What follows belongs to an exercise in optimizing a design on an open flow for small area; a production flow would make more cautious choices.
At most, simulation tests tie the RTL to the original design; equivalence was not proved.
The series may have gaps, and a smaller design here may also do less where the tests do not look.
No functional check of the RTL was part of runs 2 to 13.
The clock port is modelled as an ideal driver; clocking choices that lean on that would not hold on a real chip.
No activity file was given, so power comes from the tool's default toggle rates.

`flow/config.mk`:
```
export PLATFORM = sky130hd
export DESIGN_NAME = conv_layer
export DESIGN_NICKNAME = conv_layer
export VERILOG_FILES = /design/flow/design.v
export SDC_FILE = /design/flow/constraint.sdc
export NUM_CORES = 8
export LEC_CHECK = 0
export CAP_MARGIN = 10
export CORE_MARGIN = 2
export CORE_UTILIZATION = 65
export CTS_BUF_LIST = sky130_fd_sc_hd__clkbuf_8 sky130_fd_sc_hd__clkbuf_16
export CTS_CLUSTER_DIAMETER = 100
export CTS_CLUSTER_SIZE = 20
export SLEW_MARGIN = 10
export SYNTH_HIERARCHICAL = 1
export SYNTH_MINIMUM_KEEP_SIZE = 0
```
`flow/constraint.sdc`:
```
create_clock -name core_clock -period 7.0 [get_ports {clk}]
set_input_delay 1.4000 -clock core_clock [delete_from_list [all_inputs] [get_ports {clk}]]
set_output_delay 1.4000 -clock core_clock [all_outputs]
set_load 0.01 [all_outputs]
```
`flow/design.v`:
```
module cv_fa(a, b, c, s, co);
input a, b, c;
output s, co;
assign s = a ^ b ^ c;
assign co = (a & b) | (a & c) | (b & c);
endmodule
module cv_ha(a, b, s, co);
input a, b;
output s, co;
assign s = a ^ b;
assign co = a & b;
endmodule
module cv_xn(a, b, y);
input a, b;
output y;
assign y = ~(a ^ b);
endmodule
module conv_layer(out, activations, weights, clk, rst);
output reg [255:0] out;
input [63:0] activations;
input [63:0] weights;
input clk, rst;
reg [63:0] w_r;
reg [7:0] one [0:3];   
reg [7:0] two [0:3];   
reg [7:0] neg [0:3];   
reg [6:0] c;
reg s1, s2, v;
reg [23:0] acc [0:15];
reg [0:0] cr [0:15];
reg [15:0] sh [0:15];
wire first = (c == 7'd0) | s2;    
wire ld_sh = (c == 7'd0);         
wire ld_out = (c == 7'd6) & v;     
wire [23:0] kinit = s2 ? 24'd7929856 : 24'd2359296;
always @(posedge clk) begin
  w_r <= weights;
  s2 <= s1;
  if (!rst) begin
    c <= 7'd0;
    s1 <= 1'b1;
    v <= 1'b0;
  end else begin
    c <= (c == 7'd107) ? 7'd0 : c + 7'd1;
    s1 <= 1'b0;
    if (c == 7'd107) v <= 1'b1;
  end
end
wire [7:0] nz [0:3];
wire [7:0] negn [0:3];
genvar p, j, i;
generate
for (p = 0; p < 4; p = p + 1) begin : enc
  wire [16:0] ax = {activations[16*p +: 16], 1'b0};
  for (j = 0; j < 8; j = j + 1) begin : dig
    always @(posedge clk) begin
      one[p][j] <= ax[2*j+1] ^ ax[2*j];
      two[p][j] <= (ax[2*j+2] & ~ax[2*j+1] & ~ax[2*j]) | (~ax[2*j+2] & ax[2*j+1] & ax[2*j]);
      neg[p][j] <= ax[2*j+2];
    end
    assign nz[p][j] = one[p][j] | two[p][j];
    assign negn[p][j] = ~neg[p][j];
  end
end
for (i = 0; i < 16; i = i + 1) begin : lane
  localparam integer F = i / 4, P = i % 4;
  wire [15:0] w = w_r[16*F +: 16];
  wire [23:0] accfb = first ? kinit : acc[i];
  wire [0:0] crfb = first ? 1'd0 : cr[i];
  wire [23:0] sum;
  wire [0:0] cout;
  wire p1;
  wire q2;
  wire p3;
  wire q4;
  wire p5;
  wire q6;
  wire p7;
  wire q8;
  wire p9;
  wire q10;
  wire p11;
  wire q12;
  wire p13;
  wire q14;
  wire p15;
  wire q16;
  wire p17;
  wire q18;
  wire p19;
  wire q20;
  wire p21;
  wire q22;
  wire p23;
  wire q24;
  wire p25;
  wire q26;
  wire p27;
  wire q28;
  wire p29;
  wire q30;
  wire p31;
  wire q32;
  wire p33;
  wire q34;
  wire p35;
  wire q36;
  wire p37;
  wire q38;
  wire p39;
  wire q40;
  wire p41;
  wire q42;
  wire p43;
  wire q44;
  wire p45;
  wire q46;
  wire p47;
  wire q48;
  wire p49;
  wire q50;
  wire p51;
  wire q52;
  wire p53;
  wire q54;
  wire p55;
  wire q56;
  wire p57;
  wire q58;
  wire p59;
  wire q60;
  wire p61;
  wire q62;
  wire p63;
  wire q64;
  wire p65;
  wire q66;
  wire p67;
  wire q68;
  wire p69;
  wire q70;
  wire p71;
  wire q72;
  wire p73;
  wire q74;
  wire p75;
  wire q76;
  wire p77;
  wire q78;
  wire p79;
  wire q80;
  wire p81;
  wire q82;
  wire p83;
  wire q84;
  wire p85;
  wire q86;
  wire p87;
  wire q88;
  wire p89;
  wire q90;
  wire p91;
  wire q92;
  wire p93;
  wire q94;
  wire p95;
  wire q96;
  wire p97;
  wire q98;
  wire p99;
  wire q100;
  wire p101;
  wire q102;
  wire p103;
  wire q104;
  wire p105;
  wire q106;
  wire p107;
  wire q108;
  wire p109;
  wire q110;
  wire p111;
  wire q112;
  wire p113;
  wire q114;
  wire p115;
  wire q116;
  wire p117;
  wire q118;
  wire p119;
  wire q120;
  wire p121;
  wire q122;
  wire p123;
  wire q124;
  wire p125;
  wire q126;
  wire p127;
  wire q128;
  wire p129;
  wire q130;
  wire p131;
  wire q132;
  wire p133;
  wire q134;
  wire p135;
  wire q136;
  wire p137;
  wire q138;
  wire p139;
  wire q140;
  wire p141;
  wire q142;
  wire p143;
  wire q144;
  wire p145;
  wire q146;
  wire p147;
  wire q148;
  wire p149;
  wire q150;
  wire p151;
  wire q152;
  wire p153;
  wire q154;
  wire p155;
  wire q156;
  wire p157;
  wire q158;
  wire p159;
  wire q160;
  wire p161;
  wire q162;
  wire p163;
  wire q164;
  wire p165;
  wire q166;
  wire p167;
  wire q168;
  wire p169;
  wire q170;
  wire p171;
  wire q172;
  wire p173;
  wire q174;
  wire p175;
  wire q176;
  wire p177;
  wire q178;
  wire p179;
  wire q180;
  wire p181;
  wire q182;
  wire p183;
  wire q184;
  wire p185;
  wire q186;
  wire p187;
  wire q188;
  wire p189;
  wire q190;
  wire p191;
  wire q192;
  wire p193;
  wire q194;
  wire p195;
  wire q196;
  wire p197;
  wire q198;
  wire p199;
  wire q200;
  wire p201;
  wire q202;
  wire p203;
  wire q204;
  wire p205;
  wire q206;
  wire p207;
  wire q208;
  wire p209;
  wire q210;
  wire p211;
  wire q212;
  wire p213;
  wire q214;
  wire p215;
  wire q216;
  wire p217;
  wire q218;
  wire p219;
  wire q220;
  wire p221;
  wire q222;
  wire p223;
  wire q224;
  wire p225;
  wire q226;
  wire p227;
  wire q228;
  wire p229;
  wire q230;
  wire p231;
  wire q232;
  wire p233;
  wire q234;
  wire p235;
  wire q236;
  wire p237;
  wire q238;
  wire p239;
  wire q240;
  wire s241;
  wire c242;
  wire s243;
  wire c244;
  wire s245;
  wire c246;
  wire s247;
  wire c248;
  wire s249;
  wire c250;
  wire s251;
  wire c252;
  wire s253;
  wire c254;
  wire s255;
  wire c256;
  wire s257;
  wire c258;
  wire s259;
  wire c260;
  wire s261;
  wire c262;
  wire s263;
  wire c264;
  wire s265;
  wire c266;
  wire s267;
  wire c268;
  wire s269;
  wire c270;
  wire s271;
  wire c272;
  wire s273;
  wire c274;
  wire s275;
  wire c276;
  wire s277;
  wire c278;
  wire s279;
  wire c280;
  wire s281;
  wire c282;
  wire s283;
  wire c284;
  wire s285;
  wire c286;
  wire s287;
  wire c288;
  wire s289;
  wire c290;
  wire s291;
  wire c292;
  wire s293;
  wire c294;
  wire s295;
  wire c296;
  wire s297;
  wire c298;
  wire s299;
  wire c300;
  wire s301;
  wire c302;
  wire s303;
  wire c304;
  wire s305;
  wire c306;
  wire s307;
  wire c308;
  wire s309;
  wire c310;
  wire s311;
  wire c312;
  wire s313;
  wire c314;
  wire s315;
  wire c316;
  wire s317;
  wire c318;
  wire s319;
  wire c320;
  wire s321;
  wire c322;
  wire s323;
  wire c324;
  wire s325;
  wire c326;
  wire s327;
  wire c328;
  wire s329;
  wire c330;
  wire s331;
  wire c332;
  wire s333;
  wire c334;
  wire s335;
  wire c336;
  wire s337;
  wire c338;
  wire s339;
  wire c340;
  wire s341;
  wire c342;
  wire s343;
  wire c344;
  wire s345;
  wire c346;
  wire s347;
  wire c348;
  wire s349;
  wire c350;
  wire s351;
  wire c352;
  wire s353;
  wire c354;
  wire s355;
  wire c356;
  wire s357;
  wire c358;
  wire s359;
  wire c360;
  wire s361;
  wire c362;
  wire s363;
  wire c364;
  wire s365;
  wire c366;
  wire s367;
  wire c368;
  wire s369;
  wire c370;
  wire s371;
  wire c372;
  wire s373;
  wire c374;
  wire s375;
  wire c376;
  wire s377;
  wire c378;
  wire s379;
  wire c380;
  wire s381;
  wire c382;
  wire s383;
  wire c384;
  wire s385;
  wire c386;
  wire s387;
  wire c388;
  wire s389;
  wire c390;
  wire s391;
  wire c392;
  wire s393;
  wire c394;
  wire s395;
  wire c396;
  wire s397;
  wire c398;
  wire s399;
  wire c400;
  wire s401;
  wire c402;
  wire s403;
  wire c404;
  wire s405;
  wire c406;
  wire s407;
  wire c408;
  wire s409;
  wire c410;
  wire s411;
  wire c412;
  wire s413;
  wire c414;
  wire s415;
  wire c416;
  wire s417;
  wire c418;
  wire s419;
  wire c420;
  wire s421;
  wire c422;
  wire s423;
  wire c424;
  wire s425;
  wire c426;
  wire s427;
  wire c428;
  wire s429;
  wire c430;
  wire s431;
  wire c432;
  wire s433;
  wire c434;
  wire s435;
  wire c436;
  wire s437;
  wire c438;
  wire s439;
  wire c440;
  wire s441;
  wire c442;
  wire s443;
  wire c444;
  wire s445;
  wire c446;
  wire s447;
  wire c448;
  wire s449;
  wire c450;
  wire s451;
  wire c452;
  wire s453;
  wire c454;
  wire s455;
  wire c456;
  wire s457;
  wire c458;
  wire s459;
  wire c460;
  wire s461;
  wire c462;
  wire s463;
  wire c464;
  wire s465;
  wire c466;
  wire s467;
  wire c468;
  wire s469;
  wire c470;
  wire s471;
  wire c472;
  wire s473;
  wire c474;
  wire s475;
  wire c476;
  wire s477;
  wire c478;
  wire s479;
  wire c480;
  wire s481;
  wire c482;
  wire s483;
  wire c484;
  wire s485;
  wire c486;
  wire s487;
  wire c488;
  wire s489;
  wire c490;
  wire s491;
  wire c492;
  wire s493;
  wire c494;
  wire s495;
  wire c496;
  wire s497;
  wire c498;
  wire s499;
  wire c500;
  wire s501;
  wire c502;
  wire s503;
  wire c504;
  wire s505;
  wire c506;
  wire s507;
  wire c508;
  wire s509;
  wire c510;
  wire s511;
  wire c512;
  wire s513;
  wire c514;
  wire s515;
  wire c516;
  wire s517;
  wire c518;
  assign q2 = ~(one[P][0] & w[0]);
  cv_xn up1 (.a(q2), .b(neg[P][0]), .y(p1));
  assign q4 = ~((one[P][0] & w[1]) | (two[P][0] & w[0]));
  cv_xn up3 (.a(q4), .b(neg[P][0]), .y(p3));
  assign q6 = ~((one[P][0] & w[2]) | (two[P][0] & w[1]));
  cv_xn up5 (.a(q6), .b(neg[P][0]), .y(p5));
  assign q8 = ~((one[P][0] & w[3]) | (two[P][0] & w[2]));
  cv_xn up7 (.a(q8), .b(neg[P][0]), .y(p7));
  assign q10 = ~((one[P][0] & w[4]) | (two[P][0] & w[3]));
  cv_xn up9 (.a(q10), .b(neg[P][0]), .y(p9));
  assign q12 = ~((one[P][0] & w[5]) | (two[P][0] & w[4]));
  cv_xn up11 (.a(q12), .b(neg[P][0]), .y(p11));
  assign q14 = ~((one[P][0] & w[6]) | (two[P][0] & w[5]));
  cv_xn up13 (.a(q14), .b(neg[P][0]), .y(p13));
  assign q16 = ~((one[P][0] & w[7]) | (two[P][0] & w[6]));
  cv_xn up15 (.a(q16), .b(neg[P][0]), .y(p15));
  assign q18 = ~((one[P][0] & w[8]) | (two[P][0] & w[7]));
  cv_xn up17 (.a(q18), .b(neg[P][0]), .y(p17));
  assign q20 = ~((one[P][0] & w[9]) | (two[P][0] & w[8]));
  cv_xn up19 (.a(q20), .b(neg[P][0]), .y(p19));
  assign q22 = ~((one[P][0] & w[10]) | (two[P][0] & w[9]));
  cv_xn up21 (.a(q22), .b(neg[P][0]), .y(p21));
  assign q24 = ~((one[P][0] & w[11]) | (two[P][0] & w[10]));
  cv_xn up23 (.a(q24), .b(neg[P][0]), .y(p23));
  assign q26 = ~((one[P][0] & w[12]) | (two[P][0] & w[11]));
  cv_xn up25 (.a(q26), .b(neg[P][0]), .y(p25));
  assign q28 = ~((one[P][0] & w[13]) | (two[P][0] & w[12]));
  cv_xn up27 (.a(q28), .b(neg[P][0]), .y(p27));
  assign q30 = ~((one[P][0] & w[14]) | (two[P][0] & w[13]));
  cv_xn up29 (.a(q30), .b(neg[P][0]), .y(p29));
  assign q32 = ~((one[P][0] & w[15]) | (two[P][0] & w[14]));
  cv_xn up31 (.a(q32), .b(neg[P][0]), .y(p31));
  assign q34 = ~(nz[P][0] & w[15]);
  cv_xn up33 (.a(q34), .b(negn[P][0]), .y(p33));
  assign q36 = ~(one[P][1] & w[0]);
  cv_xn up35 (.a(q36), .b(neg[P][1]), .y(p35));
  assign q38 = ~((one[P][1] & w[1]) | (two[P][1] & w[0]));
  cv_xn up37 (.a(q38), .b(neg[P][1]), .y(p37));
  assign q40 = ~((one[P][1] & w[2]) | (two[P][1] & w[1]));
  cv_xn up39 (.a(q40), .b(neg[P][1]), .y(p39));
  assign q42 = ~((one[P][1] & w[3]) | (two[P][1] & w[2]));
  cv_xn up41 (.a(q42), .b(neg[P][1]), .y(p41));
  assign q44 = ~((one[P][1] & w[4]) | (two[P][1] & w[3]));
  cv_xn up43 (.a(q44), .b(neg[P][1]), .y(p43));
  assign q46 = ~((one[P][1] & w[5]) | (two[P][1] & w[4]));
  cv_xn up45 (.a(q46), .b(neg[P][1]), .y(p45));
  assign q48 = ~((one[P][1] & w[6]) | (two[P][1] & w[5]));
  cv_xn up47 (.a(q48), .b(neg[P][1]), .y(p47));
  assign q50 = ~((one[P][1] & w[7]) | (two[P][1] & w[6]));
  cv_xn up49 (.a(q50), .b(neg[P][1]), .y(p49));
  assign q52 = ~((one[P][1] & w[8]) | (two[P][1] & w[7]));
  cv_xn up51 (.a(q52), .b(neg[P][1]), .y(p51));
  assign q54 = ~((one[P][1] & w[9]) | (two[P][1] & w[8]));
  cv_xn up53 (.a(q54), .b(neg[P][1]), .y(p53));
  assign q56 = ~((one[P][1] & w[10]) | (two[P][1] & w[9]));
  cv_xn up55 (.a(q56), .b(neg[P][1]), .y(p55));
  assign q58 = ~((one[P][1] & w[11]) | (two[P][1] & w[10]));
  cv_xn up57 (.a(q58), .b(neg[P][1]), .y(p57));
  assign q60 = ~((one[P][1] & w[12]) | (two[P][1] & w[11]));
  cv_xn up59 (.a(q60), .b(neg[P][1]), .y(p59));
  assign q62 = ~((one[P][1] & w[13]) | (two[P][1] & w[12]));
  cv_xn up61 (.a(q62), .b(neg[P][1]), .y(p61));
  assign q64 = ~((one[P][1] & w[14]) | (two[P][1] & w[13]));
  cv_xn up63 (.a(q64), .b(neg[P][1]), .y(p63));
  assign q66 = ~((one[P][1] & w[15]) | (two[P][1] & w[14]));
  cv_xn up65 (.a(q66), .b(neg[P][1]), .y(p65));
  assign q68 = ~(nz[P][1] & w[15]);
  cv_xn up67 (.a(q68), .b(negn[P][1]), .y(p67));
  assign q70 = ~(one[P][2] & w[0]);
  cv_xn up69 (.a(q70), .b(neg[P][2]), .y(p69));
  assign q72 = ~((one[P][2] & w[1]) | (two[P][2] & w[0]));
  cv_xn up71 (.a(q72), .b(neg[P][2]), .y(p71));
  assign q74 = ~((one[P][2] & w[2]) | (two[P][2] & w[1]));
  cv_xn up73 (.a(q74), .b(neg[P][2]), .y(p73));
  assign q76 = ~((one[P][2] & w[3]) | (two[P][2] & w[2]));
  cv_xn up75 (.a(q76), .b(neg[P][2]), .y(p75));
  assign q78 = ~((one[P][2] & w[4]) | (two[P][2] & w[3]));
  cv_xn up77 (.a(q78), .b(neg[P][2]), .y(p77));
  assign q80 = ~((one[P][2] & w[5]) | (two[P][2] & w[4]));
  cv_xn up79 (.a(q80), .b(neg[P][2]), .y(p79));
  assign q82 = ~((one[P][2] & w[6]) | (two[P][2] & w[5]));
  cv_xn up81 (.a(q82), .b(neg[P][2]), .y(p81));
  assign q84 = ~((one[P][2] & w[7]) | (two[P][2] & w[6]));
  cv_xn up83 (.a(q84), .b(neg[P][2]), .y(p83));
  assign q86 = ~((one[P][2] & w[8]) | (two[P][2] & w[7]));
  cv_xn up85 (.a(q86), .b(neg[P][2]), .y(p85));
  assign q88 = ~((one[P][2] & w[9]) | (two[P][2] & w[8]));
  cv_xn up87 (.a(q88), .b(neg[P][2]), .y(p87));
  assign q90 = ~((one[P][2] & w[10]) | (two[P][2] & w[9]));
  cv_xn up89 (.a(q90), .b(neg[P][2]), .y(p89));
  assign q92 = ~((one[P][2] & w[11]) | (two[P][2] & w[10]));
  cv_xn up91 (.a(q92), .b(neg[P][2]), .y(p91));
  assign q94 = ~((one[P][2] & w[12]) | (two[P][2] & w[11]));
  cv_xn up93 (.a(q94), .b(neg[P][2]), .y(p93));
  assign q96 = ~((one[P][2] & w[13]) | (two[P][2] & w[12]));
  cv_xn up95 (.a(q96), .b(neg[P][2]), .y(p95));
  assign q98 = ~((one[P][2] & w[14]) | (two[P][2] & w[13]));
  cv_xn up97 (.a(q98), .b(neg[P][2]), .y(p97));
  assign q100 = ~((one[P][2] & w[15]) | (two[P][2] & w[14]));
  cv_xn up99 (.a(q100), .b(neg[P][2]), .y(p99));
  assign q102 = ~(nz[P][2] & w[15]);
  cv_xn up101 (.a(q102), .b(negn[P][2]), .y(p101));
  assign q104 = ~(one[P][3] & w[0]);
  cv_xn up103 (.a(q104), .b(neg[P][3]), .y(p103));
  assign q106 = ~((one[P][3] & w[1]) | (two[P][3] & w[0]));
  cv_xn up105 (.a(q106), .b(neg[P][3]), .y(p105));
  assign q108 = ~((one[P][3] & w[2]) | (two[P][3] & w[1]));
  cv_xn up107 (.a(q108), .b(neg[P][3]), .y(p107));
  assign q110 = ~((one[P][3] & w[3]) | (two[P][3] & w[2]));
  cv_xn up109 (.a(q110), .b(neg[P][3]), .y(p109));
  assign q112 = ~((one[P][3] & w[4]) | (two[P][3] & w[3]));
  cv_xn up111 (.a(q112), .b(neg[P][3]), .y(p111));
  assign q114 = ~((one[P][3] & w[5]) | (two[P][3] & w[4]));
  cv_xn up113 (.a(q114), .b(neg[P][3]), .y(p113));
  assign q116 = ~((one[P][3] & w[6]) | (two[P][3] & w[5]));
  cv_xn up115 (.a(q116), .b(neg[P][3]), .y(p115));
  assign q118 = ~((one[P][3] & w[7]) | (two[P][3] & w[6]));
  cv_xn up117 (.a(q118), .b(neg[P][3]), .y(p117));
  assign q120 = ~((one[P][3] & w[8]) | (two[P][3] & w[7]));
  cv_xn up119 (.a(q120), .b(neg[P][3]), .y(p119));
  assign q122 = ~((one[P][3] & w[9]) | (two[P][3] & w[8]));
  cv_xn up121 (.a(q122), .b(neg[P][3]), .y(p121));
  assign q124 = ~((one[P][3] & w[10]) | (two[P][3] & w[9]));
  cv_xn up123 (.a(q124), .b(neg[P][3]), .y(p123));
  assign q126 = ~((one[P][3] & w[11]) | (two[P][3] & w[10]));
  cv_xn up125 (.a(q126), .b(neg[P][3]), .y(p125));
  assign q128 = ~((one[P][3] & w[12]) | (two[P][3] & w[11]));
  cv_xn up127 (.a(q128), .b(neg[P][3]), .y(p127));
  assign q130 = ~((one[P][3] & w[13]) | (two[P][3] & w[12]));
  cv_xn up129 (.a(q130), .b(neg[P][3]), .y(p129));
  assign q132 = ~((one[P][3] & w[14]) | (two[P][3] & w[13]));
  cv_xn up131 (.a(q132), .b(neg[P][3]), .y(p131));
  assign q134 = ~((one[P][3] & w[15]) | (two[P][3] & w[14]));
  cv_xn up133 (.a(q134), .b(neg[P][3]), .y(p133));
  assign q136 = ~(nz[P][3] & w[15]);
  cv_xn up135 (.a(q136), .b(negn[P][3]), .y(p135));
  assign q138 = ~(one[P][4] & w[0]);
  cv_xn up137 (.a(q138), .b(neg[P][4]), .y(p137));
  assign q140 = ~((one[P][4] & w[1]) | (two[P][4] & w[0]));
  cv_xn up139 (.a(q140), .b(neg[P][4]), .y(p139));
  assign q142 = ~((one[P][4] & w[2]) | (two[P][4] & w[1]));
  cv_xn up141 (.a(q142), .b(neg[P][4]), .y(p141));
  assign q144 = ~((one[P][4] & w[3]) | (two[P][4] & w[2]));
  cv_xn up143 (.a(q144), .b(neg[P][4]), .y(p143));
  assign q146 = ~((one[P][4] & w[4]) | (two[P][4] & w[3]));
  cv_xn up145 (.a(q146), .b(neg[P][4]), .y(p145));
  assign q148 = ~((one[P][4] & w[5]) | (two[P][4] & w[4]));
  cv_xn up147 (.a(q148), .b(neg[P][4]), .y(p147));
  assign q150 = ~((one[P][4] & w[6]) | (two[P][4] & w[5]));
  cv_xn up149 (.a(q150), .b(neg[P][4]), .y(p149));
  assign q152 = ~((one[P][4] & w[7]) | (two[P][4] & w[6]));
  cv_xn up151 (.a(q152), .b(neg[P][4]), .y(p151));
  assign q154 = ~((one[P][4] & w[8]) | (two[P][4] & w[7]));
  cv_xn up153 (.a(q154), .b(neg[P][4]), .y(p153));
  assign q156 = ~((one[P][4] & w[9]) | (two[P][4] & w[8]));
  cv_xn up155 (.a(q156), .b(neg[P][4]), .y(p155));
  assign q158 = ~((one[P][4] & w[10]) | (two[P][4] & w[9]));
  cv_xn up157 (.a(q158), .b(neg[P][4]), .y(p157));
  assign q160 = ~((one[P][4] & w[11]) | (two[P][4] & w[10]));
  cv_xn up159 (.a(q160), .b(neg[P][4]), .y(p159));
  assign q162 = ~((one[P][4] & w[12]) | (two[P][4] & w[11]));
  cv_xn up161 (.a(q162), .b(neg[P][4]), .y(p161));
  assign q164 = ~((one[P][4] & w[13]) | (two[P][4] & w[12]));
  cv_xn up163 (.a(q164), .b(neg[P][4]), .y(p163));
  assign q166 = ~((one[P][4] & w[14]) | (two[P][4] & w[13]));
  cv_xn up165 (.a(q166), .b(neg[P][4]), .y(p165));
  assign q168 = ~((one[P][4] & w[15]) | (two[P][4] & w[14]));
  cv_xn up167 (.a(q168), .b(neg[P][4]), .y(p167));
  assign q170 = ~(one[P][5] & w[0]);
  cv_xn up169 (.a(q170), .b(neg[P][5]), .y(p169));
  assign q172 = ~((one[P][5] & w[1]) | (two[P][5] & w[0]));
  cv_xn up171 (.a(q172), .b(neg[P][5]), .y(p171));
  assign q174 = ~((one[P][5] & w[2]) | (two[P][5] & w[1]));
  cv_xn up173 (.a(q174), .b(neg[P][5]), .y(p173));
  assign q176 = ~((one[P][5] & w[3]) | (two[P][5] & w[2]));
  cv_xn up175 (.a(q176), .b(neg[P][5]), .y(p175));
  assign q178 = ~((one[P][5] & w[4]) | (two[P][5] & w[3]));
  cv_xn up177 (.a(q178), .b(neg[P][5]), .y(p177));
  assign q180 = ~((one[P][5] & w[5]) | (two[P][5] & w[4]));
  cv_xn up179 (.a(q180), .b(neg[P][5]), .y(p179));
  assign q182 = ~((one[P][5] & w[6]) | (two[P][5] & w[5]));
  cv_xn up181 (.a(q182), .b(neg[P][5]), .y(p181));
  assign q184 = ~((one[P][5] & w[7]) | (two[P][5] & w[6]));
  cv_xn up183 (.a(q184), .b(neg[P][5]), .y(p183));
  assign q186 = ~((one[P][5] & w[8]) | (two[P][5] & w[7]));
  cv_xn up185 (.a(q186), .b(neg[P][5]), .y(p185));
  assign q188 = ~((one[P][5] & w[9]) | (two[P][5] & w[8]));
  cv_xn up187 (.a(q188), .b(neg[P][5]), .y(p187));
  assign q190 = ~((one[P][5] & w[10]) | (two[P][5] & w[9]));
  cv_xn up189 (.a(q190), .b(neg[P][5]), .y(p189));
  assign q192 = ~((one[P][5] & w[11]) | (two[P][5] & w[10]));
  cv_xn up191 (.a(q192), .b(neg[P][5]), .y(p191));
  assign q194 = ~((one[P][5] & w[12]) | (two[P][5] & w[11]));
  cv_xn up193 (.a(q194), .b(neg[P][5]), .y(p193));
  assign q196 = ~((one[P][5] & w[13]) | (two[P][5] & w[12]));
  cv_xn up195 (.a(q196), .b(neg[P][5]), .y(p195));
  assign q198 = ~(one[P][6] & w[0]);
  cv_xn up197 (.a(q198), .b(neg[P][6]), .y(p197));
  assign q200 = ~((one[P][6] & w[1]) | (two[P][6] & w[0]));
  cv_xn up199 (.a(q200), .b(neg[P][6]), .y(p199));
  assign q202 = ~((one[P][6] & w[2]) | (two[P][6] & w[1]));
  cv_xn up201 (.a(q202), .b(neg[P][6]), .y(p201));
  assign q204 = ~((one[P][6] & w[3]) | (two[P][6] & w[2]));
  cv_xn up203 (.a(q204), .b(neg[P][6]), .y(p203));
  assign q206 = ~((one[P][6] & w[4]) | (two[P][6] & w[3]));
  cv_xn up205 (.a(q206), .b(neg[P][6]), .y(p205));
  assign q208 = ~((one[P][6] & w[5]) | (two[P][6] & w[4]));
  cv_xn up207 (.a(q208), .b(neg[P][6]), .y(p207));
  assign q210 = ~((one[P][6] & w[6]) | (two[P][6] & w[5]));
  cv_xn up209 (.a(q210), .b(neg[P][6]), .y(p209));
  assign q212 = ~((one[P][6] & w[7]) | (two[P][6] & w[6]));
  cv_xn up211 (.a(q212), .b(neg[P][6]), .y(p211));
  assign q214 = ~((one[P][6] & w[8]) | (two[P][6] & w[7]));
  cv_xn up213 (.a(q214), .b(neg[P][6]), .y(p213));
  assign q216 = ~((one[P][6] & w[9]) | (two[P][6] & w[8]));
  cv_xn up215 (.a(q216), .b(neg[P][6]), .y(p215));
  assign q218 = ~((one[P][6] & w[10]) | (two[P][6] & w[9]));
  cv_xn up217 (.a(q218), .b(neg[P][6]), .y(p217));
  assign q220 = ~((one[P][6] & w[11]) | (two[P][6] & w[10]));
  cv_xn up219 (.a(q220), .b(neg[P][6]), .y(p219));
  assign q222 = ~(one[P][7] & w[0]);
  cv_xn up221 (.a(q222), .b(neg[P][7]), .y(p221));
  assign q224 = ~((one[P][7] & w[1]) | (two[P][7] & w[0]));
  cv_xn up223 (.a(q224), .b(neg[P][7]), .y(p223));
  assign q226 = ~((one[P][7] & w[2]) | (two[P][7] & w[1]));
  cv_xn up225 (.a(q226), .b(neg[P][7]), .y(p225));
  assign q228 = ~((one[P][7] & w[3]) | (two[P][7] & w[2]));
  cv_xn up227 (.a(q228), .b(neg[P][7]), .y(p227));
  assign q230 = ~((one[P][7] & w[4]) | (two[P][7] & w[3]));
  cv_xn up229 (.a(q230), .b(neg[P][7]), .y(p229));
  assign q232 = ~((one[P][7] & w[5]) | (two[P][7] & w[4]));
  cv_xn up231 (.a(q232), .b(neg[P][7]), .y(p231));
  assign q234 = ~((one[P][7] & w[6]) | (two[P][7] & w[5]));
  cv_xn up233 (.a(q234), .b(neg[P][7]), .y(p233));
  assign q236 = ~((one[P][7] & w[7]) | (two[P][7] & w[6]));
  cv_xn up235 (.a(q236), .b(neg[P][7]), .y(p235));
  assign q238 = ~((one[P][7] & w[8]) | (two[P][7] & w[7]));
  cv_xn up237 (.a(q238), .b(neg[P][7]), .y(p237));
  assign q240 = ~((one[P][7] & w[9]) | (two[P][7] & w[8]));
  cv_xn up239 (.a(q240), .b(neg[P][7]), .y(p239));
  cv_fa us241 (.a(accfb[0]), .b(neg[P][0]), .c(p1), .s(s241), .co(c242));
  cv_fa us243 (.a(accfb[1]), .b(p3), .c(c242), .s(s243), .co(c244));
  cv_fa us245 (.a(accfb[2]), .b(neg[P][1]), .c(p35), .s(s245), .co(c246));
  cv_fa us247 (.a(p5), .b(s245), .c(c244), .s(s247), .co(c248));
  cv_fa us249 (.a(accfb[3]), .b(p37), .c(p7), .s(s249), .co(c250));
  cv_fa us251 (.a(c246), .b(s249), .c(c248), .s(s251), .co(c252));
  cv_fa us253 (.a(accfb[4]), .b(neg[P][2]), .c(p39), .s(s253), .co(c254));
  cv_fa us255 (.a(p69), .b(p9), .c(s253), .s(s255), .co(c256));
  cv_fa us257 (.a(c250), .b(s255), .c(c252), .s(s257), .co(c258));
  cv_fa us259 (.a(accfb[5]), .b(p11), .c(p41), .s(s259), .co(c260));
  cv_fa us261 (.a(p71), .b(c254), .c(s259), .s(s261), .co(c262));
  cv_ha us263 (.a(c256), .b(s261), .s(s263), .co(c264));
  cv_fa us265 (.a(accfb[6]), .b(neg[P][3]), .c(p103), .s(s265), .co(c266));
  cv_fa us267 (.a(p13), .b(p43), .c(p73), .s(s267), .co(c268));
  cv_fa us269 (.a(s265), .b(c260), .c(s267), .s(s269), .co(c270));
  cv_fa us271 (.a(c262), .b(s269), .c(c264), .s(s271), .co(c272));
  cv_fa us273 (.a(accfb[7]), .b(p105), .c(p15), .s(s273), .co(c274));
  cv_fa us275 (.a(p45), .b(p75), .c(c266), .s(s275), .co(c276));
  cv_fa us277 (.a(c268), .b(s273), .c(s275), .s(s277), .co(c278));
  cv_fa us279 (.a(c270), .b(s277), .c(c272), .s(s279), .co(c280));
  cv_fa us281 (.a(accfb[8]), .b(neg[P][4]), .c(p107), .s(s281), .co(c282));
  cv_fa us283 (.a(p137), .b(p17), .c(p47), .s(s283), .co(c284));
  cv_fa us285 (.a(p77), .b(s281), .c(c274), .s(s285), .co(c286));
  cv_fa us287 (.a(s283), .b(c276), .c(s285), .s(s287), .co(c288));
  cv_fa us289 (.a(c278), .b(s287), .c(c280), .s(s289), .co(c290));
  cv_fa us291 (.a(accfb[9]), .b(p109), .c(p139), .s(s291), .co(c292));
  cv_fa us293 (.a(p19), .b(p49), .c(p79), .s(s293), .co(c294));
  cv_fa us295 (.a(c282), .b(c284), .c(s291), .s(s295), .co(c296));
  cv_fa us297 (.a(s293), .b(c286), .c(s295), .s(s297), .co(c298));
  cv_fa us299 (.a(c288), .b(s297), .c(c290), .s(s299), .co(c300));
  cv_fa us301 (.a(accfb[10]), .b(neg[P][5]), .c(p111), .s(s301), .co(c302));
  cv_fa us303 (.a(p141), .b(p169), .c(p21), .s(s303), .co(c304));
  cv_fa us305 (.a(p51), .b(p81), .c(s301), .s(s305), .co(c306));
  cv_fa us307 (.a(c292), .b(c294), .c(s303), .s(s307), .co(c308));
  cv_fa us309 (.a(s305), .b(c296), .c(s307), .s(s309), .co(c310));
  cv_ha us311 (.a(c298), .b(s309), .s(s311), .co(c312));
  cv_fa us313 (.a(accfb[11]), .b(p113), .c(p143), .s(s313), .co(c314));
  cv_fa us315 (.a(p171), .b(p23), .c(p53), .s(s315), .co(c316));
  cv_fa us317 (.a(p83), .b(c302), .c(c304), .s(s317), .co(c318));
  cv_fa us319 (.a(s313), .b(s315), .c(c306), .s(s319), .co(c320));
  cv_fa us321 (.a(s317), .b(c308), .c(s319), .s(s321), .co(c322));
  cv_fa us323 (.a(c310), .b(c312), .c(s321), .s(s323), .co(c324));
  cv_fa us325 (.a(accfb[12]), .b(neg[P][6]), .c(p115), .s(s325), .co(c326));
  cv_fa us327 (.a(p145), .b(p173), .c(p197), .s(s327), .co(c328));
  cv_fa us329 (.a(p25), .b(p55), .c(p85), .s(s329), .co(c330));
  cv_fa us331 (.a(s325), .b(c314), .c(c316), .s(s331), .co(c332));
  cv_fa us333 (.a(s327), .b(s329), .c(c318), .s(s333), .co(c334));
  cv_fa us335 (.a(s331), .b(c320), .c(s333), .s(s335), .co(c336));
  cv_fa us337 (.a(c322), .b(s335), .c(c324), .s(s337), .co(c338));
  cv_fa us339 (.a(accfb[13]), .b(p117), .c(p147), .s(s339), .co(c340));
  cv_fa us341 (.a(p175), .b(p199), .c(p27), .s(s341), .co(c342));
  cv_fa us343 (.a(p57), .b(p87), .c(c326), .s(s343), .co(c344));
  cv_fa us345 (.a(c328), .b(c330), .c(s339), .s(s345), .co(c346));
  cv_fa us347 (.a(s341), .b(s343), .c(c332), .s(s347), .co(c348));
  cv_fa us349 (.a(s345), .b(c334), .c(s347), .s(s349), .co(c350));
  cv_fa us351 (.a(c336), .b(s349), .c(c338), .s(s351), .co(c352));
  cv_fa us353 (.a(accfb[14]), .b(neg[P][7]), .c(p119), .s(s353), .co(c354));
  cv_fa us355 (.a(p149), .b(p177), .c(p201), .s(s355), .co(c356));
  cv_fa us357 (.a(p221), .b(p29), .c(p59), .s(s357), .co(c358));
  cv_fa us359 (.a(p89), .b(s353), .c(c340), .s(s359), .co(c360));
  cv_fa us361 (.a(c342), .b(s355), .c(s357), .s(s361), .co(c362));
  cv_fa us363 (.a(c344), .b(c346), .c(s359), .s(s363), .co(c364));
  cv_fa us365 (.a(s361), .b(c348), .c(s363), .s(s365), .co(c366));
  cv_ha us367 (.a(c350), .b(s365), .s(s367), .co(c368));
  cv_fa us369 (.a(accfb[15]), .b(p121), .c(p151), .s(s369), .co(c370));
  cv_fa us371 (.a(p179), .b(p203), .c(p223), .s(s371), .co(c372));
  cv_fa us373 (.a(p31), .b(p61), .c(p91), .s(s373), .co(c374));
  cv_fa us375 (.a(c354), .b(c356), .c(c358), .s(s375), .co(c376));
  cv_fa us377 (.a(s369), .b(s371), .c(s373), .s(s377), .co(c378));
  cv_fa us379 (.a(c360), .b(c362), .c(s375), .s(s379), .co(c380));
  cv_fa us381 (.a(s377), .b(c364), .c(s379), .s(s381), .co(c382));
  cv_fa us383 (.a(c366), .b(s381), .c(c368), .s(s383), .co(c384));
  cv_fa us385 (.a(accfb[16]), .b(crfb[0]), .c(p123), .s(s385), .co(c386));
  cv_fa us387 (.a(p153), .b(p181), .c(p205), .s(s387), .co(c388));
  cv_fa us389 (.a(p225), .b(p33), .c(p63), .s(s389), .co(c390));
  cv_fa us391 (.a(p93), .b(s385), .c(c370), .s(s391), .co(c392));
  cv_fa us393 (.a(c372), .b(c374), .c(s387), .s(s393), .co(c394));
  cv_fa us395 (.a(s389), .b(c376), .c(s391), .s(s395), .co(c396));
  cv_fa us397 (.a(c378), .b(s393), .c(c380), .s(s397), .co(c398));
  cv_fa us399 (.a(s395), .b(s397), .c(c382), .s(s399), .co(c400));
  cv_fa us401 (.a(accfb[17]), .b(p125), .c(p155), .s(s401), .co(c402));
  cv_fa us403 (.a(p183), .b(p207), .c(p227), .s(s403), .co(c404));
  cv_fa us405 (.a(p65), .b(p95), .c(c386), .s(s405), .co(c406));
  cv_fa us407 (.a(c388), .b(c390), .c(s401), .s(s407), .co(c408));
  cv_fa us409 (.a(s403), .b(s405), .c(c392), .s(s409), .co(c410));
  cv_fa us411 (.a(c394), .b(s407), .c(s409), .s(s411), .co(c412));
  cv_fa us413 (.a(c396), .b(s411), .c(c398), .s(s413), .co(c414));
  cv_fa us415 (.a(accfb[18]), .b(p127), .c(p157), .s(s415), .co(c416));
  cv_fa us417 (.a(p185), .b(p209), .c(p229), .s(s417), .co(c418));
  cv_fa us419 (.a(p67), .b(p97), .c(c402), .s(s419), .co(c420));
  cv_fa us421 (.a(c404), .b(s415), .c(s417), .s(s421), .co(c422));
  cv_fa us423 (.a(c406), .b(s419), .c(c408), .s(s423), .co(c424));
  cv_fa us425 (.a(s421), .b(c410), .c(s423), .s(s425), .co(c426));
  cv_fa us427 (.a(c412), .b(s425), .c(c414), .s(s427), .co(c428));
  cv_fa us429 (.a(accfb[19]), .b(p129), .c(p159), .s(s429), .co(c430));
  cv_fa us431 (.a(p187), .b(p211), .c(p231), .s(s431), .co(c432));
  cv_fa us433 (.a(p99), .b(c416), .c(c418), .s(s433), .co(c434));
  cv_fa us435 (.a(s429), .b(s431), .c(c420), .s(s435), .co(c436));
  cv_fa us437 (.a(c422), .b(s433), .c(s435), .s(s437), .co(c438));
  cv_fa us439 (.a(c424), .b(s437), .c(c426), .s(s439), .co(c440));
  cv_fa us441 (.a(accfb[20]), .b(p101), .c(p131), .s(s441), .co(c442));
  cv_fa us443 (.a(p161), .b(p189), .c(p213), .s(s443), .co(c444));
  cv_fa us445 (.a(p233), .b(c430), .c(c432), .s(s445), .co(c446));
  cv_fa us447 (.a(s441), .b(s443), .c(c434), .s(s447), .co(c448));
  cv_fa us449 (.a(s445), .b(c436), .c(s447), .s(s449), .co(c450));
  cv_fa us451 (.a(c438), .b(s449), .c(c440), .s(s451), .co(c452));
  cv_fa us453 (.a(accfb[21]), .b(p133), .c(p163), .s(s453), .co(c454));
  cv_fa us455 (.a(p191), .b(p215), .c(p235), .s(s455), .co(c456));
  cv_fa us457 (.a(c442), .b(c444), .c(s453), .s(s457), .co(c458));
  cv_fa us459 (.a(s455), .b(c446), .c(s457), .s(s459), .co(c460));
  cv_fa us461 (.a(c448), .b(s459), .c(c450), .s(s461), .co(c462));
  cv_fa us463 (.a(accfb[22]), .b(p135), .c(p165), .s(s463), .co(c464));
  cv_fa us465 (.a(p193), .b(p217), .c(p237), .s(s465), .co(c466));
  cv_fa us467 (.a(c454), .b(c456), .c(s463), .s(s467), .co(c468));
  cv_fa us469 (.a(s465), .b(c458), .c(s467), .s(s469), .co(c470));
  cv_fa us471 (.a(c460), .b(s469), .c(c462), .s(s471), .co(c472));
  cv_fa us473 (.a(accfb[23]), .b(p167), .c(p195), .s(s473), .co(c474));
  cv_fa us475 (.a(p219), .b(p239), .c(c464), .s(s475), .co(c476));
  cv_fa us477 (.a(c466), .b(s473), .c(s475), .s(s477), .co(c478));
  cv_fa us479 (.a(c468), .b(s477), .c(c470), .s(s479), .co(c480));
  cv_ha us481 (.a(c258), .b(s263), .s(s481), .co(c482));
  cv_ha us483 (.a(s271), .b(c482), .s(s483), .co(c484));
  cv_ha us485 (.a(s279), .b(c484), .s(s485), .co(c486));
  cv_ha us487 (.a(s289), .b(c486), .s(s487), .co(c488));
  cv_ha us489 (.a(s299), .b(c488), .s(s489), .co(c490));
  cv_fa us491 (.a(c300), .b(s311), .c(c490), .s(s491), .co(c492));
  cv_ha us493 (.a(s323), .b(c492), .s(s493), .co(c494));
  cv_ha us495 (.a(s337), .b(c494), .s(s495), .co(c496));
  cv_ha us497 (.a(s351), .b(c496), .s(s497), .co(c498));
  cv_fa us499 (.a(c352), .b(s367), .c(c498), .s(s499), .co(c500));
  cv_ha us501 (.a(s383), .b(c500), .s(s501), .co(c502));
  cv_ha us503 (.a(c384), .b(s399), .s(s503), .co(c504));
  cv_fa us505 (.a(c400), .b(s413), .c(c504), .s(s505), .co(c506));
  cv_ha us507 (.a(s427), .b(c506), .s(s507), .co(c508));
  cv_fa us509 (.a(c428), .b(s439), .c(c508), .s(s509), .co(c510));
  cv_ha us511 (.a(s451), .b(c510), .s(s511), .co(c512));
  cv_fa us513 (.a(c452), .b(s461), .c(c512), .s(s513), .co(c514));
  cv_ha us515 (.a(s471), .b(c514), .s(s515), .co(c516));
  cv_fa us517 (.a(c472), .b(s479), .c(c516), .s(s517), .co(c518));
  assign sum = {s517, s515, s513, s511, s509, s507, s505, s503, s501, s499, s497, s495, s493, s491, s489, s487, s485, s483, s481, s257, s251, s247, s243, s241};
  assign cout = {c502};
  wire rs1;
  wire rc2;
  wire rs3;
  wire rc4;
  wire rs5;
  wire rc6;
  wire rs7;
  wire rc8;
  wire rs9;
  wire rc10;
  wire rs11;
  wire rc12;
  wire rs13;
  wire rc14;
  wire rs15;
  cv_ha urs1 (.a(acc[i][16]), .b(cr[i][0]), .s(rs1), .co(rc2));
  cv_ha urs3 (.a(acc[i][17]), .b(rc2), .s(rs3), .co(rc4));
  cv_ha urs5 (.a(acc[i][18]), .b(rc4), .s(rs5), .co(rc6));
  cv_ha urs7 (.a(acc[i][19]), .b(rc6), .s(rs7), .co(rc8));
  cv_ha urs9 (.a(acc[i][20]), .b(rc8), .s(rs9), .co(rc10));
  cv_ha urs11 (.a(acc[i][21]), .b(rc10), .s(rs11), .co(rc12));
  cv_ha urs13 (.a(acc[i][22]), .b(rc12), .s(rs13), .co(rc14));
  assign rs15 = acc[i][23] ^ rc14;
  wire [15:0] full = {rs15, rs13, rs11, rs9, rs7, rs5, rs3, rs1, acc[i][15], acc[i][14], acc[i][13], acc[i][12], acc[i][11], acc[i][10], acc[i][9], acc[i][8]};
  always @(posedge clk) begin
    acc[i] <= sum;
    cr[i] <= cout;
    if (ld_sh) sh[i] <= full;
    if (!rst) out[16*i +: 16] <= 16'd0;
    else if (ld_out) out[16*i +: 16] <= sh[i];
  end
end
endgenerate
endmodule
```
`flow/flow/run.sh`:
```
#!/bin/bash
# Own layout flow: the standard layout (standard.sh: ORFS synthesis through finish),
# with the smallest buffer (buf_1) as the buffer on every input and output port.
set -euo pipefail
cd "$(dirname "$0")/.."
export BUFFER_PORTS_ARGS="-buffer_cell sky130_fd_sc_hd__buf_1"
bash standard.sh > flow_standard.log 2>&1
```
`flow/standard.sh`:
```
#!/bin/bash
# synth_recipe.tcl (not shown) runs the flow's synth.tcl, then flattens the netlist and writes it again
# the make line also repeats each setting of config.mk as NAME=value (left out here)
make -C /OpenROAD-flow-scripts/flow DESIGN_CONFIG=/design/flow/config.mk WORK_HOME=/design/flow/orfs CLKGATE_MAP_FILE= SYNTH_SCRIPT=/design/flow/synth_recipe.tcl "${@:-finish}"
```
==> impl_results.md, run 1 <==
- Max power group: combinational cells
- Hold Crit Start: s1
- Count leader, synth: fa_1
- Required time worst endpoint: 7630 ps
- FF-to-FF End: acc[15][15]
- Top cell type's share of synthesized area: 0.355
- Tightest Hold Check Type: reg2reg
- Fin Hold WS: 331 ps
- Crit. Startpoint: c[0]
- Clk pwr: 0.00445 W
- Die span in x: 417 um
- Dpl hpwl: 269000 um
- R2R cell count: 21
- Die H: 417 um
- Top Usage Layer GRT: met2
- Iter 0 DRT Violations: 10700
- Gr usage total: 0.432
- F_max: 147 MHz
- GRT overflow: 0
- CP max stage delay: 450 ps
- Element type at the critical path end: flip-flop
- Seq cells: 1082
- Largest cells by area after synthesis: fa_1 (36%), xnor2_1 (15%), dfxtp_1 (15%)
- Per-cell routed wire length: 31.0 um
- RD Place Congestion: 0.985
- Status: finished clean
- Seq/total area: 0.204
- Seq cells post-synth: 1082
- Post-Synth Simple-Gate Area: 0.0444
Run 1, supply network:
Scale: 1 px per um. Pins as bars on the die edge. Tap cells in gray.
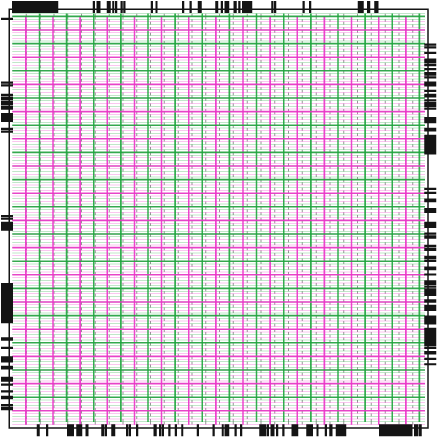
green -> VDD
magenta -> VSS
tap cells = 2218
met5 straps = 30
met4 straps = 30
rows = 151

Run 1, cells colored by class:
Scale: 1 px per um.
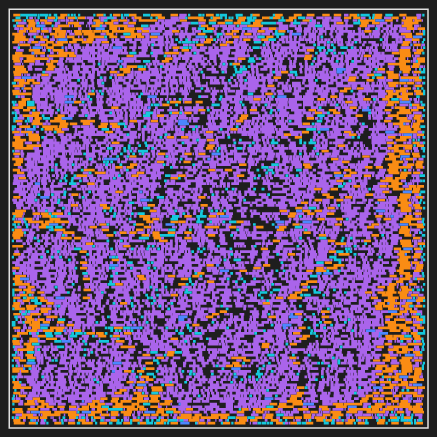
orange -> sequential cells  # cells 1082
blue -> clock drivers and dummy loads  # cells 128
cyan -> remaining buffers and delay cells  # cells 1023
purple -> remaining logic cells  # cells 7546

Run 1, routed clock nets over the placement:
Scale: 1 px per um.
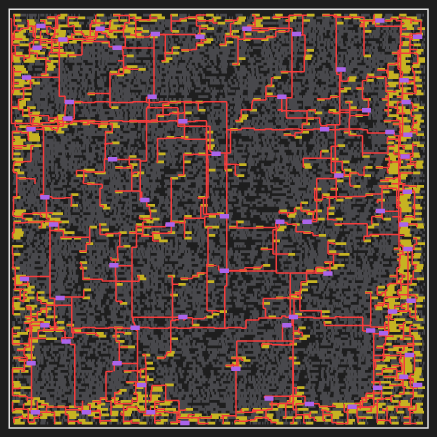
yellow -> flip-flops  # count 1082
purple -> clock-net drivers  # count 70
red -> clock wires  # length 14700 um
flops lie = widely spread
routed clock nets = 71

Run 1, finished layout with every layer on:
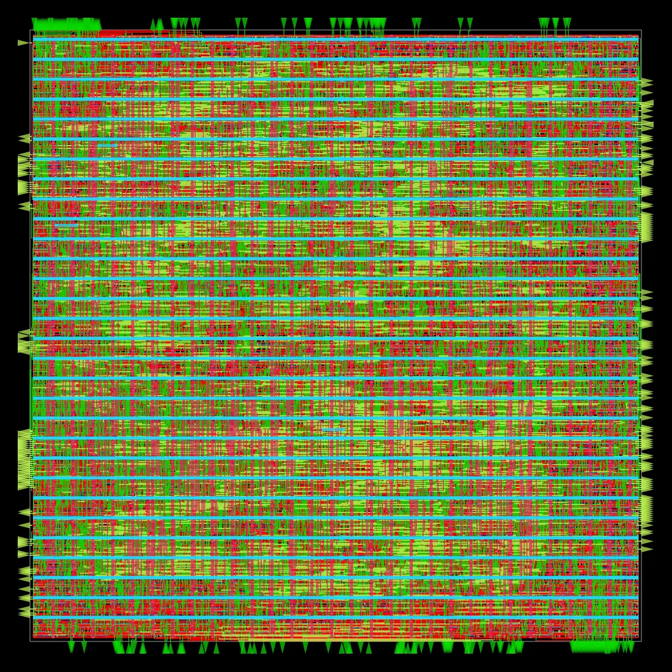

==> run 2, diff against run 1 <==
--- a/flow/design.v
+++ b/flow/design.v
@@ -996,8 +996,7 @@
     acc[i] <= sum;
     cr[i] <= cout;
     if (ld_sh) sh[i] <= full;
-    if (!rst) out[16*i +: 16] <= 16'd0;
-    else if (ld_out) out[16*i +: 16] <= sh[i];
+    if (ld_out | ~rst) out[16*i +: 16] <= sh[i] & {16{rst}};
   end
 end
 endgenerate
Run 2, finished layout with every layer on:
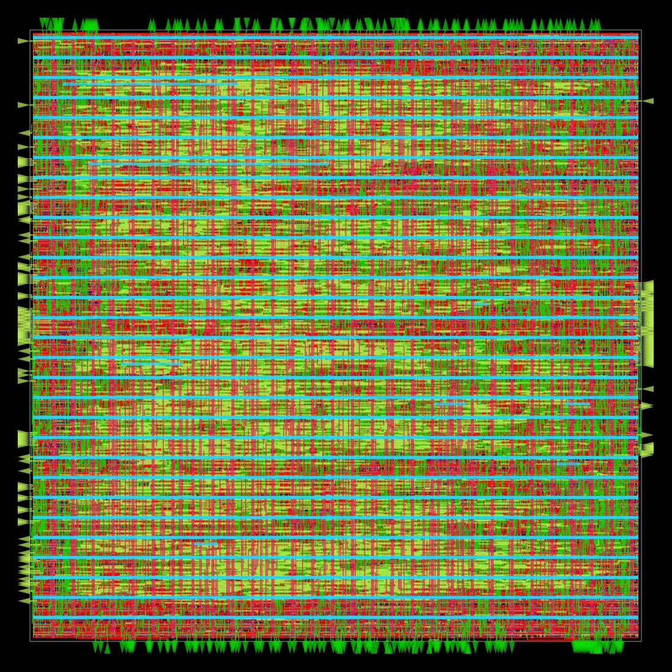
post-route cell area: 120000 um2
die span in x: 416 um
row cnt: 151
Die H: 416 um
fin cells: 11400

Run 2, routed clock nets over the placement:
Scale: 1 px per um.
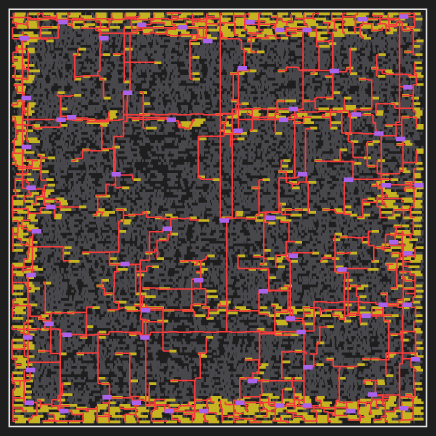
final setup skew: 60.3 ps
Worst-Skew Late Latency: 780 ps

==> run 2 against run 1 <==
Compared with the run above:
- still clean
- register-to-register slack lost 30 ps
- worst setup slack lost 30 ps
- core utilization is essentially flat
- non-clock buffer count shrank 70
- hold slack lost 2.7 ps
- clock skew grew 5.1 ps
- synthesized area shrank 0.62%
- clock power grew 1%
- first-iteration DRC count grew 17%
- die area shrank 0.61%
- critical endpoint is now acc[13][23]
==> impl_results.md, run 2 <==
- Leading cell types in the layout, fill and taps excluded: fa_1 (1968), xnor2_1 (1921), a22oi_1 (1728)
- Crit. Startpoint: w_r[56]
- Peak VDD IR: 514 uV
- Mapped Cells: 9013
- Tightest Hold Check Type: reg2reg
- CP max stage delay: 960 ps (+510 ps)
- Synth area leader: fa_1
- Element type at the critical path end: flip-flop
- Per-cell routed wire length: 34.1 um (+10%)
- Commonest cells post-synth: fa_1 (1968), xnor2_1 (1921), a22oi_1 (1728)
- RD Place Congestion: 0.997 (+1.2%)
- Number of synthesized flops with an enable pin: 512
- Drt via density: 6.99
- Iter 0 DRT Violations: 12600 (+17%)
- Seq cells post-synth: 1082 (unchanged)
- Post-Synth XOR/XNOR Area: 0.156
- Worst Slack Setup Final: 176 ps
- Combinational group power: 0.0481 W
- # diodes: 7
- Routing usage on met3: 0.215
- Via Count: 79800
- Fin nets: 11600
- Largest cells by area after synthesis: fa_1 (36%), xnor2_1 (15%), edfxtp_1 (14%)
- NetSw: 0.0301 W
- Top Registers: acc x384, out x256, sh x256
- NonClk Buf Share: 0.0623
- Multi-input logic area: 80000 um2
- Required time worst endpoint: 7630 ps (about the same)
- Crit share post-route: 0.975
- Seq cells: 1082 (unchanged)
- F_max: 147 MHz (-0.44%)
- Tot Pwr: 0.0649 W
- Clk pwr: 0.00451 W (+1%)
- Post-Synth Simple-Gate Area: 0.0417 (-0.00262)
- Vias in the first global route: 84400
- GRT overflow: 0 (unchanged)
- Hold-fix buffers at CTS: 0
- Hold Crit Start: s1
- FF-to-FF End: acc[13][23]
- Top Usage Layer GRT: met1
- Comb_multi_in: 6995
- Dpl hpwl: 266000 um (-1.1%)
- Largest family of logic cells by synthesized area: adder cells
- R2R cell count: 17 (-19%)
- Worst endpoint data arrival time: 7450 ps
- Sw Share: 0.464
- Final Setup Violations: 0
- CTS tree: built
- Top cell type's share of synthesized area: 0.357 (+0.00221)
- Nonclk inv count: 38
- Max power group: combinational cells
- Gr usage total: 0.455 (+0.0231)
- Fraction of area in multi-input gates: 0.669
- Status: finished clean
- Fin Hold WS: 328 ps (-2.73 ps)
- Count leader, synth: fa_1
- Clock Power Share: 0.070
- Nonclk buf count: 953
- CP Cell Sequence: buf_12, a22oi_1, xnor2_1, fa_1, fa_1, fa_1, fa_1, ha_1, fa_1, ha_1, fa_1, ha_1, fa_1, ha_1, fa_1, ha_1, fa_1
Run 2, cells colored by class:
Scale: 1 px per um.
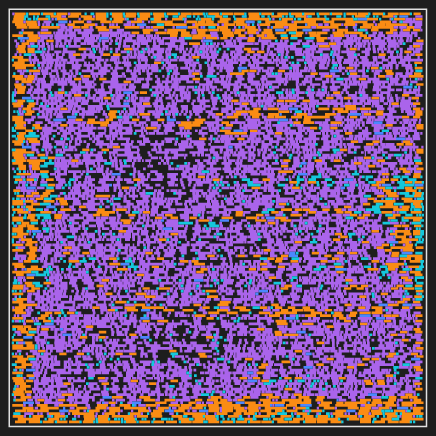
Seq/total area: 0.226
core box area: 169000 um2
Final Util: 0.708

Run 2, routed metal, one color a layer:
Scale: 1.5 px per um. Only two layers are drawn.
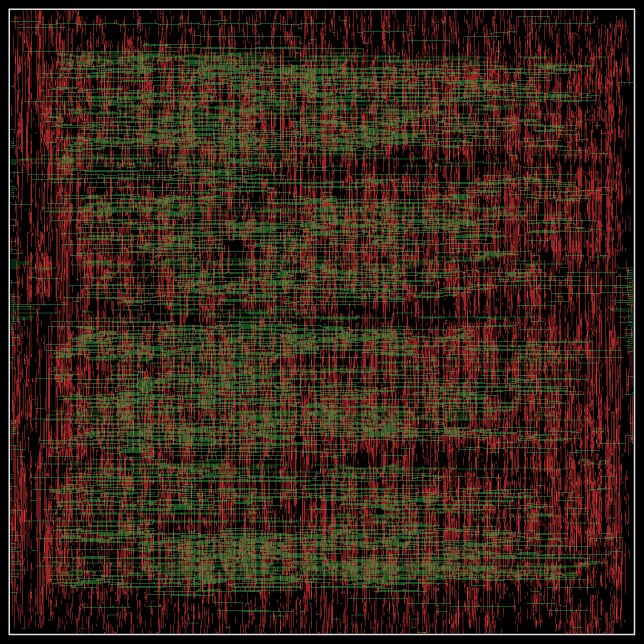
red -> M2  # wire length 150 mm
green -> M3  # wire length 68.5 mm

Run 2, supply network:
Scale: 1 px per um. Pins as bars on the die edge. Tap cells in gray.
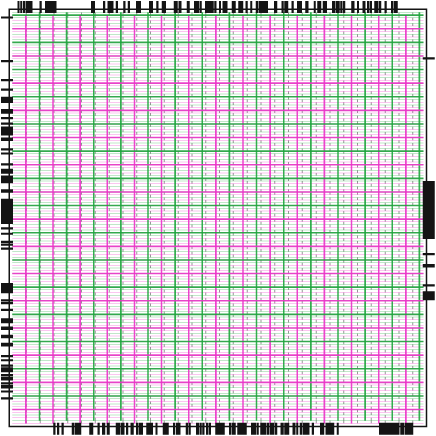

==> run 3, diff against run 2 <==
==> flow/config.mk (replaced) <==
export PLATFORM = sky130hd
export DESIGN_NAME = conv_layer
export DESIGN_NICKNAME = conv_layer
export VERILOG_FILES = /design/flow/design.v
export SDC_FILE = /design/flow/constraint.sdc
export NUM_CORES = 8
export LEC_CHECK = 0
export CAP_MARGIN = 10
export CORE_MARGIN = 2
export CORE_UTILIZATION = 70
export CTS_BUF_LIST = sky130_fd_sc_hd__clkbuf_4 sky130_fd_sc_hd__clkbuf_8
export CTS_CLUSTER_DIAMETER = 60
export CTS_CLUSTER_SIZE = 12
export SLEW_MARGIN = 10
export SYNTH_HIERARCHICAL = 1
export SYNTH_MINIMUM_KEEP_SIZE = 0
Run 3, supply network:
Scale: 1 px per um. Pins as bars on the die edge. Tap cells in gray.
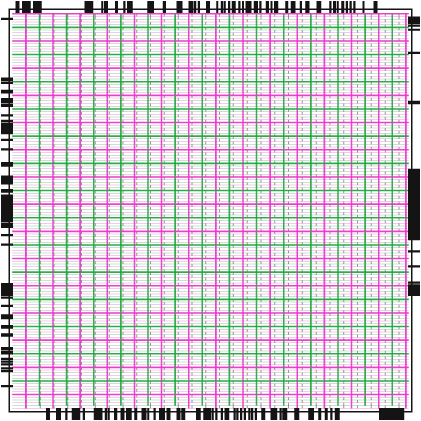
green -> VDD
magenta -> VSS
met5 straps = 29
signal pins = 386
tap cells = 2058

Run 3, cells colored by class:
Scale: 1 px per um.
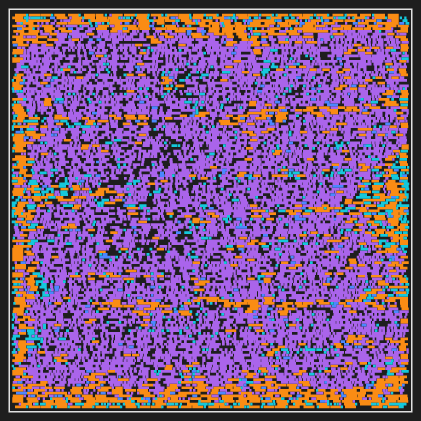
blue -> clock drivers and dummy loads  # cells 262
cyan -> remaining buffers and delay cells  # cells 966
orange -> sequential cells  # cells 1082
purple -> remaining logic cells  # cells 7033

Run 3, routed metal, one color a layer:
Scale: 1.5 px per um. Only two layers are drawn.
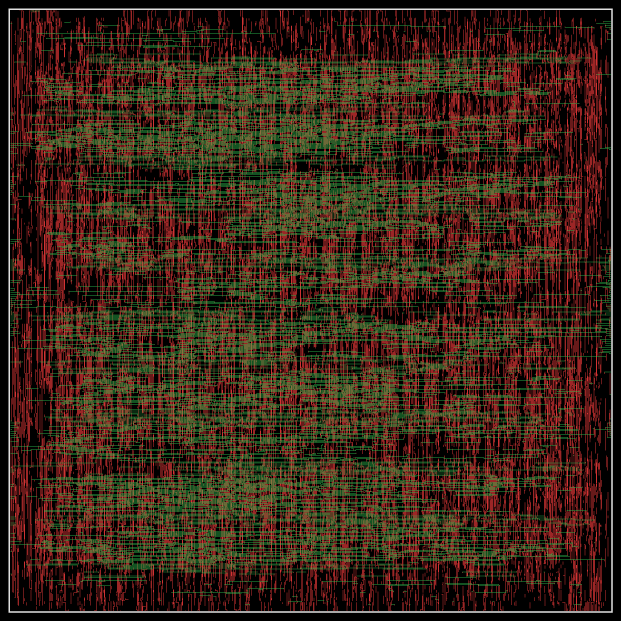
green -> M3  # wire length 72.7 mm
red -> M2  # wire length 149 mm

Run 3, finished layout with every layer on:
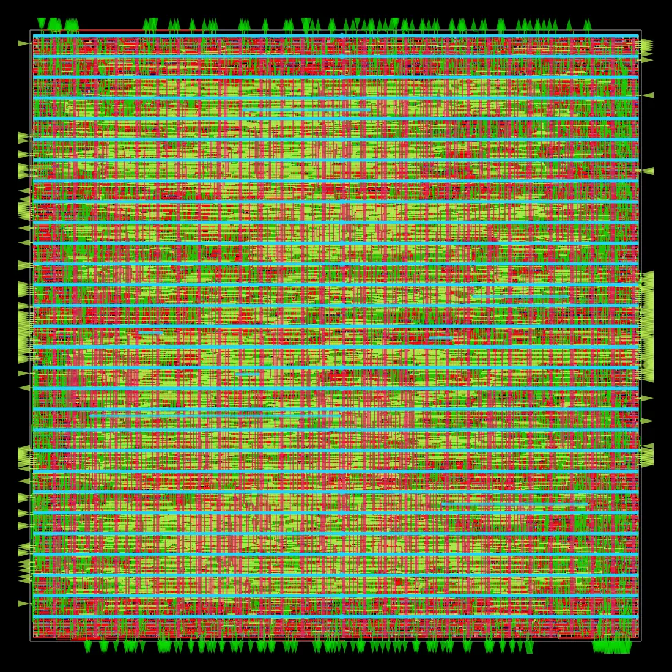
die area: 161000 um2
io pins: 386

==> run 3 against run 2 <==
Compared with the run above:
- via count increased by 2.1%
- clock-buffer cell count increased by 112
- final area increased by 0.42%
- largest cell class unchanged
- largest power group unchanged
==> impl_results.md, run 3 <==
- Routing usage on met3: 0.252 (+0.0367)
- CP Cell Sequence: inv_1, ha_1, a31oi_4, buf_12, buf_12, and2_1, fa_1, fa_1, fa_1, fa_1, ha_1, fa_1, ha_1, fa_1, ha_1, fa_1, ha_1, fa_1, ha_1, fa_1
- Status: finished clean
- Final setup skew: 50.3 ps (-10.0 ps)
- Nonclk buf count: 966 (+1.4%)
- Post-Synth XOR/XNOR Area: 0.156 (unchanged)
- Iter 0 DRT Violations: 13700 (+8.9%)
- Top Registers: acc x384, out x256, sh x256
- # diodes: 8 (+1)
- Tot Pwr: 0.0655 W (+0.93%)
- R2R cell count: 20 (+3)
- Post-Synth Simple-Gate Area: 0.0417 (unchanged)
- Crit share post-route: 0.982 (+0.00661)
- Gr usage total: 0.487 (+0.0315)
- Fin nets: 11700 (+0.72%)
- Combinational group power: 0.0478 W (about the same)
- GRT overflow: 0 (unchanged)
- Clk pwr: 0.00534 W (+18%)
- Per-cell routed wire length: 33.9 um (-0.54%)
- FF-to-FF End: acc[9][23]
- Peak VDD IR: 433 uV (-16%)
- Sw Share: 0.462 (-0.00120)
- Max power group: combinational cells
- Nonclk inv count: 38 (unchanged)
- Required time worst endpoint: 7810 ps (+180 ps)
- Fraction of area in multi-input gates: 0.666 (-0.00281)
Run 3, routed clock nets over the placement:
Scale: 1 px per um.
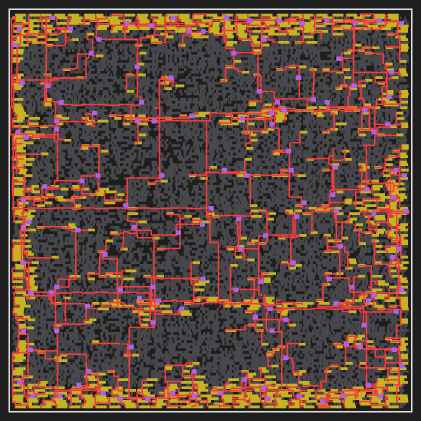

==> run 4, diff against run 3 <==
--- a/flow/design.v
+++ b/flow/design.v
@@ -26,16 +26,17 @@
 reg [7:0] neg [0:3];   
 reg [6:0] c;
 reg s1, s2, v;
+reg first;   
 reg [23:0] acc [0:15];
 reg [0:0] cr [0:15];
 reg [15:0] sh [0:15];
-wire first = (c == 7'd0) | s2;    
 wire ld_sh = (c == 7'd0);         
 wire ld_out = (c == 7'd6) & v;     
 wire [23:0] kinit = s2 ? 24'd7929856 : 24'd2359296;
 always @(posedge clk) begin
   w_r <= weights;
   s2 <= s1;
+  first <= !rst | (c == 7'd107) | s1;
   if (!rst) begin
     c <= 7'd0;
     s1 <= 1'b1;
@@ -827,19 +828,19 @@
   cv_xn up237 (.a(q238), .b(neg[P][7]), .y(p237));
   assign q240 = ~((one[P][7] & w[9]) | (two[P][7] & w[8]));
   cv_xn up239 (.a(q240), .b(neg[P][7]), .y(p239));
-  cv_fa us241 (.a(accfb[0]), .b(neg[P][0]), .c(p1), .s(s241), .co(c242));
+  cv_fa us241 (.a(neg[P][0]), .b(accfb[0]), .c(p1), .s(s241), .co(c242));
   cv_fa us243 (.a(accfb[1]), .b(p3), .c(c242), .s(s243), .co(c244));
-  cv_fa us245 (.a(accfb[2]), .b(neg[P][1]), .c(p35), .s(s245), .co(c246));
+  cv_fa us245 (.a(neg[P][1]), .b(accfb[2]), .c(p35), .s(s245), .co(c246));
   cv_fa us247 (.a(p5), .b(s245), .c(c244), .s(s247), .co(c248));
   cv_fa us249 (.a(accfb[3]), .b(p37), .c(p7), .s(s249), .co(c250));
   cv_fa us251 (.a(c246), .b(s249), .c(c248), .s(s251), .co(c252));
-  cv_fa us253 (.a(accfb[4]), .b(neg[P][2]), .c(p39), .s(s253), .co(c254));
+  cv_fa us253 (.a(neg[P][2]), .b(accfb[4]), .c(p39), .s(s253), .co(c254));
   cv_fa us255 (.a(p69), .b(p9), .c(s253), .s(s255), .co(c256));
   cv_fa us257 (.a(c250), .b(s255), .c(c252), .s(s257), .co(c258));
   cv_fa us259 (.a(accfb[5]), .b(p11), .c(p41), .s(s259), .co(c260));
   cv_fa us261 (.a(p71), .b(c254), .c(s259), .s(s261), .co(c262));
   cv_ha us263 (.a(c256), .b(s261), .s(s263), .co(c264));
-  cv_fa us265 (.a(accfb[6]), .b(neg[P][3]), .c(p103), .s(s265), .co(c266));
+  cv_fa us265 (.a(neg[P][3]), .b(accfb[6]), .c(p103), .s(s265), .co(c266));
   cv_fa us267 (.a(p13), .b(p43), .c(p73), .s(s267), .co(c268));
   cv_fa us269 (.a(s265), .b(c260), .c(s267), .s(s269), .co(c270));
   cv_fa us271 (.a(c262), .b(s269), .c(c264), .s(s271), .co(c272));
@@ -847,7 +848,7 @@
   cv_fa us275 (.a(p45), .b(p75), .c(c266), .s(s275), .co(c276));
   cv_fa us277 (.a(c268), .b(s273), .c(s275), .s(s277), .co(c278));
   cv_fa us279 (.a(c270), .b(s277), .c(c272), .s(s279), .co(c280));
-  cv_fa us281 (.a(accfb[8]), .b(neg[P][4]), .c(p107), .s(s281), .co(c282));
+  cv_fa us281 (.a(neg[P][4]), .b(accfb[8]), .c(p107), .s(s281), .co(c282));
   cv_fa us283 (.a(p137), .b(p17), .c(p47), .s(s283), .co(c284));
   cv_fa us285 (.a(p77), .b(s281), .c(c274), .s(s285), .co(c286));
   cv_fa us287 (.a(s283), .b(c276), .c(s285), .s(s287), .co(c288));
@@ -857,7 +858,7 @@
   cv_fa us295 (.a(c282), .b(c284), .c(s291), .s(s295), .co(c296));
   cv_fa us297 (.a(s293), .b(c286), .c(s295), .s(s297), .co(c298));
   cv_fa us299 (.a(c288), .b(s297), .c(c290), .s(s299), .co(c300));
-  cv_fa us301 (.a(accfb[10]), .b(neg[P][5]), .c(p111), .s(s301), .co(c302));
+  cv_fa us301 (.a(neg[P][5]), .b(accfb[10]), .c(p111), .s(s301), .co(c302));
   cv_fa us303 (.a(p141), .b(p169), .c(p21), .s(s303), .co(c304));
   cv_fa us305 (.a(p51), .b(p81), .c(s301), .s(s305), .co(c306));
   cv_fa us307 (.a(c292), .b(c294), .c(s303), .s(s307), .co(c308));
@@ -869,7 +870,7 @@
   cv_fa us319 (.a(s313), .b(s315), .c(c306), .s(s319), .co(c320));
   cv_fa us321 (.a(s317), .b(c308), .c(s319), .s(s321), .co(c322));
   cv_fa us323 (.a(c310), .b(c312), .c(s321), .s(s323), .co(c324));
-  cv_fa us325 (.a(accfb[12]), .b(neg[P][6]), .c(p115), .s(s325), .co(c326));
+  cv_fa us325 (.a(neg[P][6]), .b(accfb[12]), .c(p115), .s(s325), .co(c326));
   cv_fa us327 (.a(p145), .b(p173), .c(p197), .s(s327), .co(c328));
   cv_fa us329 (.a(p25), .b(p55), .c(p85), .s(s329), .co(c330));
   cv_fa us331 (.a(s325), .b(c314), .c(c316), .s(s331), .co(c332));
@@ -883,7 +884,7 @@
   cv_fa us347 (.a(s341), .b(s343), .c(c332), .s(s347), .co(c348));
   cv_fa us349 (.a(s345), .b(c334), .c(s347), .s(s349), .co(c350));
   cv_fa us351 (.a(c336), .b(s349), .c(c338), .s(s351), .co(c352));
-  cv_fa us353 (.a(accfb[14]), .b(neg[P][7]), .c(p119), .s(s353), .co(c354));
+  cv_fa us353 (.a(neg[P][7]), .b(accfb[14]), .c(p119), .s(s353), .co(c354));
   cv_fa us355 (.a(p149), .b(p177), .c(p201), .s(s355), .co(c356));
   cv_fa us357 (.a(p221), .b(p29), .c(p59), .s(s357), .co(c358));
   cv_fa us359 (.a(p89), .b(s353), .c(c340), .s(s359), .co(c360));
==> flow/config.mk (replaced) <==
export PLATFORM = sky130hd
export DESIGN_NAME = conv_layer
export DESIGN_NICKNAME = conv_layer
export VERILOG_FILES = /design/flow/design.v
export SDC_FILE = /design/flow/constraint.sdc
export NUM_CORES = 8
export LEC_CHECK = 0
export CAP_MARGIN = 10
export CORE_MARGIN = 2
export CORE_UTILIZATION = 65
export CTS_BUF_LIST = sky130_fd_sc_hd__clkbuf_8 sky130_fd_sc_hd__clkbuf_16
export CTS_CLUSTER_DIAMETER = 100
export CTS_CLUSTER_SIZE = 20
export SLEW_MARGIN = 10
export SYNTH_HIERARCHICAL = 1
export SYNTH_MINIMUM_KEEP_SIZE = 0
Run 4, routed clock nets over the placement:
Scale: 1 px per um.
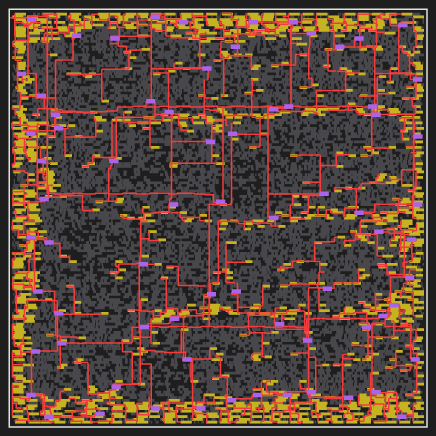
Worst-Skew Late Latency: 770 ps
Clock Power Share: 0.071
clk pwr: 0.00451 W
final setup skew: 52.1 ps

Run 4, cells colored by class:
Scale: 1 px per um.
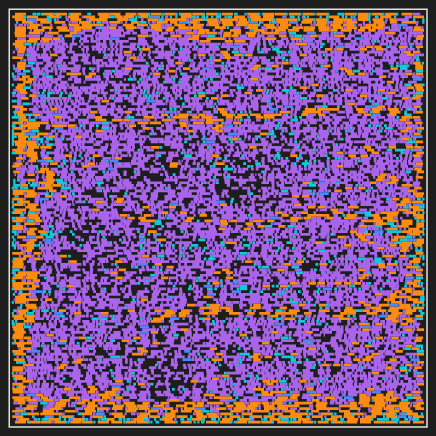
orange -> sequential cells  # cells 1083
purple -> remaining logic cells  # cells 7098
blue -> clock drivers and dummy loads  # cells 128
cyan -> remaining buffers and delay cells  # cells 999

==> run 4 against run 3 <==
Compared with the run above:
- clock skew increased by 1.8 ps
- still clean
- wire length increased by 0.83%
- largest cell class unchanged
- register-to-register slack improved by 170 ps
==> impl_results.md, run 4 <==
- Root Buffer: clkbuf_16
- GRT overflow: 0 (unchanged)
- Post-Synth XOR/XNOR Area: 0.156 (-0.000258)
- Slew Viols, Final: 0
- FF-to-FF End: acc[3][23]
- Status: finished clean
- Max power group: combinational cells
- RSZ-0062 raised after global routing: no
- Synth area leader: fa_1
- Tot Pwr: 0.0636 W (-2.9%)
- Largest family of logic cells by synthesized area: adder cells
- Required time worst endpoint: 7630 ps (-180 ps)
- Top Registers: acc x384, out x256, sh x256
- Clkbuf count: 73
- DR DRC count: 0
- Multi-input logic area: 79800 um2
- Post-Place Setup Slack: 455 ps
- Post-Synth Simple-Gate Area: 0.0418 (+0.0000896)
- Io pins: 386 (unchanged)
- Crit share post-route: 0.957 (-0.0246)
- Fin nets: 11700 (+0.25%)
- Routed wl met2: 151000 um
- Sequential group power: 0.0123 W
- Peak VDD IR: 467 uV (+8.0%)
- Routing usage on met3: 0.205 (-0.0473)
- Mapped Cells: 9078
- Worst-path fanout max: 15
- Sequential cell area: 27100 um2
- Seq cells post-synth: 1083
- Per-cell routed wire length: 33.8 um (-0.30%)
- Hold path depth: 0
- Startpoint types: flip-flop
- Die area: 173000 um2 (+7.8%)
- Combinational group power: 0.0468 W (-2%)
- Placed cell count: 11400
- Nonclk buf count: 999 (+3.4%)
- CP Cell Sequence: buf_4, a22oi_1, xnor2_1, fa_1, fa_1, fa_1, fa_1, fa_1, ha_1, fa_1, ha_1, fa_1, ha_1, fa_1, ha_1, fa_1
- Worst Slack Setup Final: 302 ps
- CTS clk-pin slew, worst paths: 100 ps
- Gr usage total: 0.456 (-0.0310)
- Longest Clk Path Bufs: 3
- Final Util: 0.708
- Post-synth cell types: 35
- Drt via density: 6.95
- Hold-fix buffers at CTS: 0
- Pleak: 43.9 nW
- # diodes: 12 (+4)
- Compound-Gate Fraction of Synth Area: 0.126
- Drt pass-1 iters: 7
- Nonclk inv count: 100 (+160%)
- Sw Share: 0.463 (about the same)
- Iter 0 DRT Violations: 13000 (-5.0%)
- Initial antenna violation count: 19
- Most common cell after layout, fill and taps aside: fa_1
- R2R cell count: 16 (-20%)
- Fraction of area in multi-input gates: 0.667 (+0.00108)
- Post-synthesis mux area share: 0
- Comb_multi_in: 6998
Run 4, supply network:
Scale: 1 px per um. Pins as bars on the die edge. Tap cells in gray.
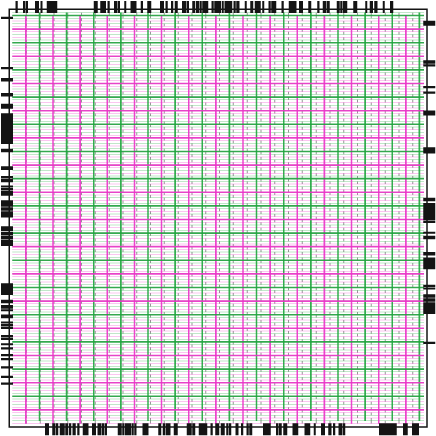
green -> VDD
magenta -> VSS
signal pins = 386
met4 straps = 30

Run 4, finished layout with every layer on:
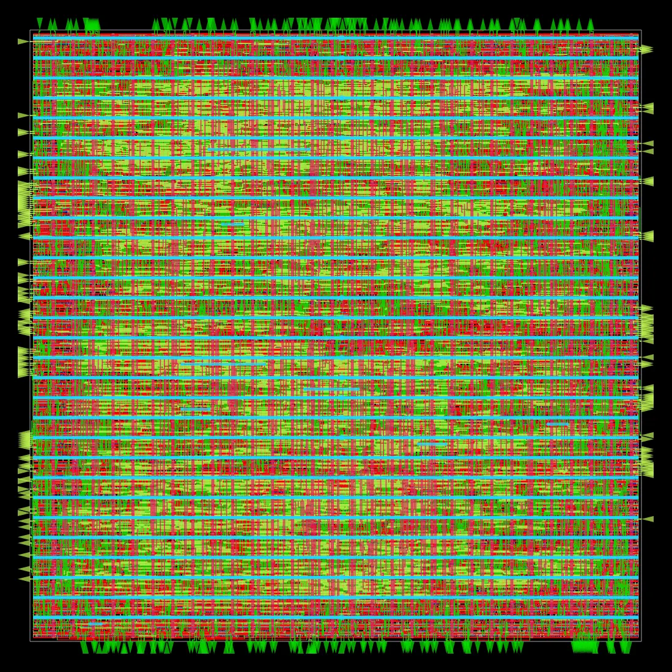
routed wire length: 390000 um
post-route cell area: 120000 um2
fin cells: 11500

Run 4, routed metal, one color a layer:
Scale: 1.5 px per um. Only two layers are drawn.
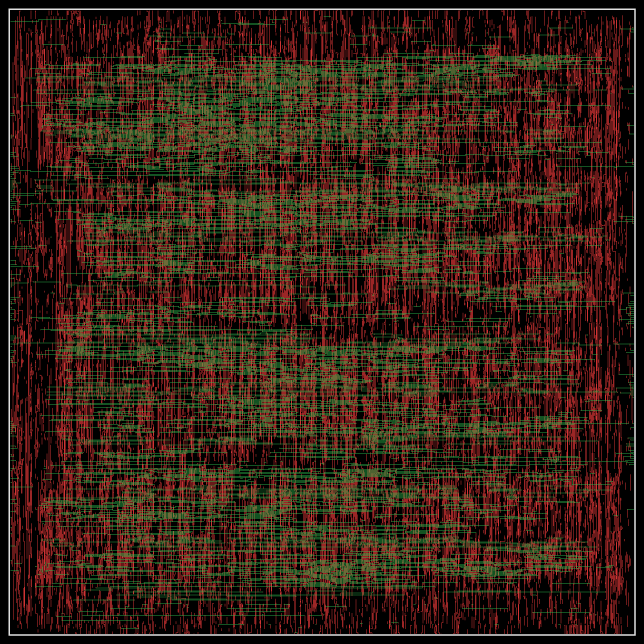

==> run 5, diff against run 4 <==
--- a/flow/design.v
+++ b/flow/design.v
@@ -26,17 +26,16 @@
 reg [7:0] neg [0:3];   
 reg [6:0] c;
 reg s1, s2, v;
-reg first;   
 reg [23:0] acc [0:15];
-reg [0:0] cr [0:15];
+reg [2:0] cr [0:15];
 reg [15:0] sh [0:15];
+wire first = (c == 7'd0) | s2;    
 wire ld_sh = (c == 7'd0);         
 wire ld_out = (c == 7'd6) & v;     
 wire [23:0] kinit = s2 ? 24'd7929856 : 24'd2359296;
 always @(posedge clk) begin
   w_r <= weights;
   s2 <= s1;
-  first <= !rst | (c == 7'd107) | s1;
   if (!rst) begin
     c <= 7'd0;
     s1 <= 1'b1;
@@ -67,9 +66,9 @@
   localparam integer F = i / 4, P = i % 4;
   wire [15:0] w = w_r[16*F +: 16];
   wire [23:0] accfb = first ? kinit : acc[i];
-  wire [0:0] crfb = first ? 1'd0 : cr[i];
+  wire [2:0] crfb = first ? 3'd0 : cr[i];
   wire [23:0] sum;
-  wire [0:0] cout;
+  wire [2:0] cout;
   wire p1;
   wire q2;
   wire p3;
@@ -586,8 +585,6 @@
   wire c514;
   wire s515;
   wire c516;
-  wire s517;
-  wire c518;
   assign q2 = ~(one[P][0] & w[0]);
   cv_xn up1 (.a(q2), .b(neg[P][0]), .y(p1));
   assign q4 = ~((one[P][0] & w[1]) | (two[P][0] & w[0]));
@@ -828,70 +825,70 @@
   cv_xn up237 (.a(q238), .b(neg[P][7]), .y(p237));
   assign q240 = ~((one[P][7] & w[9]) | (two[P][7] & w[8]));
   cv_xn up239 (.a(q240), .b(neg[P][7]), .y(p239));
-  cv_fa us241 (.a(neg[P][0]), .b(accfb[0]), .c(p1), .s(s241), .co(c242));
+  cv_fa us241 (.a(accfb[0]), .b(neg[P][0]), .c(p1), .s(s241), .co(c242));
   cv_fa us243 (.a(accfb[1]), .b(p3), .c(c242), .s(s243), .co(c244));
-  cv_fa us245 (.a(neg[P][1]), .b(accfb[2]), .c(p35), .s(s245), .co(c246));
+  cv_fa us245 (.a(accfb[2]), .b(neg[P][1]), .c(p35), .s(s245), .co(c246));
   cv_fa us247 (.a(p5), .b(s245), .c(c244), .s(s247), .co(c248));
   cv_fa us249 (.a(accfb[3]), .b(p37), .c(p7), .s(s249), .co(c250));
   cv_fa us251 (.a(c246), .b(s249), .c(c248), .s(s251), .co(c252));
-  cv_fa us253 (.a(neg[P][2]), .b(accfb[4]), .c(p39), .s(s253), .co(c254));
+  cv_fa us253 (.a(accfb[4]), .b(neg[P][2]), .c(p39), .s(s253), .co(c254));
   cv_fa us255 (.a(p69), .b(p9), .c(s253), .s(s255), .co(c256));
   cv_fa us257 (.a(c250), .b(s255), .c(c252), .s(s257), .co(c258));
   cv_fa us259 (.a(accfb[5]), .b(p11), .c(p41), .s(s259), .co(c260));
   cv_fa us261 (.a(p71), .b(c254), .c(s259), .s(s261), .co(c262));
-  cv_ha us263 (.a(c256), .b(s261), .s(s263), .co(c264));
-  cv_fa us265 (.a(neg[P][3]), .b(accfb[6]), .c(p103), .s(s265), .co(c266));
-  cv_fa us267 (.a(p13), .b(p43), .c(p73), .s(s267), .co(c268));
-  cv_fa us269 (.a(s265), .b(c260), .c(s267), .s(s269), .co(c270));
-  cv_fa us271 (.a(c262), .b(s269), .c(c264), .s(s271), .co(c272));
-  cv_fa us273 (.a(accfb[7]), .b(p105), .c(p15), .s(s273), .co(c274));
-  cv_fa us275 (.a(p45), .b(p75), .c(c266), .s(s275), .co(c276));
-  cv_fa us277 (.a(c268), .b(s273), .c(s275), .s(s277), .co(c278));
+  cv_fa us263 (.a(c256), .b(s261), .c(c258), .s(s263), .co(c264));
+  cv_fa us265 (.a(accfb[6]), .b(crfb[0]), .c(neg[P][3]), .s(s265), .co(c266));
+  cv_fa us267 (.a(s265), .b(p103), .c(p13), .s(s267), .co(c268));
+  cv_fa us269 (.a(p43), .b(p73), .c(c260), .s(s269), .co(c270));
+  cv_fa us271 (.a(s267), .b(s269), .c(c262), .s(s271), .co(c272));
+  cv_fa us273 (.a(accfb[7]), .b(c266), .c(p105), .s(s273), .co(c274));
+  cv_fa us275 (.a(p15), .b(p45), .c(p75), .s(s275), .co(c276));
+  cv_fa us277 (.a(s273), .b(c268), .c(s275), .s(s277), .co(c278));
   cv_fa us279 (.a(c270), .b(s277), .c(c272), .s(s279), .co(c280));
-  cv_fa us281 (.a(neg[P][4]), .b(accfb[8]), .c(p107), .s(s281), .co(c282));
+  cv_fa us281 (.a(accfb[8]), .b(neg[P][4]), .c(p107), .s(s281), .co(c282));
   cv_fa us283 (.a(p137), .b(p17), .c(p47), .s(s283), .co(c284));
-  cv_fa us285 (.a(p77), .b(s281), .c(c274), .s(s285), .co(c286));
-  cv_fa us287 (.a(s283), .b(c276), .c(s285), .s(s287), .co(c288));
+  cv_fa us285 (.a(p77), .b(c274), .c(s281), .s(s285), .co(c286));
+  cv_fa us287 (.a(c276), .b(s283), .c(s285), .s(s287), .co(c288));
   cv_fa us289 (.a(c278), .b(s287), .c(c280), .s(s289), .co(c290));
   cv_fa us291 (.a(accfb[9]), .b(p109), .c(p139), .s(s291), .co(c292));
   cv_fa us293 (.a(p19), .b(p49), .c(p79), .s(s293), .co(c294));
   cv_fa us295 (.a(c282), .b(c284), .c(s291), .s(s295), .co(c296));
   cv_fa us297 (.a(s293), .b(c286), .c(s295), .s(s297), .co(c298));
   cv_fa us299 (.a(c288), .b(s297), .c(c290), .s(s299), .co(c300));
-  cv_fa us301 (.a(neg[P][5]), .b(accfb[10]), .c(p111), .s(s301), .co(c302));
+  cv_fa us301 (.a(accfb[10]), .b(neg[P][5]), .c(p111), .s(s301), .co(c302));
   cv_fa us303 (.a(p141), .b(p169), .c(p21), .s(s303), .co(c304));
   cv_fa us305 (.a(p51), .b(p81), .c(s301), .s(s305), .co(c306));
   cv_fa us307 (.a(c292), .b(c294), .c(s303), .s(s307), .co(c308));
   cv_fa us309 (.a(s305), .b(c296), .c(s307), .s(s309), .co(c310));
-  cv_ha us311 (.a(c298), .b(s309), .s(s311), .co(c312));
+  cv_fa us311 (.a(c298), .b(s309), .c(c300), .s(s311), .co(c312));
   cv_fa us313 (.a(accfb[11]), .b(p113), .c(p143), .s(s313), .co(c314));
   cv_fa us315 (.a(p171), .b(p23), .c(p53), .s(s315), .co(c316));
   cv_fa us317 (.a(p83), .b(c302), .c(c304), .s(s317), .co(c318));
   cv_fa us319 (.a(s313), .b(s315), .c(c306), .s(s319), .co(c320));
   cv_fa us321 (.a(s317), .b(c308), .c(s319), .s(s321), .co(c322));
-  cv_fa us323 (.a(c310), .b(c312), .c(s321), .s(s323), .co(c324));
-  cv_fa us325 (.a(neg[P][6]), .b(accfb[12]), .c(p115), .s(s325), .co(c326));
-  cv_fa us327 (.a(p145), .b(p173), .c(p197), .s(s327), .co(c328));
-  cv_fa us329 (.a(p25), .b(p55), .c(p85), .s(s329), .co(c330));
-  cv_fa us331 (.a(s325), .b(c314), .c(c316), .s(s331), .co(c332));
-  cv_fa us333 (.a(s327), .b(s329), .c(c318), .s(s333), .co(c334));
-  cv_fa us335 (.a(s331), .b(c320), .c(s333), .s(s335), .co(c336));
-  cv_fa us337 (.a(c322), .b(s335), .c(c324), .s(s337), .co(c338));
-  cv_fa us339 (.a(accfb[13]), .b(p117), .c(p147), .s(s339), .co(c340));
-  cv_fa us341 (.a(p175), .b(p199), .c(p27), .s(s341), .co(c342));
-  cv_fa us343 (.a(p57), .b(p87), .c(c326), .s(s343), .co(c344));
-  cv_fa us345 (.a(c328), .b(c330), .c(s339), .s(s345), .co(c346));
+  cv_fa us323 (.a(c310), .b(s321), .c(c312), .s(s323), .co(c324));
+  cv_fa us325 (.a(accfb[12]), .b(crfb[1]), .c(neg[P][6]), .s(s325), .co(c326));
+  cv_fa us327 (.a(s325), .b(p115), .c(p145), .s(s327), .co(c328));
+  cv_fa us329 (.a(p173), .b(p197), .c(p25), .s(s329), .co(c330));
+  cv_fa us331 (.a(p55), .b(p85), .c(c314), .s(s331), .co(c332));
+  cv_fa us333 (.a(c316), .b(s327), .c(s329), .s(s333), .co(c334));
+  cv_fa us335 (.a(c318), .b(s331), .c(s333), .s(s335), .co(c336));
+  cv_fa us337 (.a(c320), .b(s335), .c(c322), .s(s337), .co(c338));
+  cv_fa us339 (.a(accfb[13]), .b(c326), .c(p117), .s(s339), .co(c340));
+  cv_fa us341 (.a(p147), .b(p175), .c(p199), .s(s341), .co(c342));
+  cv_fa us343 (.a(p27), .b(p57), .c(p87), .s(s343), .co(c344));
+  cv_fa us345 (.a(s339), .b(c328), .c(c330), .s(s345), .co(c346));
   cv_fa us347 (.a(s341), .b(s343), .c(c332), .s(s347), .co(c348));
-  cv_fa us349 (.a(s345), .b(c334), .c(s347), .s(s349), .co(c350));
+  cv_fa us349 (.a(c334), .b(s345), .c(s347), .s(s349), .co(c350));
   cv_fa us351 (.a(c336), .b(s349), .c(c338), .s(s351), .co(c352));
-  cv_fa us353 (.a(neg[P][7]), .b(accfb[14]), .c(p119), .s(s353), .co(c354));
+  cv_fa us353 (.a(accfb[14]), .b(neg[P][7]), .c(p119), .s(s353), .co(c354));
   cv_fa us355 (.a(p149), .b(p177), .c(p201), .s(s355), .co(c356));
   cv_fa us357 (.a(p221), .b(p29), .c(p59), .s(s357), .co(c358));
-  cv_fa us359 (.a(p89), .b(s353), .c(c340), .s(s359), .co(c360));
-  cv_fa us361 (.a(c342), .b(s355), .c(s357), .s(s361), .co(c362));
-  cv_fa us363 (.a(c344), .b(c346), .c(s359), .s(s363), .co(c364));
+  cv_fa us359 (.a(p89), .b(c340), .c(s353), .s(s359), .co(c360));
+  cv_fa us361 (.a(c342), .b(c344), .c(s355), .s(s361), .co(c362));
+  cv_fa us363 (.a(s357), .b(s359), .c(c346), .s(s363), .co(c364));
   cv_fa us365 (.a(s361), .b(c348), .c(s363), .s(s365), .co(c366));
-  cv_ha us367 (.a(c350), .b(s365), .s(s367), .co(c368));
+  cv_fa us367 (.a(c350), .b(s365), .c(c352), .s(s367), .co(c368));
   cv_fa us369 (.a(accfb[15]), .b(p121), .c(p151), .s(s369), .co(c370));
   cv_fa us371 (.a(p179), .b(p203), .c(p223), .s(s371), .co(c372));
   cv_fa us373 (.a(p31), .b(p61), .c(p91), .s(s373), .co(c374));
@@ -900,14 +897,14 @@
   cv_fa us379 (.a(c360), .b(c362), .c(s375), .s(s379), .co(c380));
   cv_fa us381 (.a(s377), .b(c364), .c(s379), .s(s381), .co(c382));
   cv_fa us383 (.a(c366), .b(s381), .c(c368), .s(s383), .co(c384));
-  cv_fa us385 (.a(accfb[16]), .b(crfb[0]), .c(p123), .s(s385), .co(c386));
-  cv_fa us387 (.a(p153), .b(p181), .c(p205), .s(s387), .co(c388));
-  cv_fa us389 (.a(p225), .b(p33), .c(p63), .s(s389), .co(c390));
-  cv_fa us391 (.a(p93), .b(s385), .c(c370), .s(s391), .co(c392));
-  cv_fa us393 (.a(c372), .b(c374), .c(s387), .s(s393), .co(c394));
-  cv_fa us395 (.a(s389), .b(c376), .c(s391), .s(s395), .co(c396));
-  cv_fa us397 (.a(c378), .b(s393), .c(c380), .s(s397), .co(c398));
-  cv_fa us399 (.a(s395), .b(s397), .c(c382), .s(s399), .co(c400));
+  cv_fa us385 (.a(accfb[16]), .b(p123), .c(p153), .s(s385), .co(c386));
+  cv_fa us387 (.a(p181), .b(p205), .c(p225), .s(s387), .co(c388));
+  cv_fa us389 (.a(p33), .b(p63), .c(p93), .s(s389), .co(c390));
+  cv_fa us391 (.a(c370), .b(c372), .c(c374), .s(s391), .co(c392));
+  cv_fa us393 (.a(s385), .b(s387), .c(s389), .s(s393), .co(c394));
+  cv_fa us395 (.a(c376), .b(c378), .c(s391), .s(s395), .co(c396));
+  cv_fa us397 (.a(s393), .b(c380), .c(s395), .s(s397), .co(c398));
+  cv_fa us399 (.a(c382), .b(s397), .c(c384), .s(s399), .co(c400));
   cv_fa us401 (.a(accfb[17]), .b(p125), .c(p155), .s(s401), .co(c402));
   cv_fa us403 (.a(p183), .b(p207), .c(p227), .s(s403), .co(c404));
   cv_fa us405 (.a(p65), .b(p95), .c(c386), .s(s405), .co(c406));
@@ -915,24 +912,24 @@
   cv_fa us409 (.a(s403), .b(s405), .c(c392), .s(s409), .co(c410));
   cv_fa us411 (.a(c394), .b(s407), .c(s409), .s(s411), .co(c412));
   cv_fa us413 (.a(c396), .b(s411), .c(c398), .s(s413), .co(c414));
-  cv_fa us415 (.a(accfb[18]), .b(p127), .c(p157), .s(s415), .co(c416));
-  cv_fa us417 (.a(p185), .b(p209), .c(p229), .s(s417), .co(c418));
-  cv_fa us419 (.a(p67), .b(p97), .c(c402), .s(s419), .co(c420));
-  cv_fa us421 (.a(c404), .b(s415), .c(s417), .s(s421), .co(c422));
-  cv_fa us423 (.a(c406), .b(s419), .c(c408), .s(s423), .co(c424));
-  cv_fa us425 (.a(s421), .b(c410), .c(s423), .s(s425), .co(c426));
-  cv_fa us427 (.a(c412), .b(s425), .c(c414), .s(s427), .co(c428));
+  cv_fa us415 (.a(accfb[18]), .b(crfb[2]), .c(p127), .s(s415), .co(c416));
+  cv_fa us417 (.a(p157), .b(p185), .c(p209), .s(s417), .co(c418));
+  cv_fa us419 (.a(p229), .b(p67), .c(p97), .s(s419), .co(c420));
+  cv_fa us421 (.a(s415), .b(c402), .c(c404), .s(s421), .co(c422));
+  cv_fa us423 (.a(s417), .b(s419), .c(c406), .s(s423), .co(c424));
+  cv_fa us425 (.a(c408), .b(s421), .c(s423), .s(s425), .co(c426));
+  cv_fa us427 (.a(c410), .b(s425), .c(c412), .s(s427), .co(c428));
   cv_fa us429 (.a(accfb[19]), .b(p129), .c(p159), .s(s429), .co(c430));
   cv_fa us431 (.a(p187), .b(p211), .c(p231), .s(s431), .co(c432));
   cv_fa us433 (.a(p99), .b(c416), .c(c418), .s(s433), .co(c434));
-  cv_fa us435 (.a(s429), .b(s431), .c(c420), .s(s435), .co(c436));
-  cv_fa us437 (.a(c422), .b(s433), .c(s435), .s(s437), .co(c438));
+  cv_fa us435 (.a(c420), .b(s429), .c(s431), .s(s435), .co(c436));
+  cv_fa us437 (.a(s433), .b(c422), .c(s435), .s(s437), .co(c438));
   cv_fa us439 (.a(c424), .b(s437), .c(c426), .s(s439), .co(c440));
   cv_fa us441 (.a(accfb[20]), .b(p101), .c(p131), .s(s441), .co(c442));
   cv_fa us443 (.a(p161), .b(p189), .c(p213), .s(s443), .co(c444));
   cv_fa us445 (.a(p233), .b(c430), .c(c432), .s(s445), .co(c446));
   cv_fa us447 (.a(s441), .b(s443), .c(c434), .s(s447), .co(c448));
-  cv_fa us449 (.a(s445), .b(c436), .c(s447), .s(s449), .co(c450));
+  cv_fa us449 (.a(c436), .b(s445), .c(s447), .s(s449), .co(c450));
   cv_fa us451 (.a(c438), .b(s449), .c(c440), .s(s451), .co(c452));
   cv_fa us453 (.a(accfb[21]), .b(p133), .c(p163), .s(s453), .co(c454));
   cv_fa us455 (.a(p191), .b(p215), .c(p235), .s(s455), .co(c456));
@@ -948,28 +945,27 @@
   cv_fa us475 (.a(p219), .b(p239), .c(c464), .s(s475), .co(c476));
   cv_fa us477 (.a(c466), .b(s473), .c(s475), .s(s477), .co(c478));
   cv_fa us479 (.a(c468), .b(s477), .c(c470), .s(s479), .co(c480));
-  cv_ha us481 (.a(c258), .b(s263), .s(s481), .co(c482));
-  cv_ha us483 (.a(s271), .b(c482), .s(s483), .co(c484));
-  cv_ha us485 (.a(s279), .b(c484), .s(s485), .co(c486));
-  cv_ha us487 (.a(s289), .b(c486), .s(s487), .co(c488));
-  cv_ha us489 (.a(s299), .b(c488), .s(s489), .co(c490));
-  cv_fa us491 (.a(c300), .b(s311), .c(c490), .s(s491), .co(c492));
-  cv_ha us493 (.a(s323), .b(c492), .s(s493), .co(c494));
-  cv_ha us495 (.a(s337), .b(c494), .s(s495), .co(c496));
-  cv_ha us497 (.a(s351), .b(c496), .s(s497), .co(c498));
-  cv_fa us499 (.a(c352), .b(s367), .c(c498), .s(s499), .co(c500));
-  cv_ha us501 (.a(s383), .b(c500), .s(s501), .co(c502));
-  cv_ha us503 (.a(c384), .b(s399), .s(s503), .co(c504));
-  cv_fa us505 (.a(c400), .b(s413), .c(c504), .s(s505), .co(c506));
-  cv_ha us507 (.a(s427), .b(c506), .s(s507), .co(c508));
-  cv_fa us509 (.a(c428), .b(s439), .c(c508), .s(s509), .co(c510));
-  cv_ha us511 (.a(s451), .b(c510), .s(s511), .co(c512));
-  cv_fa us513 (.a(c452), .b(s461), .c(c512), .s(s513), .co(c514));
-  cv_ha us515 (.a(s471), .b(c514), .s(s515), .co(c516));
-  cv_fa us517 (.a(c472), .b(s479), .c(c516), .s(s517), .co(c518));
-  assign sum = {s517, s515, s513, s511, s509, s507, s505, s503, s501, s499, s497, s495, s493, s491, s489, s487, s485, s483, s481, s257, s251, s247, s243, s241};
-  assign cout = {c502};
-  wire rs1;
+  cv_ha us481 (.a(c264), .b(s271), .s(s481), .co(c482));
+  cv_ha us483 (.a(s279), .b(c482), .s(s483), .co(c484));
+  cv_ha us485 (.a(s289), .b(c484), .s(s485), .co(c486));
+  cv_ha us487 (.a(s299), .b(c486), .s(s487), .co(c488));
+  cv_ha us489 (.a(s311), .b(c488), .s(s489), .co(c490));
+  cv_ha us491 (.a(s323), .b(c490), .s(s491), .co(c492));
+  cv_ha us493 (.a(c324), .b(s337), .s(s493), .co(c494));
+  cv_ha us495 (.a(s351), .b(c494), .s(s495), .co(c496));
+  cv_ha us497 (.a(s367), .b(c496), .s(s497), .co(c498));
+  cv_ha us499 (.a(s383), .b(c498), .s(s499), .co(c500));
+  cv_ha us501 (.a(s399), .b(c500), .s(s501), .co(c502));
+  cv_fa us503 (.a(c400), .b(s413), .c(c502), .s(s503), .co(c504));
+  cv_ha us505 (.a(c414), .b(s427), .s(s505), .co(c506));
+  cv_fa us507 (.a(c428), .b(s439), .c(c506), .s(s507), .co(c508));
+  cv_ha us509 (.a(s451), .b(c508), .s(s509), .co(c510));
+  cv_fa us511 (.a(c452), .b(s461), .c(c510), .s(s511), .co(c512));
+  cv_ha us513 (.a(s471), .b(c512), .s(s513), .co(c514));
+  cv_fa us515 (.a(c472), .b(s479), .c(c514), .s(s515), .co(c516));
+  assign sum = {s515, s513, s511, s509, s507, s505, s503, s501, s499, s497, s495, s493, s491, s489, s487, s485, s483, s481, s263, s257, s251, s247, s243, s241};
+  assign cout = {c504, c492, 1'b0};
+  wire rc1;
   wire rc2;
   wire rs3;
   wire rc4;
@@ -984,20 +980,49 @@
   wire rs13;
   wire rc14;
   wire rs15;
-  cv_ha urs1 (.a(acc[i][16]), .b(cr[i][0]), .s(rs1), .co(rc2));
-  cv_ha urs3 (.a(acc[i][17]), .b(rc2), .s(rs3), .co(rc4));
-  cv_ha urs5 (.a(acc[i][18]), .b(rc4), .s(rs5), .co(rc6));
-  cv_ha urs7 (.a(acc[i][19]), .b(rc6), .s(rs7), .co(rc8));
-  cv_ha urs9 (.a(acc[i][20]), .b(rc8), .s(rs9), .co(rc10));
-  cv_ha urs11 (.a(acc[i][21]), .b(rc10), .s(rs11), .co(rc12));
-  cv_ha urs13 (.a(acc[i][22]), .b(rc12), .s(rs13), .co(rc14));
-  assign rs15 = acc[i][23] ^ rc14;
-  wire [15:0] full = {rs15, rs13, rs11, rs9, rs7, rs5, rs3, rs1, acc[i][15], acc[i][14], acc[i][13], acc[i][12], acc[i][11], acc[i][10], acc[i][9], acc[i][8]};
+  wire rc16;
+  wire rs17;
+  wire rc18;
+  wire rs19;
+  wire rc20;
+  wire rs21;
+  wire rc22;
+  wire rs23;
+  wire rc24;
+  wire rs25;
+  wire rc26;
+  wire rs27;
+  wire rc28;
+  wire rs29;
+  wire rc30;
+  wire rs31;
+  wire rc32;
+  wire rs33;
+  assign rc1 = acc[i][6] & cr[i][0];
+  assign rc2 = acc[i][7] & rc1;
+  cv_ha urs3 (.a(acc[i][8]), .b(rc2), .s(rs3), .co(rc4));
+  cv_ha urs5 (.a(acc[i][9]), .b(rc4), .s(rs5), .co(rc6));
+  cv_ha urs7 (.a(acc[i][10]), .b(rc6), .s(rs7), .co(rc8));
+  cv_ha urs9 (.a(acc[i][11]), .b(rc8), .s(rs9), .co(rc10));
+  cv_fa urs11 (.a(acc[i][12]), .b(rc10), .c(cr[i][1]), .s(rs11), .co(rc12));
+  cv_ha urs13 (.a(acc[i][13]), .b(rc12), .s(rs13), .co(rc14));
+  cv_ha urs15 (.a(acc[i][14]), .b(rc14), .s(rs15), .co(rc16));
+  cv_ha urs17 (.a(acc[i][15]), .b(rc16), .s(rs17), .co(rc18));
+  cv_ha urs19 (.a(acc[i][16]), .b(rc18), .s(rs19), .co(rc20));
+  cv_ha urs21 (.a(acc[i][17]), .b(rc20), .s(rs21), .co(rc22));
+  cv_fa urs23 (.a(acc[i][18]), .b(rc22), .c(cr[i][2]), .s(rs23), .co(rc24));
+  cv_ha urs25 (.a(acc[i][19]), .b(rc24), .s(rs25), .co(rc26));
+  cv_ha urs27 (.a(acc[i][20]), .b(rc26), .s(rs27), .co(rc28));
+  cv_ha urs29 (.a(acc[i][21]), .b(rc28), .s(rs29), .co(rc30));
+  cv_ha urs31 (.a(acc[i][22]), .b(rc30), .s(rs31), .co(rc32));
+  assign rs33 = acc[i][23] ^ rc32;
+  wire [15:0] full = {rs33, rs31, rs29, rs27, rs25, rs23, rs21, rs19, rs17, rs15, rs13, rs11, rs9, rs7, rs5, rs3};
   always @(posedge clk) begin
     acc[i] <= sum;
     cr[i] <= cout;
     if (ld_sh) sh[i] <= full;
-    if (ld_out | ~rst) out[16*i +: 16] <= sh[i] & {16{rst}};
+    if (!rst) out[16*i +: 16] <= 16'd0;
+    else if (ld_out) out[16*i +: 16] <= sh[i];
   end
 end
 endgenerate
==> flow/run.sh (new file) <==
#!/bin/bash
# synth_recipe.tcl (not shown) runs the flow's synth.tcl, then flattens the netlist and writes it again
# the make line also repeats each setting of config.mk as NAME=value (left out here)
make -C /OpenROAD-flow-scripts/flow DESIGN_CONFIG=/design/flow/config.mk WORK_HOME=/design/flow/orfs CLKGATE_MAP_FILE= SYNTH_SCRIPT=/design/flow/synth_recipe.tcl finish
removed: flow/flow/run.sh
removed: flow/standard.sh
Run 5, routed metal, one color a layer:
Scale: 1.5 px per um. Only two layers are drawn.
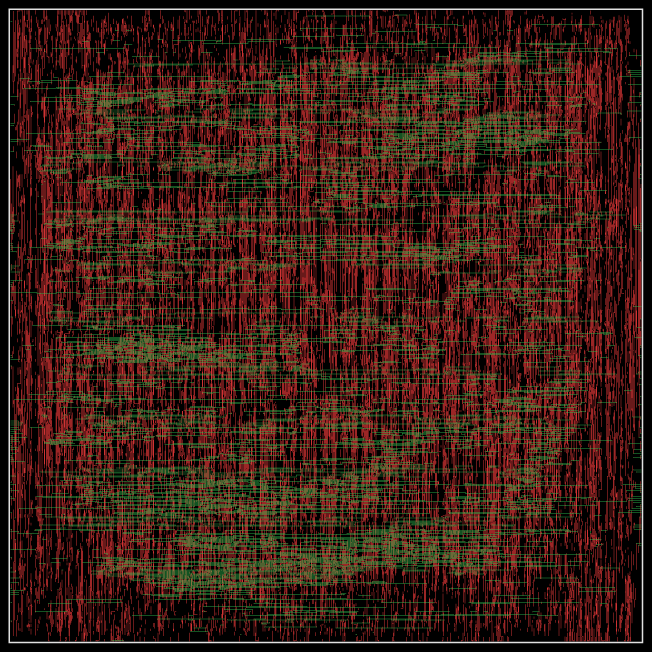
red -> M2  # wire length 165 mm
green -> M3  # wire length 53.7 mm

Run 5, finished layout with every layer on:
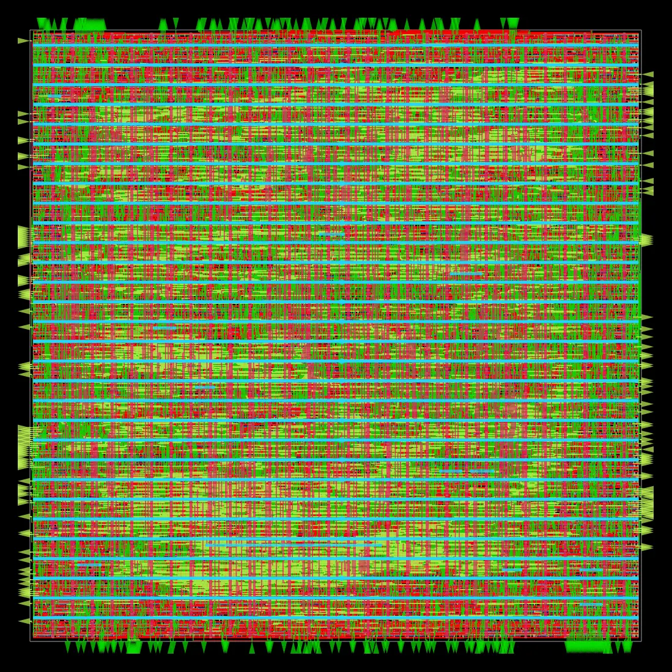
post-route cell area: 124000 um2
die span in x: 421 um
routed wire length: 387000 um

Run 5, routed clock nets over the placement:
Scale: 1 px per um.
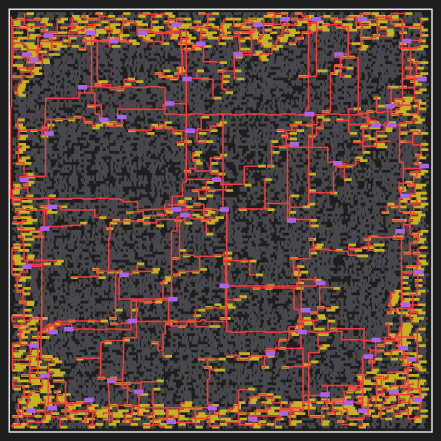
Clock Power Share: 0.076
clk pwr: 0.00464 W
final setup skew: 41.4 ps

Run 5, supply network:
Scale: 1 px per um. Pins as bars on the die edge. Tap cells in gray.
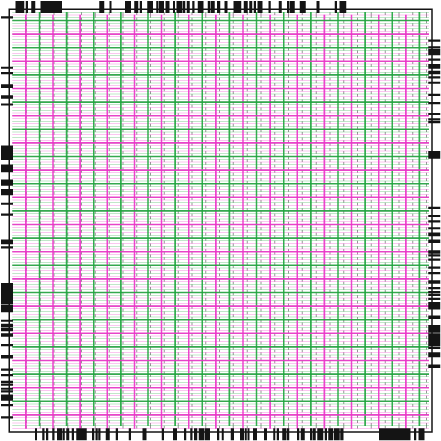
green -> VDD
magenta -> VSS
met5 straps = 30
signal pins = 386
tap cells = 2325
rows = 153

==> run 5 against run 4 <==
Compared with the run above:
- still clean on timing, DRC and antenna
- wire length fell by 0.58%
- final area rose by 3.5%
- non-clock buffer count down 74
- clock skew is 11 ps lower
- critical path type unchanged
- largest power group unchanged
- highest routed layer unchanged
==> impl_results.md, run 5 <==
- CTS clk-pin slew, worst paths: 100 ps (about the same)
- Crit share post-route: 0.953 (-0.00385)
- Drt via density: 6.81 (-1.9%)
- Post-Place Setup Slack: 343 ps (-111 ps)
- Io pins: 386 (unchanged)
- Post-Synth Simple-Gate Area: 0.0444 (+0.00255)
- Commonest cells post-synth: fa_1 (2016), xnor2_1 (1921), a22oi_1 (1728)
- Clkbuf count: 75 (+2.7%)
- Relative slew slack: 0.184
- Pleak: 45.8 nW (+4.3%)
- Hold path depth: 0 (unchanged)
- Hold-fix buffers at CTS: 0 (unchanged)
- Sw Share: 0.456 (-0.00650)
- FF-to-FF End: acc[2][17]
- Required time worst endpoint: 7630 ps (about the same)
- Final Util: 0.714 (+0.00662)
- Worst-path fanout max: 83 (+68)
- Sequential cell area: 24800 um2 (-8.3%)
- Nonclk buf count: 925 (-7.4%)
- Fin nets: 12400 (+5.6%)
- Per-cell routed wire length: 31.7 um (-6.0%)
- Initial antenna violation count: 35 (+16)
- Worst-Skew Late Latency: 770 ps (about the same)
- Sequential group power: 0.0120 W (about the same)
- Routing usage on met3: 0.154 (-0.0504)
- Longest Clk Path Bufs: 3 (unchanged)
- Drt pass-1 iters: 9 (+2)
- Nonclk inv count: 37 (-63%)
- Most common cell after layout, fill and taps aside: fa_1
- Comb_multi_in: 7669 (+9.6%)
- Seq cells post-synth: 1098 (+1.4%)
- GRT overflow: 0 (unchanged)
- CP Cell Sequence: inv_1, ha_1, a31oi_4, buf_12, and2_1, fa_1, fa_1, fa_1, fa_1, fa_1, fa_1, fa_1, fa_1, ha_1, ha_1, ha_1, ha_1, ha_1, fa_1
- Slew Viols, Final: 0 (unchanged)
- Routed wl met2: 165000 um (+9.4%)
- Max power group: combinational cells
- Status: finished clean
- Iter 0 DRT Violations: 11500 (-12%)
- R2R cell count: 19 (+3)
- Die area: 177000 um2 (+2.4%)
- Comb pwr share: 0.728
- Compound-Gate Fraction of Synth Area: 0.124 (-0.00170)
- Top Registers: acc x384, out x256, sh x256
- Largest family of logic cells by synthesized area: adder cells
- DR DRC count: 0 (unchanged)
- # diodes: 15 (+3)
- Post-Synth XOR/XNOR Area: 0.152 (-0.00374)
- Gr usage total: 0.440 (-0.0159)
- Fin cells: 12200 (+5.8%)
Run 5, cells colored by class:
Scale: 1 px per um.
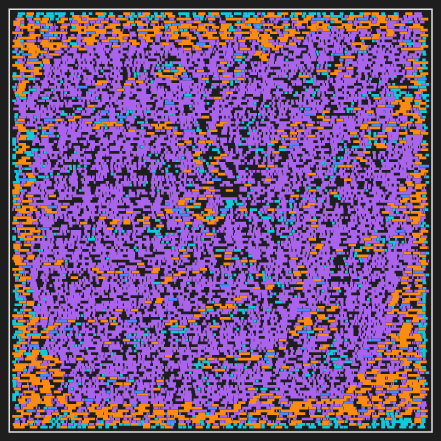

==> run 6, diff against run 5 <==
==> flow/flow/run.sh (new file) <==
#!/bin/bash
# Own layout flow: the standard layout (standard.sh: ORFS synthesis through finish) with
# the smallest buffer on every port, and non-critical gates downsized after global routing.
set -euo pipefail
cd "$(dirname "$0")/.."
export BUFFER_PORTS_ARGS="-buffer_cell sky130_fd_sc_hd__buf_1"
export RECOVER_POWER=100
bash standard.sh > flow_standard.log 2>&1
==> flow/standard.sh (new file) <==
#!/bin/bash
# synth_recipe.tcl (not shown) runs the flow's synth.tcl, then flattens the netlist and writes it again
# the make line also repeats each setting of config.mk as NAME=value (left out here)
make -C /OpenROAD-flow-scripts/flow DESIGN_CONFIG=/design/flow/config.mk WORK_HOME=/design/flow/orfs CLKGATE_MAP_FILE= SYNTH_SCRIPT=/design/flow/synth_recipe.tcl "${@:-finish}"
removed: flow/run.sh
Run 6, cells colored by class:
Scale: 1 px per um.
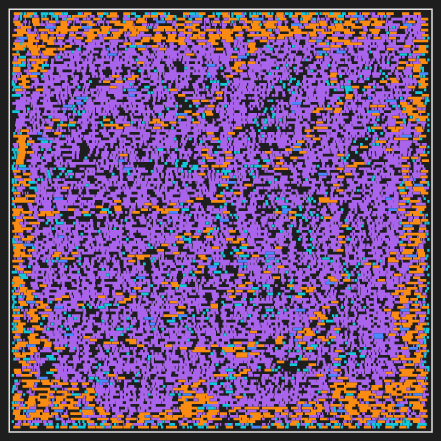
Final Util: 0.701
row cnt: 153

Run 6, routed metal, one color a layer:
Scale: 1.5 px per um. Only two layers are drawn.
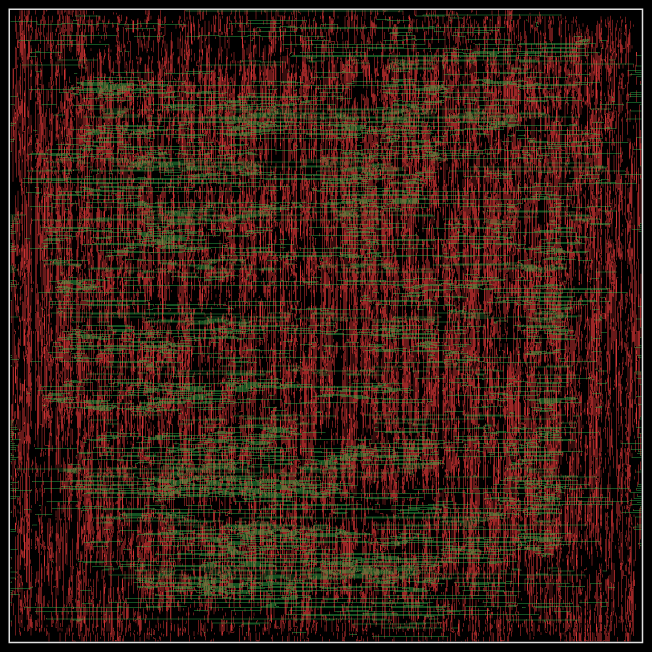
red -> M2  # wire length 163 mm
green -> M3  # wire length 52.6 mm

==> run 6 against run 5 <==
Compared with the run above:
- the layout now fails its checks (capacitance limit, slew limit)
- global-route usage down 0.26 points
- sequential share of layout area increased by 0.38 points
- clock skew shrank 1.8 ps
- synthesized area is the same
- register-to-register slack worse by 90 ps
- core utilization down 1.3 points
- final cell count up 0.39%
- critical path type unchanged
- critical endpoint is now acc[9][17]
- largest cell class unchanged
==> impl_results.md, run 6 <==
- Largest cells by area after synthesis: fa_1 (36%), dfxtp_1 (15%), xnor2_1 (15%)
- Vias in the first global route: 88000
- Die area: 177000 um2 (unchanged)
- Combinational group power: 0.0440 W
- Max power group: combinational cells
- Routing usage on met3: 0.145 (-0.00913)
- Hold-fix buffers at CTS: 0 (unchanged)
- Commonest cells post-synth: fa_1 (2016), xnor2_1 (1921), a22oi_1 (1728)
- Status: failed layout checks
- Post-CTS setup buffers: 0
- Via Count: 83000
- Clk pwr: 0.00467 W (about the same)
- Worst-path fanout max: 17 (-80%)
- Relative slew slack: -1.20 (-1.39)
- Crit share post-route: 0.965 (+0.0123)
- FF-to-FF End: acc[9][17]
- Required time worst endpoint: 7640 ps (about the same)
- Seq cells post-synth: 1098 (unchanged)
- Sw Share: 0.456 (about the same)
- Post-Synth Simple-Gate Area: 0.0444 (unchanged)
- Post-Place Setup Slack: 328 ps (-15.4 ps)
- Routed wl met2: 163000 um (-1.3%)
- Gr usage total: 0.437 (-0.00263)
- Top Registers: acc x384, out x256, sh x256
- Comb pwr share: 0.724 (-0.004)
- Most common cell after layout, fill and taps aside: fa_1
- Clock Power Share: 0.077 (about the same)
- Largest family of logic cells by synthesized area: adder cells
- Final setup skew: 39.6 ps (-1.79 ps)
- Comb_multi_in: 7669 (unchanged)
- Critical path's top delay family: adder cells
- Clkbuf count: 77 (+2.7%)
- Sequential group power: 0.0121 W (about the same)
- Hold path depth: 0 (unchanged)
- Nonclk inv count: 37 (unchanged)
- Pleak: 44.9 nW (-1.9%)
- Final Setup Violations: 0
- R2R cell count: 13 (-6)
- CP Cell Sequence: clkbuf_1, a22oi_1, xnor2_1, fa_1, fa_1, fa_1, fa_1, fa_1, fa_1, fa_1, fa_1, ha_1, fa_1
- Slew Viols, Final: 469 (+469)
- Die span in x: 421 um (unchanged)
- DR DRC count: 0 (unchanged)
- Drt pass-1 iters: 8 (-1)
- Failing Checks: capacitance limit, slew limit
- Post-Synth XOR/XNOR Area: 0.152 (unchanged)
- Sequential cell area: 24800 um2 (about the same)
- CTS clk-pin slew, worst paths: 80 ps (-20 ps)
- Worst-Skew Late Latency: 770 ps (about the same)
- MaxCap Viol Count: 9
- Drt via density: 6.77 (-0.55%)
- Io pins: 386 (unchanged)
- GRT overflow: 0 (unchanged)
- Nonclk buf count: 971 (+5.0%)
Run 6, routed clock nets over the placement:
Scale: 1 px per um.
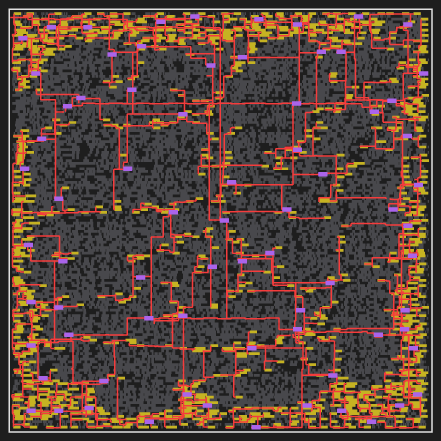
purple -> clock-net drivers  # count 74
red -> clock wires  # length 15100 um
yellow -> flip-flops  # count 1098
routed clock nets = 75
flops lie = widely spread

Run 6, finished layout with every layer on:
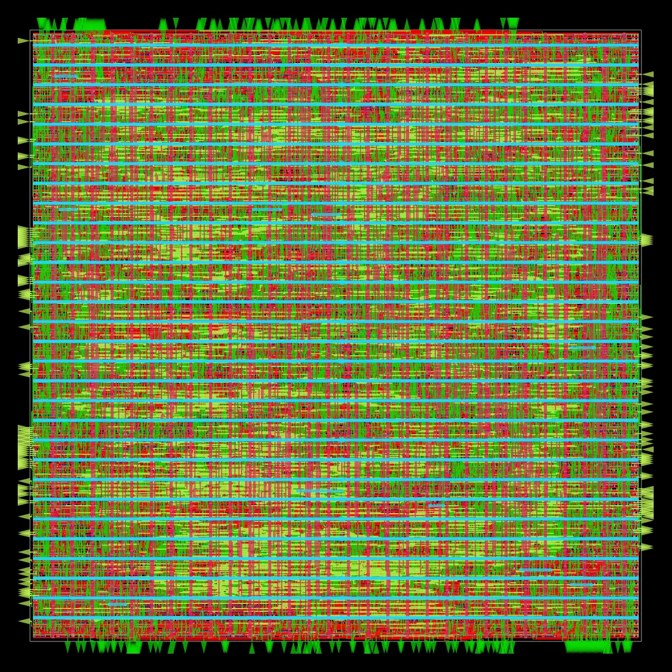
routed wire length: 385000 um
fin cells: 12300
post-route cell area: 122000 um2

==> run 7, diff against run 6 <==
==> flow/flow/run.sh (replaced) <==
#!/bin/bash
# Own layout flow: the standard layout (standard.sh: ORFS synthesis through finish),
# with the smallest buffer (buf_1) as the buffer on every input and output port.
set -euo pipefail
cd "$(dirname "$0")/.."
export BUFFER_PORTS_ARGS="-buffer_cell sky130_fd_sc_hd__buf_1"
bash standard.sh > flow_standard.log 2>&1
--- a/flow/config.mk
+++ b/flow/config.mk
@@ -7,7 +7,7 @@
 export LEC_CHECK = 0
 export CAP_MARGIN = 10
 export CORE_MARGIN = 2
-export CORE_UTILIZATION = 65
+export CORE_UTILIZATION = 80
 export CTS_BUF_LIST = sky130_fd_sc_hd__clkbuf_8 sky130_fd_sc_hd__clkbuf_16
 export CTS_CLUSTER_DIAMETER = 100
 export CTS_CLUSTER_SIZE = 20
Run 7, routed clock nets over the placement:
Scale: 1 px per um.
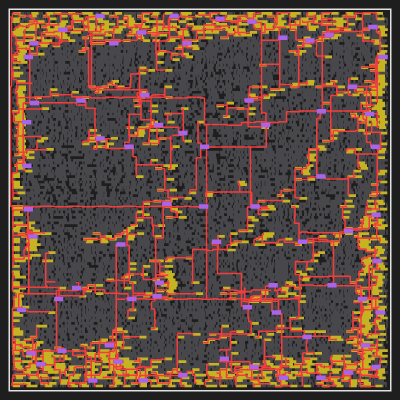
clk pwr: 0.00456 W
Clock Power Share: 0.074
Worst-Skew Late Latency: 750 ps

Run 7, supply network:
Scale: 1 px per um. Pins as bars on the die edge. Tap cells in gray.
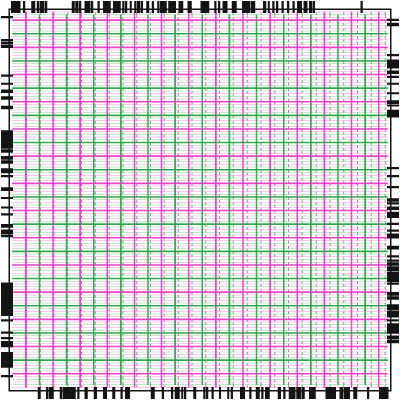
Peak VDD IR: 464 uV
Die H: 380 um
die span in x: 380 um

==> run 7 against run 6 <==
Compared with the run above:
- the run now finishes clean
- non-clock buffer count decreased by 67
- largest power group unchanged
- core utilization increased by 16 points
- final area down 0.70%
- clock-buffer cell count shrank 4
- critical endpoint is now acc[3][17]
- wire length fell by 1.7%
- hold slack got worse by 6.9 ps
- sequential share of layout area rose by 0.14 points
==> impl_results.md, run 7 <==
- Commonest cells post-synth: fa_1 (2016), xnor2_1 (1921), a22oi_1 (1728)
- Crit share post-route: 0.966 (about the same)
- Hold path depth: 0 (unchanged)
- Nonclk inv count: 37 (unchanged)
- DR DRC count: 0 (unchanged)
- Largest family of logic cells by synthesized area: adder cells
- Fin cells: 11800 (-4.0%)
- Die area: 144000 um2 (-19%)
- Top Registers: acc x384, out x256, sh x256
- Critical path's top delay family: adder cells
- Drt pass-1 iters: 13 (+5)
- Hold-fix buffers at CTS: 0 (unchanged)
- FF-to-FF End: acc[3][17]
- Clkbuf count: 73 (-5.2%)
- Nonclk buf count: 904 (-6.9%)
- Status: finished clean
- Routing usage on met3: 0.224 (+0.0787)
- Post-route cell area: 121000 um2 (-0.70%)
- Pleak: 44.7 nW (-0.48%)
- Comb_multi_in: 7669 (unchanged)
- Seq cells post-synth: 1098 (unchanged)
- Drt via density: 7.34 (+8.3%)
- Seq/Total Area, Yosys: 0.217
- Final Setup Violations: 0 (unchanged)
- Post-Synth XOR/XNOR Area: 0.152 (unchanged)
- Slew Viols, Final: 0 (-100%)
- Post-Synth Simple-Gate Area: 0.0444 (unchanged)
- Sequential cell area: 24800 um2 (about the same)
- Largest cells by area after synthesis: fa_1 (36%), dfxtp_1 (15%), xnor2_1 (15%)
- Count leader, synth: fa_1
- CTS clk-pin slew, worst paths: 100 ps (+20 ps)
- Required time worst endpoint: 7640 ps (about the same)
- R2R cell count: 18 (+5)
- Comb pwr share: 0.729 (+0.005)
- CP Cell Sequence: inv_1, ha_1, a31oi_4, buf_12, buf_12, buf_4, and2_1, fa_1, fa_1, fa_1, fa_1, fa_1, fa_1, fa_1, fa_1, fa_1, ha_1, fa_1
- Sw Share: 0.459 (+0.00265)
- GRT overflow: 0 (unchanged)
- Final Util: 0.857 (+0.156)
- Relative slew slack: 0.0310 (+1.24)
- Combinational group power: 0.0449 W (+2%)
- Post-CTS setup buffers: 0 (unchanged)
- Vias in the first global route: 93600 (+6.4%)
- Row cnt: 138 (-9.8%)
Run 7, cells colored by class:
Scale: 1 px per um.
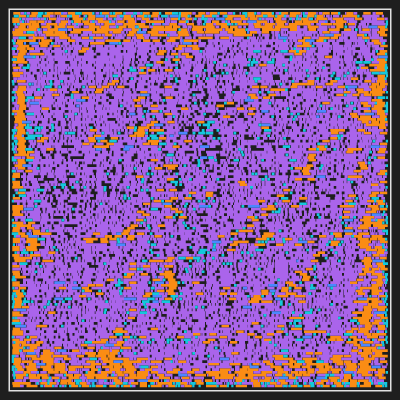
orange -> sequential cells  # cells 1098
cyan -> remaining buffers and delay cells  # cells 904
purple -> remaining logic cells  # cells 7706
blue -> clock drivers and dummy loads  # cells 130

Run 7, routed metal, one color a layer:
Scale: 1.5 px per um. Only two layers are drawn.
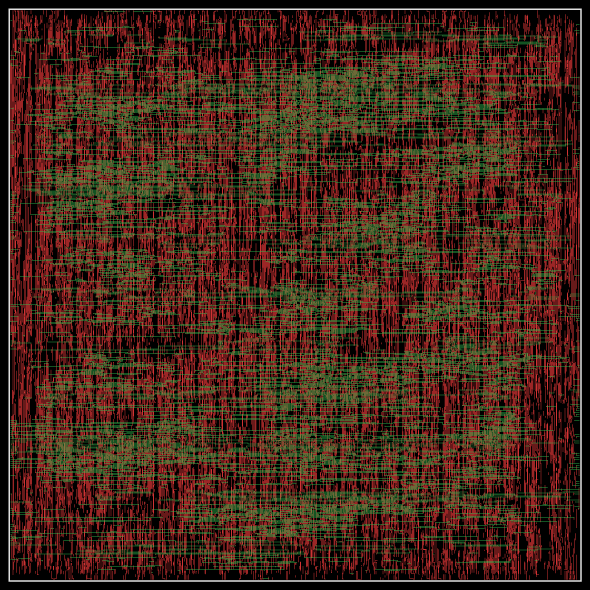
routed wire length: 378000 um
gr usage total: 0.530
Via Count: 86300

Run 7, finished layout with every layer on:
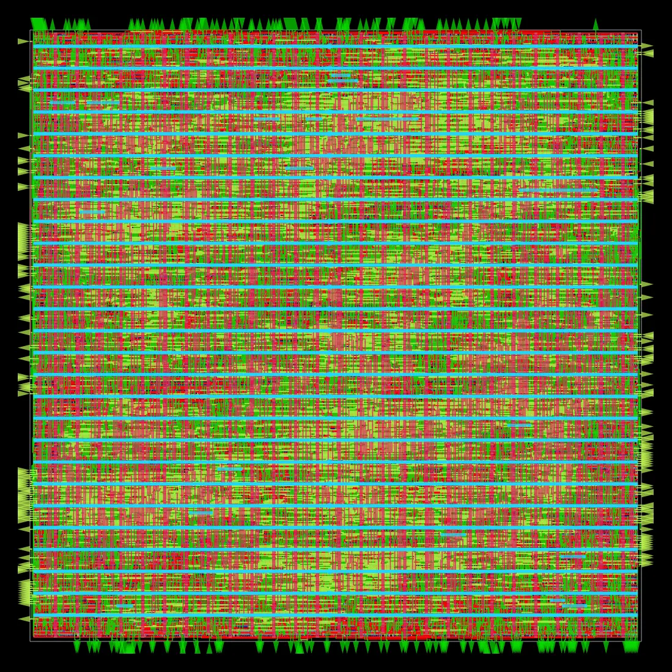

==> run 8, diff against run 7 <==
--- a/flow/config.mk
+++ b/flow/config.mk
@@ -7,7 +7,7 @@
 export LEC_CHECK = 0
 export CAP_MARGIN = 10
 export CORE_MARGIN = 2
-export CORE_UTILIZATION = 80
+export CORE_UTILIZATION = 65
 export CTS_BUF_LIST = sky130_fd_sc_hd__clkbuf_8 sky130_fd_sc_hd__clkbuf_16
 export CTS_CLUSTER_DIAMETER = 100
 export CTS_CLUSTER_SIZE = 20
Run 8, finished layout with every layer on:
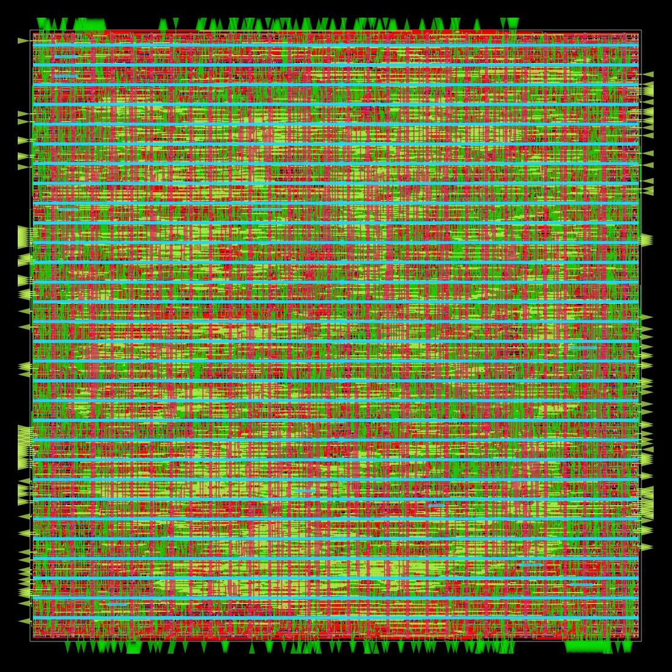
die area: 177000 um2
Die H: 421 um
Final Util: 0.702

Run 8, routed metal, one color a layer:
Scale: 1.5 px per um. Only two layers are drawn.
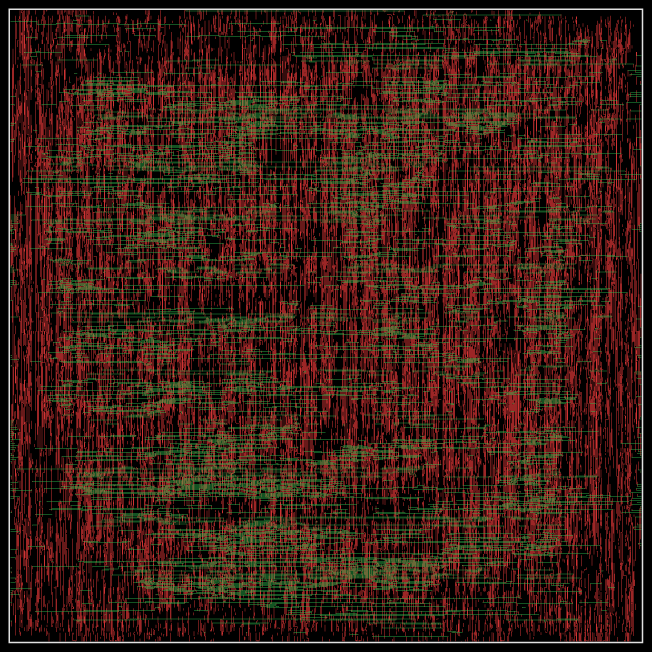
green -> M3  # wire length 51.9 mm
red -> M2  # wire length 163 mm

Run 8, cells colored by class:
Scale: 1 px per um.
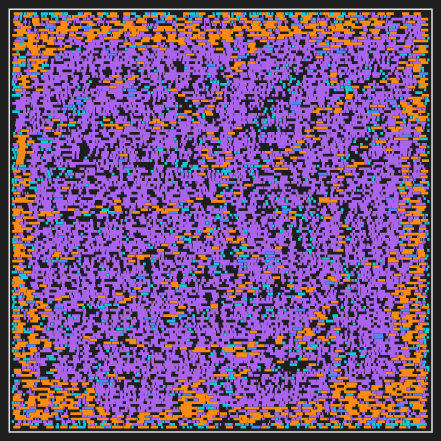
cyan -> remaining buffers and delay cells  # cells 971
purple -> remaining logic cells  # cells 7706
blue -> clock drivers and dummy loads  # cells 138
orange -> sequential cells  # cells 1098

Run 8, routed clock nets over the placement:
Scale: 1 px per um.
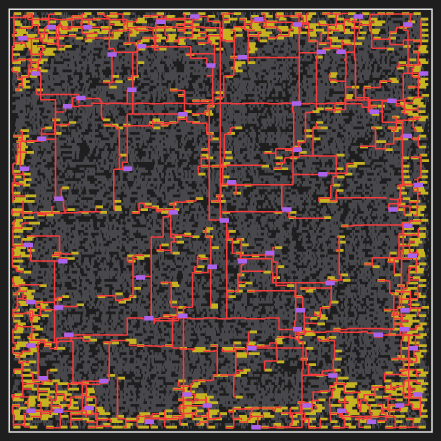
red -> clock wires  # length 15100 um
purple -> clock-net drivers  # count 74
yellow -> flip-flops  # count 1098
routed clock nets = 75

==> run 8 against run 7 <==
Compared with the run above:
- hold slack gained 8.1 ps
- flip-flop and latch count is the same
- synthesized cell count is the same
- register-to-register slack gained 80 ps
- final area grew 0.84%
- clock-buffer cell count grew 4
- combinational power shrank 2%
- fmax grew 1.2%
- final cell count grew 4.2%
- critical path type unchanged
==> impl_results.md, run 8 <==
- Commonest cells post-synth: fa_1 (2016), xnor2_1 (1921), a22oi_1 (1728)
- Post-Synth Simple-Gate Area: 0.0444 (unchanged)
- Tot Pwr: 0.0608 W
- Combinational group power: 0.0440 W (-2%)
- Top Registers: acc x384, out x256, sh x256
- Max stage delay cell, worst path: fa_1
- Relative slew slack: 0.248 (+0.217)
- Fin nets: 12400
- Gr usage total: 0.437 (-0.0930)
- Post-CTS setup buffers: 0 (unchanged)
- Required time worst endpoint: 7630 ps (about the same)
- Sw Share: 0.456 (-0.00261)
- Hold-fix buffers at CTS: 0 (unchanged)
- R2R cell count: 18 (unchanged)
- DR DRC count: 0 (unchanged)
- Comb_multi_in: 7669 (unchanged)
- Largest cells by area after synthesis: fa_1 (36%), dfxtp_1 (15%), xnor2_1 (15%)
- Peak VDD IR: 442 uV (-4.8%)
- Clkbuf count: 77 (+5.5%)
- Pleak: 45.1 nW (+0.74%)
- Clk pwr: 0.00467 W (+2%)
- Drt via density: 6.77 (-7.7%)
- Worst-Skew Late Latency: 770 ps (+20 ps)
- Count leader, synth: fa_1
- Comb pwr share: 0.724 (-0.005)
- Pin count of the biggest net entering global routing: 167
- FF-to-FF End: acc[3][17]
- Sequential cell area: 24800 um2 (about the same)
- Status: finished clean
- Cts repair resizes: 0
- CTS clk-pin slew, worst paths: 80 ps (-20 ps)
- Via Count: 83000 (-3.8%)
- Die span in x: 421 um (+11%)
- Largest family of logic cells by synthesized area: adder cells
- Slew Viols, Final: 0 (unchanged)
- Reg2reg start: c[0]
- Post-route cell area: 122000 um2 (+0.84%)
- Element type at the critical path end: flip-flop
- Placed cell count: 12100
- Vias in the first global route: 88000 (-6.0%)
- Nonclk buf count: 971 (+7.4%)
- Critical Path End: acc[3][17]
- Routed wire length: 385000 um (+1.8%)
- Row cnt: 153 (+11%)
- Hold path depth: 0 (unchanged)
- Fin cells: 12300 (+4.2%)
- Crit share post-route: 0.954 (-0.0113)
- Seq cells post-synth: 1098 (unchanged)
- H-tree Lvls: 3
- Routing usage on met3: 0.145 (-0.0787)
- Seq cells: 1098
- Layout area overhead: 7.61%
- Seq/Total Area, Yosys: 0.217 (unchanged)
- Final Setup Violations: 0 (unchanged)
- CP Cell Sequence: inv_1, ha_1, a31oi_4, buf_12, buf_12, buf_4, and2_1, fa_1, fa_1, fa_1, fa_1, fa_1, fa_1, fa_1, fa_1, fa_1, ha_1, fa_1
## Run 9: files that changed since run 8, shown whole
removed: flow/flow/run.sh
removed: flow/standard.sh
==> flow/design.v <==
module cv_lane(clk, rst, first, s2, ld_sh, ld_out, w, one, two, neg, out);
input clk, rst, first, s2, ld_sh, ld_out;
input [15:0] w;
input [7:0] one, two, neg;
output reg [15:0] out;
reg [23:0] acc;
reg cr6;
reg cr12;
reg cr18;
reg [15:0] sh;
wire p1;
wire p2;
wire p3;
wire p4;
wire p5;
wire p6;
wire p7;
wire p8;
wire p9;
wire p10;
wire p11;
wire p12;
wire p13;
wire p14;
wire p15;
wire p16;
wire p17;
wire p18;
wire p19;
wire p20;
wire p21;
wire p22;
wire p23;
wire p24;
wire p25;
wire p26;
wire p27;
wire p28;
wire p29;
wire p30;
wire p31;
wire p32;
wire p33;
wire p34;
wire p35;
wire p36;
wire p37;
wire p38;
wire p39;
wire p40;
wire p41;
wire p42;
wire p43;
wire p44;
wire p45;
wire p46;
wire p47;
wire p48;
wire p49;
wire p50;
wire p51;
wire p52;
wire p53;
wire p54;
wire p55;
wire p56;
wire p57;
wire p58;
wire p59;
wire p60;
wire p61;
wire p62;
wire p63;
wire p64;
wire p65;
wire p66;
wire p67;
wire p68;
wire p69;
wire p70;
wire p71;
wire p72;
wire p73;
wire p74;
wire p75;
wire p76;
wire p77;
wire p78;
wire p79;
wire p80;
wire p81;
wire p82;
wire p83;
wire p84;
wire p85;
wire p86;
wire p87;
wire p88;
wire p89;
wire p90;
wire p91;
wire p92;
wire p93;
wire p94;
wire p95;
wire p96;
wire p97;
wire p98;
wire p99;
wire p100;
wire p101;
wire p102;
wire p103;
wire p104;
wire p105;
wire p106;
wire p107;
wire p108;
wire p109;
wire p110;
wire p111;
wire p112;
wire p113;
wire p114;
wire p115;
wire p116;
wire p117;
wire p118;
wire p119;
wire p120;
wire s121;
wire c122;
wire s123;
wire c124;
wire s125;
wire c126;
wire s127;
wire c128;
wire s129;
wire c130;
wire s131;
wire c132;
wire s133;
wire c134;
wire s135;
wire c136;
wire s137;
wire c138;
wire s139;
wire c140;
wire s141;
wire c142;
wire s143;
wire c144;
wire s145;
wire c146;
wire s147;
wire c148;
wire s149;
wire c150;
wire s151;
wire c152;
wire s153;
wire c154;
wire s155;
wire c156;
wire s157;
wire c158;
wire s159;
wire c160;
wire s161;
wire c162;
wire s163;
wire c164;
wire s165;
wire c166;
wire s167;
wire c168;
wire s169;
wire c170;
wire s171;
wire c172;
wire s173;
wire c174;
wire s175;
wire c176;
wire s177;
wire c178;
wire s179;
wire c180;
wire s181;
wire c182;
wire s183;
wire c184;
wire s185;
wire c186;
wire s187;
wire c188;
wire s189;
wire c190;
wire s191;
wire c192;
wire s193;
wire c194;
wire s195;
wire c196;
wire s197;
wire c198;
wire s199;
wire c200;
wire s201;
wire c202;
wire s203;
wire c204;
wire s205;
wire c206;
wire s207;
wire c208;
wire s209;
wire c210;
wire s211;
wire c212;
wire s213;
wire c214;
wire s215;
wire c216;
wire s217;
wire c218;
wire s219;
wire c220;
wire s221;
wire c222;
wire s223;
wire c224;
wire s225;
wire c226;
wire s227;
wire c228;
wire s229;
wire c230;
wire s231;
wire c232;
wire s233;
wire c234;
wire s235;
wire c236;
wire s237;
wire c238;
wire s239;
wire c240;
wire s241;
wire c242;
wire s243;
wire c244;
wire s245;
wire c246;
wire s247;
wire c248;
wire s249;
wire c250;
wire s251;
wire c252;
wire s253;
wire c254;
wire s255;
wire c256;
wire s257;
wire c258;
wire s259;
wire c260;
wire s261;
wire c262;
wire s263;
wire c264;
wire s265;
wire c266;
wire s267;
wire c268;
wire s269;
wire c270;
wire s271;
wire c272;
wire s273;
wire c274;
wire s275;
wire c276;
wire s277;
wire c278;
wire s279;
wire c280;
wire s281;
wire c282;
wire s283;
wire c284;
wire s285;
wire c286;
wire s287;
wire c288;
wire s289;
wire c290;
wire s291;
wire c292;
wire s293;
wire c294;
wire s295;
wire c296;
wire s297;
wire c298;
wire s299;
wire c300;
wire s301;
wire c302;
wire s303;
wire c304;
wire s305;
wire c306;
wire s307;
wire c308;
wire s309;
wire c310;
wire s311;
wire c312;
wire s313;
wire c314;
wire s315;
wire c316;
wire s317;
wire c318;
wire s319;
wire c320;
wire s321;
wire c322;
wire s323;
wire c324;
wire s325;
wire c326;
wire s327;
wire c328;
wire s329;
wire c330;
wire s331;
wire c332;
wire s333;
wire c334;
wire s335;
wire c336;
wire s337;
wire c338;
wire s339;
wire c340;
wire s341;
wire c342;
wire s343;
wire c344;
wire s345;
wire c346;
wire s347;
wire c348;
wire s349;
wire c350;
wire s351;
wire c352;
wire s353;
wire c354;
wire s355;
wire c356;
wire s357;
wire c358;
wire s359;
wire c360;
wire s361;
wire c362;
wire s363;
wire c364;
wire s365;
wire c366;
wire s367;
wire c368;
wire s369;
wire c370;
wire s371;
wire c372;
wire s373;
wire c374;
wire s375;
wire c376;
wire s377;
wire c378;
wire s379;
wire c380;
wire s381;
wire c382;
wire s383;
wire c384;
wire s385;
wire c386;
wire s387;
wire c388;
wire s389;
wire c390;
wire s391;
wire c392;
wire s393;
wire c394;
wire s395;
wire c396;
assign p1 = (one[0] & w[0]) ^ neg[0];
assign p2 = ((one[0] & w[1]) | (two[0] & w[0])) ^ neg[0];
assign p3 = ((one[0] & w[2]) | (two[0] & w[1])) ^ neg[0];
assign p4 = ((one[0] & w[3]) | (two[0] & w[2])) ^ neg[0];
assign p5 = ((one[0] & w[4]) | (two[0] & w[3])) ^ neg[0];
assign p6 = ((one[0] & w[5]) | (two[0] & w[4])) ^ neg[0];
assign p7 = ((one[0] & w[6]) | (two[0] & w[5])) ^ neg[0];
assign p8 = ((one[0] & w[7]) | (two[0] & w[6])) ^ neg[0];
assign p9 = ((one[0] & w[8]) | (two[0] & w[7])) ^ neg[0];
assign p10 = ((one[0] & w[9]) | (two[0] & w[8])) ^ neg[0];
assign p11 = ((one[0] & w[10]) | (two[0] & w[9])) ^ neg[0];
assign p12 = ((one[0] & w[11]) | (two[0] & w[10])) ^ neg[0];
assign p13 = ((one[0] & w[12]) | (two[0] & w[11])) ^ neg[0];
assign p14 = ((one[0] & w[13]) | (two[0] & w[12])) ^ neg[0];
assign p15 = ((one[0] & w[14]) | (two[0] & w[13])) ^ neg[0];
assign p16 = ((one[0] & w[15]) | (two[0] & w[14])) ^ neg[0];
assign p17 = ~(((one[0] & w[15]) | (two[0] & w[15])) ^ neg[0]);
assign p18 = (one[1] & w[0]) ^ neg[1];
assign p19 = ((one[1] & w[1]) | (two[1] & w[0])) ^ neg[1];
assign p20 = ((one[1] & w[2]) | (two[1] & w[1])) ^ neg[1];
assign p21 = ((one[1] & w[3]) | (two[1] & w[2])) ^ neg[1];
assign p22 = ((one[1] & w[4]) | (two[1] & w[3])) ^ neg[1];
assign p23 = ((one[1] & w[5]) | (two[1] & w[4])) ^ neg[1];
assign p24 = ((one[1] & w[6]) | (two[1] & w[5])) ^ neg[1];
assign p25 = ((one[1] & w[7]) | (two[1] & w[6])) ^ neg[1];
assign p26 = ((one[1] & w[8]) | (two[1] & w[7])) ^ neg[1];
assign p27 = ((one[1] & w[9]) | (two[1] & w[8])) ^ neg[1];
assign p28 = ((one[1] & w[10]) | (two[1] & w[9])) ^ neg[1];
assign p29 = ((one[1] & w[11]) | (two[1] & w[10])) ^ neg[1];
assign p30 = ((one[1] & w[12]) | (two[1] & w[11])) ^ neg[1];
assign p31 = ((one[1] & w[13]) | (two[1] & w[12])) ^ neg[1];
assign p32 = ((one[1] & w[14]) | (two[1] & w[13])) ^ neg[1];
assign p33 = ((one[1] & w[15]) | (two[1] & w[14])) ^ neg[1];
assign p34 = ~(((one[1] & w[15]) | (two[1] & w[15])) ^ neg[1]);
assign p35 = (one[2] & w[0]) ^ neg[2];
assign p36 = ((one[2] & w[1]) | (two[2] & w[0])) ^ neg[2];
assign p37 = ((one[2] & w[2]) | (two[2] & w[1])) ^ neg[2];
assign p38 = ((one[2] & w[3]) | (two[2] & w[2])) ^ neg[2];
assign p39 = ((one[2] & w[4]) | (two[2] & w[3])) ^ neg[2];
assign p40 = ((one[2] & w[5]) | (two[2] & w[4])) ^ neg[2];
assign p41 = ((one[2] & w[6]) | (two[2] & w[5])) ^ neg[2];
assign p42 = ((one[2] & w[7]) | (two[2] & w[6])) ^ neg[2];
assign p43 = ((one[2] & w[8]) | (two[2] & w[7])) ^ neg[2];
assign p44 = ((one[2] & w[9]) | (two[2] & w[8])) ^ neg[2];
assign p45 = ((one[2] & w[10]) | (two[2] & w[9])) ^ neg[2];
assign p46 = ((one[2] & w[11]) | (two[2] & w[10])) ^ neg[2];
assign p47 = ((one[2] & w[12]) | (two[2] & w[11])) ^ neg[2];
assign p48 = ((one[2] & w[13]) | (two[2] & w[12])) ^ neg[2];
assign p49 = ((one[2] & w[14]) | (two[2] & w[13])) ^ neg[2];
assign p50 = ((one[2] & w[15]) | (two[2] & w[14])) ^ neg[2];
assign p51 = ~(((one[2] & w[15]) | (two[2] & w[15])) ^ neg[2]);
assign p52 = (one[3] & w[0]) ^ neg[3];
assign p53 = ((one[3] & w[1]) | (two[3] & w[0])) ^ neg[3];
assign p54 = ((one[3] & w[2]) | (two[3] & w[1])) ^ neg[3];
assign p55 = ((one[3] & w[3]) | (two[3] & w[2])) ^ neg[3];
assign p56 = ((one[3] & w[4]) | (two[3] & w[3])) ^ neg[3];
assign p57 = ((one[3] & w[5]) | (two[3] & w[4])) ^ neg[3];
assign p58 = ((one[3] & w[6]) | (two[3] & w[5])) ^ neg[3];
assign p59 = ((one[3] & w[7]) | (two[3] & w[6])) ^ neg[3];
assign p60 = ((one[3] & w[8]) | (two[3] & w[7])) ^ neg[3];
assign p61 = ((one[3] & w[9]) | (two[3] & w[8])) ^ neg[3];
assign p62 = ((one[3] & w[10]) | (two[3] & w[9])) ^ neg[3];
assign p63 = ((one[3] & w[11]) | (two[3] & w[10])) ^ neg[3];
assign p64 = ((one[3] & w[12]) | (two[3] & w[11])) ^ neg[3];
assign p65 = ((one[3] & w[13]) | (two[3] & w[12])) ^ neg[3];
assign p66 = ((one[3] & w[14]) | (two[3] & w[13])) ^ neg[3];
assign p67 = ((one[3] & w[15]) | (two[3] & w[14])) ^ neg[3];
assign p68 = ~(((one[3] & w[15]) | (two[3] & w[15])) ^ neg[3]);
assign p69 = (one[4] & w[0]) ^ neg[4];
assign p70 = ((one[4] & w[1]) | (two[4] & w[0])) ^ neg[4];
assign p71 = ((one[4] & w[2]) | (two[4] & w[1])) ^ neg[4];
assign p72 = ((one[4] & w[3]) | (two[4] & w[2])) ^ neg[4];
assign p73 = ((one[4] & w[4]) | (two[4] & w[3])) ^ neg[4];
assign p74 = ((one[4] & w[5]) | (two[4] & w[4])) ^ neg[4];
assign p75 = ((one[4] & w[6]) | (two[4] & w[5])) ^ neg[4];
assign p76 = ((one[4] & w[7]) | (two[4] & w[6])) ^ neg[4];
assign p77 = ((one[4] & w[8]) | (two[4] & w[7])) ^ neg[4];
assign p78 = ((one[4] & w[9]) | (two[4] & w[8])) ^ neg[4];
assign p79 = ((one[4] & w[10]) | (two[4] & w[9])) ^ neg[4];
assign p80 = ((one[4] & w[11]) | (two[4] & w[10])) ^ neg[4];
assign p81 = ((one[4] & w[12]) | (two[4] & w[11])) ^ neg[4];
assign p82 = ((one[4] & w[13]) | (two[4] & w[12])) ^ neg[4];
assign p83 = ((one[4] & w[14]) | (two[4] & w[13])) ^ neg[4];
assign p84 = ((one[4] & w[15]) | (two[4] & w[14])) ^ neg[4];
assign p85 = (one[5] & w[0]) ^ neg[5];
assign p86 = ((one[5] & w[1]) | (two[5] & w[0])) ^ neg[5];
assign p87 = ((one[5] & w[2]) | (two[5] & w[1])) ^ neg[5];
assign p88 = ((one[5] & w[3]) | (two[5] & w[2])) ^ neg[5];
assign p89 = ((one[5] & w[4]) | (two[5] & w[3])) ^ neg[5];
assign p90 = ((one[5] & w[5]) | (two[5] & w[4])) ^ neg[5];
assign p91 = ((one[5] & w[6]) | (two[5] & w[5])) ^ neg[5];
assign p92 = ((one[5] & w[7]) | (two[5] & w[6])) ^ neg[5];
assign p93 = ((one[5] & w[8]) | (two[5] & w[7])) ^ neg[5];
assign p94 = ((one[5] & w[9]) | (two[5] & w[8])) ^ neg[5];
assign p95 = ((one[5] & w[10]) | (two[5] & w[9])) ^ neg[5];
assign p96 = ((one[5] & w[11]) | (two[5] & w[10])) ^ neg[5];
assign p97 = ((one[5] & w[12]) | (two[5] & w[11])) ^ neg[5];
assign p98 = ((one[5] & w[13]) | (two[5] & w[12])) ^ neg[5];
assign p99 = (one[6] & w[0]) ^ neg[6];
assign p100 = ((one[6] & w[1]) | (two[6] & w[0])) ^ neg[6];
assign p101 = ((one[6] & w[2]) | (two[6] & w[1])) ^ neg[6];
assign p102 = ((one[6] & w[3]) | (two[6] & w[2])) ^ neg[6];
assign p103 = ((one[6] & w[4]) | (two[6] & w[3])) ^ neg[6];
assign p104 = ((one[6] & w[5]) | (two[6] & w[4])) ^ neg[6];
assign p105 = ((one[6] & w[6]) | (two[6] & w[5])) ^ neg[6];
assign p106 = ((one[6] & w[7]) | (two[6] & w[6])) ^ neg[6];
assign p107 = ((one[6] & w[8]) | (two[6] & w[7])) ^ neg[6];
assign p108 = ((one[6] & w[9]) | (two[6] & w[8])) ^ neg[6];
assign p109 = ((one[6] & w[10]) | (two[6] & w[9])) ^ neg[6];
assign p110 = ((one[6] & w[11]) | (two[6] & w[10])) ^ neg[6];
assign p111 = (one[7] & w[0]) ^ neg[7];
assign p112 = ((one[7] & w[1]) | (two[7] & w[0])) ^ neg[7];
assign p113 = ((one[7] & w[2]) | (two[7] & w[1])) ^ neg[7];
assign p114 = ((one[7] & w[3]) | (two[7] & w[2])) ^ neg[7];
assign p115 = ((one[7] & w[4]) | (two[7] & w[3])) ^ neg[7];
assign p116 = ((one[7] & w[5]) | (two[7] & w[4])) ^ neg[7];
assign p117 = ((one[7] & w[6]) | (two[7] & w[5])) ^ neg[7];
assign p118 = ((one[7] & w[7]) | (two[7] & w[6])) ^ neg[7];
assign p119 = ((one[7] & w[8]) | (two[7] & w[7])) ^ neg[7];
assign p120 = ((one[7] & w[9]) | (two[7] & w[8])) ^ neg[7];
wire [23:0] kinit = s2 ? 24'd7929856 : 24'd2359296;
wire [23:0] accfb = first ? kinit : acc;
assign s121 = accfb[0] ^ neg[0] ^ p1;
assign c122 = (accfb[0] & neg[0]) | (accfb[0] & p1) | (neg[0] & p1);
assign s123 = accfb[1] ^ p2 ^ c122;
assign c124 = (accfb[1] & p2) | (accfb[1] & c122) | (p2 & c122);
assign s125 = accfb[2] ^ neg[1] ^ p18;
assign c126 = (accfb[2] & neg[1]) | (accfb[2] & p18) | (neg[1] & p18);
assign s127 = p3 ^ s125 ^ c124;
assign c128 = (p3 & s125) | (p3 & c124) | (s125 & c124);
assign s129 = accfb[3] ^ p19 ^ p4;
assign c130 = (accfb[3] & p19) | (accfb[3] & p4) | (p19 & p4);
assign s131 = c126 ^ s129 ^ c128;
assign c132 = (c126 & s129) | (c126 & c128) | (s129 & c128);
assign s133 = accfb[4] ^ neg[2] ^ p20;
assign c134 = (accfb[4] & neg[2]) | (accfb[4] & p20) | (neg[2] & p20);
assign s135 = p35 ^ p5 ^ c130;
assign c136 = (p35 & p5) | (p35 & c130) | (p5 & c130);
assign s137 = s133 ^ s135 ^ c132;
assign c138 = (s133 & s135) | (s133 & c132) | (s135 & c132);
assign s139 = accfb[5] ^ p21 ^ p36;
assign c140 = (accfb[5] & p21) | (accfb[5] & p36) | (p21 & p36);
assign s141 = p6 ^ c134 ^ s139;
assign c142 = (p6 & c134) | (p6 & s139) | (c134 & s139);
assign s143 = c136 ^ s141 ^ c138;
assign c144 = (c136 & s141) | (c136 & c138) | (s141 & c138);
assign s145 = (cr6 & ~first) ^ accfb[6] ^ neg[3];
assign c146 = ((cr6 & ~first) & accfb[6]) | ((cr6 & ~first) & neg[3]) | (accfb[6] & neg[3]);
assign s147 = p22 ^ p37 ^ p52;
assign c148 = (p22 & p37) | (p22 & p52) | (p37 & p52);
assign s149 = p7 ^ s145 ^ c140;
assign c150 = (p7 & s145) | (p7 & c140) | (s145 & c140);
assign s151 = s147 ^ c142 ^ s149;
assign c152 = (s147 & c142) | (s147 & s149) | (c142 & s149);
assign s153 = accfb[7] ^ p23 ^ p38;
assign c154 = (accfb[7] & p23) | (accfb[7] & p38) | (p23 & p38);
assign s155 = p53 ^ p8 ^ c146;
assign c156 = (p53 & p8) | (p53 & c146) | (p8 & c146);
assign s157 = c148 ^ s153 ^ s155;
assign c158 = (c148 & s153) | (c148 & s155) | (s153 & s155);
assign s159 = c150 ^ s157 ^ c152;
assign c160 = (c150 & s157) | (c150 & c152) | (s157 & c152);
assign s161 = accfb[8] ^ neg[4] ^ p24;
assign c162 = (accfb[8] & neg[4]) | (accfb[8] & p24) | (neg[4] & p24);
assign s163 = p39 ^ p54 ^ p69;
assign c164 = (p39 & p54) | (p39 & p69) | (p54 & p69);
assign s165 = p9 ^ c154 ^ c156;
assign c166 = (p9 & c154) | (p9 & c156) | (c154 & c156);
assign s167 = s161 ^ s163 ^ c158;
assign c168 = (s161 & s163) | (s161 & c158) | (s163 & c158);
assign s169 = s165 ^ s167 ^ c160;
assign c170 = (s165 & s167) | (s165 & c160) | (s167 & c160);
assign s171 = accfb[9] ^ p10 ^ p25;
assign c172 = (accfb[9] & p10) | (accfb[9] & p25) | (p10 & p25);
assign s173 = p40 ^ p55 ^ p70;
assign c174 = (p40 & p55) | (p40 & p70) | (p55 & p70);
assign s175 = c162 ^ c164 ^ s171;
assign c176 = (c162 & c164) | (c162 & s171) | (c164 & s171);
assign s177 = s173 ^ c166 ^ s175;
assign c178 = (s173 & c166) | (s173 & s175) | (c166 & s175);
assign s179 = c168 ^ s177 ^ c170;
assign c180 = (c168 & s177) | (c168 & c170) | (s177 & c170);
assign s181 = accfb[10] ^ neg[5] ^ p11;
assign c182 = (accfb[10] & neg[5]) | (accfb[10] & p11) | (neg[5] & p11);
assign s183 = p26 ^ p41 ^ p56;
assign c184 = (p26 & p41) | (p26 & p56) | (p41 & p56);
assign s185 = p71 ^ p85 ^ c172;
assign c186 = (p71 & p85) | (p71 & c172) | (p85 & c172);
assign s187 = c174 ^ s181 ^ s183;
assign c188 = (c174 & s181) | (c174 & s183) | (s181 & s183);
assign s189 = c176 ^ s185 ^ s187;
assign c190 = (c176 & s185) | (c176 & s187) | (s185 & s187);
assign s191 = c178 ^ s189 ^ c180;
assign c192 = (c178 & s189) | (c178 & c180) | (s189 & c180);
assign s193 = accfb[11] ^ p12 ^ p27;
assign c194 = (accfb[11] & p12) | (accfb[11] & p27) | (p12 & p27);
assign s195 = p42 ^ p57 ^ p72;
assign c196 = (p42 & p57) | (p42 & p72) | (p57 & p72);
assign s197 = p86 ^ c182 ^ c184;
assign c198 = (p86 & c182) | (p86 & c184) | (c182 & c184);
assign s199 = s193 ^ s195 ^ c186;
assign c200 = (s193 & s195) | (s193 & c186) | (s195 & c186);
assign s201 = c188 ^ s197 ^ s199;
assign c202 = (c188 & s197) | (c188 & s199) | (s197 & s199);
assign s203 = c190 ^ s201 ^ c192;
assign c204 = (c190 & s201) | (c190 & c192) | (s201 & c192);
assign s205 = (cr12 & ~first) ^ accfb[12] ^ neg[6];
assign c206 = ((cr12 & ~first) & accfb[12]) | ((cr12 & ~first) & neg[6]) | (accfb[12] & neg[6]);
assign s207 = p13 ^ p28 ^ p43;
assign c208 = (p13 & p28) | (p13 & p43) | (p28 & p43);
assign s209 = p58 ^ p73 ^ p87;
assign c210 = (p58 & p73) | (p58 & p87) | (p73 & p87);
assign s211 = p99 ^ s205 ^ c194;
assign c212 = (p99 & s205) | (p99 & c194) | (s205 & c194);
assign s213 = c196 ^ s207 ^ s209;
assign c214 = (c196 & s207) | (c196 & s209) | (s207 & s209);
assign s215 = c198 ^ s211 ^ s213;
assign c216 = (c198 & s211) | (c198 & s213) | (s211 & s213);
assign s217 = c200 ^ s215 ^ c202;
assign c218 = (c200 & s215) | (c200 & c202) | (s215 & c202);
assign s219 = accfb[13] ^ p100 ^ p14;
assign c220 = (accfb[13] & p100) | (accfb[13] & p14) | (p100 & p14);
assign s221 = p29 ^ p44 ^ p59;
assign c222 = (p29 & p44) | (p29 & p59) | (p44 & p59);
assign s223 = p74 ^ p88 ^ c206;
assign c224 = (p74 & p88) | (p74 & c206) | (p88 & c206);
assign s225 = c208 ^ c210 ^ s219;
assign c226 = (c208 & c210) | (c208 & s219) | (c210 & s219);
assign s227 = s221 ^ s223 ^ c212;
assign c228 = (s221 & s223) | (s221 & c212) | (s223 & c212);
assign s229 = c214 ^ s225 ^ s227;
assign c230 = (c214 & s225) | (c214 & s227) | (s225 & s227);
assign s231 = c216 ^ s229 ^ c218;
assign c232 = (c216 & s229) | (c216 & c218) | (s229 & c218);
assign s233 = accfb[14] ^ neg[7] ^ p101;
assign c234 = (accfb[14] & neg[7]) | (accfb[14] & p101) | (neg[7] & p101);
assign s235 = p111 ^ p15 ^ p30;
assign c236 = (p111 & p15) | (p111 & p30) | (p15 & p30);
assign s237 = p45 ^ p60 ^ p75;
assign c238 = (p45 & p60) | (p45 & p75) | (p60 & p75);
assign s239 = p89 ^ c220 ^ c222;
assign c240 = (p89 & c220) | (p89 & c222) | (c220 & c222);
assign s241 = c224 ^ s233 ^ s235;
assign c242 = (c224 & s233) | (c224 & s235) | (s233 & s235);
assign s243 = s237 ^ c226 ^ s239;
assign c244 = (s237 & c226) | (s237 & s239) | (c226 & s239);
assign s245 = s241 ^ c228 ^ s243;
assign c246 = (s241 & c228) | (s241 & s243) | (c228 & s243);
assign s247 = c230 ^ s245 ^ c232;
assign c248 = (c230 & s245) | (c230 & c232) | (s245 & c232);
assign s249 = accfb[15] ^ p102 ^ p112;
assign c250 = (accfb[15] & p102) | (accfb[15] & p112) | (p102 & p112);
assign s251 = p16 ^ p31 ^ p46;
assign c252 = (p16 & p31) | (p16 & p46) | (p31 & p46);
assign s253 = p61 ^ p76 ^ p90;
assign c254 = (p61 & p76) | (p61 & p90) | (p76 & p90);
assign s255 = c234 ^ c236 ^ c238;
assign c256 = (c234 & c236) | (c234 & c238) | (c236 & c238);
assign s257 = s249 ^ s251 ^ s253;
assign c258 = (s249 & s251) | (s249 & s253) | (s251 & s253);
assign s259 = c240 ^ c242 ^ s255;
assign c260 = (c240 & c242) | (c240 & s255) | (c242 & s255);
assign s261 = s257 ^ c244 ^ s259;
assign c262 = (s257 & c244) | (s257 & s259) | (c244 & s259);
assign s263 = c246 ^ s261 ^ c248;
assign c264 = (c246 & s261) | (c246 & c248) | (s261 & c248);
assign s265 = accfb[16] ^ p103 ^ p113;
assign c266 = (accfb[16] & p103) | (accfb[16] & p113) | (p103 & p113);
assign s267 = p17 ^ p32 ^ p47;
assign c268 = (p17 & p32) | (p17 & p47) | (p32 & p47);
assign s269 = p62 ^ p77 ^ p91;
assign c270 = (p62 & p77) | (p62 & p91) | (p77 & p91);
assign s271 = c250 ^ c252 ^ c254;
assign c272 = (c250 & c252) | (c250 & c254) | (c252 & c254);
assign s273 = s265 ^ s267 ^ s269;
assign c274 = (s265 & s267) | (s265 & s269) | (s267 & s269);
assign s275 = c256 ^ c258 ^ s271;
assign c276 = (c256 & c258) | (c256 & s271) | (c258 & s271);
assign s277 = s273 ^ c260 ^ s275;
assign c278 = (s273 & c260) | (s273 & s275) | (c260 & s275);
assign s279 = c262 ^ s277 ^ c264;
assign c280 = (c262 & s277) | (c262 & c264) | (s277 & c264);
assign s281 = accfb[17] ^ p104 ^ p114;
assign c282 = (accfb[17] & p104) | (accfb[17] & p114) | (p104 & p114);
assign s283 = p33 ^ p48 ^ p63;
assign c284 = (p33 & p48) | (p33 & p63) | (p48 & p63);
assign s285 = p78 ^ p92 ^ c266;
assign c286 = (p78 & p92) | (p78 & c266) | (p92 & c266);
assign s287 = c268 ^ c270 ^ s281;
assign c288 = (c268 & c270) | (c268 & s281) | (c270 & s281);
assign s289 = s283 ^ c272 ^ c274;
assign c290 = (s283 & c272) | (s283 & c274) | (c272 & c274);
assign s291 = s285 ^ s287 ^ c276;
assign c292 = (s285 & s287) | (s285 & c276) | (s287 & c276);
assign s293 = s289 ^ c278 ^ s291;
assign c294 = (s289 & c278) | (s289 & s291) | (c278 & s291);
assign s295 = (cr18 & ~first) ^ accfb[18] ^ p105;
assign c296 = ((cr18 & ~first) & accfb[18]) | ((cr18 & ~first) & p105) | (accfb[18] & p105);
assign s297 = p115 ^ p34 ^ p49;
assign c298 = (p115 & p34) | (p115 & p49) | (p34 & p49);
assign s299 = p64 ^ p79 ^ p93;
assign c300 = (p64 & p79) | (p64 & p93) | (p79 & p93);
assign s301 = c282 ^ c284 ^ s295;
assign c302 = (c282 & c284) | (c282 & s295) | (c284 & s295);
assign s303 = s297 ^ s299 ^ c286;
assign c304 = (s297 & s299) | (s297 & c286) | (s299 & c286);
assign s305 = c288 ^ s301 ^ c290;
assign c306 = (c288 & s301) | (c288 & c290) | (s301 & c290);
assign s307 = s303 ^ c292 ^ s305;
assign c308 = (s303 & c292) | (s303 & s305) | (c292 & s305);
assign s309 = accfb[19] ^ p106 ^ p116;
assign c310 = (accfb[19] & p106) | (accfb[19] & p116) | (p106 & p116);
assign s311 = p50 ^ p65 ^ p80;
assign c312 = (p50 & p65) | (p50 & p80) | (p65 & p80);
assign s313 = p94 ^ c296 ^ c298;
assign c314 = (p94 & c296) | (p94 & c298) | (c296 & c298);
assign s315 = c300 ^ s309 ^ s311;
assign c316 = (c300 & s309) | (c300 & s311) | (s309 & s311);
assign s317 = c302 ^ s313 ^ s315;
assign c318 = (c302 & s313) | (c302 & s315) | (s313 & s315);
assign s319 = c304 ^ s317 ^ c306;
assign c320 = (c304 & s317) | (c304 & c306) | (s317 & c306);
assign s321 = accfb[20] ^ p107 ^ p117;
assign c322 = (accfb[20] & p107) | (accfb[20] & p117) | (p107 & p117);
assign s323 = p51 ^ p66 ^ p81;
assign c324 = (p51 & p66) | (p51 & p81) | (p66 & p81);
assign s325 = p95 ^ c310 ^ c312;
assign c326 = (p95 & c310) | (p95 & c312) | (c310 & c312);
assign s327 = s321 ^ s323 ^ c314;
assign c328 = (s321 & s323) | (s321 & c314) | (s323 & c314);
assign s329 = c316 ^ s325 ^ s327;
assign c330 = (c316 & s325) | (c316 & s327) | (s325 & s327);
assign s331 = c318 ^ s329 ^ c320;
assign c332 = (c318 & s329) | (c318 & c320) | (s329 & c320);
assign s333 = accfb[21] ^ p108 ^ p118;
assign c334 = (accfb[21] & p108) | (accfb[21] & p118) | (p108 & p118);
assign s335 = p67 ^ p82 ^ p96;
assign c336 = (p67 & p82) | (p67 & p96) | (p82 & p96);
assign s337 = c322 ^ c324 ^ s333;
assign c338 = (c322 & c324) | (c322 & s333) | (c324 & s333);
assign s339 = s335 ^ c326 ^ s337;
assign c340 = (s335 & c326) | (s335 & s337) | (c326 & s337);
assign s341 = c328 ^ s339 ^ c330;
assign c342 = (c328 & s339) | (c328 & c330) | (s339 & c330);
assign s343 = accfb[22] ^ p109 ^ p119;
assign c344 = (accfb[22] & p109) | (accfb[22] & p119) | (p109 & p119);
assign s345 = p68 ^ p83 ^ p97;
assign c346 = (p68 & p83) | (p68 & p97) | (p83 & p97);
assign s347 = c334 ^ c336 ^ s343;
assign c348 = (c334 & c336) | (c334 & s343) | (c336 & s343);
assign s349 = s345 ^ c338 ^ s347;
assign c350 = (s345 & c338) | (s345 & s347) | (c338 & s347);
assign s351 = c340 ^ s349 ^ c342;
assign c352 = (c340 & s349) | (c340 & c342) | (s349 & c342);
assign s353 = accfb[23] ^ p110 ^ p120;
assign c354 = (accfb[23] & p110) | (accfb[23] & p120) | (p110 & p120);
assign s355 = p84 ^ p98 ^ c344;
assign c356 = (p84 & p98) | (p84 & c344) | (p98 & c344);
assign s357 = c346 ^ s353 ^ c348;
assign c358 = (c346 & s353) | (c346 & c348) | (s353 & c348);
assign s359 = s355 ^ c350 ^ s357;
assign c360 = (s355 & c350) | (s355 & s357) | (c350 & s357);
wire cin6 = 1'b0;
assign s361 = c144 ^ s151;
assign c362 = c144 & s151;
assign s363 = s159 ^ c362;
assign c364 = s159 & c362;
assign s365 = s169 ^ c364;
assign c366 = s169 & c364;
assign s367 = s179 ^ c366;
assign c368 = s179 & c366;
assign s369 = s191 ^ c368;
assign c370 = s191 & c368;
assign s371 = s203 ^ c370;
assign c372 = s203 & c370;
wire cin12 = c372;
assign s373 = c204 ^ s217;
assign c374 = c204 & s217;
assign s375 = s231 ^ c374;
assign c376 = s231 & c374;
assign s377 = s247 ^ c376;
assign c378 = s247 & c376;
assign s379 = s263 ^ c378;
assign c380 = s263 & c378;
assign s381 = s279 ^ c380;
assign c382 = s279 & c380;
assign s383 = c280 ^ s293 ^ c382;
assign c384 = (c280 & s293) | (c280 & c382) | (s293 & c382);
wire cin18 = c384;
assign s385 = c294 ^ s307;
assign c386 = c294 & s307;
assign s387 = c308 ^ s319 ^ c386;
assign c388 = (c308 & s319) | (c308 & c386) | (s319 & c386);
assign s389 = s331 ^ c388;
assign c390 = s331 & c388;
assign s391 = c332 ^ s341 ^ c390;
assign c392 = (c332 & s341) | (c332 & c390) | (s341 & c390);
assign s393 = s351 ^ c392;
assign c394 = s351 & c392;
assign s395 = c352 ^ s359 ^ c394;
assign c396 = (c352 & s359) | (c352 & c394) | (s359 & c394);
wire [23:0] sum = {s395, s393, s391, s389, s387, s385, s383, s381, s379, s377, s375, s373, s371, s369, s367, s365, s363, s361, s143, s137, s131, s127, s123, s121};
wire [23:0] full = acc + ({24'd0, cr6} << 6) + ({24'd0, cr12} << 12) + ({24'd0, cr18} << 18);
always @(posedge clk) begin
  acc <= sum;
  cr6 <= cin6;
  cr12 <= cin12;
  cr18 <= cin18;
  if (ld_sh) sh <= full[23:8];
  if (!rst) out <= 16'd0;
  else if (ld_out) out <= sh;
end
endmodule
module conv_layer(out, activations, weights, clk, rst);
output [255:0] out;
input [63:0] activations;
input [63:0] weights;
input clk, rst;
reg [63:0] a_r, w_r;
reg [6:0] c;
reg s1, s2, v;
always @(posedge clk) begin
  a_r <= activations;
  w_r <= weights;
  s2 <= s1;
  if (!rst) begin
    c <= 7'd0;
    s1 <= 1'b1;
    v <= 1'b0;
  end else begin
    c <= (c == 7'd107) ? 7'd0 : c + 7'd1;
    s1 <= 1'b0;
    if (c == 7'd107) v <= 1'b1;
  end
end
wire first = (c == 7'd0) | s2;
wire ld_sh = (c == 7'd0);
wire ld_out = (c == 7'd6) & v;
wire [7:0] one [0:3];
wire [7:0] two [0:3];
wire [7:0] neg [0:3];
genvar p, f, j;
generate
for (p = 0; p < 4; p = p + 1) begin : enc
  wire [16:0] ax = {a_r[16*p +: 16], 1'b0};
  for (j = 0; j < 8; j = j + 1) begin : dig
    assign one[p][j] = ax[2*j+1] ^ ax[2*j];
    assign two[p][j] = (ax[2*j+2] & ~ax[2*j+1] & ~ax[2*j]) | (~ax[2*j+2] & ax[2*j+1] & ax[2*j]);
    assign neg[p][j] = ax[2*j+2];
  end
end
for (f = 0; f < 4; f = f + 1) begin : fl
  for (p = 0; p < 4; p = p + 1) begin : px
    cv_lane lane (.clk(clk), .rst(rst), .first(first), .s2(s2), .ld_sh(ld_sh), .ld_out(ld_out),
                  .w(w_r[16*f +: 16]), .one(one[p]), .two(two[p]), .neg(neg[p]),
                  .out(out[16*(4*f+p) +: 16]));
  end
end
endgenerate
endmodule
==> flow/run.sh <==
#!/bin/bash
# synth_recipe.tcl (not shown) runs the flow's synth.tcl, then flattens the netlist and writes it again
# the make line also repeats each setting of config.mk as NAME=value (left out here)
make -C /OpenROAD-flow-scripts/flow DESIGN_CONFIG=/design/flow/config.mk WORK_HOME=/design/flow/orfs CLKGATE_MAP_FILE= SYNTH_SCRIPT=/design/flow/synth_recipe.tcl finish
==> flow/config.mk <==
export PLATFORM = sky130hd
export DESIGN_NAME = conv_layer
export DESIGN_NICKNAME = conv_layer
export VERILOG_FILES = /design/flow/design.v
export SDC_FILE = /design/flow/constraint.sdc
export NUM_CORES = 8
export LEC_CHECK = 0
export ABC_AREA = 1
export CAP_MARGIN = 20
export CORE_MARGIN = 2
export CORE_UTILIZATION = 55
export SLEW_MARGIN = 20
Run 9, routed clock nets over the placement:
Scale: 1 px per um.
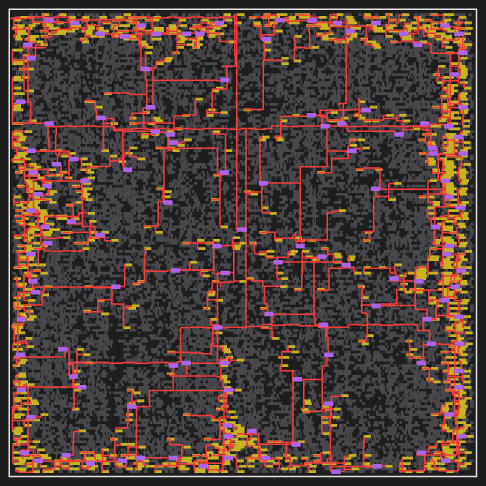
red -> clock wires  # length 16600 um
purple -> clock-net drivers  # count 131
yellow -> flip-flops  # count 1066
routed clock nets = 132
flops lie = widely spread

Run 9, routed metal, one color a layer:
Scale: 1 px per um. Only two layers are drawn.
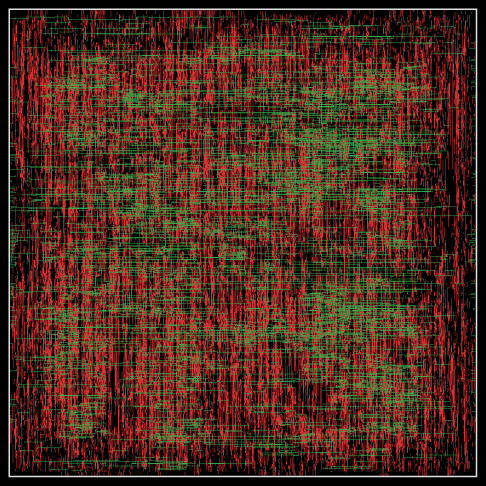
per-cell routed wire length: 29.6 um
gr usage total: 0.430
routed wire length: 466000 um
Via Count: 97100

==> run 9 against run 8 <==
Compared with the run above:
- final area up 7.7%
- register-to-register slack got worse by 150 ps
- non-clock buffer count increased by 97
- via count rose by 17%
- flip-flop and latch count fell by 32
- combinational power up about 10%
- final cell count rose by 28%
- wire length up 21%
- synthesized cell count grew 30%
- fmax fell by 2.1%
- critical endpoint is now fl[0].px[1].lane.acc[23]
- largest cell class unchanged
- largest power group unchanged
- highest routed layer unchanged
==> impl_results.md, run 9 <==
- Sequential cell area: 23900 um2 (-3.5%)
- DR DRC count: 0 (unchanged)
- H-tree Lvls: 4 (+1)
- Comb pwr share: 0.723 (about the same)
- CTS clk-pin slew, worst paths: 60 ps (-20 ps)
- Pleak: 59.4 nW (+32%)
- Element type at the critical path end: flip-flop
- Seq/Total Area, Yosys: 0.204 (-0.0131)
- Max stage delay cell, worst path: inv_2
- Hold-fix buffers at CTS: 0 (unchanged)
- Top Registers: fl.px.lane.acc x384, fl.px.lane.out x256, fl.px.lane.sh x256
- Crit share post-route: 0.975 (+0.0208)
- Slew Viols, Final: 0 (unchanged)
- Pin count of the biggest net entering global routing: 150 (-10%)
- R2R cell count: 25 (+7)
- Hold path depth: 0 (unchanged)
- Commonest cells post-synth: inv_1 (2024), xor2_1 (1927), fa_1 (1856)
- Critical Path End: fl[0].px[1].lane.acc[23]
- Post-Synth XOR/XNOR Area: 0.149
- Seq cells post-synth: 1066 (-2.9%)
- Relative slew slack: 0.129 (-0.120)
- Clk pwr: 0.00725 W (+55%)
- Nonclk buf count: 1068 (+10%)
- Fin nets: 15100 (+21%)
- Max power group: combinational cells
- Post-route cell area: 131000 um2 (+7.7%)
- Layout area overhead: 11.8%
- Seq cells: 1066 (-2.9%)
- Final Setup Violations: 0 (unchanged)
- Status: finished clean
- Routing usage on met3: 0.152 (+0.00721)
- Reg2reg start: w_r[10]
- Largest cells by area after synthesis: fa_1 (32%), xor2_1 (14%), dfxtp_1 (14%)
- Combinational group power: 0.0484 W (+10%)
- Worst-Skew Late Latency: 830 ps (+60 ps)
- Required time worst endpoint: 7710 ps (+80 ps)
- Drt pass-1 iters: 25
- Sw Share: 0.492 (+0.0357)
- Tot Pwr: 0.0669 W (+10%)
- Placed cell count: 15500 (+28%)
- Die area: 217000 um2 (+22%)
- Comb_multi_in: 8394 (+9.5%)
Run 9, finished layout with every layer on:
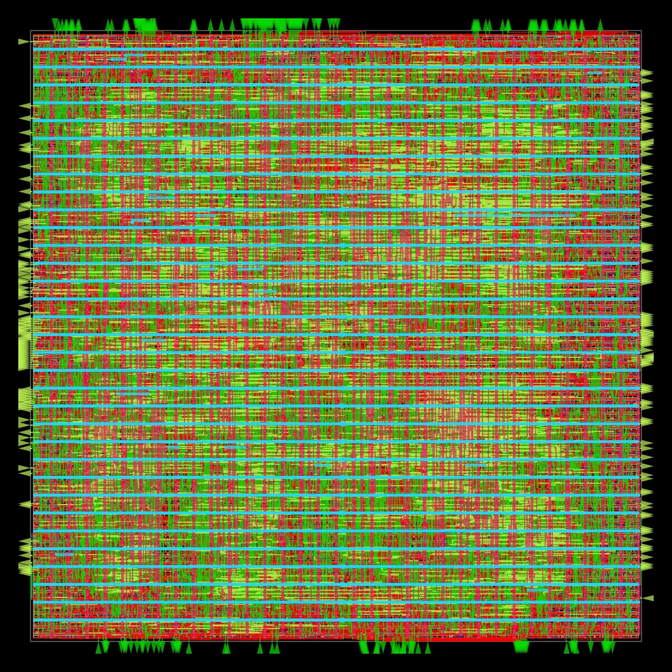
Final Util: 0.618
Die H: 466 um
fin cells: 15700
die span in x: 466 um
row cnt: 169

Run 9, supply network:
Scale: 1 px per um. Pins as bars on the die edge. Tap cells in gray.
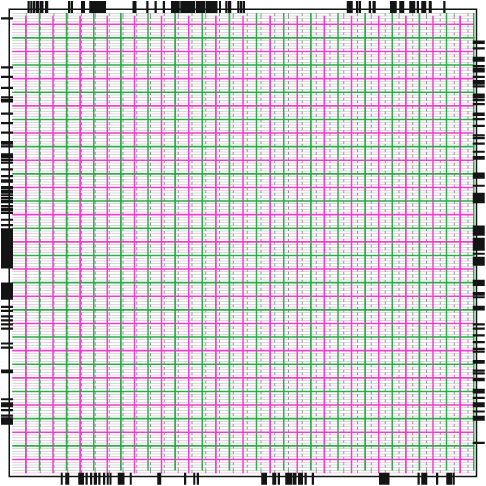
core box area: 212000 um2
Peak VDD IR: 519 uV

Run 9, cells colored by class:
Scale: 1 px per um.
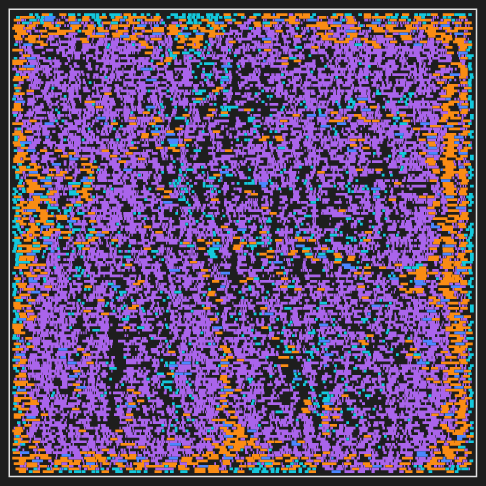

==> run 10, diff against run 9 <==
--- a/flow/config.mk
+++ b/flow/config.mk
@@ -6,7 +6,9 @@
 export NUM_CORES = 8
 export LEC_CHECK = 0
 export ABC_AREA = 1
-export CAP_MARGIN = 20
+export CAP_MARGIN = 0
 export CORE_MARGIN = 2
-export CORE_UTILIZATION = 55
-export SLEW_MARGIN = 20
+export CORE_UTILIZATION = 65
+export CTS_BUF_LIST = sky130_fd_sc_hd__clkbuf_4 sky130_fd_sc_hd__clkbuf_8
+export CTS_CLUSTER_SIZE = 30
+export SLEW_MARGIN = 0
Run 10, cells colored by class:
Scale: 1 px per um.
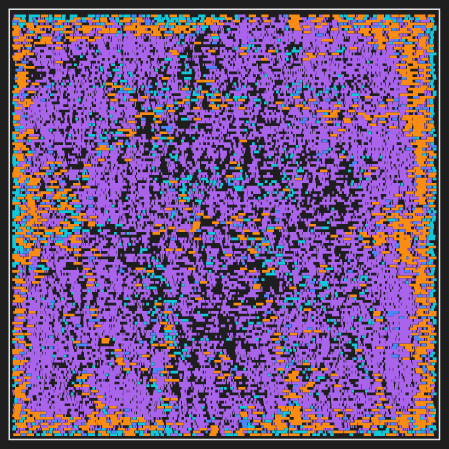
orange -> sequential cells  # cells 1066
purple -> remaining logic cells  # cells 10515
cyan -> remaining buffers and delay cells  # cells 1032
blue -> clock drivers and dummy loads  # cells 341

Run 10, finished layout with every layer on:
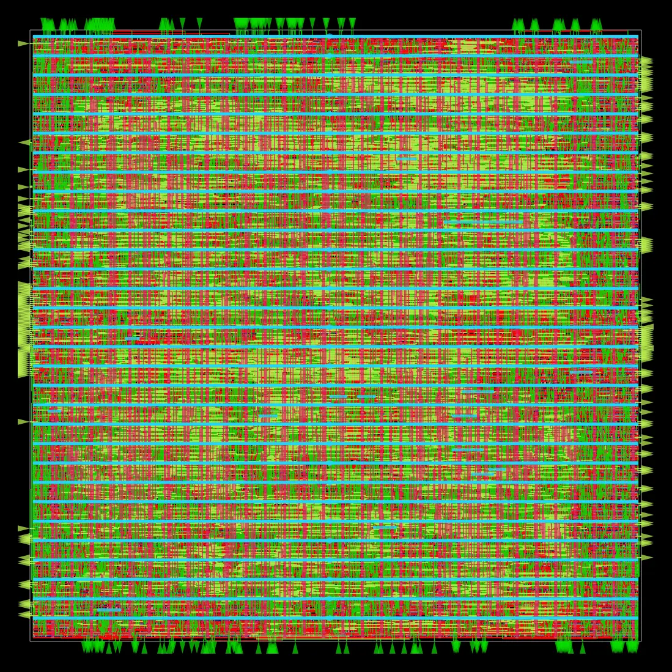
die span in x: 429 um
post-route cell area: 130000 um2
routed wire length: 439000 um

Run 10, supply network:
Scale: 1 px per um. Pins as bars on the die edge. Tap cells in gray.
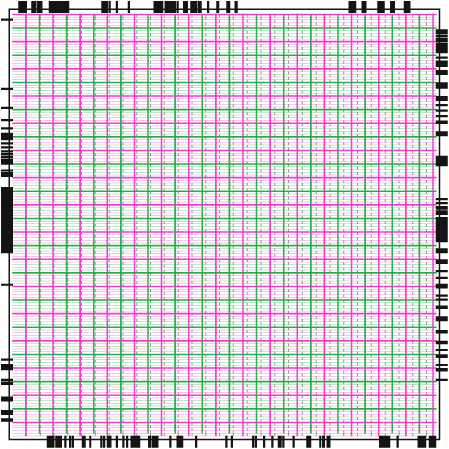
green -> VDD
magenta -> VSS
signal pins = 386
met5 straps = 31
met1 rails = 156

Run 10, routed metal, one color a layer:
Scale: 1.5 px per um. Only two layers are drawn.
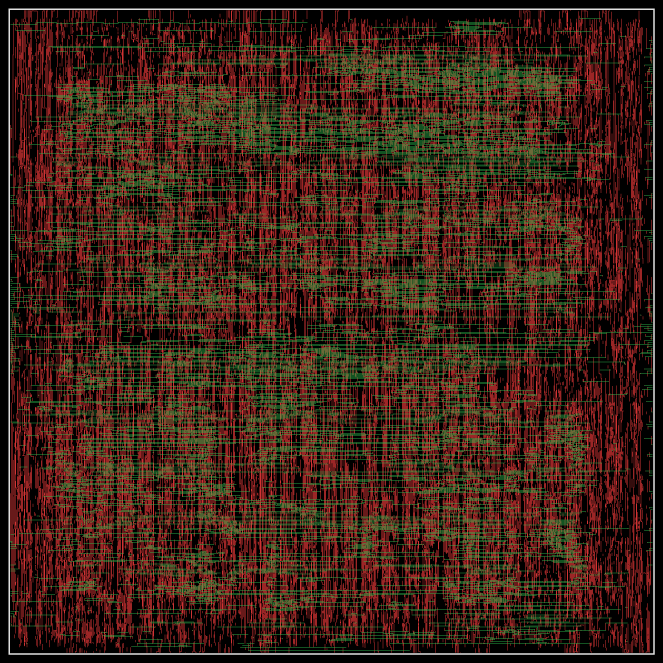
red -> M2  # wire length 179 mm
green -> M3  # wire length 70.3 mm

==> run 10 against run 9 <==
Compared with the run above:
- still clean
- fmax is 1.0% higher
- first-iteration DRC count increased by 7.8%
- wire length fell by 5.8%
- synthesized cell count unchanged
- core utilization increased by 11 points
- clock power shrank 9.4%
- clock skew increased by 63 ps
- hold slack lost 2.4 ps
- via count up 1.2%
- die area down 15%
- clock-buffer cell count up 122
- critical path type unchanged
- highest routed layer unchanged
==> impl_results.md, run 10 <==
- Seq cells: 1066 (unchanged)
- Element type at the critical path end: flip-flop
- H-tree Lvls: 4 (unchanged)
- Nonclk buf count: 1032 (-3.4%)
- Worst-Skew Late Latency: 1070 ps (+240 ps)
- Final Util: 0.726 (+0.108)
- Per-cell routed wire length: 28.6 um (-3.3%)
- Max power group: combinational cells
- Fin nets: 15100 (+0.10%)
- WL met3: 70300 um
- Die area: 184000 um2 (-15%)
- Seq cells post-synth: 1066 (unchanged)
- Slew Viols, Final: 0 (unchanged)
- Max stage delay cell, worst path: buf_4
- Relative slew slack: 0.137 (+0.00804)
- Combinational group power: 0.0480 W (-0.8%)
- Gr usage total: 0.478 (+0.0475)
- Row cnt: 155 (-8.3%)
- Sequential cell area: 23900 um2 (unchanged)
- Status: finished clean
- Tot Pwr: 0.0659 W (-1.4%)
- R2R cell count: 18 (-28%)
- Clk pwr: 0.00657 W (-9.4%)
- Critical Path End: fl[0].px[1].lane.acc[17]
- Drt via density: 6.41
- Crit share post-route: 0.965 (-0.00980)
- Peak VDD IR: 630 uV (+21%)
- Layout area overhead: 10.7%
- Final Setup Violations: 0 (unchanged)
- Seq/Total Area, Yosys: 0.204 (unchanged)
- Required time worst endpoint: 7940 ps (+230 ps)
- Routing usage on met3: 0.199 (+0.0468)
- Sw Share: 0.493 (+0.00124)
- Core box area: 179000 um2 (-16%)
- Top Registers: fl.px.lane.acc x384, fl.px.lane.out x256, fl.px.lane.sh x256
- Commonest cells post-synth: inv_1 (2024), xor2_1 (1927), fa_1 (1856)
- Comb_multi_in: 8393 (-0.012%)
- Fin cells: 15300 (-2.6%)
- Comb pwr share: 0.728 (+0.005)
- Initial Utilization: 0.656
- Pin count of the biggest net entering global routing: 157 (+4.7%)
- Largest cells by area after synthesis: fa_1 (32%), xor2_1 (14%), dfxtp_1 (14%)
- Reg2reg start: a_r[16]
Run 10, routed clock nets over the placement:
Scale: 1 px per um.
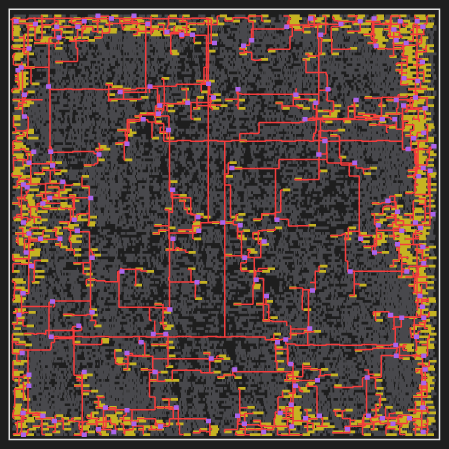

## Run 11: files that changed since run 10, shown whole
==> flow/design.v <==
module cv_fa(a, b, c, s, co);
input a, b, c;
output s, co;
assign s = a ^ b ^ c;
assign co = (a & b) | (a & c) | (b & c);
endmodule
module cv_ha(a, b, s, co);
input a, b;
output s, co;
assign s = a ^ b;
assign co = a & b;
endmodule
module cv_pp(on, tn, wn, wm1n, neg, p);
input on, tn, wn, wm1n, neg;
output p;
assign p = ~((on | wn) & (tn | wm1n)) ^ neg;
endmodule
module cv_pp1(an, wn, neg, p);
input an, wn, neg;
output p;
assign p = ~(an | wn) ^ neg;
endmodule
module cv_mac(wn, onen, twon, nzn, neg, negn, accfb, crfb, sum, cout);
input [15:0] wn;
input [7:0] onen, twon, nzn, neg, negn;
input [23:0] accfb;
input [2:0] crfb;
output [23:0] sum;
output [2:0] cout;
wire p1;
wire p2;
wire p3;
wire p4;
wire p5;
wire p6;
wire p7;
wire p8;
wire p9;
wire p10;
wire p11;
wire p12;
wire p13;
wire p14;
wire p15;
wire p16;
wire p17;
wire p18;
wire p19;
wire p20;
wire p21;
wire p22;
wire p23;
wire p24;
wire p25;
wire p26;
wire p27;
wire p28;
wire p29;
wire p30;
wire p31;
wire p32;
wire p33;
wire p34;
wire p35;
wire p36;
wire p37;
wire p38;
wire p39;
wire p40;
wire p41;
wire p42;
wire p43;
wire p44;
wire p45;
wire p46;
wire p47;
wire p48;
wire p49;
wire p50;
wire p51;
wire p52;
wire p53;
wire p54;
wire p55;
wire p56;
wire p57;
wire p58;
wire p59;
wire p60;
wire p61;
wire p62;
wire p63;
wire p64;
wire p65;
wire p66;
wire p67;
wire p68;
wire p69;
wire p70;
wire p71;
wire p72;
wire p73;
wire p74;
wire p75;
wire p76;
wire p77;
wire p78;
wire p79;
wire p80;
wire p81;
wire p82;
wire p83;
wire p84;
wire p85;
wire p86;
wire p87;
wire p88;
wire p89;
wire p90;
wire p91;
wire p92;
wire p93;
wire p94;
wire p95;
wire p96;
wire p97;
wire p98;
wire p99;
wire p100;
wire p101;
wire p102;
wire p103;
wire p104;
wire p105;
wire p106;
wire p107;
wire p108;
wire p109;
wire p110;
wire p111;
wire p112;
wire p113;
wire p114;
wire p115;
wire p116;
wire p117;
wire p118;
wire p119;
wire p120;
wire s121;
wire c122;
wire s123;
wire c124;
wire s125;
wire c126;
wire s127;
wire c128;
wire s129;
wire c130;
wire s131;
wire c132;
wire s133;
wire c134;
wire s135;
wire c136;
wire s137;
wire c138;
wire s139;
wire c140;
wire s141;
wire c142;
wire s143;
wire c144;
wire s145;
wire c146;
wire s147;
wire c148;
wire s149;
wire c150;
wire s151;
wire c152;
wire s153;
wire c154;
wire s155;
wire c156;
wire s157;
wire c158;
wire s159;
wire c160;
wire s161;
wire c162;
wire s163;
wire c164;
wire s165;
wire c166;
wire s167;
wire c168;
wire s169;
wire c170;
wire s171;
wire c172;
wire s173;
wire c174;
wire s175;
wire c176;
wire s177;
wire c178;
wire s179;
wire c180;
wire s181;
wire c182;
wire s183;
wire c184;
wire s185;
wire c186;
wire s187;
wire c188;
wire s189;
wire c190;
wire s191;
wire c192;
wire s193;
wire c194;
wire s195;
wire c196;
wire s197;
wire c198;
wire s199;
wire c200;
wire s201;
wire c202;
wire s203;
wire c204;
wire s205;
wire c206;
wire s207;
wire c208;
wire s209;
wire c210;
wire s211;
wire c212;
wire s213;
wire c214;
wire s215;
wire c216;
wire s217;
wire c218;
wire s219;
wire c220;
wire s221;
wire c222;
wire s223;
wire c224;
wire s225;
wire c226;
wire s227;
wire c228;
wire s229;
wire c230;
wire s231;
wire c232;
wire s233;
wire c234;
wire s235;
wire c236;
wire s237;
wire c238;
wire s239;
wire c240;
wire s241;
wire c242;
wire s243;
wire c244;
wire s245;
wire c246;
wire s247;
wire c248;
wire s249;
wire c250;
wire s251;
wire c252;
wire s253;
wire c254;
wire s255;
wire c256;
wire s257;
wire c258;
wire s259;
wire c260;
wire s261;
wire c262;
wire s263;
wire c264;
wire s265;
wire c266;
wire s267;
wire c268;
wire s269;
wire c270;
wire s271;
wire c272;
wire s273;
wire c274;
wire s275;
wire c276;
wire s277;
wire c278;
wire s279;
wire c280;
wire s281;
wire c282;
wire s283;
wire c284;
wire s285;
wire c286;
wire s287;
wire c288;
wire s289;
wire c290;
wire s291;
wire c292;
wire s293;
wire c294;
wire s295;
wire c296;
wire s297;
wire c298;
wire s299;
wire c300;
wire s301;
wire c302;
wire s303;
wire c304;
wire s305;
wire c306;
wire s307;
wire c308;
wire s309;
wire c310;
wire s311;
wire c312;
wire s313;
wire c314;
wire s315;
wire c316;
wire s317;
wire c318;
wire s319;
wire c320;
wire s321;
wire c322;
wire s323;
wire c324;
wire s325;
wire c326;
wire s327;
wire c328;
wire s329;
wire c330;
wire s331;
wire c332;
wire s333;
wire c334;
wire s335;
wire c336;
wire s337;
wire c338;
wire s339;
wire c340;
wire s341;
wire c342;
wire s343;
wire c344;
wire s345;
wire c346;
wire s347;
wire c348;
wire s349;
wire c350;
wire s351;
wire c352;
wire s353;
wire c354;
wire s355;
wire c356;
wire s357;
wire c358;
wire s359;
wire c360;
wire s361;
wire c362;
wire s363;
wire c364;
wire s365;
wire c366;
wire s367;
wire c368;
wire s369;
wire c370;
wire s371;
wire c372;
wire s373;
wire c374;
wire s375;
wire c376;
wire s377;
wire c378;
wire s379;
wire c380;
wire s381;
wire c382;
wire s383;
wire c384;
wire s385;
wire c386;
wire s387;
wire c388;
wire s389;
wire c390;
wire s391;
wire c392;
wire s393;
wire c394;
wire s395;
wire c396;
cv_pp1 up1 (.an(onen[0]), .wn(wn[0]), .neg(neg[0]), .p(p1));
cv_pp up2 (.on(onen[0]), .tn(twon[0]), .wn(wn[1]), .wm1n(wn[0]), .neg(neg[0]), .p(p2));
cv_pp up3 (.on(onen[0]), .tn(twon[0]), .wn(wn[2]), .wm1n(wn[1]), .neg(neg[0]), .p(p3));
cv_pp up4 (.on(onen[0]), .tn(twon[0]), .wn(wn[3]), .wm1n(wn[2]), .neg(neg[0]), .p(p4));
cv_pp up5 (.on(onen[0]), .tn(twon[0]), .wn(wn[4]), .wm1n(wn[3]), .neg(neg[0]), .p(p5));
cv_pp up6 (.on(onen[0]), .tn(twon[0]), .wn(wn[5]), .wm1n(wn[4]), .neg(neg[0]), .p(p6));
cv_pp up7 (.on(onen[0]), .tn(twon[0]), .wn(wn[6]), .wm1n(wn[5]), .neg(neg[0]), .p(p7));
cv_pp up8 (.on(onen[0]), .tn(twon[0]), .wn(wn[7]), .wm1n(wn[6]), .neg(neg[0]), .p(p8));
cv_pp up9 (.on(onen[0]), .tn(twon[0]), .wn(wn[8]), .wm1n(wn[7]), .neg(neg[0]), .p(p9));
cv_pp up10 (.on(onen[0]), .tn(twon[0]), .wn(wn[9]), .wm1n(wn[8]), .neg(neg[0]), .p(p10));
cv_pp up11 (.on(onen[0]), .tn(twon[0]), .wn(wn[10]), .wm1n(wn[9]), .neg(neg[0]), .p(p11));
cv_pp up12 (.on(onen[0]), .tn(twon[0]), .wn(wn[11]), .wm1n(wn[10]), .neg(neg[0]), .p(p12));
cv_pp up13 (.on(onen[0]), .tn(twon[0]), .wn(wn[12]), .wm1n(wn[11]), .neg(neg[0]), .p(p13));
cv_pp up14 (.on(onen[0]), .tn(twon[0]), .wn(wn[13]), .wm1n(wn[12]), .neg(neg[0]), .p(p14));
cv_pp up15 (.on(onen[0]), .tn(twon[0]), .wn(wn[14]), .wm1n(wn[13]), .neg(neg[0]), .p(p15));
cv_pp up16 (.on(onen[0]), .tn(twon[0]), .wn(wn[15]), .wm1n(wn[14]), .neg(neg[0]), .p(p16));
cv_pp1 up17 (.an(nzn[0]), .wn(wn[15]), .neg(negn[0]), .p(p17));
cv_pp1 up18 (.an(onen[1]), .wn(wn[0]), .neg(neg[1]), .p(p18));
cv_pp up19 (.on(onen[1]), .tn(twon[1]), .wn(wn[1]), .wm1n(wn[0]), .neg(neg[1]), .p(p19));
cv_pp up20 (.on(onen[1]), .tn(twon[1]), .wn(wn[2]), .wm1n(wn[1]), .neg(neg[1]), .p(p20));
cv_pp up21 (.on(onen[1]), .tn(twon[1]), .wn(wn[3]), .wm1n(wn[2]), .neg(neg[1]), .p(p21));
cv_pp up22 (.on(onen[1]), .tn(twon[1]), .wn(wn[4]), .wm1n(wn[3]), .neg(neg[1]), .p(p22));
cv_pp up23 (.on(onen[1]), .tn(twon[1]), .wn(wn[5]), .wm1n(wn[4]), .neg(neg[1]), .p(p23));
cv_pp up24 (.on(onen[1]), .tn(twon[1]), .wn(wn[6]), .wm1n(wn[5]), .neg(neg[1]), .p(p24));
cv_pp up25 (.on(onen[1]), .tn(twon[1]), .wn(wn[7]), .wm1n(wn[6]), .neg(neg[1]), .p(p25));
cv_pp up26 (.on(onen[1]), .tn(twon[1]), .wn(wn[8]), .wm1n(wn[7]), .neg(neg[1]), .p(p26));
cv_pp up27 (.on(onen[1]), .tn(twon[1]), .wn(wn[9]), .wm1n(wn[8]), .neg(neg[1]), .p(p27));
cv_pp up28 (.on(onen[1]), .tn(twon[1]), .wn(wn[10]), .wm1n(wn[9]), .neg(neg[1]), .p(p28));
cv_pp up29 (.on(onen[1]), .tn(twon[1]), .wn(wn[11]), .wm1n(wn[10]), .neg(neg[1]), .p(p29));
cv_pp up30 (.on(onen[1]), .tn(twon[1]), .wn(wn[12]), .wm1n(wn[11]), .neg(neg[1]), .p(p30));
cv_pp up31 (.on(onen[1]), .tn(twon[1]), .wn(wn[13]), .wm1n(wn[12]), .neg(neg[1]), .p(p31));
cv_pp up32 (.on(onen[1]), .tn(twon[1]), .wn(wn[14]), .wm1n(wn[13]), .neg(neg[1]), .p(p32));
cv_pp up33 (.on(onen[1]), .tn(twon[1]), .wn(wn[15]), .wm1n(wn[14]), .neg(neg[1]), .p(p33));
cv_pp1 up34 (.an(nzn[1]), .wn(wn[15]), .neg(negn[1]), .p(p34));
cv_pp1 up35 (.an(onen[2]), .wn(wn[0]), .neg(neg[2]), .p(p35));
cv_pp up36 (.on(onen[2]), .tn(twon[2]), .wn(wn[1]), .wm1n(wn[0]), .neg(neg[2]), .p(p36));
cv_pp up37 (.on(onen[2]), .tn(twon[2]), .wn(wn[2]), .wm1n(wn[1]), .neg(neg[2]), .p(p37));
cv_pp up38 (.on(onen[2]), .tn(twon[2]), .wn(wn[3]), .wm1n(wn[2]), .neg(neg[2]), .p(p38));
cv_pp up39 (.on(onen[2]), .tn(twon[2]), .wn(wn[4]), .wm1n(wn[3]), .neg(neg[2]), .p(p39));
cv_pp up40 (.on(onen[2]), .tn(twon[2]), .wn(wn[5]), .wm1n(wn[4]), .neg(neg[2]), .p(p40));
cv_pp up41 (.on(onen[2]), .tn(twon[2]), .wn(wn[6]), .wm1n(wn[5]), .neg(neg[2]), .p(p41));
cv_pp up42 (.on(onen[2]), .tn(twon[2]), .wn(wn[7]), .wm1n(wn[6]), .neg(neg[2]), .p(p42));
cv_pp up43 (.on(onen[2]), .tn(twon[2]), .wn(wn[8]), .wm1n(wn[7]), .neg(neg[2]), .p(p43));
cv_pp up44 (.on(onen[2]), .tn(twon[2]), .wn(wn[9]), .wm1n(wn[8]), .neg(neg[2]), .p(p44));
cv_pp up45 (.on(onen[2]), .tn(twon[2]), .wn(wn[10]), .wm1n(wn[9]), .neg(neg[2]), .p(p45));
cv_pp up46 (.on(onen[2]), .tn(twon[2]), .wn(wn[11]), .wm1n(wn[10]), .neg(neg[2]), .p(p46));
cv_pp up47 (.on(onen[2]), .tn(twon[2]), .wn(wn[12]), .wm1n(wn[11]), .neg(neg[2]), .p(p47));
cv_pp up48 (.on(onen[2]), .tn(twon[2]), .wn(wn[13]), .wm1n(wn[12]), .neg(neg[2]), .p(p48));
cv_pp up49 (.on(onen[2]), .tn(twon[2]), .wn(wn[14]), .wm1n(wn[13]), .neg(neg[2]), .p(p49));
cv_pp up50 (.on(onen[2]), .tn(twon[2]), .wn(wn[15]), .wm1n(wn[14]), .neg(neg[2]), .p(p50));
cv_pp1 up51 (.an(nzn[2]), .wn(wn[15]), .neg(negn[2]), .p(p51));
cv_pp1 up52 (.an(onen[3]), .wn(wn[0]), .neg(neg[3]), .p(p52));
cv_pp up53 (.on(onen[3]), .tn(twon[3]), .wn(wn[1]), .wm1n(wn[0]), .neg(neg[3]), .p(p53));
cv_pp up54 (.on(onen[3]), .tn(twon[3]), .wn(wn[2]), .wm1n(wn[1]), .neg(neg[3]), .p(p54));
cv_pp up55 (.on(onen[3]), .tn(twon[3]), .wn(wn[3]), .wm1n(wn[2]), .neg(neg[3]), .p(p55));
cv_pp up56 (.on(onen[3]), .tn(twon[3]), .wn(wn[4]), .wm1n(wn[3]), .neg(neg[3]), .p(p56));
cv_pp up57 (.on(onen[3]), .tn(twon[3]), .wn(wn[5]), .wm1n(wn[4]), .neg(neg[3]), .p(p57));
cv_pp up58 (.on(onen[3]), .tn(twon[3]), .wn(wn[6]), .wm1n(wn[5]), .neg(neg[3]), .p(p58));
cv_pp up59 (.on(onen[3]), .tn(twon[3]), .wn(wn[7]), .wm1n(wn[6]), .neg(neg[3]), .p(p59));
cv_pp up60 (.on(onen[3]), .tn(twon[3]), .wn(wn[8]), .wm1n(wn[7]), .neg(neg[3]), .p(p60));
cv_pp up61 (.on(onen[3]), .tn(twon[3]), .wn(wn[9]), .wm1n(wn[8]), .neg(neg[3]), .p(p61));
cv_pp up62 (.on(onen[3]), .tn(twon[3]), .wn(wn[10]), .wm1n(wn[9]), .neg(neg[3]), .p(p62));
cv_pp up63 (.on(onen[3]), .tn(twon[3]), .wn(wn[11]), .wm1n(wn[10]), .neg(neg[3]), .p(p63));
cv_pp up64 (.on(onen[3]), .tn(twon[3]), .wn(wn[12]), .wm1n(wn[11]), .neg(neg[3]), .p(p64));
cv_pp up65 (.on(onen[3]), .tn(twon[3]), .wn(wn[13]), .wm1n(wn[12]), .neg(neg[3]), .p(p65));
cv_pp up66 (.on(onen[3]), .tn(twon[3]), .wn(wn[14]), .wm1n(wn[13]), .neg(neg[3]), .p(p66));
cv_pp up67 (.on(onen[3]), .tn(twon[3]), .wn(wn[15]), .wm1n(wn[14]), .neg(neg[3]), .p(p67));
cv_pp1 up68 (.an(nzn[3]), .wn(wn[15]), .neg(negn[3]), .p(p68));
cv_pp1 up69 (.an(onen[4]), .wn(wn[0]), .neg(neg[4]), .p(p69));
cv_pp up70 (.on(onen[4]), .tn(twon[4]), .wn(wn[1]), .wm1n(wn[0]), .neg(neg[4]), .p(p70));
cv_pp up71 (.on(onen[4]), .tn(twon[4]), .wn(wn[2]), .wm1n(wn[1]), .neg(neg[4]), .p(p71));
cv_pp up72 (.on(onen[4]), .tn(twon[4]), .wn(wn[3]), .wm1n(wn[2]), .neg(neg[4]), .p(p72));
cv_pp up73 (.on(onen[4]), .tn(twon[4]), .wn(wn[4]), .wm1n(wn[3]), .neg(neg[4]), .p(p73));
cv_pp up74 (.on(onen[4]), .tn(twon[4]), .wn(wn[5]), .wm1n(wn[4]), .neg(neg[4]), .p(p74));
cv_pp up75 (.on(onen[4]), .tn(twon[4]), .wn(wn[6]), .wm1n(wn[5]), .neg(neg[4]), .p(p75));
cv_pp up76 (.on(onen[4]), .tn(twon[4]), .wn(wn[7]), .wm1n(wn[6]), .neg(neg[4]), .p(p76));
cv_pp up77 (.on(onen[4]), .tn(twon[4]), .wn(wn[8]), .wm1n(wn[7]), .neg(neg[4]), .p(p77));
cv_pp up78 (.on(onen[4]), .tn(twon[4]), .wn(wn[9]), .wm1n(wn[8]), .neg(neg[4]), .p(p78));
cv_pp up79 (.on(onen[4]), .tn(twon[4]), .wn(wn[10]), .wm1n(wn[9]), .neg(neg[4]), .p(p79));
cv_pp up80 (.on(onen[4]), .tn(twon[4]), .wn(wn[11]), .wm1n(wn[10]), .neg(neg[4]), .p(p80));
cv_pp up81 (.on(onen[4]), .tn(twon[4]), .wn(wn[12]), .wm1n(wn[11]), .neg(neg[4]), .p(p81));
cv_pp up82 (.on(onen[4]), .tn(twon[4]), .wn(wn[13]), .wm1n(wn[12]), .neg(neg[4]), .p(p82));
cv_pp up83 (.on(onen[4]), .tn(twon[4]), .wn(wn[14]), .wm1n(wn[13]), .neg(neg[4]), .p(p83));
cv_pp up84 (.on(onen[4]), .tn(twon[4]), .wn(wn[15]), .wm1n(wn[14]), .neg(neg[4]), .p(p84));
cv_pp1 up85 (.an(onen[5]), .wn(wn[0]), .neg(neg[5]), .p(p85));
cv_pp up86 (.on(onen[5]), .tn(twon[5]), .wn(wn[1]), .wm1n(wn[0]), .neg(neg[5]), .p(p86));
cv_pp up87 (.on(onen[5]), .tn(twon[5]), .wn(wn[2]), .wm1n(wn[1]), .neg(neg[5]), .p(p87));
cv_pp up88 (.on(onen[5]), .tn(twon[5]), .wn(wn[3]), .wm1n(wn[2]), .neg(neg[5]), .p(p88));
cv_pp up89 (.on(onen[5]), .tn(twon[5]), .wn(wn[4]), .wm1n(wn[3]), .neg(neg[5]), .p(p89));
cv_pp up90 (.on(onen[5]), .tn(twon[5]), .wn(wn[5]), .wm1n(wn[4]), .neg(neg[5]), .p(p90));
cv_pp up91 (.on(onen[5]), .tn(twon[5]), .wn(wn[6]), .wm1n(wn[5]), .neg(neg[5]), .p(p91));
cv_pp up92 (.on(onen[5]), .tn(twon[5]), .wn(wn[7]), .wm1n(wn[6]), .neg(neg[5]), .p(p92));
cv_pp up93 (.on(onen[5]), .tn(twon[5]), .wn(wn[8]), .wm1n(wn[7]), .neg(neg[5]), .p(p93));
cv_pp up94 (.on(onen[5]), .tn(twon[5]), .wn(wn[9]), .wm1n(wn[8]), .neg(neg[5]), .p(p94));
cv_pp up95 (.on(onen[5]), .tn(twon[5]), .wn(wn[10]), .wm1n(wn[9]), .neg(neg[5]), .p(p95));
cv_pp up96 (.on(onen[5]), .tn(twon[5]), .wn(wn[11]), .wm1n(wn[10]), .neg(neg[5]), .p(p96));
cv_pp up97 (.on(onen[5]), .tn(twon[5]), .wn(wn[12]), .wm1n(wn[11]), .neg(neg[5]), .p(p97));
cv_pp up98 (.on(onen[5]), .tn(twon[5]), .wn(wn[13]), .wm1n(wn[12]), .neg(neg[5]), .p(p98));
cv_pp1 up99 (.an(onen[6]), .wn(wn[0]), .neg(neg[6]), .p(p99));
cv_pp up100 (.on(onen[6]), .tn(twon[6]), .wn(wn[1]), .wm1n(wn[0]), .neg(neg[6]), .p(p100));
cv_pp up101 (.on(onen[6]), .tn(twon[6]), .wn(wn[2]), .wm1n(wn[1]), .neg(neg[6]), .p(p101));
cv_pp up102 (.on(onen[6]), .tn(twon[6]), .wn(wn[3]), .wm1n(wn[2]), .neg(neg[6]), .p(p102));
cv_pp up103 (.on(onen[6]), .tn(twon[6]), .wn(wn[4]), .wm1n(wn[3]), .neg(neg[6]), .p(p103));
cv_pp up104 (.on(onen[6]), .tn(twon[6]), .wn(wn[5]), .wm1n(wn[4]), .neg(neg[6]), .p(p104));
cv_pp up105 (.on(onen[6]), .tn(twon[6]), .wn(wn[6]), .wm1n(wn[5]), .neg(neg[6]), .p(p105));
cv_pp up106 (.on(onen[6]), .tn(twon[6]), .wn(wn[7]), .wm1n(wn[6]), .neg(neg[6]), .p(p106));
cv_pp up107 (.on(onen[6]), .tn(twon[6]), .wn(wn[8]), .wm1n(wn[7]), .neg(neg[6]), .p(p107));
cv_pp up108 (.on(onen[6]), .tn(twon[6]), .wn(wn[9]), .wm1n(wn[8]), .neg(neg[6]), .p(p108));
cv_pp up109 (.on(onen[6]), .tn(twon[6]), .wn(wn[10]), .wm1n(wn[9]), .neg(neg[6]), .p(p109));
cv_pp up110 (.on(onen[6]), .tn(twon[6]), .wn(wn[11]), .wm1n(wn[10]), .neg(neg[6]), .p(p110));
cv_pp1 up111 (.an(onen[7]), .wn(wn[0]), .neg(neg[7]), .p(p111));
cv_pp up112 (.on(onen[7]), .tn(twon[7]), .wn(wn[1]), .wm1n(wn[0]), .neg(neg[7]), .p(p112));
cv_pp up113 (.on(onen[7]), .tn(twon[7]), .wn(wn[2]), .wm1n(wn[1]), .neg(neg[7]), .p(p113));
cv_pp up114 (.on(onen[7]), .tn(twon[7]), .wn(wn[3]), .wm1n(wn[2]), .neg(neg[7]), .p(p114));
cv_pp up115 (.on(onen[7]), .tn(twon[7]), .wn(wn[4]), .wm1n(wn[3]), .neg(neg[7]), .p(p115));
cv_pp up116 (.on(onen[7]), .tn(twon[7]), .wn(wn[5]), .wm1n(wn[4]), .neg(neg[7]), .p(p116));
cv_pp up117 (.on(onen[7]), .tn(twon[7]), .wn(wn[6]), .wm1n(wn[5]), .neg(neg[7]), .p(p117));
cv_pp up118 (.on(onen[7]), .tn(twon[7]), .wn(wn[7]), .wm1n(wn[6]), .neg(neg[7]), .p(p118));
cv_pp up119 (.on(onen[7]), .tn(twon[7]), .wn(wn[8]), .wm1n(wn[7]), .neg(neg[7]), .p(p119));
cv_pp up120 (.on(onen[7]), .tn(twon[7]), .wn(wn[9]), .wm1n(wn[8]), .neg(neg[7]), .p(p120));
cv_fa us121 (.a(accfb[0]), .b(neg[0]), .c(p1), .s(s121), .co(c122));
cv_fa us123 (.a(accfb[1]), .b(p2), .c(c122), .s(s123), .co(c124));
cv_fa us125 (.a(accfb[2]), .b(neg[1]), .c(p18), .s(s125), .co(c126));
cv_fa us127 (.a(p3), .b(s125), .c(c124), .s(s127), .co(c128));
cv_fa us129 (.a(accfb[3]), .b(p19), .c(p4), .s(s129), .co(c130));
cv_fa us131 (.a(c126), .b(s129), .c(c128), .s(s131), .co(c132));
cv_fa us133 (.a(accfb[4]), .b(neg[2]), .c(p20), .s(s133), .co(c134));
cv_fa us135 (.a(p35), .b(p5), .c(c130), .s(s135), .co(c136));
cv_fa us137 (.a(s133), .b(s135), .c(c132), .s(s137), .co(c138));
cv_fa us139 (.a(accfb[5]), .b(p21), .c(p36), .s(s139), .co(c140));
cv_fa us141 (.a(p6), .b(c134), .c(s139), .s(s141), .co(c142));
cv_fa us143 (.a(c136), .b(s141), .c(c138), .s(s143), .co(c144));
cv_fa us145 (.a(accfb[6]), .b(crfb[0]), .c(neg[3]), .s(s145), .co(c146));
cv_fa us147 (.a(p22), .b(p37), .c(p52), .s(s147), .co(c148));
cv_fa us149 (.a(p7), .b(s145), .c(c140), .s(s149), .co(c150));
cv_fa us151 (.a(s147), .b(c142), .c(s149), .s(s151), .co(c152));
cv_fa us153 (.a(accfb[7]), .b(p23), .c(p38), .s(s153), .co(c154));
cv_fa us155 (.a(p53), .b(p8), .c(c146), .s(s155), .co(c156));
cv_fa us157 (.a(c148), .b(s153), .c(s155), .s(s157), .co(c158));
cv_fa us159 (.a(c150), .b(s157), .c(c152), .s(s159), .co(c160));
cv_fa us161 (.a(accfb[8]), .b(neg[4]), .c(p24), .s(s161), .co(c162));
cv_fa us163 (.a(p39), .b(p54), .c(p69), .s(s163), .co(c164));
cv_fa us165 (.a(p9), .b(c154), .c(c156), .s(s165), .co(c166));
cv_fa us167 (.a(s161), .b(s163), .c(c158), .s(s167), .co(c168));
cv_fa us169 (.a(s165), .b(s167), .c(c160), .s(s169), .co(c170));
cv_fa us171 (.a(accfb[9]), .b(p10), .c(p25), .s(s171), .co(c172));
cv_fa us173 (.a(p40), .b(p55), .c(p70), .s(s173), .co(c174));
cv_fa us175 (.a(c162), .b(c164), .c(s171), .s(s175), .co(c176));
cv_fa us177 (.a(s173), .b(c166), .c(s175), .s(s177), .co(c178));
cv_fa us179 (.a(c168), .b(s177), .c(c170), .s(s179), .co(c180));
cv_fa us181 (.a(accfb[10]), .b(neg[5]), .c(p11), .s(s181), .co(c182));
cv_fa us183 (.a(p26), .b(p41), .c(p56), .s(s183), .co(c184));
cv_fa us185 (.a(p71), .b(p85), .c(c172), .s(s185), .co(c186));
cv_fa us187 (.a(c174), .b(s181), .c(s183), .s(s187), .co(c188));
cv_fa us189 (.a(c176), .b(s185), .c(s187), .s(s189), .co(c190));
cv_fa us191 (.a(c178), .b(s189), .c(c180), .s(s191), .co(c192));
cv_fa us193 (.a(accfb[11]), .b(p12), .c(p27), .s(s193), .co(c194));
cv_fa us195 (.a(p42), .b(p57), .c(p72), .s(s195), .co(c196));
cv_fa us197 (.a(p86), .b(c182), .c(c184), .s(s197), .co(c198));
cv_fa us199 (.a(s193), .b(s195), .c(c186), .s(s199), .co(c200));
cv_fa us201 (.a(c188), .b(s197), .c(s199), .s(s201), .co(c202));
cv_fa us203 (.a(c190), .b(s201), .c(c192), .s(s203), .co(c204));
cv_fa us205 (.a(accfb[12]), .b(crfb[1]), .c(neg[6]), .s(s205), .co(c206));
cv_fa us207 (.a(p13), .b(p28), .c(p43), .s(s207), .co(c208));
cv_fa us209 (.a(p58), .b(p73), .c(p87), .s(s209), .co(c210));
cv_fa us211 (.a(p99), .b(s205), .c(c194), .s(s211), .co(c212));
cv_fa us213 (.a(c196), .b(s207), .c(s209), .s(s213), .co(c214));
cv_fa us215 (.a(c198), .b(s211), .c(s213), .s(s215), .co(c216));
cv_fa us217 (.a(c200), .b(s215), .c(c202), .s(s217), .co(c218));
cv_fa us219 (.a(accfb[13]), .b(p100), .c(p14), .s(s219), .co(c220));
cv_fa us221 (.a(p29), .b(p44), .c(p59), .s(s221), .co(c222));
cv_fa us223 (.a(p74), .b(p88), .c(c206), .s(s223), .co(c224));
cv_fa us225 (.a(c208), .b(c210), .c(s219), .s(s225), .co(c226));
cv_fa us227 (.a(s221), .b(s223), .c(c212), .s(s227), .co(c228));
cv_fa us229 (.a(c214), .b(s225), .c(s227), .s(s229), .co(c230));
cv_fa us231 (.a(c216), .b(s229), .c(c218), .s(s231), .co(c232));
cv_fa us233 (.a(accfb[14]), .b(neg[7]), .c(p101), .s(s233), .co(c234));
cv_fa us235 (.a(p111), .b(p15), .c(p30), .s(s235), .co(c236));
cv_fa us237 (.a(p45), .b(p60), .c(p75), .s(s237), .co(c238));
cv_fa us239 (.a(p89), .b(c220), .c(c222), .s(s239), .co(c240));
cv_fa us241 (.a(c224), .b(s233), .c(s235), .s(s241), .co(c242));
cv_fa us243 (.a(s237), .b(c226), .c(s239), .s(s243), .co(c244));
cv_fa us245 (.a(s241), .b(c228), .c(s243), .s(s245), .co(c246));
cv_fa us247 (.a(c230), .b(s245), .c(c232), .s(s247), .co(c248));
cv_fa us249 (.a(accfb[15]), .b(p102), .c(p112), .s(s249), .co(c250));
cv_fa us251 (.a(p16), .b(p31), .c(p46), .s(s251), .co(c252));
cv_fa us253 (.a(p61), .b(p76), .c(p90), .s(s253), .co(c254));
cv_fa us255 (.a(c234), .b(c236), .c(c238), .s(s255), .co(c256));
cv_fa us257 (.a(s249), .b(s251), .c(s253), .s(s257), .co(c258));
cv_fa us259 (.a(c240), .b(c242), .c(s255), .s(s259), .co(c260));
cv_fa us261 (.a(s257), .b(c244), .c(s259), .s(s261), .co(c262));
cv_fa us263 (.a(c246), .b(s261), .c(c248), .s(s263), .co(c264));
cv_fa us265 (.a(accfb[16]), .b(p103), .c(p113), .s(s265), .co(c266));
cv_fa us267 (.a(p17), .b(p32), .c(p47), .s(s267), .co(c268));
cv_fa us269 (.a(p62), .b(p77), .c(p91), .s(s269), .co(c270));
cv_fa us271 (.a(c250), .b(c252), .c(c254), .s(s271), .co(c272));
cv_fa us273 (.a(s265), .b(s267), .c(s269), .s(s273), .co(c274));
cv_fa us275 (.a(c256), .b(c258), .c(s271), .s(s275), .co(c276));
cv_fa us277 (.a(s273), .b(c260), .c(s275), .s(s277), .co(c278));
cv_fa us279 (.a(c262), .b(s277), .c(c264), .s(s279), .co(c280));
cv_fa us281 (.a(accfb[17]), .b(p104), .c(p114), .s(s281), .co(c282));
cv_fa us283 (.a(p33), .b(p48), .c(p63), .s(s283), .co(c284));
cv_fa us285 (.a(p78), .b(p92), .c(c266), .s(s285), .co(c286));
cv_fa us287 (.a(c268), .b(c270), .c(s281), .s(s287), .co(c288));
cv_fa us289 (.a(s283), .b(c272), .c(c274), .s(s289), .co(c290));
cv_fa us291 (.a(s285), .b(s287), .c(c276), .s(s291), .co(c292));
cv_fa us293 (.a(s289), .b(c278), .c(s291), .s(s293), .co(c294));
cv_fa us295 (.a(accfb[18]), .b(crfb[2]), .c(p105), .s(s295), .co(c296));
cv_fa us297 (.a(p115), .b(p34), .c(p49), .s(s297), .co(c298));
cv_fa us299 (.a(p64), .b(p79), .c(p93), .s(s299), .co(c300));
cv_fa us301 (.a(c282), .b(c284), .c(s295), .s(s301), .co(c302));
cv_fa us303 (.a(s297), .b(s299), .c(c286), .s(s303), .co(c304));
cv_fa us305 (.a(c288), .b(s301), .c(c290), .s(s305), .co(c306));
cv_fa us307 (.a(s303), .b(c292), .c(s305), .s(s307), .co(c308));
cv_fa us309 (.a(accfb[19]), .b(p106), .c(p116), .s(s309), .co(c310));
cv_fa us311 (.a(p50), .b(p65), .c(p80), .s(s311), .co(c312));
cv_fa us313 (.a(p94), .b(c296), .c(c298), .s(s313), .co(c314));
cv_fa us315 (.a(c300), .b(s309), .c(s311), .s(s315), .co(c316));
cv_fa us317 (.a(c302), .b(s313), .c(s315), .s(s317), .co(c318));
cv_fa us319 (.a(c304), .b(s317), .c(c306), .s(s319), .co(c320));
cv_fa us321 (.a(accfb[20]), .b(p107), .c(p117), .s(s321), .co(c322));
cv_fa us323 (.a(p51), .b(p66), .c(p81), .s(s323), .co(c324));
cv_fa us325 (.a(p95), .b(c310), .c(c312), .s(s325), .co(c326));
cv_fa us327 (.a(s321), .b(s323), .c(c314), .s(s327), .co(c328));
cv_fa us329 (.a(c316), .b(s325), .c(s327), .s(s329), .co(c330));
cv_fa us331 (.a(c318), .b(s329), .c(c320), .s(s331), .co(c332));
cv_fa us333 (.a(accfb[21]), .b(p108), .c(p118), .s(s333), .co(c334));
cv_fa us335 (.a(p67), .b(p82), .c(p96), .s(s335), .co(c336));
cv_fa us337 (.a(c322), .b(c324), .c(s333), .s(s337), .co(c338));
cv_fa us339 (.a(s335), .b(c326), .c(s337), .s(s339), .co(c340));
cv_fa us341 (.a(c328), .b(s339), .c(c330), .s(s341), .co(c342));
cv_fa us343 (.a(accfb[22]), .b(p109), .c(p119), .s(s343), .co(c344));
cv_fa us345 (.a(p68), .b(p83), .c(p97), .s(s345), .co(c346));
cv_fa us347 (.a(c334), .b(c336), .c(s343), .s(s347), .co(c348));
cv_fa us349 (.a(s345), .b(c338), .c(s347), .s(s349), .co(c350));
cv_fa us351 (.a(c340), .b(s349), .c(c342), .s(s351), .co(c352));
cv_fa us353 (.a(accfb[23]), .b(p110), .c(p120), .s(s353), .co(c354));
cv_fa us355 (.a(p84), .b(p98), .c(c344), .s(s355), .co(c356));
cv_fa us357 (.a(c346), .b(s353), .c(c348), .s(s357), .co(c358));
cv_fa us359 (.a(s355), .b(c350), .c(s357), .s(s359), .co(c360));
cv_ha us361 (.a(c144), .b(s151), .s(s361), .co(c362));
cv_ha us363 (.a(s159), .b(c362), .s(s363), .co(c364));
cv_ha us365 (.a(s169), .b(c364), .s(s365), .co(c366));
cv_ha us367 (.a(s179), .b(c366), .s(s367), .co(c368));
cv_ha us369 (.a(s191), .b(c368), .s(s369), .co(c370));
cv_ha us371 (.a(s203), .b(c370), .s(s371), .co(c372));
cv_ha us373 (.a(c204), .b(s217), .s(s373), .co(c374));
cv_ha us375 (.a(s231), .b(c374), .s(s375), .co(c376));
cv_ha us377 (.a(s247), .b(c376), .s(s377), .co(c378));
cv_ha us379 (.a(s263), .b(c378), .s(s379), .co(c380));
cv_ha us381 (.a(s279), .b(c380), .s(s381), .co(c382));
cv_fa us383 (.a(c280), .b(s293), .c(c382), .s(s383), .co(c384));
cv_ha us385 (.a(c294), .b(s307), .s(s385), .co(c386));
cv_fa us387 (.a(c308), .b(s319), .c(c386), .s(s387), .co(c388));
cv_ha us389 (.a(s331), .b(c388), .s(s389), .co(c390));
cv_fa us391 (.a(c332), .b(s341), .c(c390), .s(s391), .co(c392));
cv_ha us393 (.a(s351), .b(c392), .s(s393), .co(c394));
cv_fa us395 (.a(c352), .b(s359), .c(c394), .s(s395), .co(c396));
assign sum = {s395, s393, s391, s389, s387, s385, s383, s381, s379, s377, s375, s373, s371, s369, s367, s365, s363, s361, s143, s137, s131, s127, s123, s121};
assign cout = {c384, c372, 1'b0};
endmodule
module conv_layer(out, activations, weights, clk, rst);
output reg [255:0] out;
input [63:0] activations;
input [63:0] weights;
input clk, rst;
reg [63:0] a_r, w_r;
reg [6:0] c;
reg s1, s2, v;
reg [23:0] acc [0:15];
reg [2:0] cr [0:15];
reg [15:0] sh [0:15];
wire first = (c == 7'd0) | s2;    
wire ld_sh = (c == 7'd0);         
wire ld_out = (c == 7'd6) & v;    
wire [23:0] kinit = s2 ? 24'd7929856 : 24'd2359296;
always @(posedge clk) begin
  a_r <= activations;
  w_r <= weights;
  s2 <= s1;
  if (!rst) begin
    c <= 7'd0;
    s1 <= 1'b1;
    v <= 1'b0;
  end else begin
    c <= (c == 7'd107) ? 7'd0 : c + 7'd1;
    s1 <= 1'b0;
    if (c == 7'd107) v <= 1'b1;
  end
end
wire [7:0] onen [0:3];
wire [7:0] twon [0:3];
wire [7:0] neg [0:3];
wire [63:0] wn = ~w_r;
genvar p, f, j, i;
generate
for (p = 0; p < 4; p = p + 1) begin : enc
  wire [16:0] ax = {a_r[16*p +: 16], 1'b0};
  for (j = 0; j < 8; j = j + 1) begin : dig
    assign onen[p][j] = ~(ax[2*j+1] ^ ax[2*j]);
    assign twon[p][j] = ~((ax[2*j+2] & ~ax[2*j+1] & ~ax[2*j]) | (~ax[2*j+2] & ax[2*j+1] & ax[2*j]));
    assign neg[p][j] = ax[2*j+2];
  end
end
for (i = 0; i < 16; i = i + 1) begin : lane
  localparam integer F = i / 4, P = i % 4;
  wire [23:0] sum;
  wire [2:0] cout;
  wire [23:0] accfb = first ? kinit : acc[i];
  wire [2:0] crfb = first ? 3'd0 : cr[i];
  wire [23:0] full = acc[i] + ({24'd0, cr[i][0]} << 6) + ({24'd0, cr[i][1]} << 12) + ({24'd0, cr[i][2]} << 18);
  cv_mac mac (.wn(wn[16*F +: 16]), .onen(onen[P]), .twon(twon[P]), .nzn(onen[P] & twon[P]), .neg(neg[P]), .negn(~neg[P]),
              .accfb(accfb), .crfb(crfb), .sum(sum), .cout(cout));
  always @(posedge clk) begin
    acc[i] <= sum;
    cr[i] <= cout;
    if (ld_sh) sh[i] <= full[23:8];
    if (!rst) out[16*i +: 16] <= 16'd0;
    else if (ld_out) out[16*i +: 16] <= sh[i];
  end
end
endgenerate
endmodule
==> flow/config.mk <==
export PLATFORM = sky130hd
export DESIGN_NAME = conv_layer
export DESIGN_NICKNAME = conv_layer
export VERILOG_FILES = /design/flow/design.v
export SDC_FILE = /design/flow/constraint.sdc
export NUM_CORES = 8
export LEC_CHECK = 0
export CAP_MARGIN = 20
export CORE_MARGIN = 2
export CORE_UTILIZATION = 55
export SLEW_MARGIN = 20
export SYNTH_HIERARCHICAL = 1
export SYNTH_MINIMUM_KEEP_SIZE = 0
Run 11, routed clock nets over the placement:
Scale: 1 px per um.
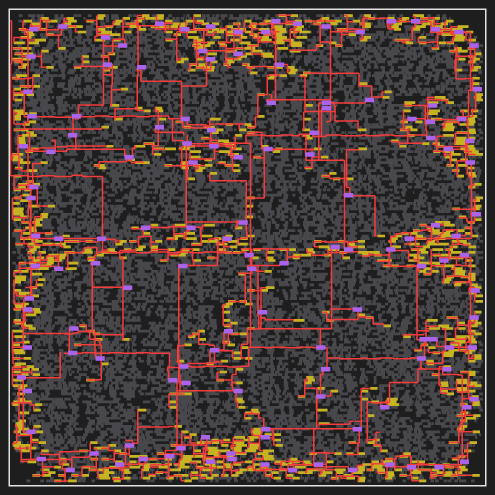
Worst-Skew Late Latency: 830 ps
Clock Power Share: 0.107

Run 11, routed metal, one color a layer:
Scale: 1 px per um. Only two layers are drawn.
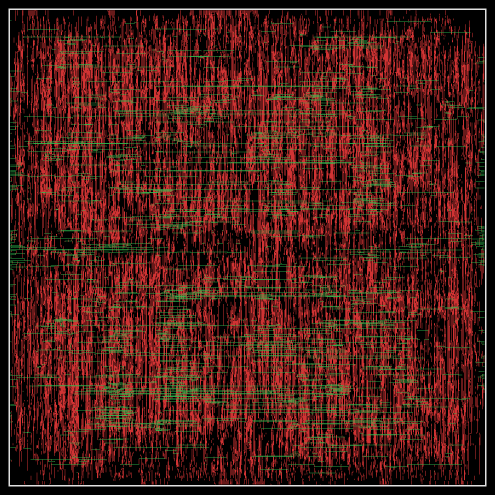
green -> M3  # wire length 29.5 mm
red -> M2  # wire length 184 mm

==> run 11 against run 10 <==
Compared with the run above:
- worst setup slack improved by 430 ps
- clock-buffer cell count shrank 102
- combinational power increased by 6.0%
- non-clock buffer count fell by 155
- synthesized area rose by 4.0%
==> impl_results.md, run 11 <==
- WL met3: 29500 um (-58%)
- Critical Path End: acc[15][17]
- Reg2reg start: a_r[49]
- Core box area: 220000 um2 (+23%)
- Tot Pwr: 0.0701 W (+6.3%)
- Comb_multi_in: 8063 (-3.9%)
- Sw Share: 0.439 (-0.0536)
- Initial Utilization: 0.554 (-0.102)
- Gr usage total: 0.357 (-0.121)
- Comb pwr share: 0.726 (-0.002)
- Required time worst endpoint: 7750 ps (-190 ps)
- Status: finished clean
- Final Setup Violations: 0 (unchanged)
- Combinational group power: 0.0509 W (+6.0%)
- Routed wire length: 397000 um (-9.6%)
- Peak VDD IR: 528 uV (-16%)
- Drt via density: 6.18 (-3.6%)
- R2R cell count: 18 (unchanged)
- Crit share post-route: 0.904 (-0.0615)
- Element type at the critical path end: flip-flop
- Fin cells: 13300 (-13%)
- Clk pwr: 0.00749 W (+14%)
- Fin nets: 12600 (-16%)
- Max power group: combinational cells
- Layout area overhead: 13.5%
- Sequential cell area: 24300 um2 (+1.7%)
- Per-cell routed wire length: 29.7 um (+3.9%)
Run 11, cells colored by class:
Scale: 1 px per um.
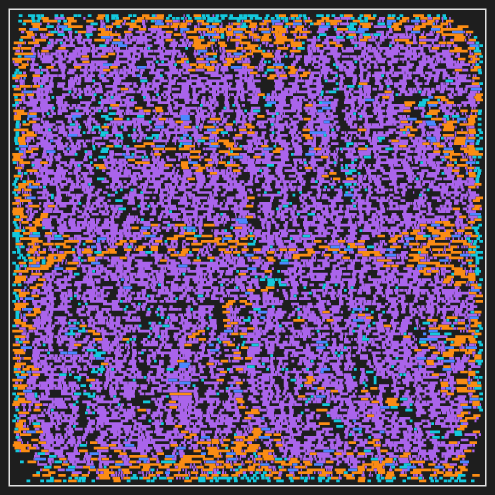
orange -> sequential cells  # cells 1082
cyan -> remaining buffers and delay cells  # cells 877
purple -> remaining logic cells  # cells 8173
blue -> clock drivers and dummy loads  # cells 255

Run 11, finished layout with every layer on:
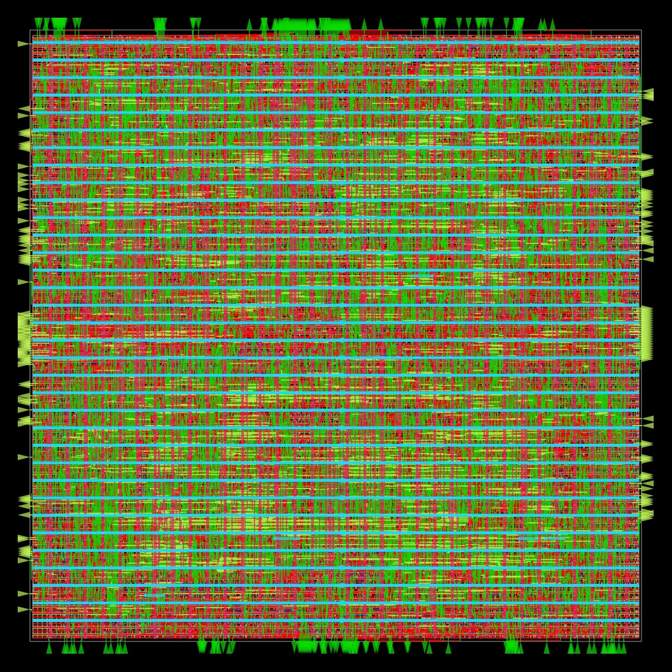
die area: 226000 um2
row cnt: 172
Final Util: 0.629
die span in x: 475 um

Run 11, supply network:
Scale: 1 px per um. Pins as bars on the die edge. Tap cells in gray.
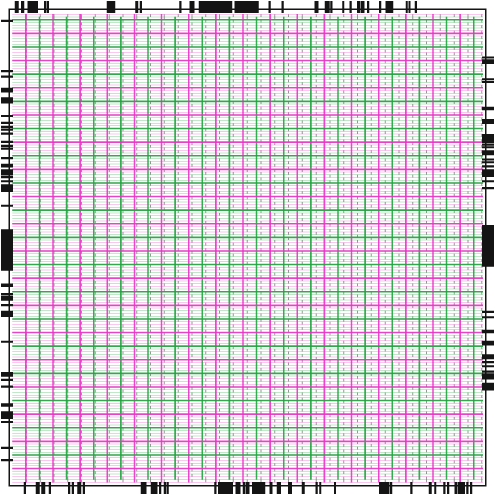

--- run 12: outline of the changes from run 11 ---
flow/design.v: 748 -> 752 lines; modules unchanged: 2
  cv_x: new, 5 lines
  conv_layer: edited, 62 -> 735 lines
  removed: cv_pp, cv_pp1, cv_mac
==> module cv_x as of run 12 <==
module cv_x(a, b, y);
input a, b;
output y;
assign y = a ^ b;
endmodule
==> flow/flow/run.sh (new file) <==
#!/bin/bash
# Own layout flow: the standard layout (standard.sh: ORFS synthesis through finish),
# with the smallest buffer (buf_1) as the buffer on every input and output port.
set -euo pipefail
cd "$(dirname "$0")/.."
export BUFFER_PORTS_ARGS="-buffer_cell sky130_fd_sc_hd__buf_1"
bash standard.sh > flow_standard.log 2>&1
==> flow/standard.sh (new file) <==
#!/bin/bash
# synth_recipe.tcl (not shown) runs the flow's synth.tcl, then flattens the netlist and writes it again
# the make line also repeats each setting of config.mk as NAME=value (left out here)
make -C /OpenROAD-flow-scripts/flow DESIGN_CONFIG=/design/flow/config.mk WORK_HOME=/design/flow/orfs CLKGATE_MAP_FILE= SYNTH_SCRIPT=/design/flow/synth_recipe.tcl "${@:-finish}"
--- a/flow/config.mk
+++ b/flow/config.mk
@@ -6,8 +6,12 @@
 export NUM_CORES = 8
 export LEC_CHECK = 0
-export CAP_MARGIN = 20
+export CAP_MARGIN = 10
 export CORE_MARGIN = 2
-export CORE_UTILIZATION = 55
-export SLEW_MARGIN = 20
+export CORE_UTILIZATION = 50
+export CTS_BUF_LIST = sky130_fd_sc_hd__clkbuf_8 sky130_fd_sc_hd__clkbuf_16
+export CTS_CLUSTER_DIAMETER = 100
+export CTS_CLUSTER_SIZE = 20
+export PLACE_DENSITY = 0.52
+export SLEW_MARGIN = 10
 export SYNTH_HIERARCHICAL = 1
 export SYNTH_MINIMUM_KEEP_SIZE = 0
removed: flow/run.sh
Run 12, supply network:
Scale: 1 px per um. Pins as bars on the die edge. Tap cells in gray.
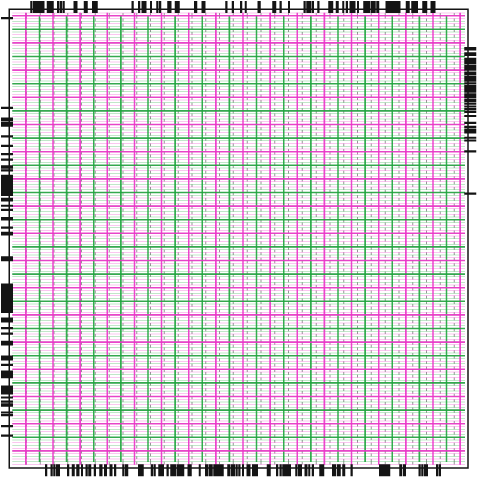
green -> VDD
magenta -> VSS
signal pins = 386
tap cells = 2688
met4 straps = 33

Run 12, finished layout with every layer on:
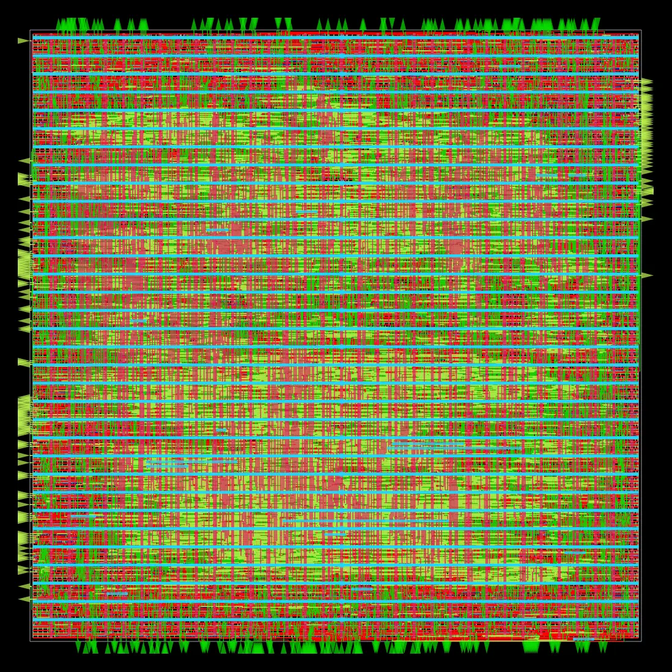
fin cells: 11000
Final Util: 0.548

==> run 12 against run 11 <==
Compared with the run above:
- the layout now fails its checks (capacitance limit, slew limit)
- sequential share of layout area rose by 7.8 points
- clock power fell by about 30%
- fmax fell by 5.8%
- hold slack improved by 39 ps
- flip-flop and latch count rose by 69
- sequential power rose by 15%
- synthesized area fell by 16%
- first-iteration DRC count rose to 4.4 times the previous value
- final area fell by 19%
- core utilization fell by 8.1 points
- highest routed layer unchanged
==> impl_results.md, run 12 <==
- Row cnt: 166 (-3.5%)
- Max power group: combinational cells
- Layout area overhead: 9.05%
- Combinational group power: 0.0339 W (-33%)
- Critical Path End: acc[14][15]
- Worst Hold Path EP: r2
- CTS sink count: 1151
- Cts repair resizes: 0
- Comb pwr share: 0.644 (-0.082)
- Share of cells above drive strength 1: 0.139
- Comb_multi_in: 5616 (-30%)
- Commonest cells post-synth: fa_1 (1908), a222oi_1 (1584), clkbuf_1 (1119)
- Slew Viols, Final: 9
- Sequential cell area: 28400 um2 (+17%)
- Tapcells: 2688
- Element type at the critical path end: flip-flop
- Fin nets: 10500 (-17%)
- Clkbuf count: 85
- Core box area: 204000 um2 (-7.2%)
- Clk pwr: 0.00522 W (-30%)
- Failing Checks: capacitance limit, slew limit
- Final Setup Violations: 0 (unchanged)
- Initial Utilization: 0.503 (-0.0514)
- Top Metal Used: met5
- Leading cell types in the layout, fill and taps excluded: fa_1 (1908), a222oi_1 (1584), buf_4 (558)
- WL met3: 87400 um (+200%)
- Post-Synth Simple-Gate Area: 0.0442
- Drt via density: 7.88 (+28%)
- Die span in x: 457 um (-3.7%)
- Required time worst endpoint: 7670 ps (-80 ps)
- Die H: 457 um
- Peak VDD IR: 392 uV (-26%)
- Filler cells: 17300
- Sw Share: 0.469 (+0.0296)
- # diodes: 66
- Reg2reg start: w3_r[3][1]
- MaxCap Viol Count: 1
- Status: failed layout checks
- Tot Pwr: 0.0526 W (-25%)
- Hold path depth: 0
- H-tree Lvls: 3
- Die area: 209000 um2 (-7.3%)
- Worst Slack Setup Final: 284 ps
Run 12, routed clock nets over the placement:
Scale: 1 px per um.
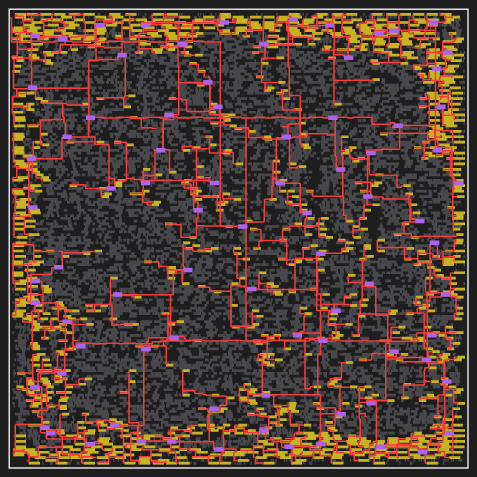
Worst-Skew Late Latency: 810 ps
Clock Power Share: 0.099
final setup skew: 53.4 ps

Run 12, routed metal, one color a layer:
Scale: 1 px per um. Only two layers are drawn.
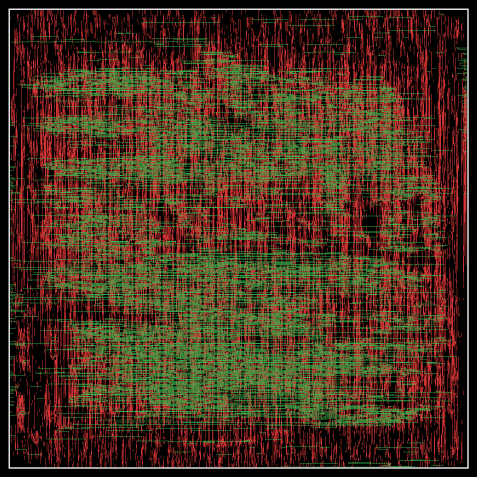
per-cell routed wire length: 44.5 um
routed wire length: 489000 um
Via Count: 86700
gr usage total: 0.463

==> run 13, diff against run 12 <==
==> flow/flow/run.sh (replaced) <==
#!/bin/bash
# Own layout flow: the standard layout (standard.sh: ORFS synthesis through finish), with
# - the smallest buffer (buf_1) as the buffer on every input and output port, and
# - one site of placement padding on each side of every a222oi cell (flow/pad.tcl, sourced
#   before each detailed placement), for pin access.
set -euo pipefail
cd "$(dirname "$0")/.."
export BUFFER_PORTS_ARGS="-buffer_cell sky130_fd_sc_hd__buf_1"
pad="$PWD/flow/pad.tcl"
export PRE_DETAIL_PLACE_TCL="$pad" PRE_CTS_TCL="$pad" PRE_GLOBAL_ROUTE_TCL="$pad"
export PRE_REPAIR_TIMING_POST_PLACE_TCL="$pad"
bash standard.sh > flow_standard.log 2>&1
==> flow/flow/pad.tcl (new file) <==
# One free site on each side of every a222oi cell, whose six inputs sit in one row of pins,
# so that the router can reach them. Sourced before each detailed placement.
set_placement_padding -masters sky130_fd_sc_hd__a222oi_1 -left 1 -right 1
--- a/flow/config.mk
+++ b/flow/config.mk
@@ -11,7 +11,7 @@
 export CTS_BUF_LIST = sky130_fd_sc_hd__clkbuf_8 sky130_fd_sc_hd__clkbuf_16
 export CTS_CLUSTER_DIAMETER = 100
 export CTS_CLUSTER_SIZE = 20
-export PLACE_DENSITY = 0.52
+export PLACE_DENSITY = 0.55
 export SLEW_MARGIN = 10
 export SYNTH_HIERARCHICAL = 1
 export SYNTH_MINIMUM_KEEP_SIZE = 0
==> run 13 against run 12 <==
Compared with the run above:
- the run now fails in 5_1_grt
- synthesized area did not move
- synthesized cell count did not move
==> impl_results.md, run 13 <==
- Status: did not finish
- Failed at: 5_1_grt
- Tool Error: [ERROR DPL-0033] detailed placement checks failed during check placement.
- Synth area leader: fa_1
- Top cell type's share of synthesized area: 0.372
- Count leader, synth: fa_1
- Post-Synth XOR/XNOR Area: 0.0263
- Commonest cells post-synth: fa_1 (1908), a222oi_1 (1584), clkbuf_1 (1119)
- Die span in x: 457 um (unchanged)
- Seq cells post-synth: 1151
- Initial Utilization: 0.503 (unchanged)
- Area share of fa/ha/maj cells after synthesis: 0.405
- Initial antenna violation count: 64
- RD Place Congestion: 1.02
- Primary FF master, synth: dfxtp_1
- Post-Place Setup Slack: 659 ps
- Compound-Gate Fraction of Synth Area: 0.193
- Post-synth cell types: 64
- Cts repair resizes: 0 (unchanged)
- Post-Synth Simple-Gate Area: 0.0442 (unchanged)
- Row cnt: 166 (unchanged)
- Placed cell count: 10800
- Mean area per synthesized cell: 12.3 um2
- Buffers on Ports: 385
- Post-synthesis mux area share: 0
- Number of synthesized flops with an enable pin: 512
- Total CTS buffers: 81
- Post-CTS setup buffers: 0
- Hold-fix buffers at CTS: 0
- Mapped Cells: 8324
- DP Area: 109000 um2
- Io pins: 386
- Mapped Area: 103000 um2
- Synth async-reset ratio: 0
- Seq/Total Area, Yosys: 0.274
- Pin count of the biggest net entering global routing: 126
- Die H: 457 um (unchanged)
- CTS sink count: 1151 (unchanged)
- Largest cells by area after synthesis: fa_1 (37%), a222oi_1 (15%), edfxtp_1 (15%)
- Dpl hpwl: 335000 um
- Largest family of logic cells by synthesized area: adder cells
- Yosys warns: 14
--- run 14: outline of the changes from run 13 ---
flow/design.v: 752 -> 963 lines; modules unchanged: 3
  cv_ao22: new, 5 lines
  conv_layer: edited, 735 -> 941 lines
==> module cv_ao22 as of run 14 <==
module cv_ao22(a, b, c, d, y);
input a, b, c, d;
output y;
assign y = (a & b) | (c & d);
endmodule
==> flow/flow/run.sh (replaced) <==
#!/bin/bash
# Own layout flow: the standard layout (standard.sh: ORFS synthesis through finish),
# with the smallest buffer (buf_1) as the buffer on every input and output port.
set -euo pipefail
cd "$(dirname "$0")/.."
export BUFFER_PORTS_ARGS="-buffer_cell sky130_fd_sc_hd__buf_1"
bash standard.sh > flow_standard.log 2>&1
--- a/flow/config.mk
+++ b/flow/config.mk
@@ -8,9 +8,8 @@
 export CAP_MARGIN = 10
 export CORE_MARGIN = 2
-export CORE_UTILIZATION = 50
+export CORE_UTILIZATION = 65
 export CTS_BUF_LIST = sky130_fd_sc_hd__clkbuf_8 sky130_fd_sc_hd__clkbuf_16
 export CTS_CLUSTER_DIAMETER = 100
 export CTS_CLUSTER_SIZE = 20
-export PLACE_DENSITY = 0.55
 export SLEW_MARGIN = 10
 export SYNTH_HIERARCHICAL = 1
removed: flow/flow/pad.tcl
Run 14, finished layout with every layer on:
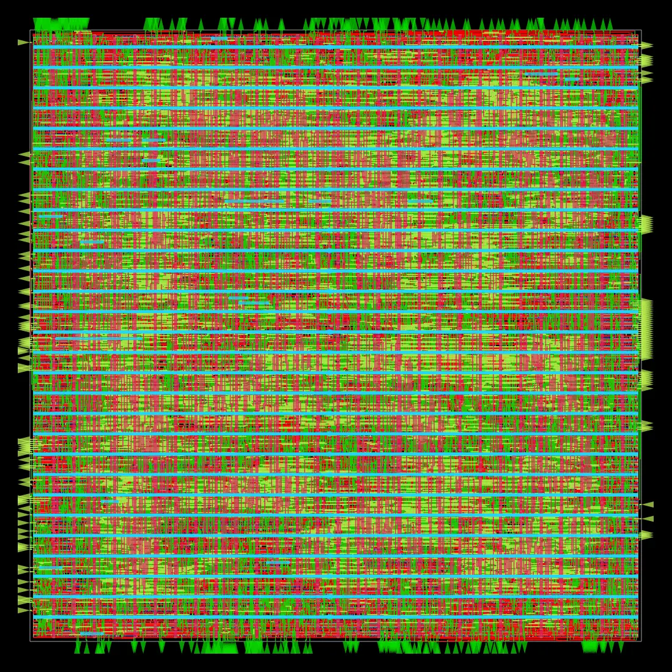
fin cells: 12100
die area: 167000 um2

Run 14, routed clock nets over the placement:
Scale: 1 px per um.
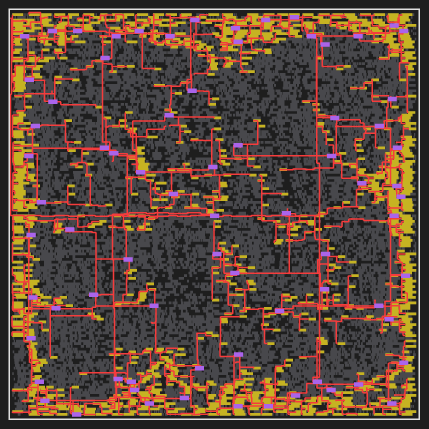
Clock Power Share: 0.094
Worst-Skew Late Latency: 790 ps

Run 14, supply network:
Scale: 1 px per um. Pins as bars on the die edge. Tap cells in gray.
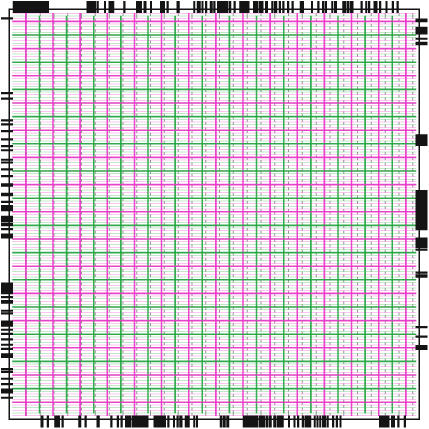
core box area: 163000 um2
die span in x: 409 um
Die H: 409 um
Peak VDD IR: 523 uV

Run 14, cells colored by class:
Scale: 1 px per um.
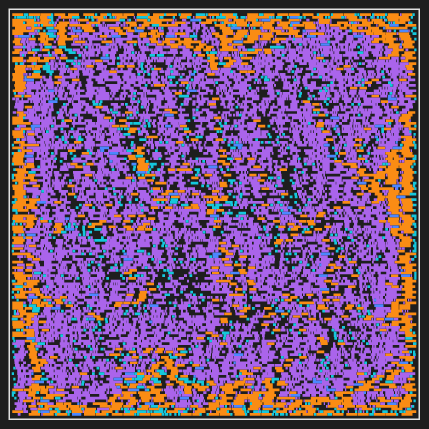
purple -> remaining logic cells  # cells 7550
cyan -> remaining buffers and delay cells  # cells 1036
blue -> clock drivers and dummy loads  # cells 139
orange -> sequential cells  # cells 1151

==> run 14 against run 13 <==
Compared with the run above:
- now clean on timing, DRC and antenna
- synthesized cell count increased by 11%
- synthesized area increased by 3.6%
==> impl_results.md, run 14 <==
- Commonest cells post-synth: fa_1 (1908), a21oi_1 (1685), a22o_1 (1648)
- Largest cells by area after synthesis: fa_1 (36%), edfxtp_1 (14%), a22o_1 (14%)
- Top Registers: acc x384, out x256, shn x256
- Io pins: 386 (unchanged)
- Count leader, synth: fa_1
- Top cell category: multi-input combinational cells
- Critical path's top delay family: adder cells
- Hold Crit Start: r1
- Hold-fix buffers at CTS: 0 (unchanged)
- Mapped Area: 106000 um2 (+3.6%)
- Clkbuf count: 81
- Top cell type's share of synthesized area: 0.359 (-0.0128)
- Seq/Total Area, Yosys: 0.265 (-0.00942)
- Post-synthesis mux area share: 0.0000941 (+0.0000941)
- Final hold vios: 0
- CTS sink count: 1151 (unchanged)
- Most common cell after layout, fill and taps aside: fa_1
- Element type at the critical path end: flip-flop
- Seq cells post-synth: 1151 (unchanged)
- Leading cell types in the layout, fill and taps excluded: fa_1 (1908), a21oi_1 (1685), a22o_1 (1648)
- Mapped Cells: 9254 (+11%)
- Area share of fa/ha/maj cells after synthesis: 0.391 (-0.0139)
- Post-Place Setup Slack: 686 ps (+27.4 ps)
- Largest register by flop count: acc
- Synth area leader: fa_1
- Status: finished clean
- Mean area per synthesized cell: 11.5 um2 (-6.9%)
- Number of synthesized flops with an enable pin: 512 (unchanged)
- Yosys warns: 21 (+7)
- Final Setup Violations: 0
- Post-CTS setup buffers: 0 (unchanged)
- Pin count of the biggest net entering global routing: 132
- Fraction of area in multi-input gates: 0.643
- Largest family of logic cells by synthesized area: adder cells
- Dpl hpwl: 283000 um (-16%)
- Initial antenna violation count: 29
- Filler cells: 11700
- Most used cell, CP: fa_1
- Via Count: 90300
- Total CTS buffers: 75 (-7.4%)
- Flop pwr share: 0.258
- Buffers on Ports: 385 (unchanged)
- Crit path buffers/inverters: 1
- DP Area: 115000 um2 (+4.7%)
- Synth async-reset ratio: 0 (unchanged)
- Primary FF master, synth: dfxtp_1
- Post-Synth Simple-Gate Area: 0.0433 (-0.000942)
- F_max: 156 MHz
- RD Place Congestion: 0.996 (-2.8%)
- Placed cell count: 11900 (+10%)
- Final ANT Viol Nets: 0
- Cts repair resizes: 0 (unchanged)
- Row cnt: 148 (-11%)
- Post-Synth XOR/XNOR Area: 0.0250 (-0.00131)
- Initial Utilization: 0.654 (+0.152)
- Longest Clk Path Bufs: 3
- Critical Path End: acc[4][15]
- Compound-Gate Fraction of Synth Area: 0.247 (+0.0532)
Run 14, routed metal, one color a layer:
Scale: 1.5 px per um. Only two layers are drawn.
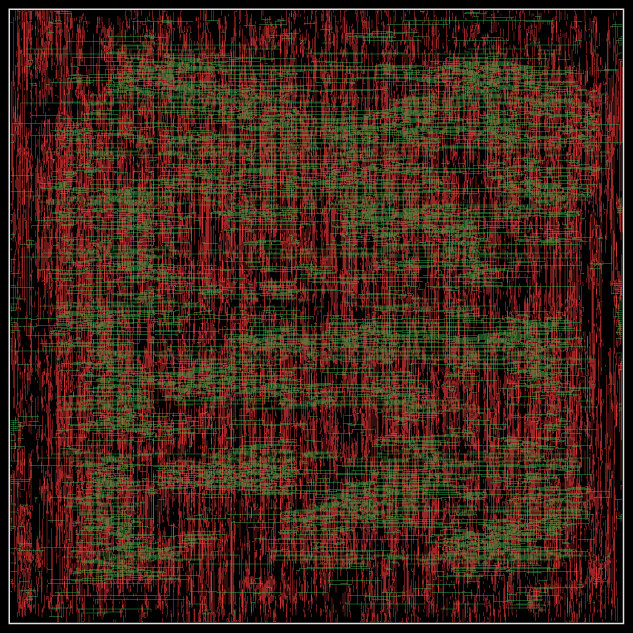

==> run 15, diff against run 14 <==
--- a/flow/design.v
+++ b/flow/design.v
@@ -1,3 +1,8 @@
+module cv_ao22(a, b, c, d, y);
+input a, b, c, d;
+output y;
+assign y = (a & b) | (c & d);
+endmodule
 module cv_fa(a, b, c, s, co);
 input a, b, c;
 output s, co;
@@ -10,10 +15,20 @@
 assign s = a ^ b;
 assign co = a & b;
 endmodule
-module cv_ao22(a, b, c, d, y);
-input a, b, c, d;
+module cv_and2(a, b, y);
+input a, b;
 output y;
-assign y = (a & b) | (c & d);
+assign y = a & b;
+endmodule
+module cv_or2(a, b, y);
+input a, b;
+output y;
+assign y = a | b;
+endmodule
+module cv_a21o(a, b, c, y);
+input a, b, c;
+output y;
+assign y = (a & b) | c;
 endmodule
 module cv_x(a, b, y);
 input a, b;
@@ -33,17 +48,20 @@
 reg [3:0] one7, two7, neg7, negn7;   
 reg [6:0] c;
 reg r1, r2, v;
-reg first;   
+reg first;    
+reg firstn;   
+reg first8;   
 reg [23:0] acc [0:15];
 reg [0:0] cr [0:15];
 reg [15:0] shn [0:15];
 wire ld_sh = (c == 7'd0);         
 wire ld_out = (c == 7'd6) & v;    
-wire [23:0] kinit = r2 ? 24'd333177 : 24'd11468836;
 always @(posedge clk) begin
   w_r <= weights;
   r2 <= r1;
   first <= !rst | (c == 7'd107) | r1;
+  firstn <= ~(!rst | (c == 7'd107) | r1);
+  first8 <= (!rst | (c == 7'd107)) & ~r1;
   if (!rst) begin
     c <= 7'd0;
     r1 <= 1'b1;
@@ -81,8 +99,33 @@
   localparam integer F = i / 4, P = i % 4;
   wire [15:0] w = w_r[16*F +: 16];
   wire [17:1] w3 = w3_r[F];
-  wire [23:0] accfb = first ? ~kinit : acc[i];
-  wire [0:0] crfb = first ? {1{1'b1}} : cr[i];
+  wire [23:0] accfb;
+  wire [0:0] crfb;
+  cv_a21o ug0 (.a(acc[i][0]), .b(firstn), .c(first8), .y(accfb[0]));
+  cv_or2 ug1 (.a(acc[i][1]), .b(first), .y(accfb[1]));
+  cv_a21o ug2 (.a(acc[i][2]), .b(firstn), .c(r2), .y(accfb[2]));
+  cv_a21o ug3 (.a(acc[i][3]), .b(firstn), .c(first8), .y(accfb[3]));
+  cv_a21o ug4 (.a(acc[i][4]), .b(firstn), .c(first8), .y(accfb[4]));
+  cv_and2 ug5 (.a(acc[i][5]), .b(firstn), .y(accfb[5]));
+  cv_a21o ug6 (.a(acc[i][6]), .b(firstn), .c(first8), .y(accfb[6]));
+  cv_or2 ug7 (.a(acc[i][7]), .b(first), .y(accfb[7]));
+  cv_a21o ug8 (.a(acc[i][8]), .b(firstn), .c(first8), .y(accfb[8]));
+  cv_or2 ug9 (.a(acc[i][9]), .b(first), .y(accfb[9]));
+  cv_a21o ug10 (.a(acc[i][10]), .b(firstn), .c(first8), .y(accfb[10]));
+  cv_or2 ug11 (.a(acc[i][11]), .b(first), .y(accfb[11]));
+  cv_a21o ug12 (.a(acc[i][12]), .b(firstn), .c(first8), .y(accfb[12]));
+  cv_or2 ug13 (.a(acc[i][13]), .b(first), .y(accfb[13]));
+  cv_or2 ug14 (.a(acc[i][14]), .b(first), .y(accfb[14]));
+  cv_or2 ug15 (.a(acc[i][15]), .b(first), .y(accfb[15]));
+  cv_and2 ug16 (.a(acc[i][16]), .b(firstn), .y(accfb[16]));
+  cv_a21o ug17 (.a(acc[i][17]), .b(firstn), .c(r2), .y(accfb[17]));
+  cv_and2 ug18 (.a(acc[i][18]), .b(firstn), .y(accfb[18]));
+  cv_a21o ug19 (.a(acc[i][19]), .b(firstn), .c(r2), .y(accfb[19]));
+  cv_or2 ug20 (.a(acc[i][20]), .b(first), .y(accfb[20]));
+  cv_a21o ug21 (.a(acc[i][21]), .b(firstn), .c(r2), .y(accfb[21]));
+  cv_or2 ug22 (.a(acc[i][22]), .b(first), .y(accfb[22]));
+  cv_a21o ug23 (.a(acc[i][23]), .b(firstn), .c(r2), .y(accfb[23]));
+  cv_or2 ugc0 (.a(cr[i][0]), .b(first), .y(crfb[0]));
   wire [23:0] sum;
   wire [0:0] cout;
   wire p1;
Run 15, routed metal, one color a layer:
Scale: 1.5 px per um. Only two layers are drawn.
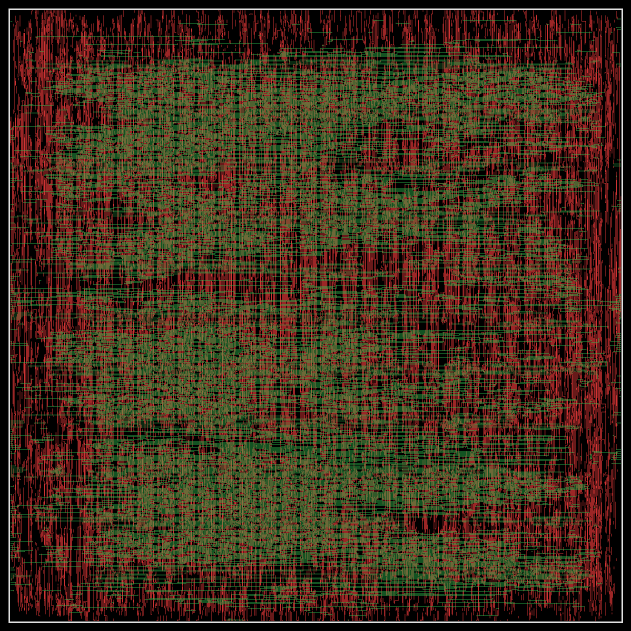
per-cell routed wire length: 41.3 um
routed wire length: 495000 um
Via Count: 97600
gr usage total: 0.592

Run 15, supply network:
Scale: 1 px per um. Pins as bars on the die edge. Tap cells in gray.
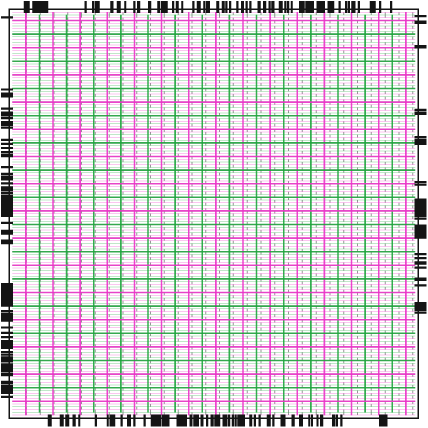
Peak VDD IR: 382 uV
die span in x: 408 um

Run 15, finished layout with every layer on:
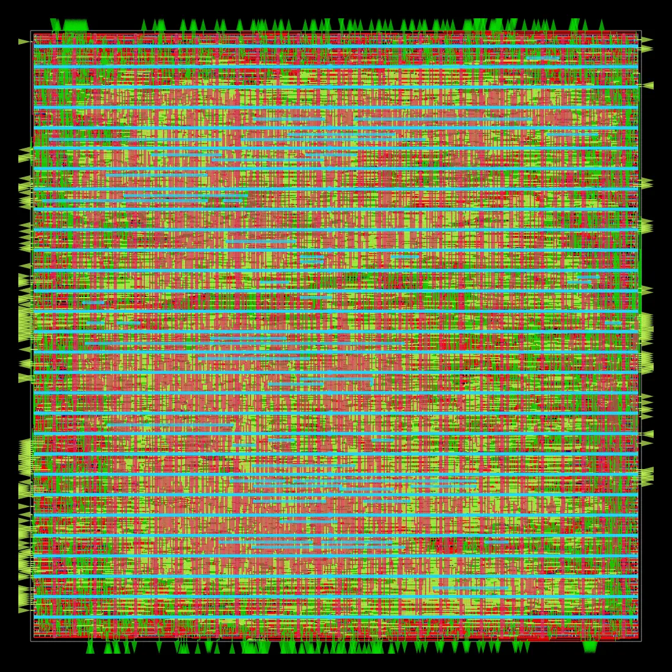
fin cells: 12000
Die H: 408 um
row cnt: 148

Run 15, routed clock nets over the placement:
Scale: 1 px per um.
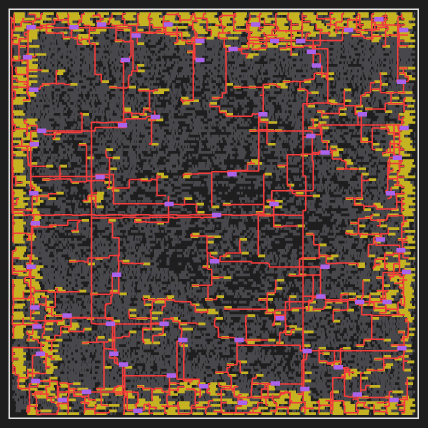
final setup skew: 61.8 ps
clk pwr: 0.00473 W
Clock Power Share: 0.088
Worst-Skew Late Latency: 800 ps

==> run 15 against run 14 <==
Compared with the run above:
- now fails the layout checks on capacitance limit, slew limit
- flip-flop and latch count grew 2
- via count grew 8.1%
- first-iteration DRC count grew 46%
- critical path depth shrank 6
- final area grew 0.76%
- synthesized area shrank 0.44%
- global-route usage grew 10 points
- power grew 5.5%
- sequential share of layout area shrank 0.11 points
- sequential power grew 4%
- final cell count shrank 0.75%
- worst setup slack lost 23 ps
- critical endpoint is now acc[10][23]
==> impl_results.md, run 15 <==
- Area share of fa/ha/maj cells after synthesis: 0.393 (+0.00172)
- Pin count of the biggest net entering global routing: 142 (+7.6%)
- Post-CTS setup buffers: 0 (unchanged)
- Seq cells post-synth: 1153 (+0.17%)
- Seq/Total Area, Yosys: 0.266 (+0.00155)
- Element type at the critical path end: flip-flop
- CTS sink count: 1153 (+0.17%)
- DP Area: 115000 um2 (+0.73%)
- Hold Crit Start: r1
- Failing Checks: capacitance limit, slew limit
- Flop pwr share: 0.254 (-0.004)
- Largest register by flop count: acc
- Top Registers: acc x384, out x256, shn x256
- Fraction of area in multi-input gates: 0.641 (-0.00217)
- Die area: 166000 um2 (-0.44%)
- Post-Synth Simple-Gate Area: 0.0419 (-0.00142)
- Final ANT Viol Nets: 0 (unchanged)
- Synth area leader: fa_1
- Slew Viols, Final: 23
- Final hold vios: 0 (unchanged)
- Commonest cells post-synth: fa_1 (1908), a21oi_1 (1688), a22o_1 (1648)
- RD Place Congestion: 1.08 (+8.6%)
- Most common cell after layout, fill and taps aside: fa_1
- Leading cell types in the layout, fill and taps excluded: fa_1 (1908), a21oi_1 (1688), a22o_1 (1648)
- Most used cell, CP: fa_1
- Mapped Cells: 8990 (-2.9%)
- Critical Path End: acc[10][23]
- Top cell category: multi-input combinational cells
- MaxCap Viol Count: 3
- Largest cells by area after synthesis: fa_1 (36%), edfxtp_1 (15%), a22o_1 (14%)
- Final Setup Violations: 0 (unchanged)
- Buffers on Ports: 385 (unchanged)
- Number of synthesized flops with an enable pin: 512 (unchanged)
- Io pins: 386 (unchanged)
- Total CTS buffers: 73 (-2.7%)
- Yosys warns: 21 (unchanged)
- Dpl hpwl: 329000 um (+16%)
- Largest family of logic cells by synthesized area: adder cells
- Filler cells: 11300 (-3.5%)
- Clkbuf count: 79 (-2.5%)
- F_max: 155 MHz (-0.35%)
- Longest Clk Path Bufs: 3 (unchanged)
- Crit path buffers/inverters: 1 (unchanged)
- Status: failed layout checks
- Post-Place Setup Slack: 704 ps (+17.8 ps)
- Mapped Area: 106000 um2 (-0.44%)
- Count leader, synth: fa_1
- Core box area: 162000 um2 (-0.23%)
- Placed cell count: 11800 (-1.3%)
- Synth async-reset ratio: 0 (unchanged)

[static timing again, ports no longer ideal]
In the flow no input, the clock included, has a driving cell. The finished layouts below were timed again as built, in two steps. Step 1: set_driving_cell puts a clkbuf_16 on clk and a buf_2 on each other input, an assumption about the parent block. Step 2 moves the port delays by t, midway between the first and last clock arrival at a register: inputs arrive t later, outputs are due t later. That takes back most of the time a late clock gives input paths. Three values: ideal, step 1, step 2; two values: the first two.
run	shift t [ns]	slack for setup (ns)	worst data-port slew with drivers (ns)
run 1	0.832	0.206 / 0.206 / 0.206	0.11
run 2	0.847	0.176 / 0.176 / 0.176	0.15
run 3	1.017	0.129 / 0.129 / 0.129	0.16
run 4	0.836	0.302 / 0.302 / 0.302	0.12
run 5	0.839	0.329 / 0.329 / 0.329	0.07
run 6	0.845	0.242 / 0.242 / 0.217	0.11
run 7	0.822	0.241 / 0.241 / 0.241	0.22
run 8	0.847	0.320 / 0.320 / 0.320	0.11
run 9	0.910	0.174 / 0.174 / 0.174	0.10
run 10	1.115	0.242 / 0.242 / 0.242	0.10
run 11	0.907	0.673 / 0.673 / 0.673	0.15
run 12	0.881	0.284 / 0.284 / 0.284	0.24
run 14	0.846	0.571 / 0.571 / 0.571	0.18
run 15	0.871	0.548 / 0.548 / 0.548	0.15
The setup slack of run 6, which loses most, moves by 0.000 ns with the drivers and by -0.025 ns with both steps.
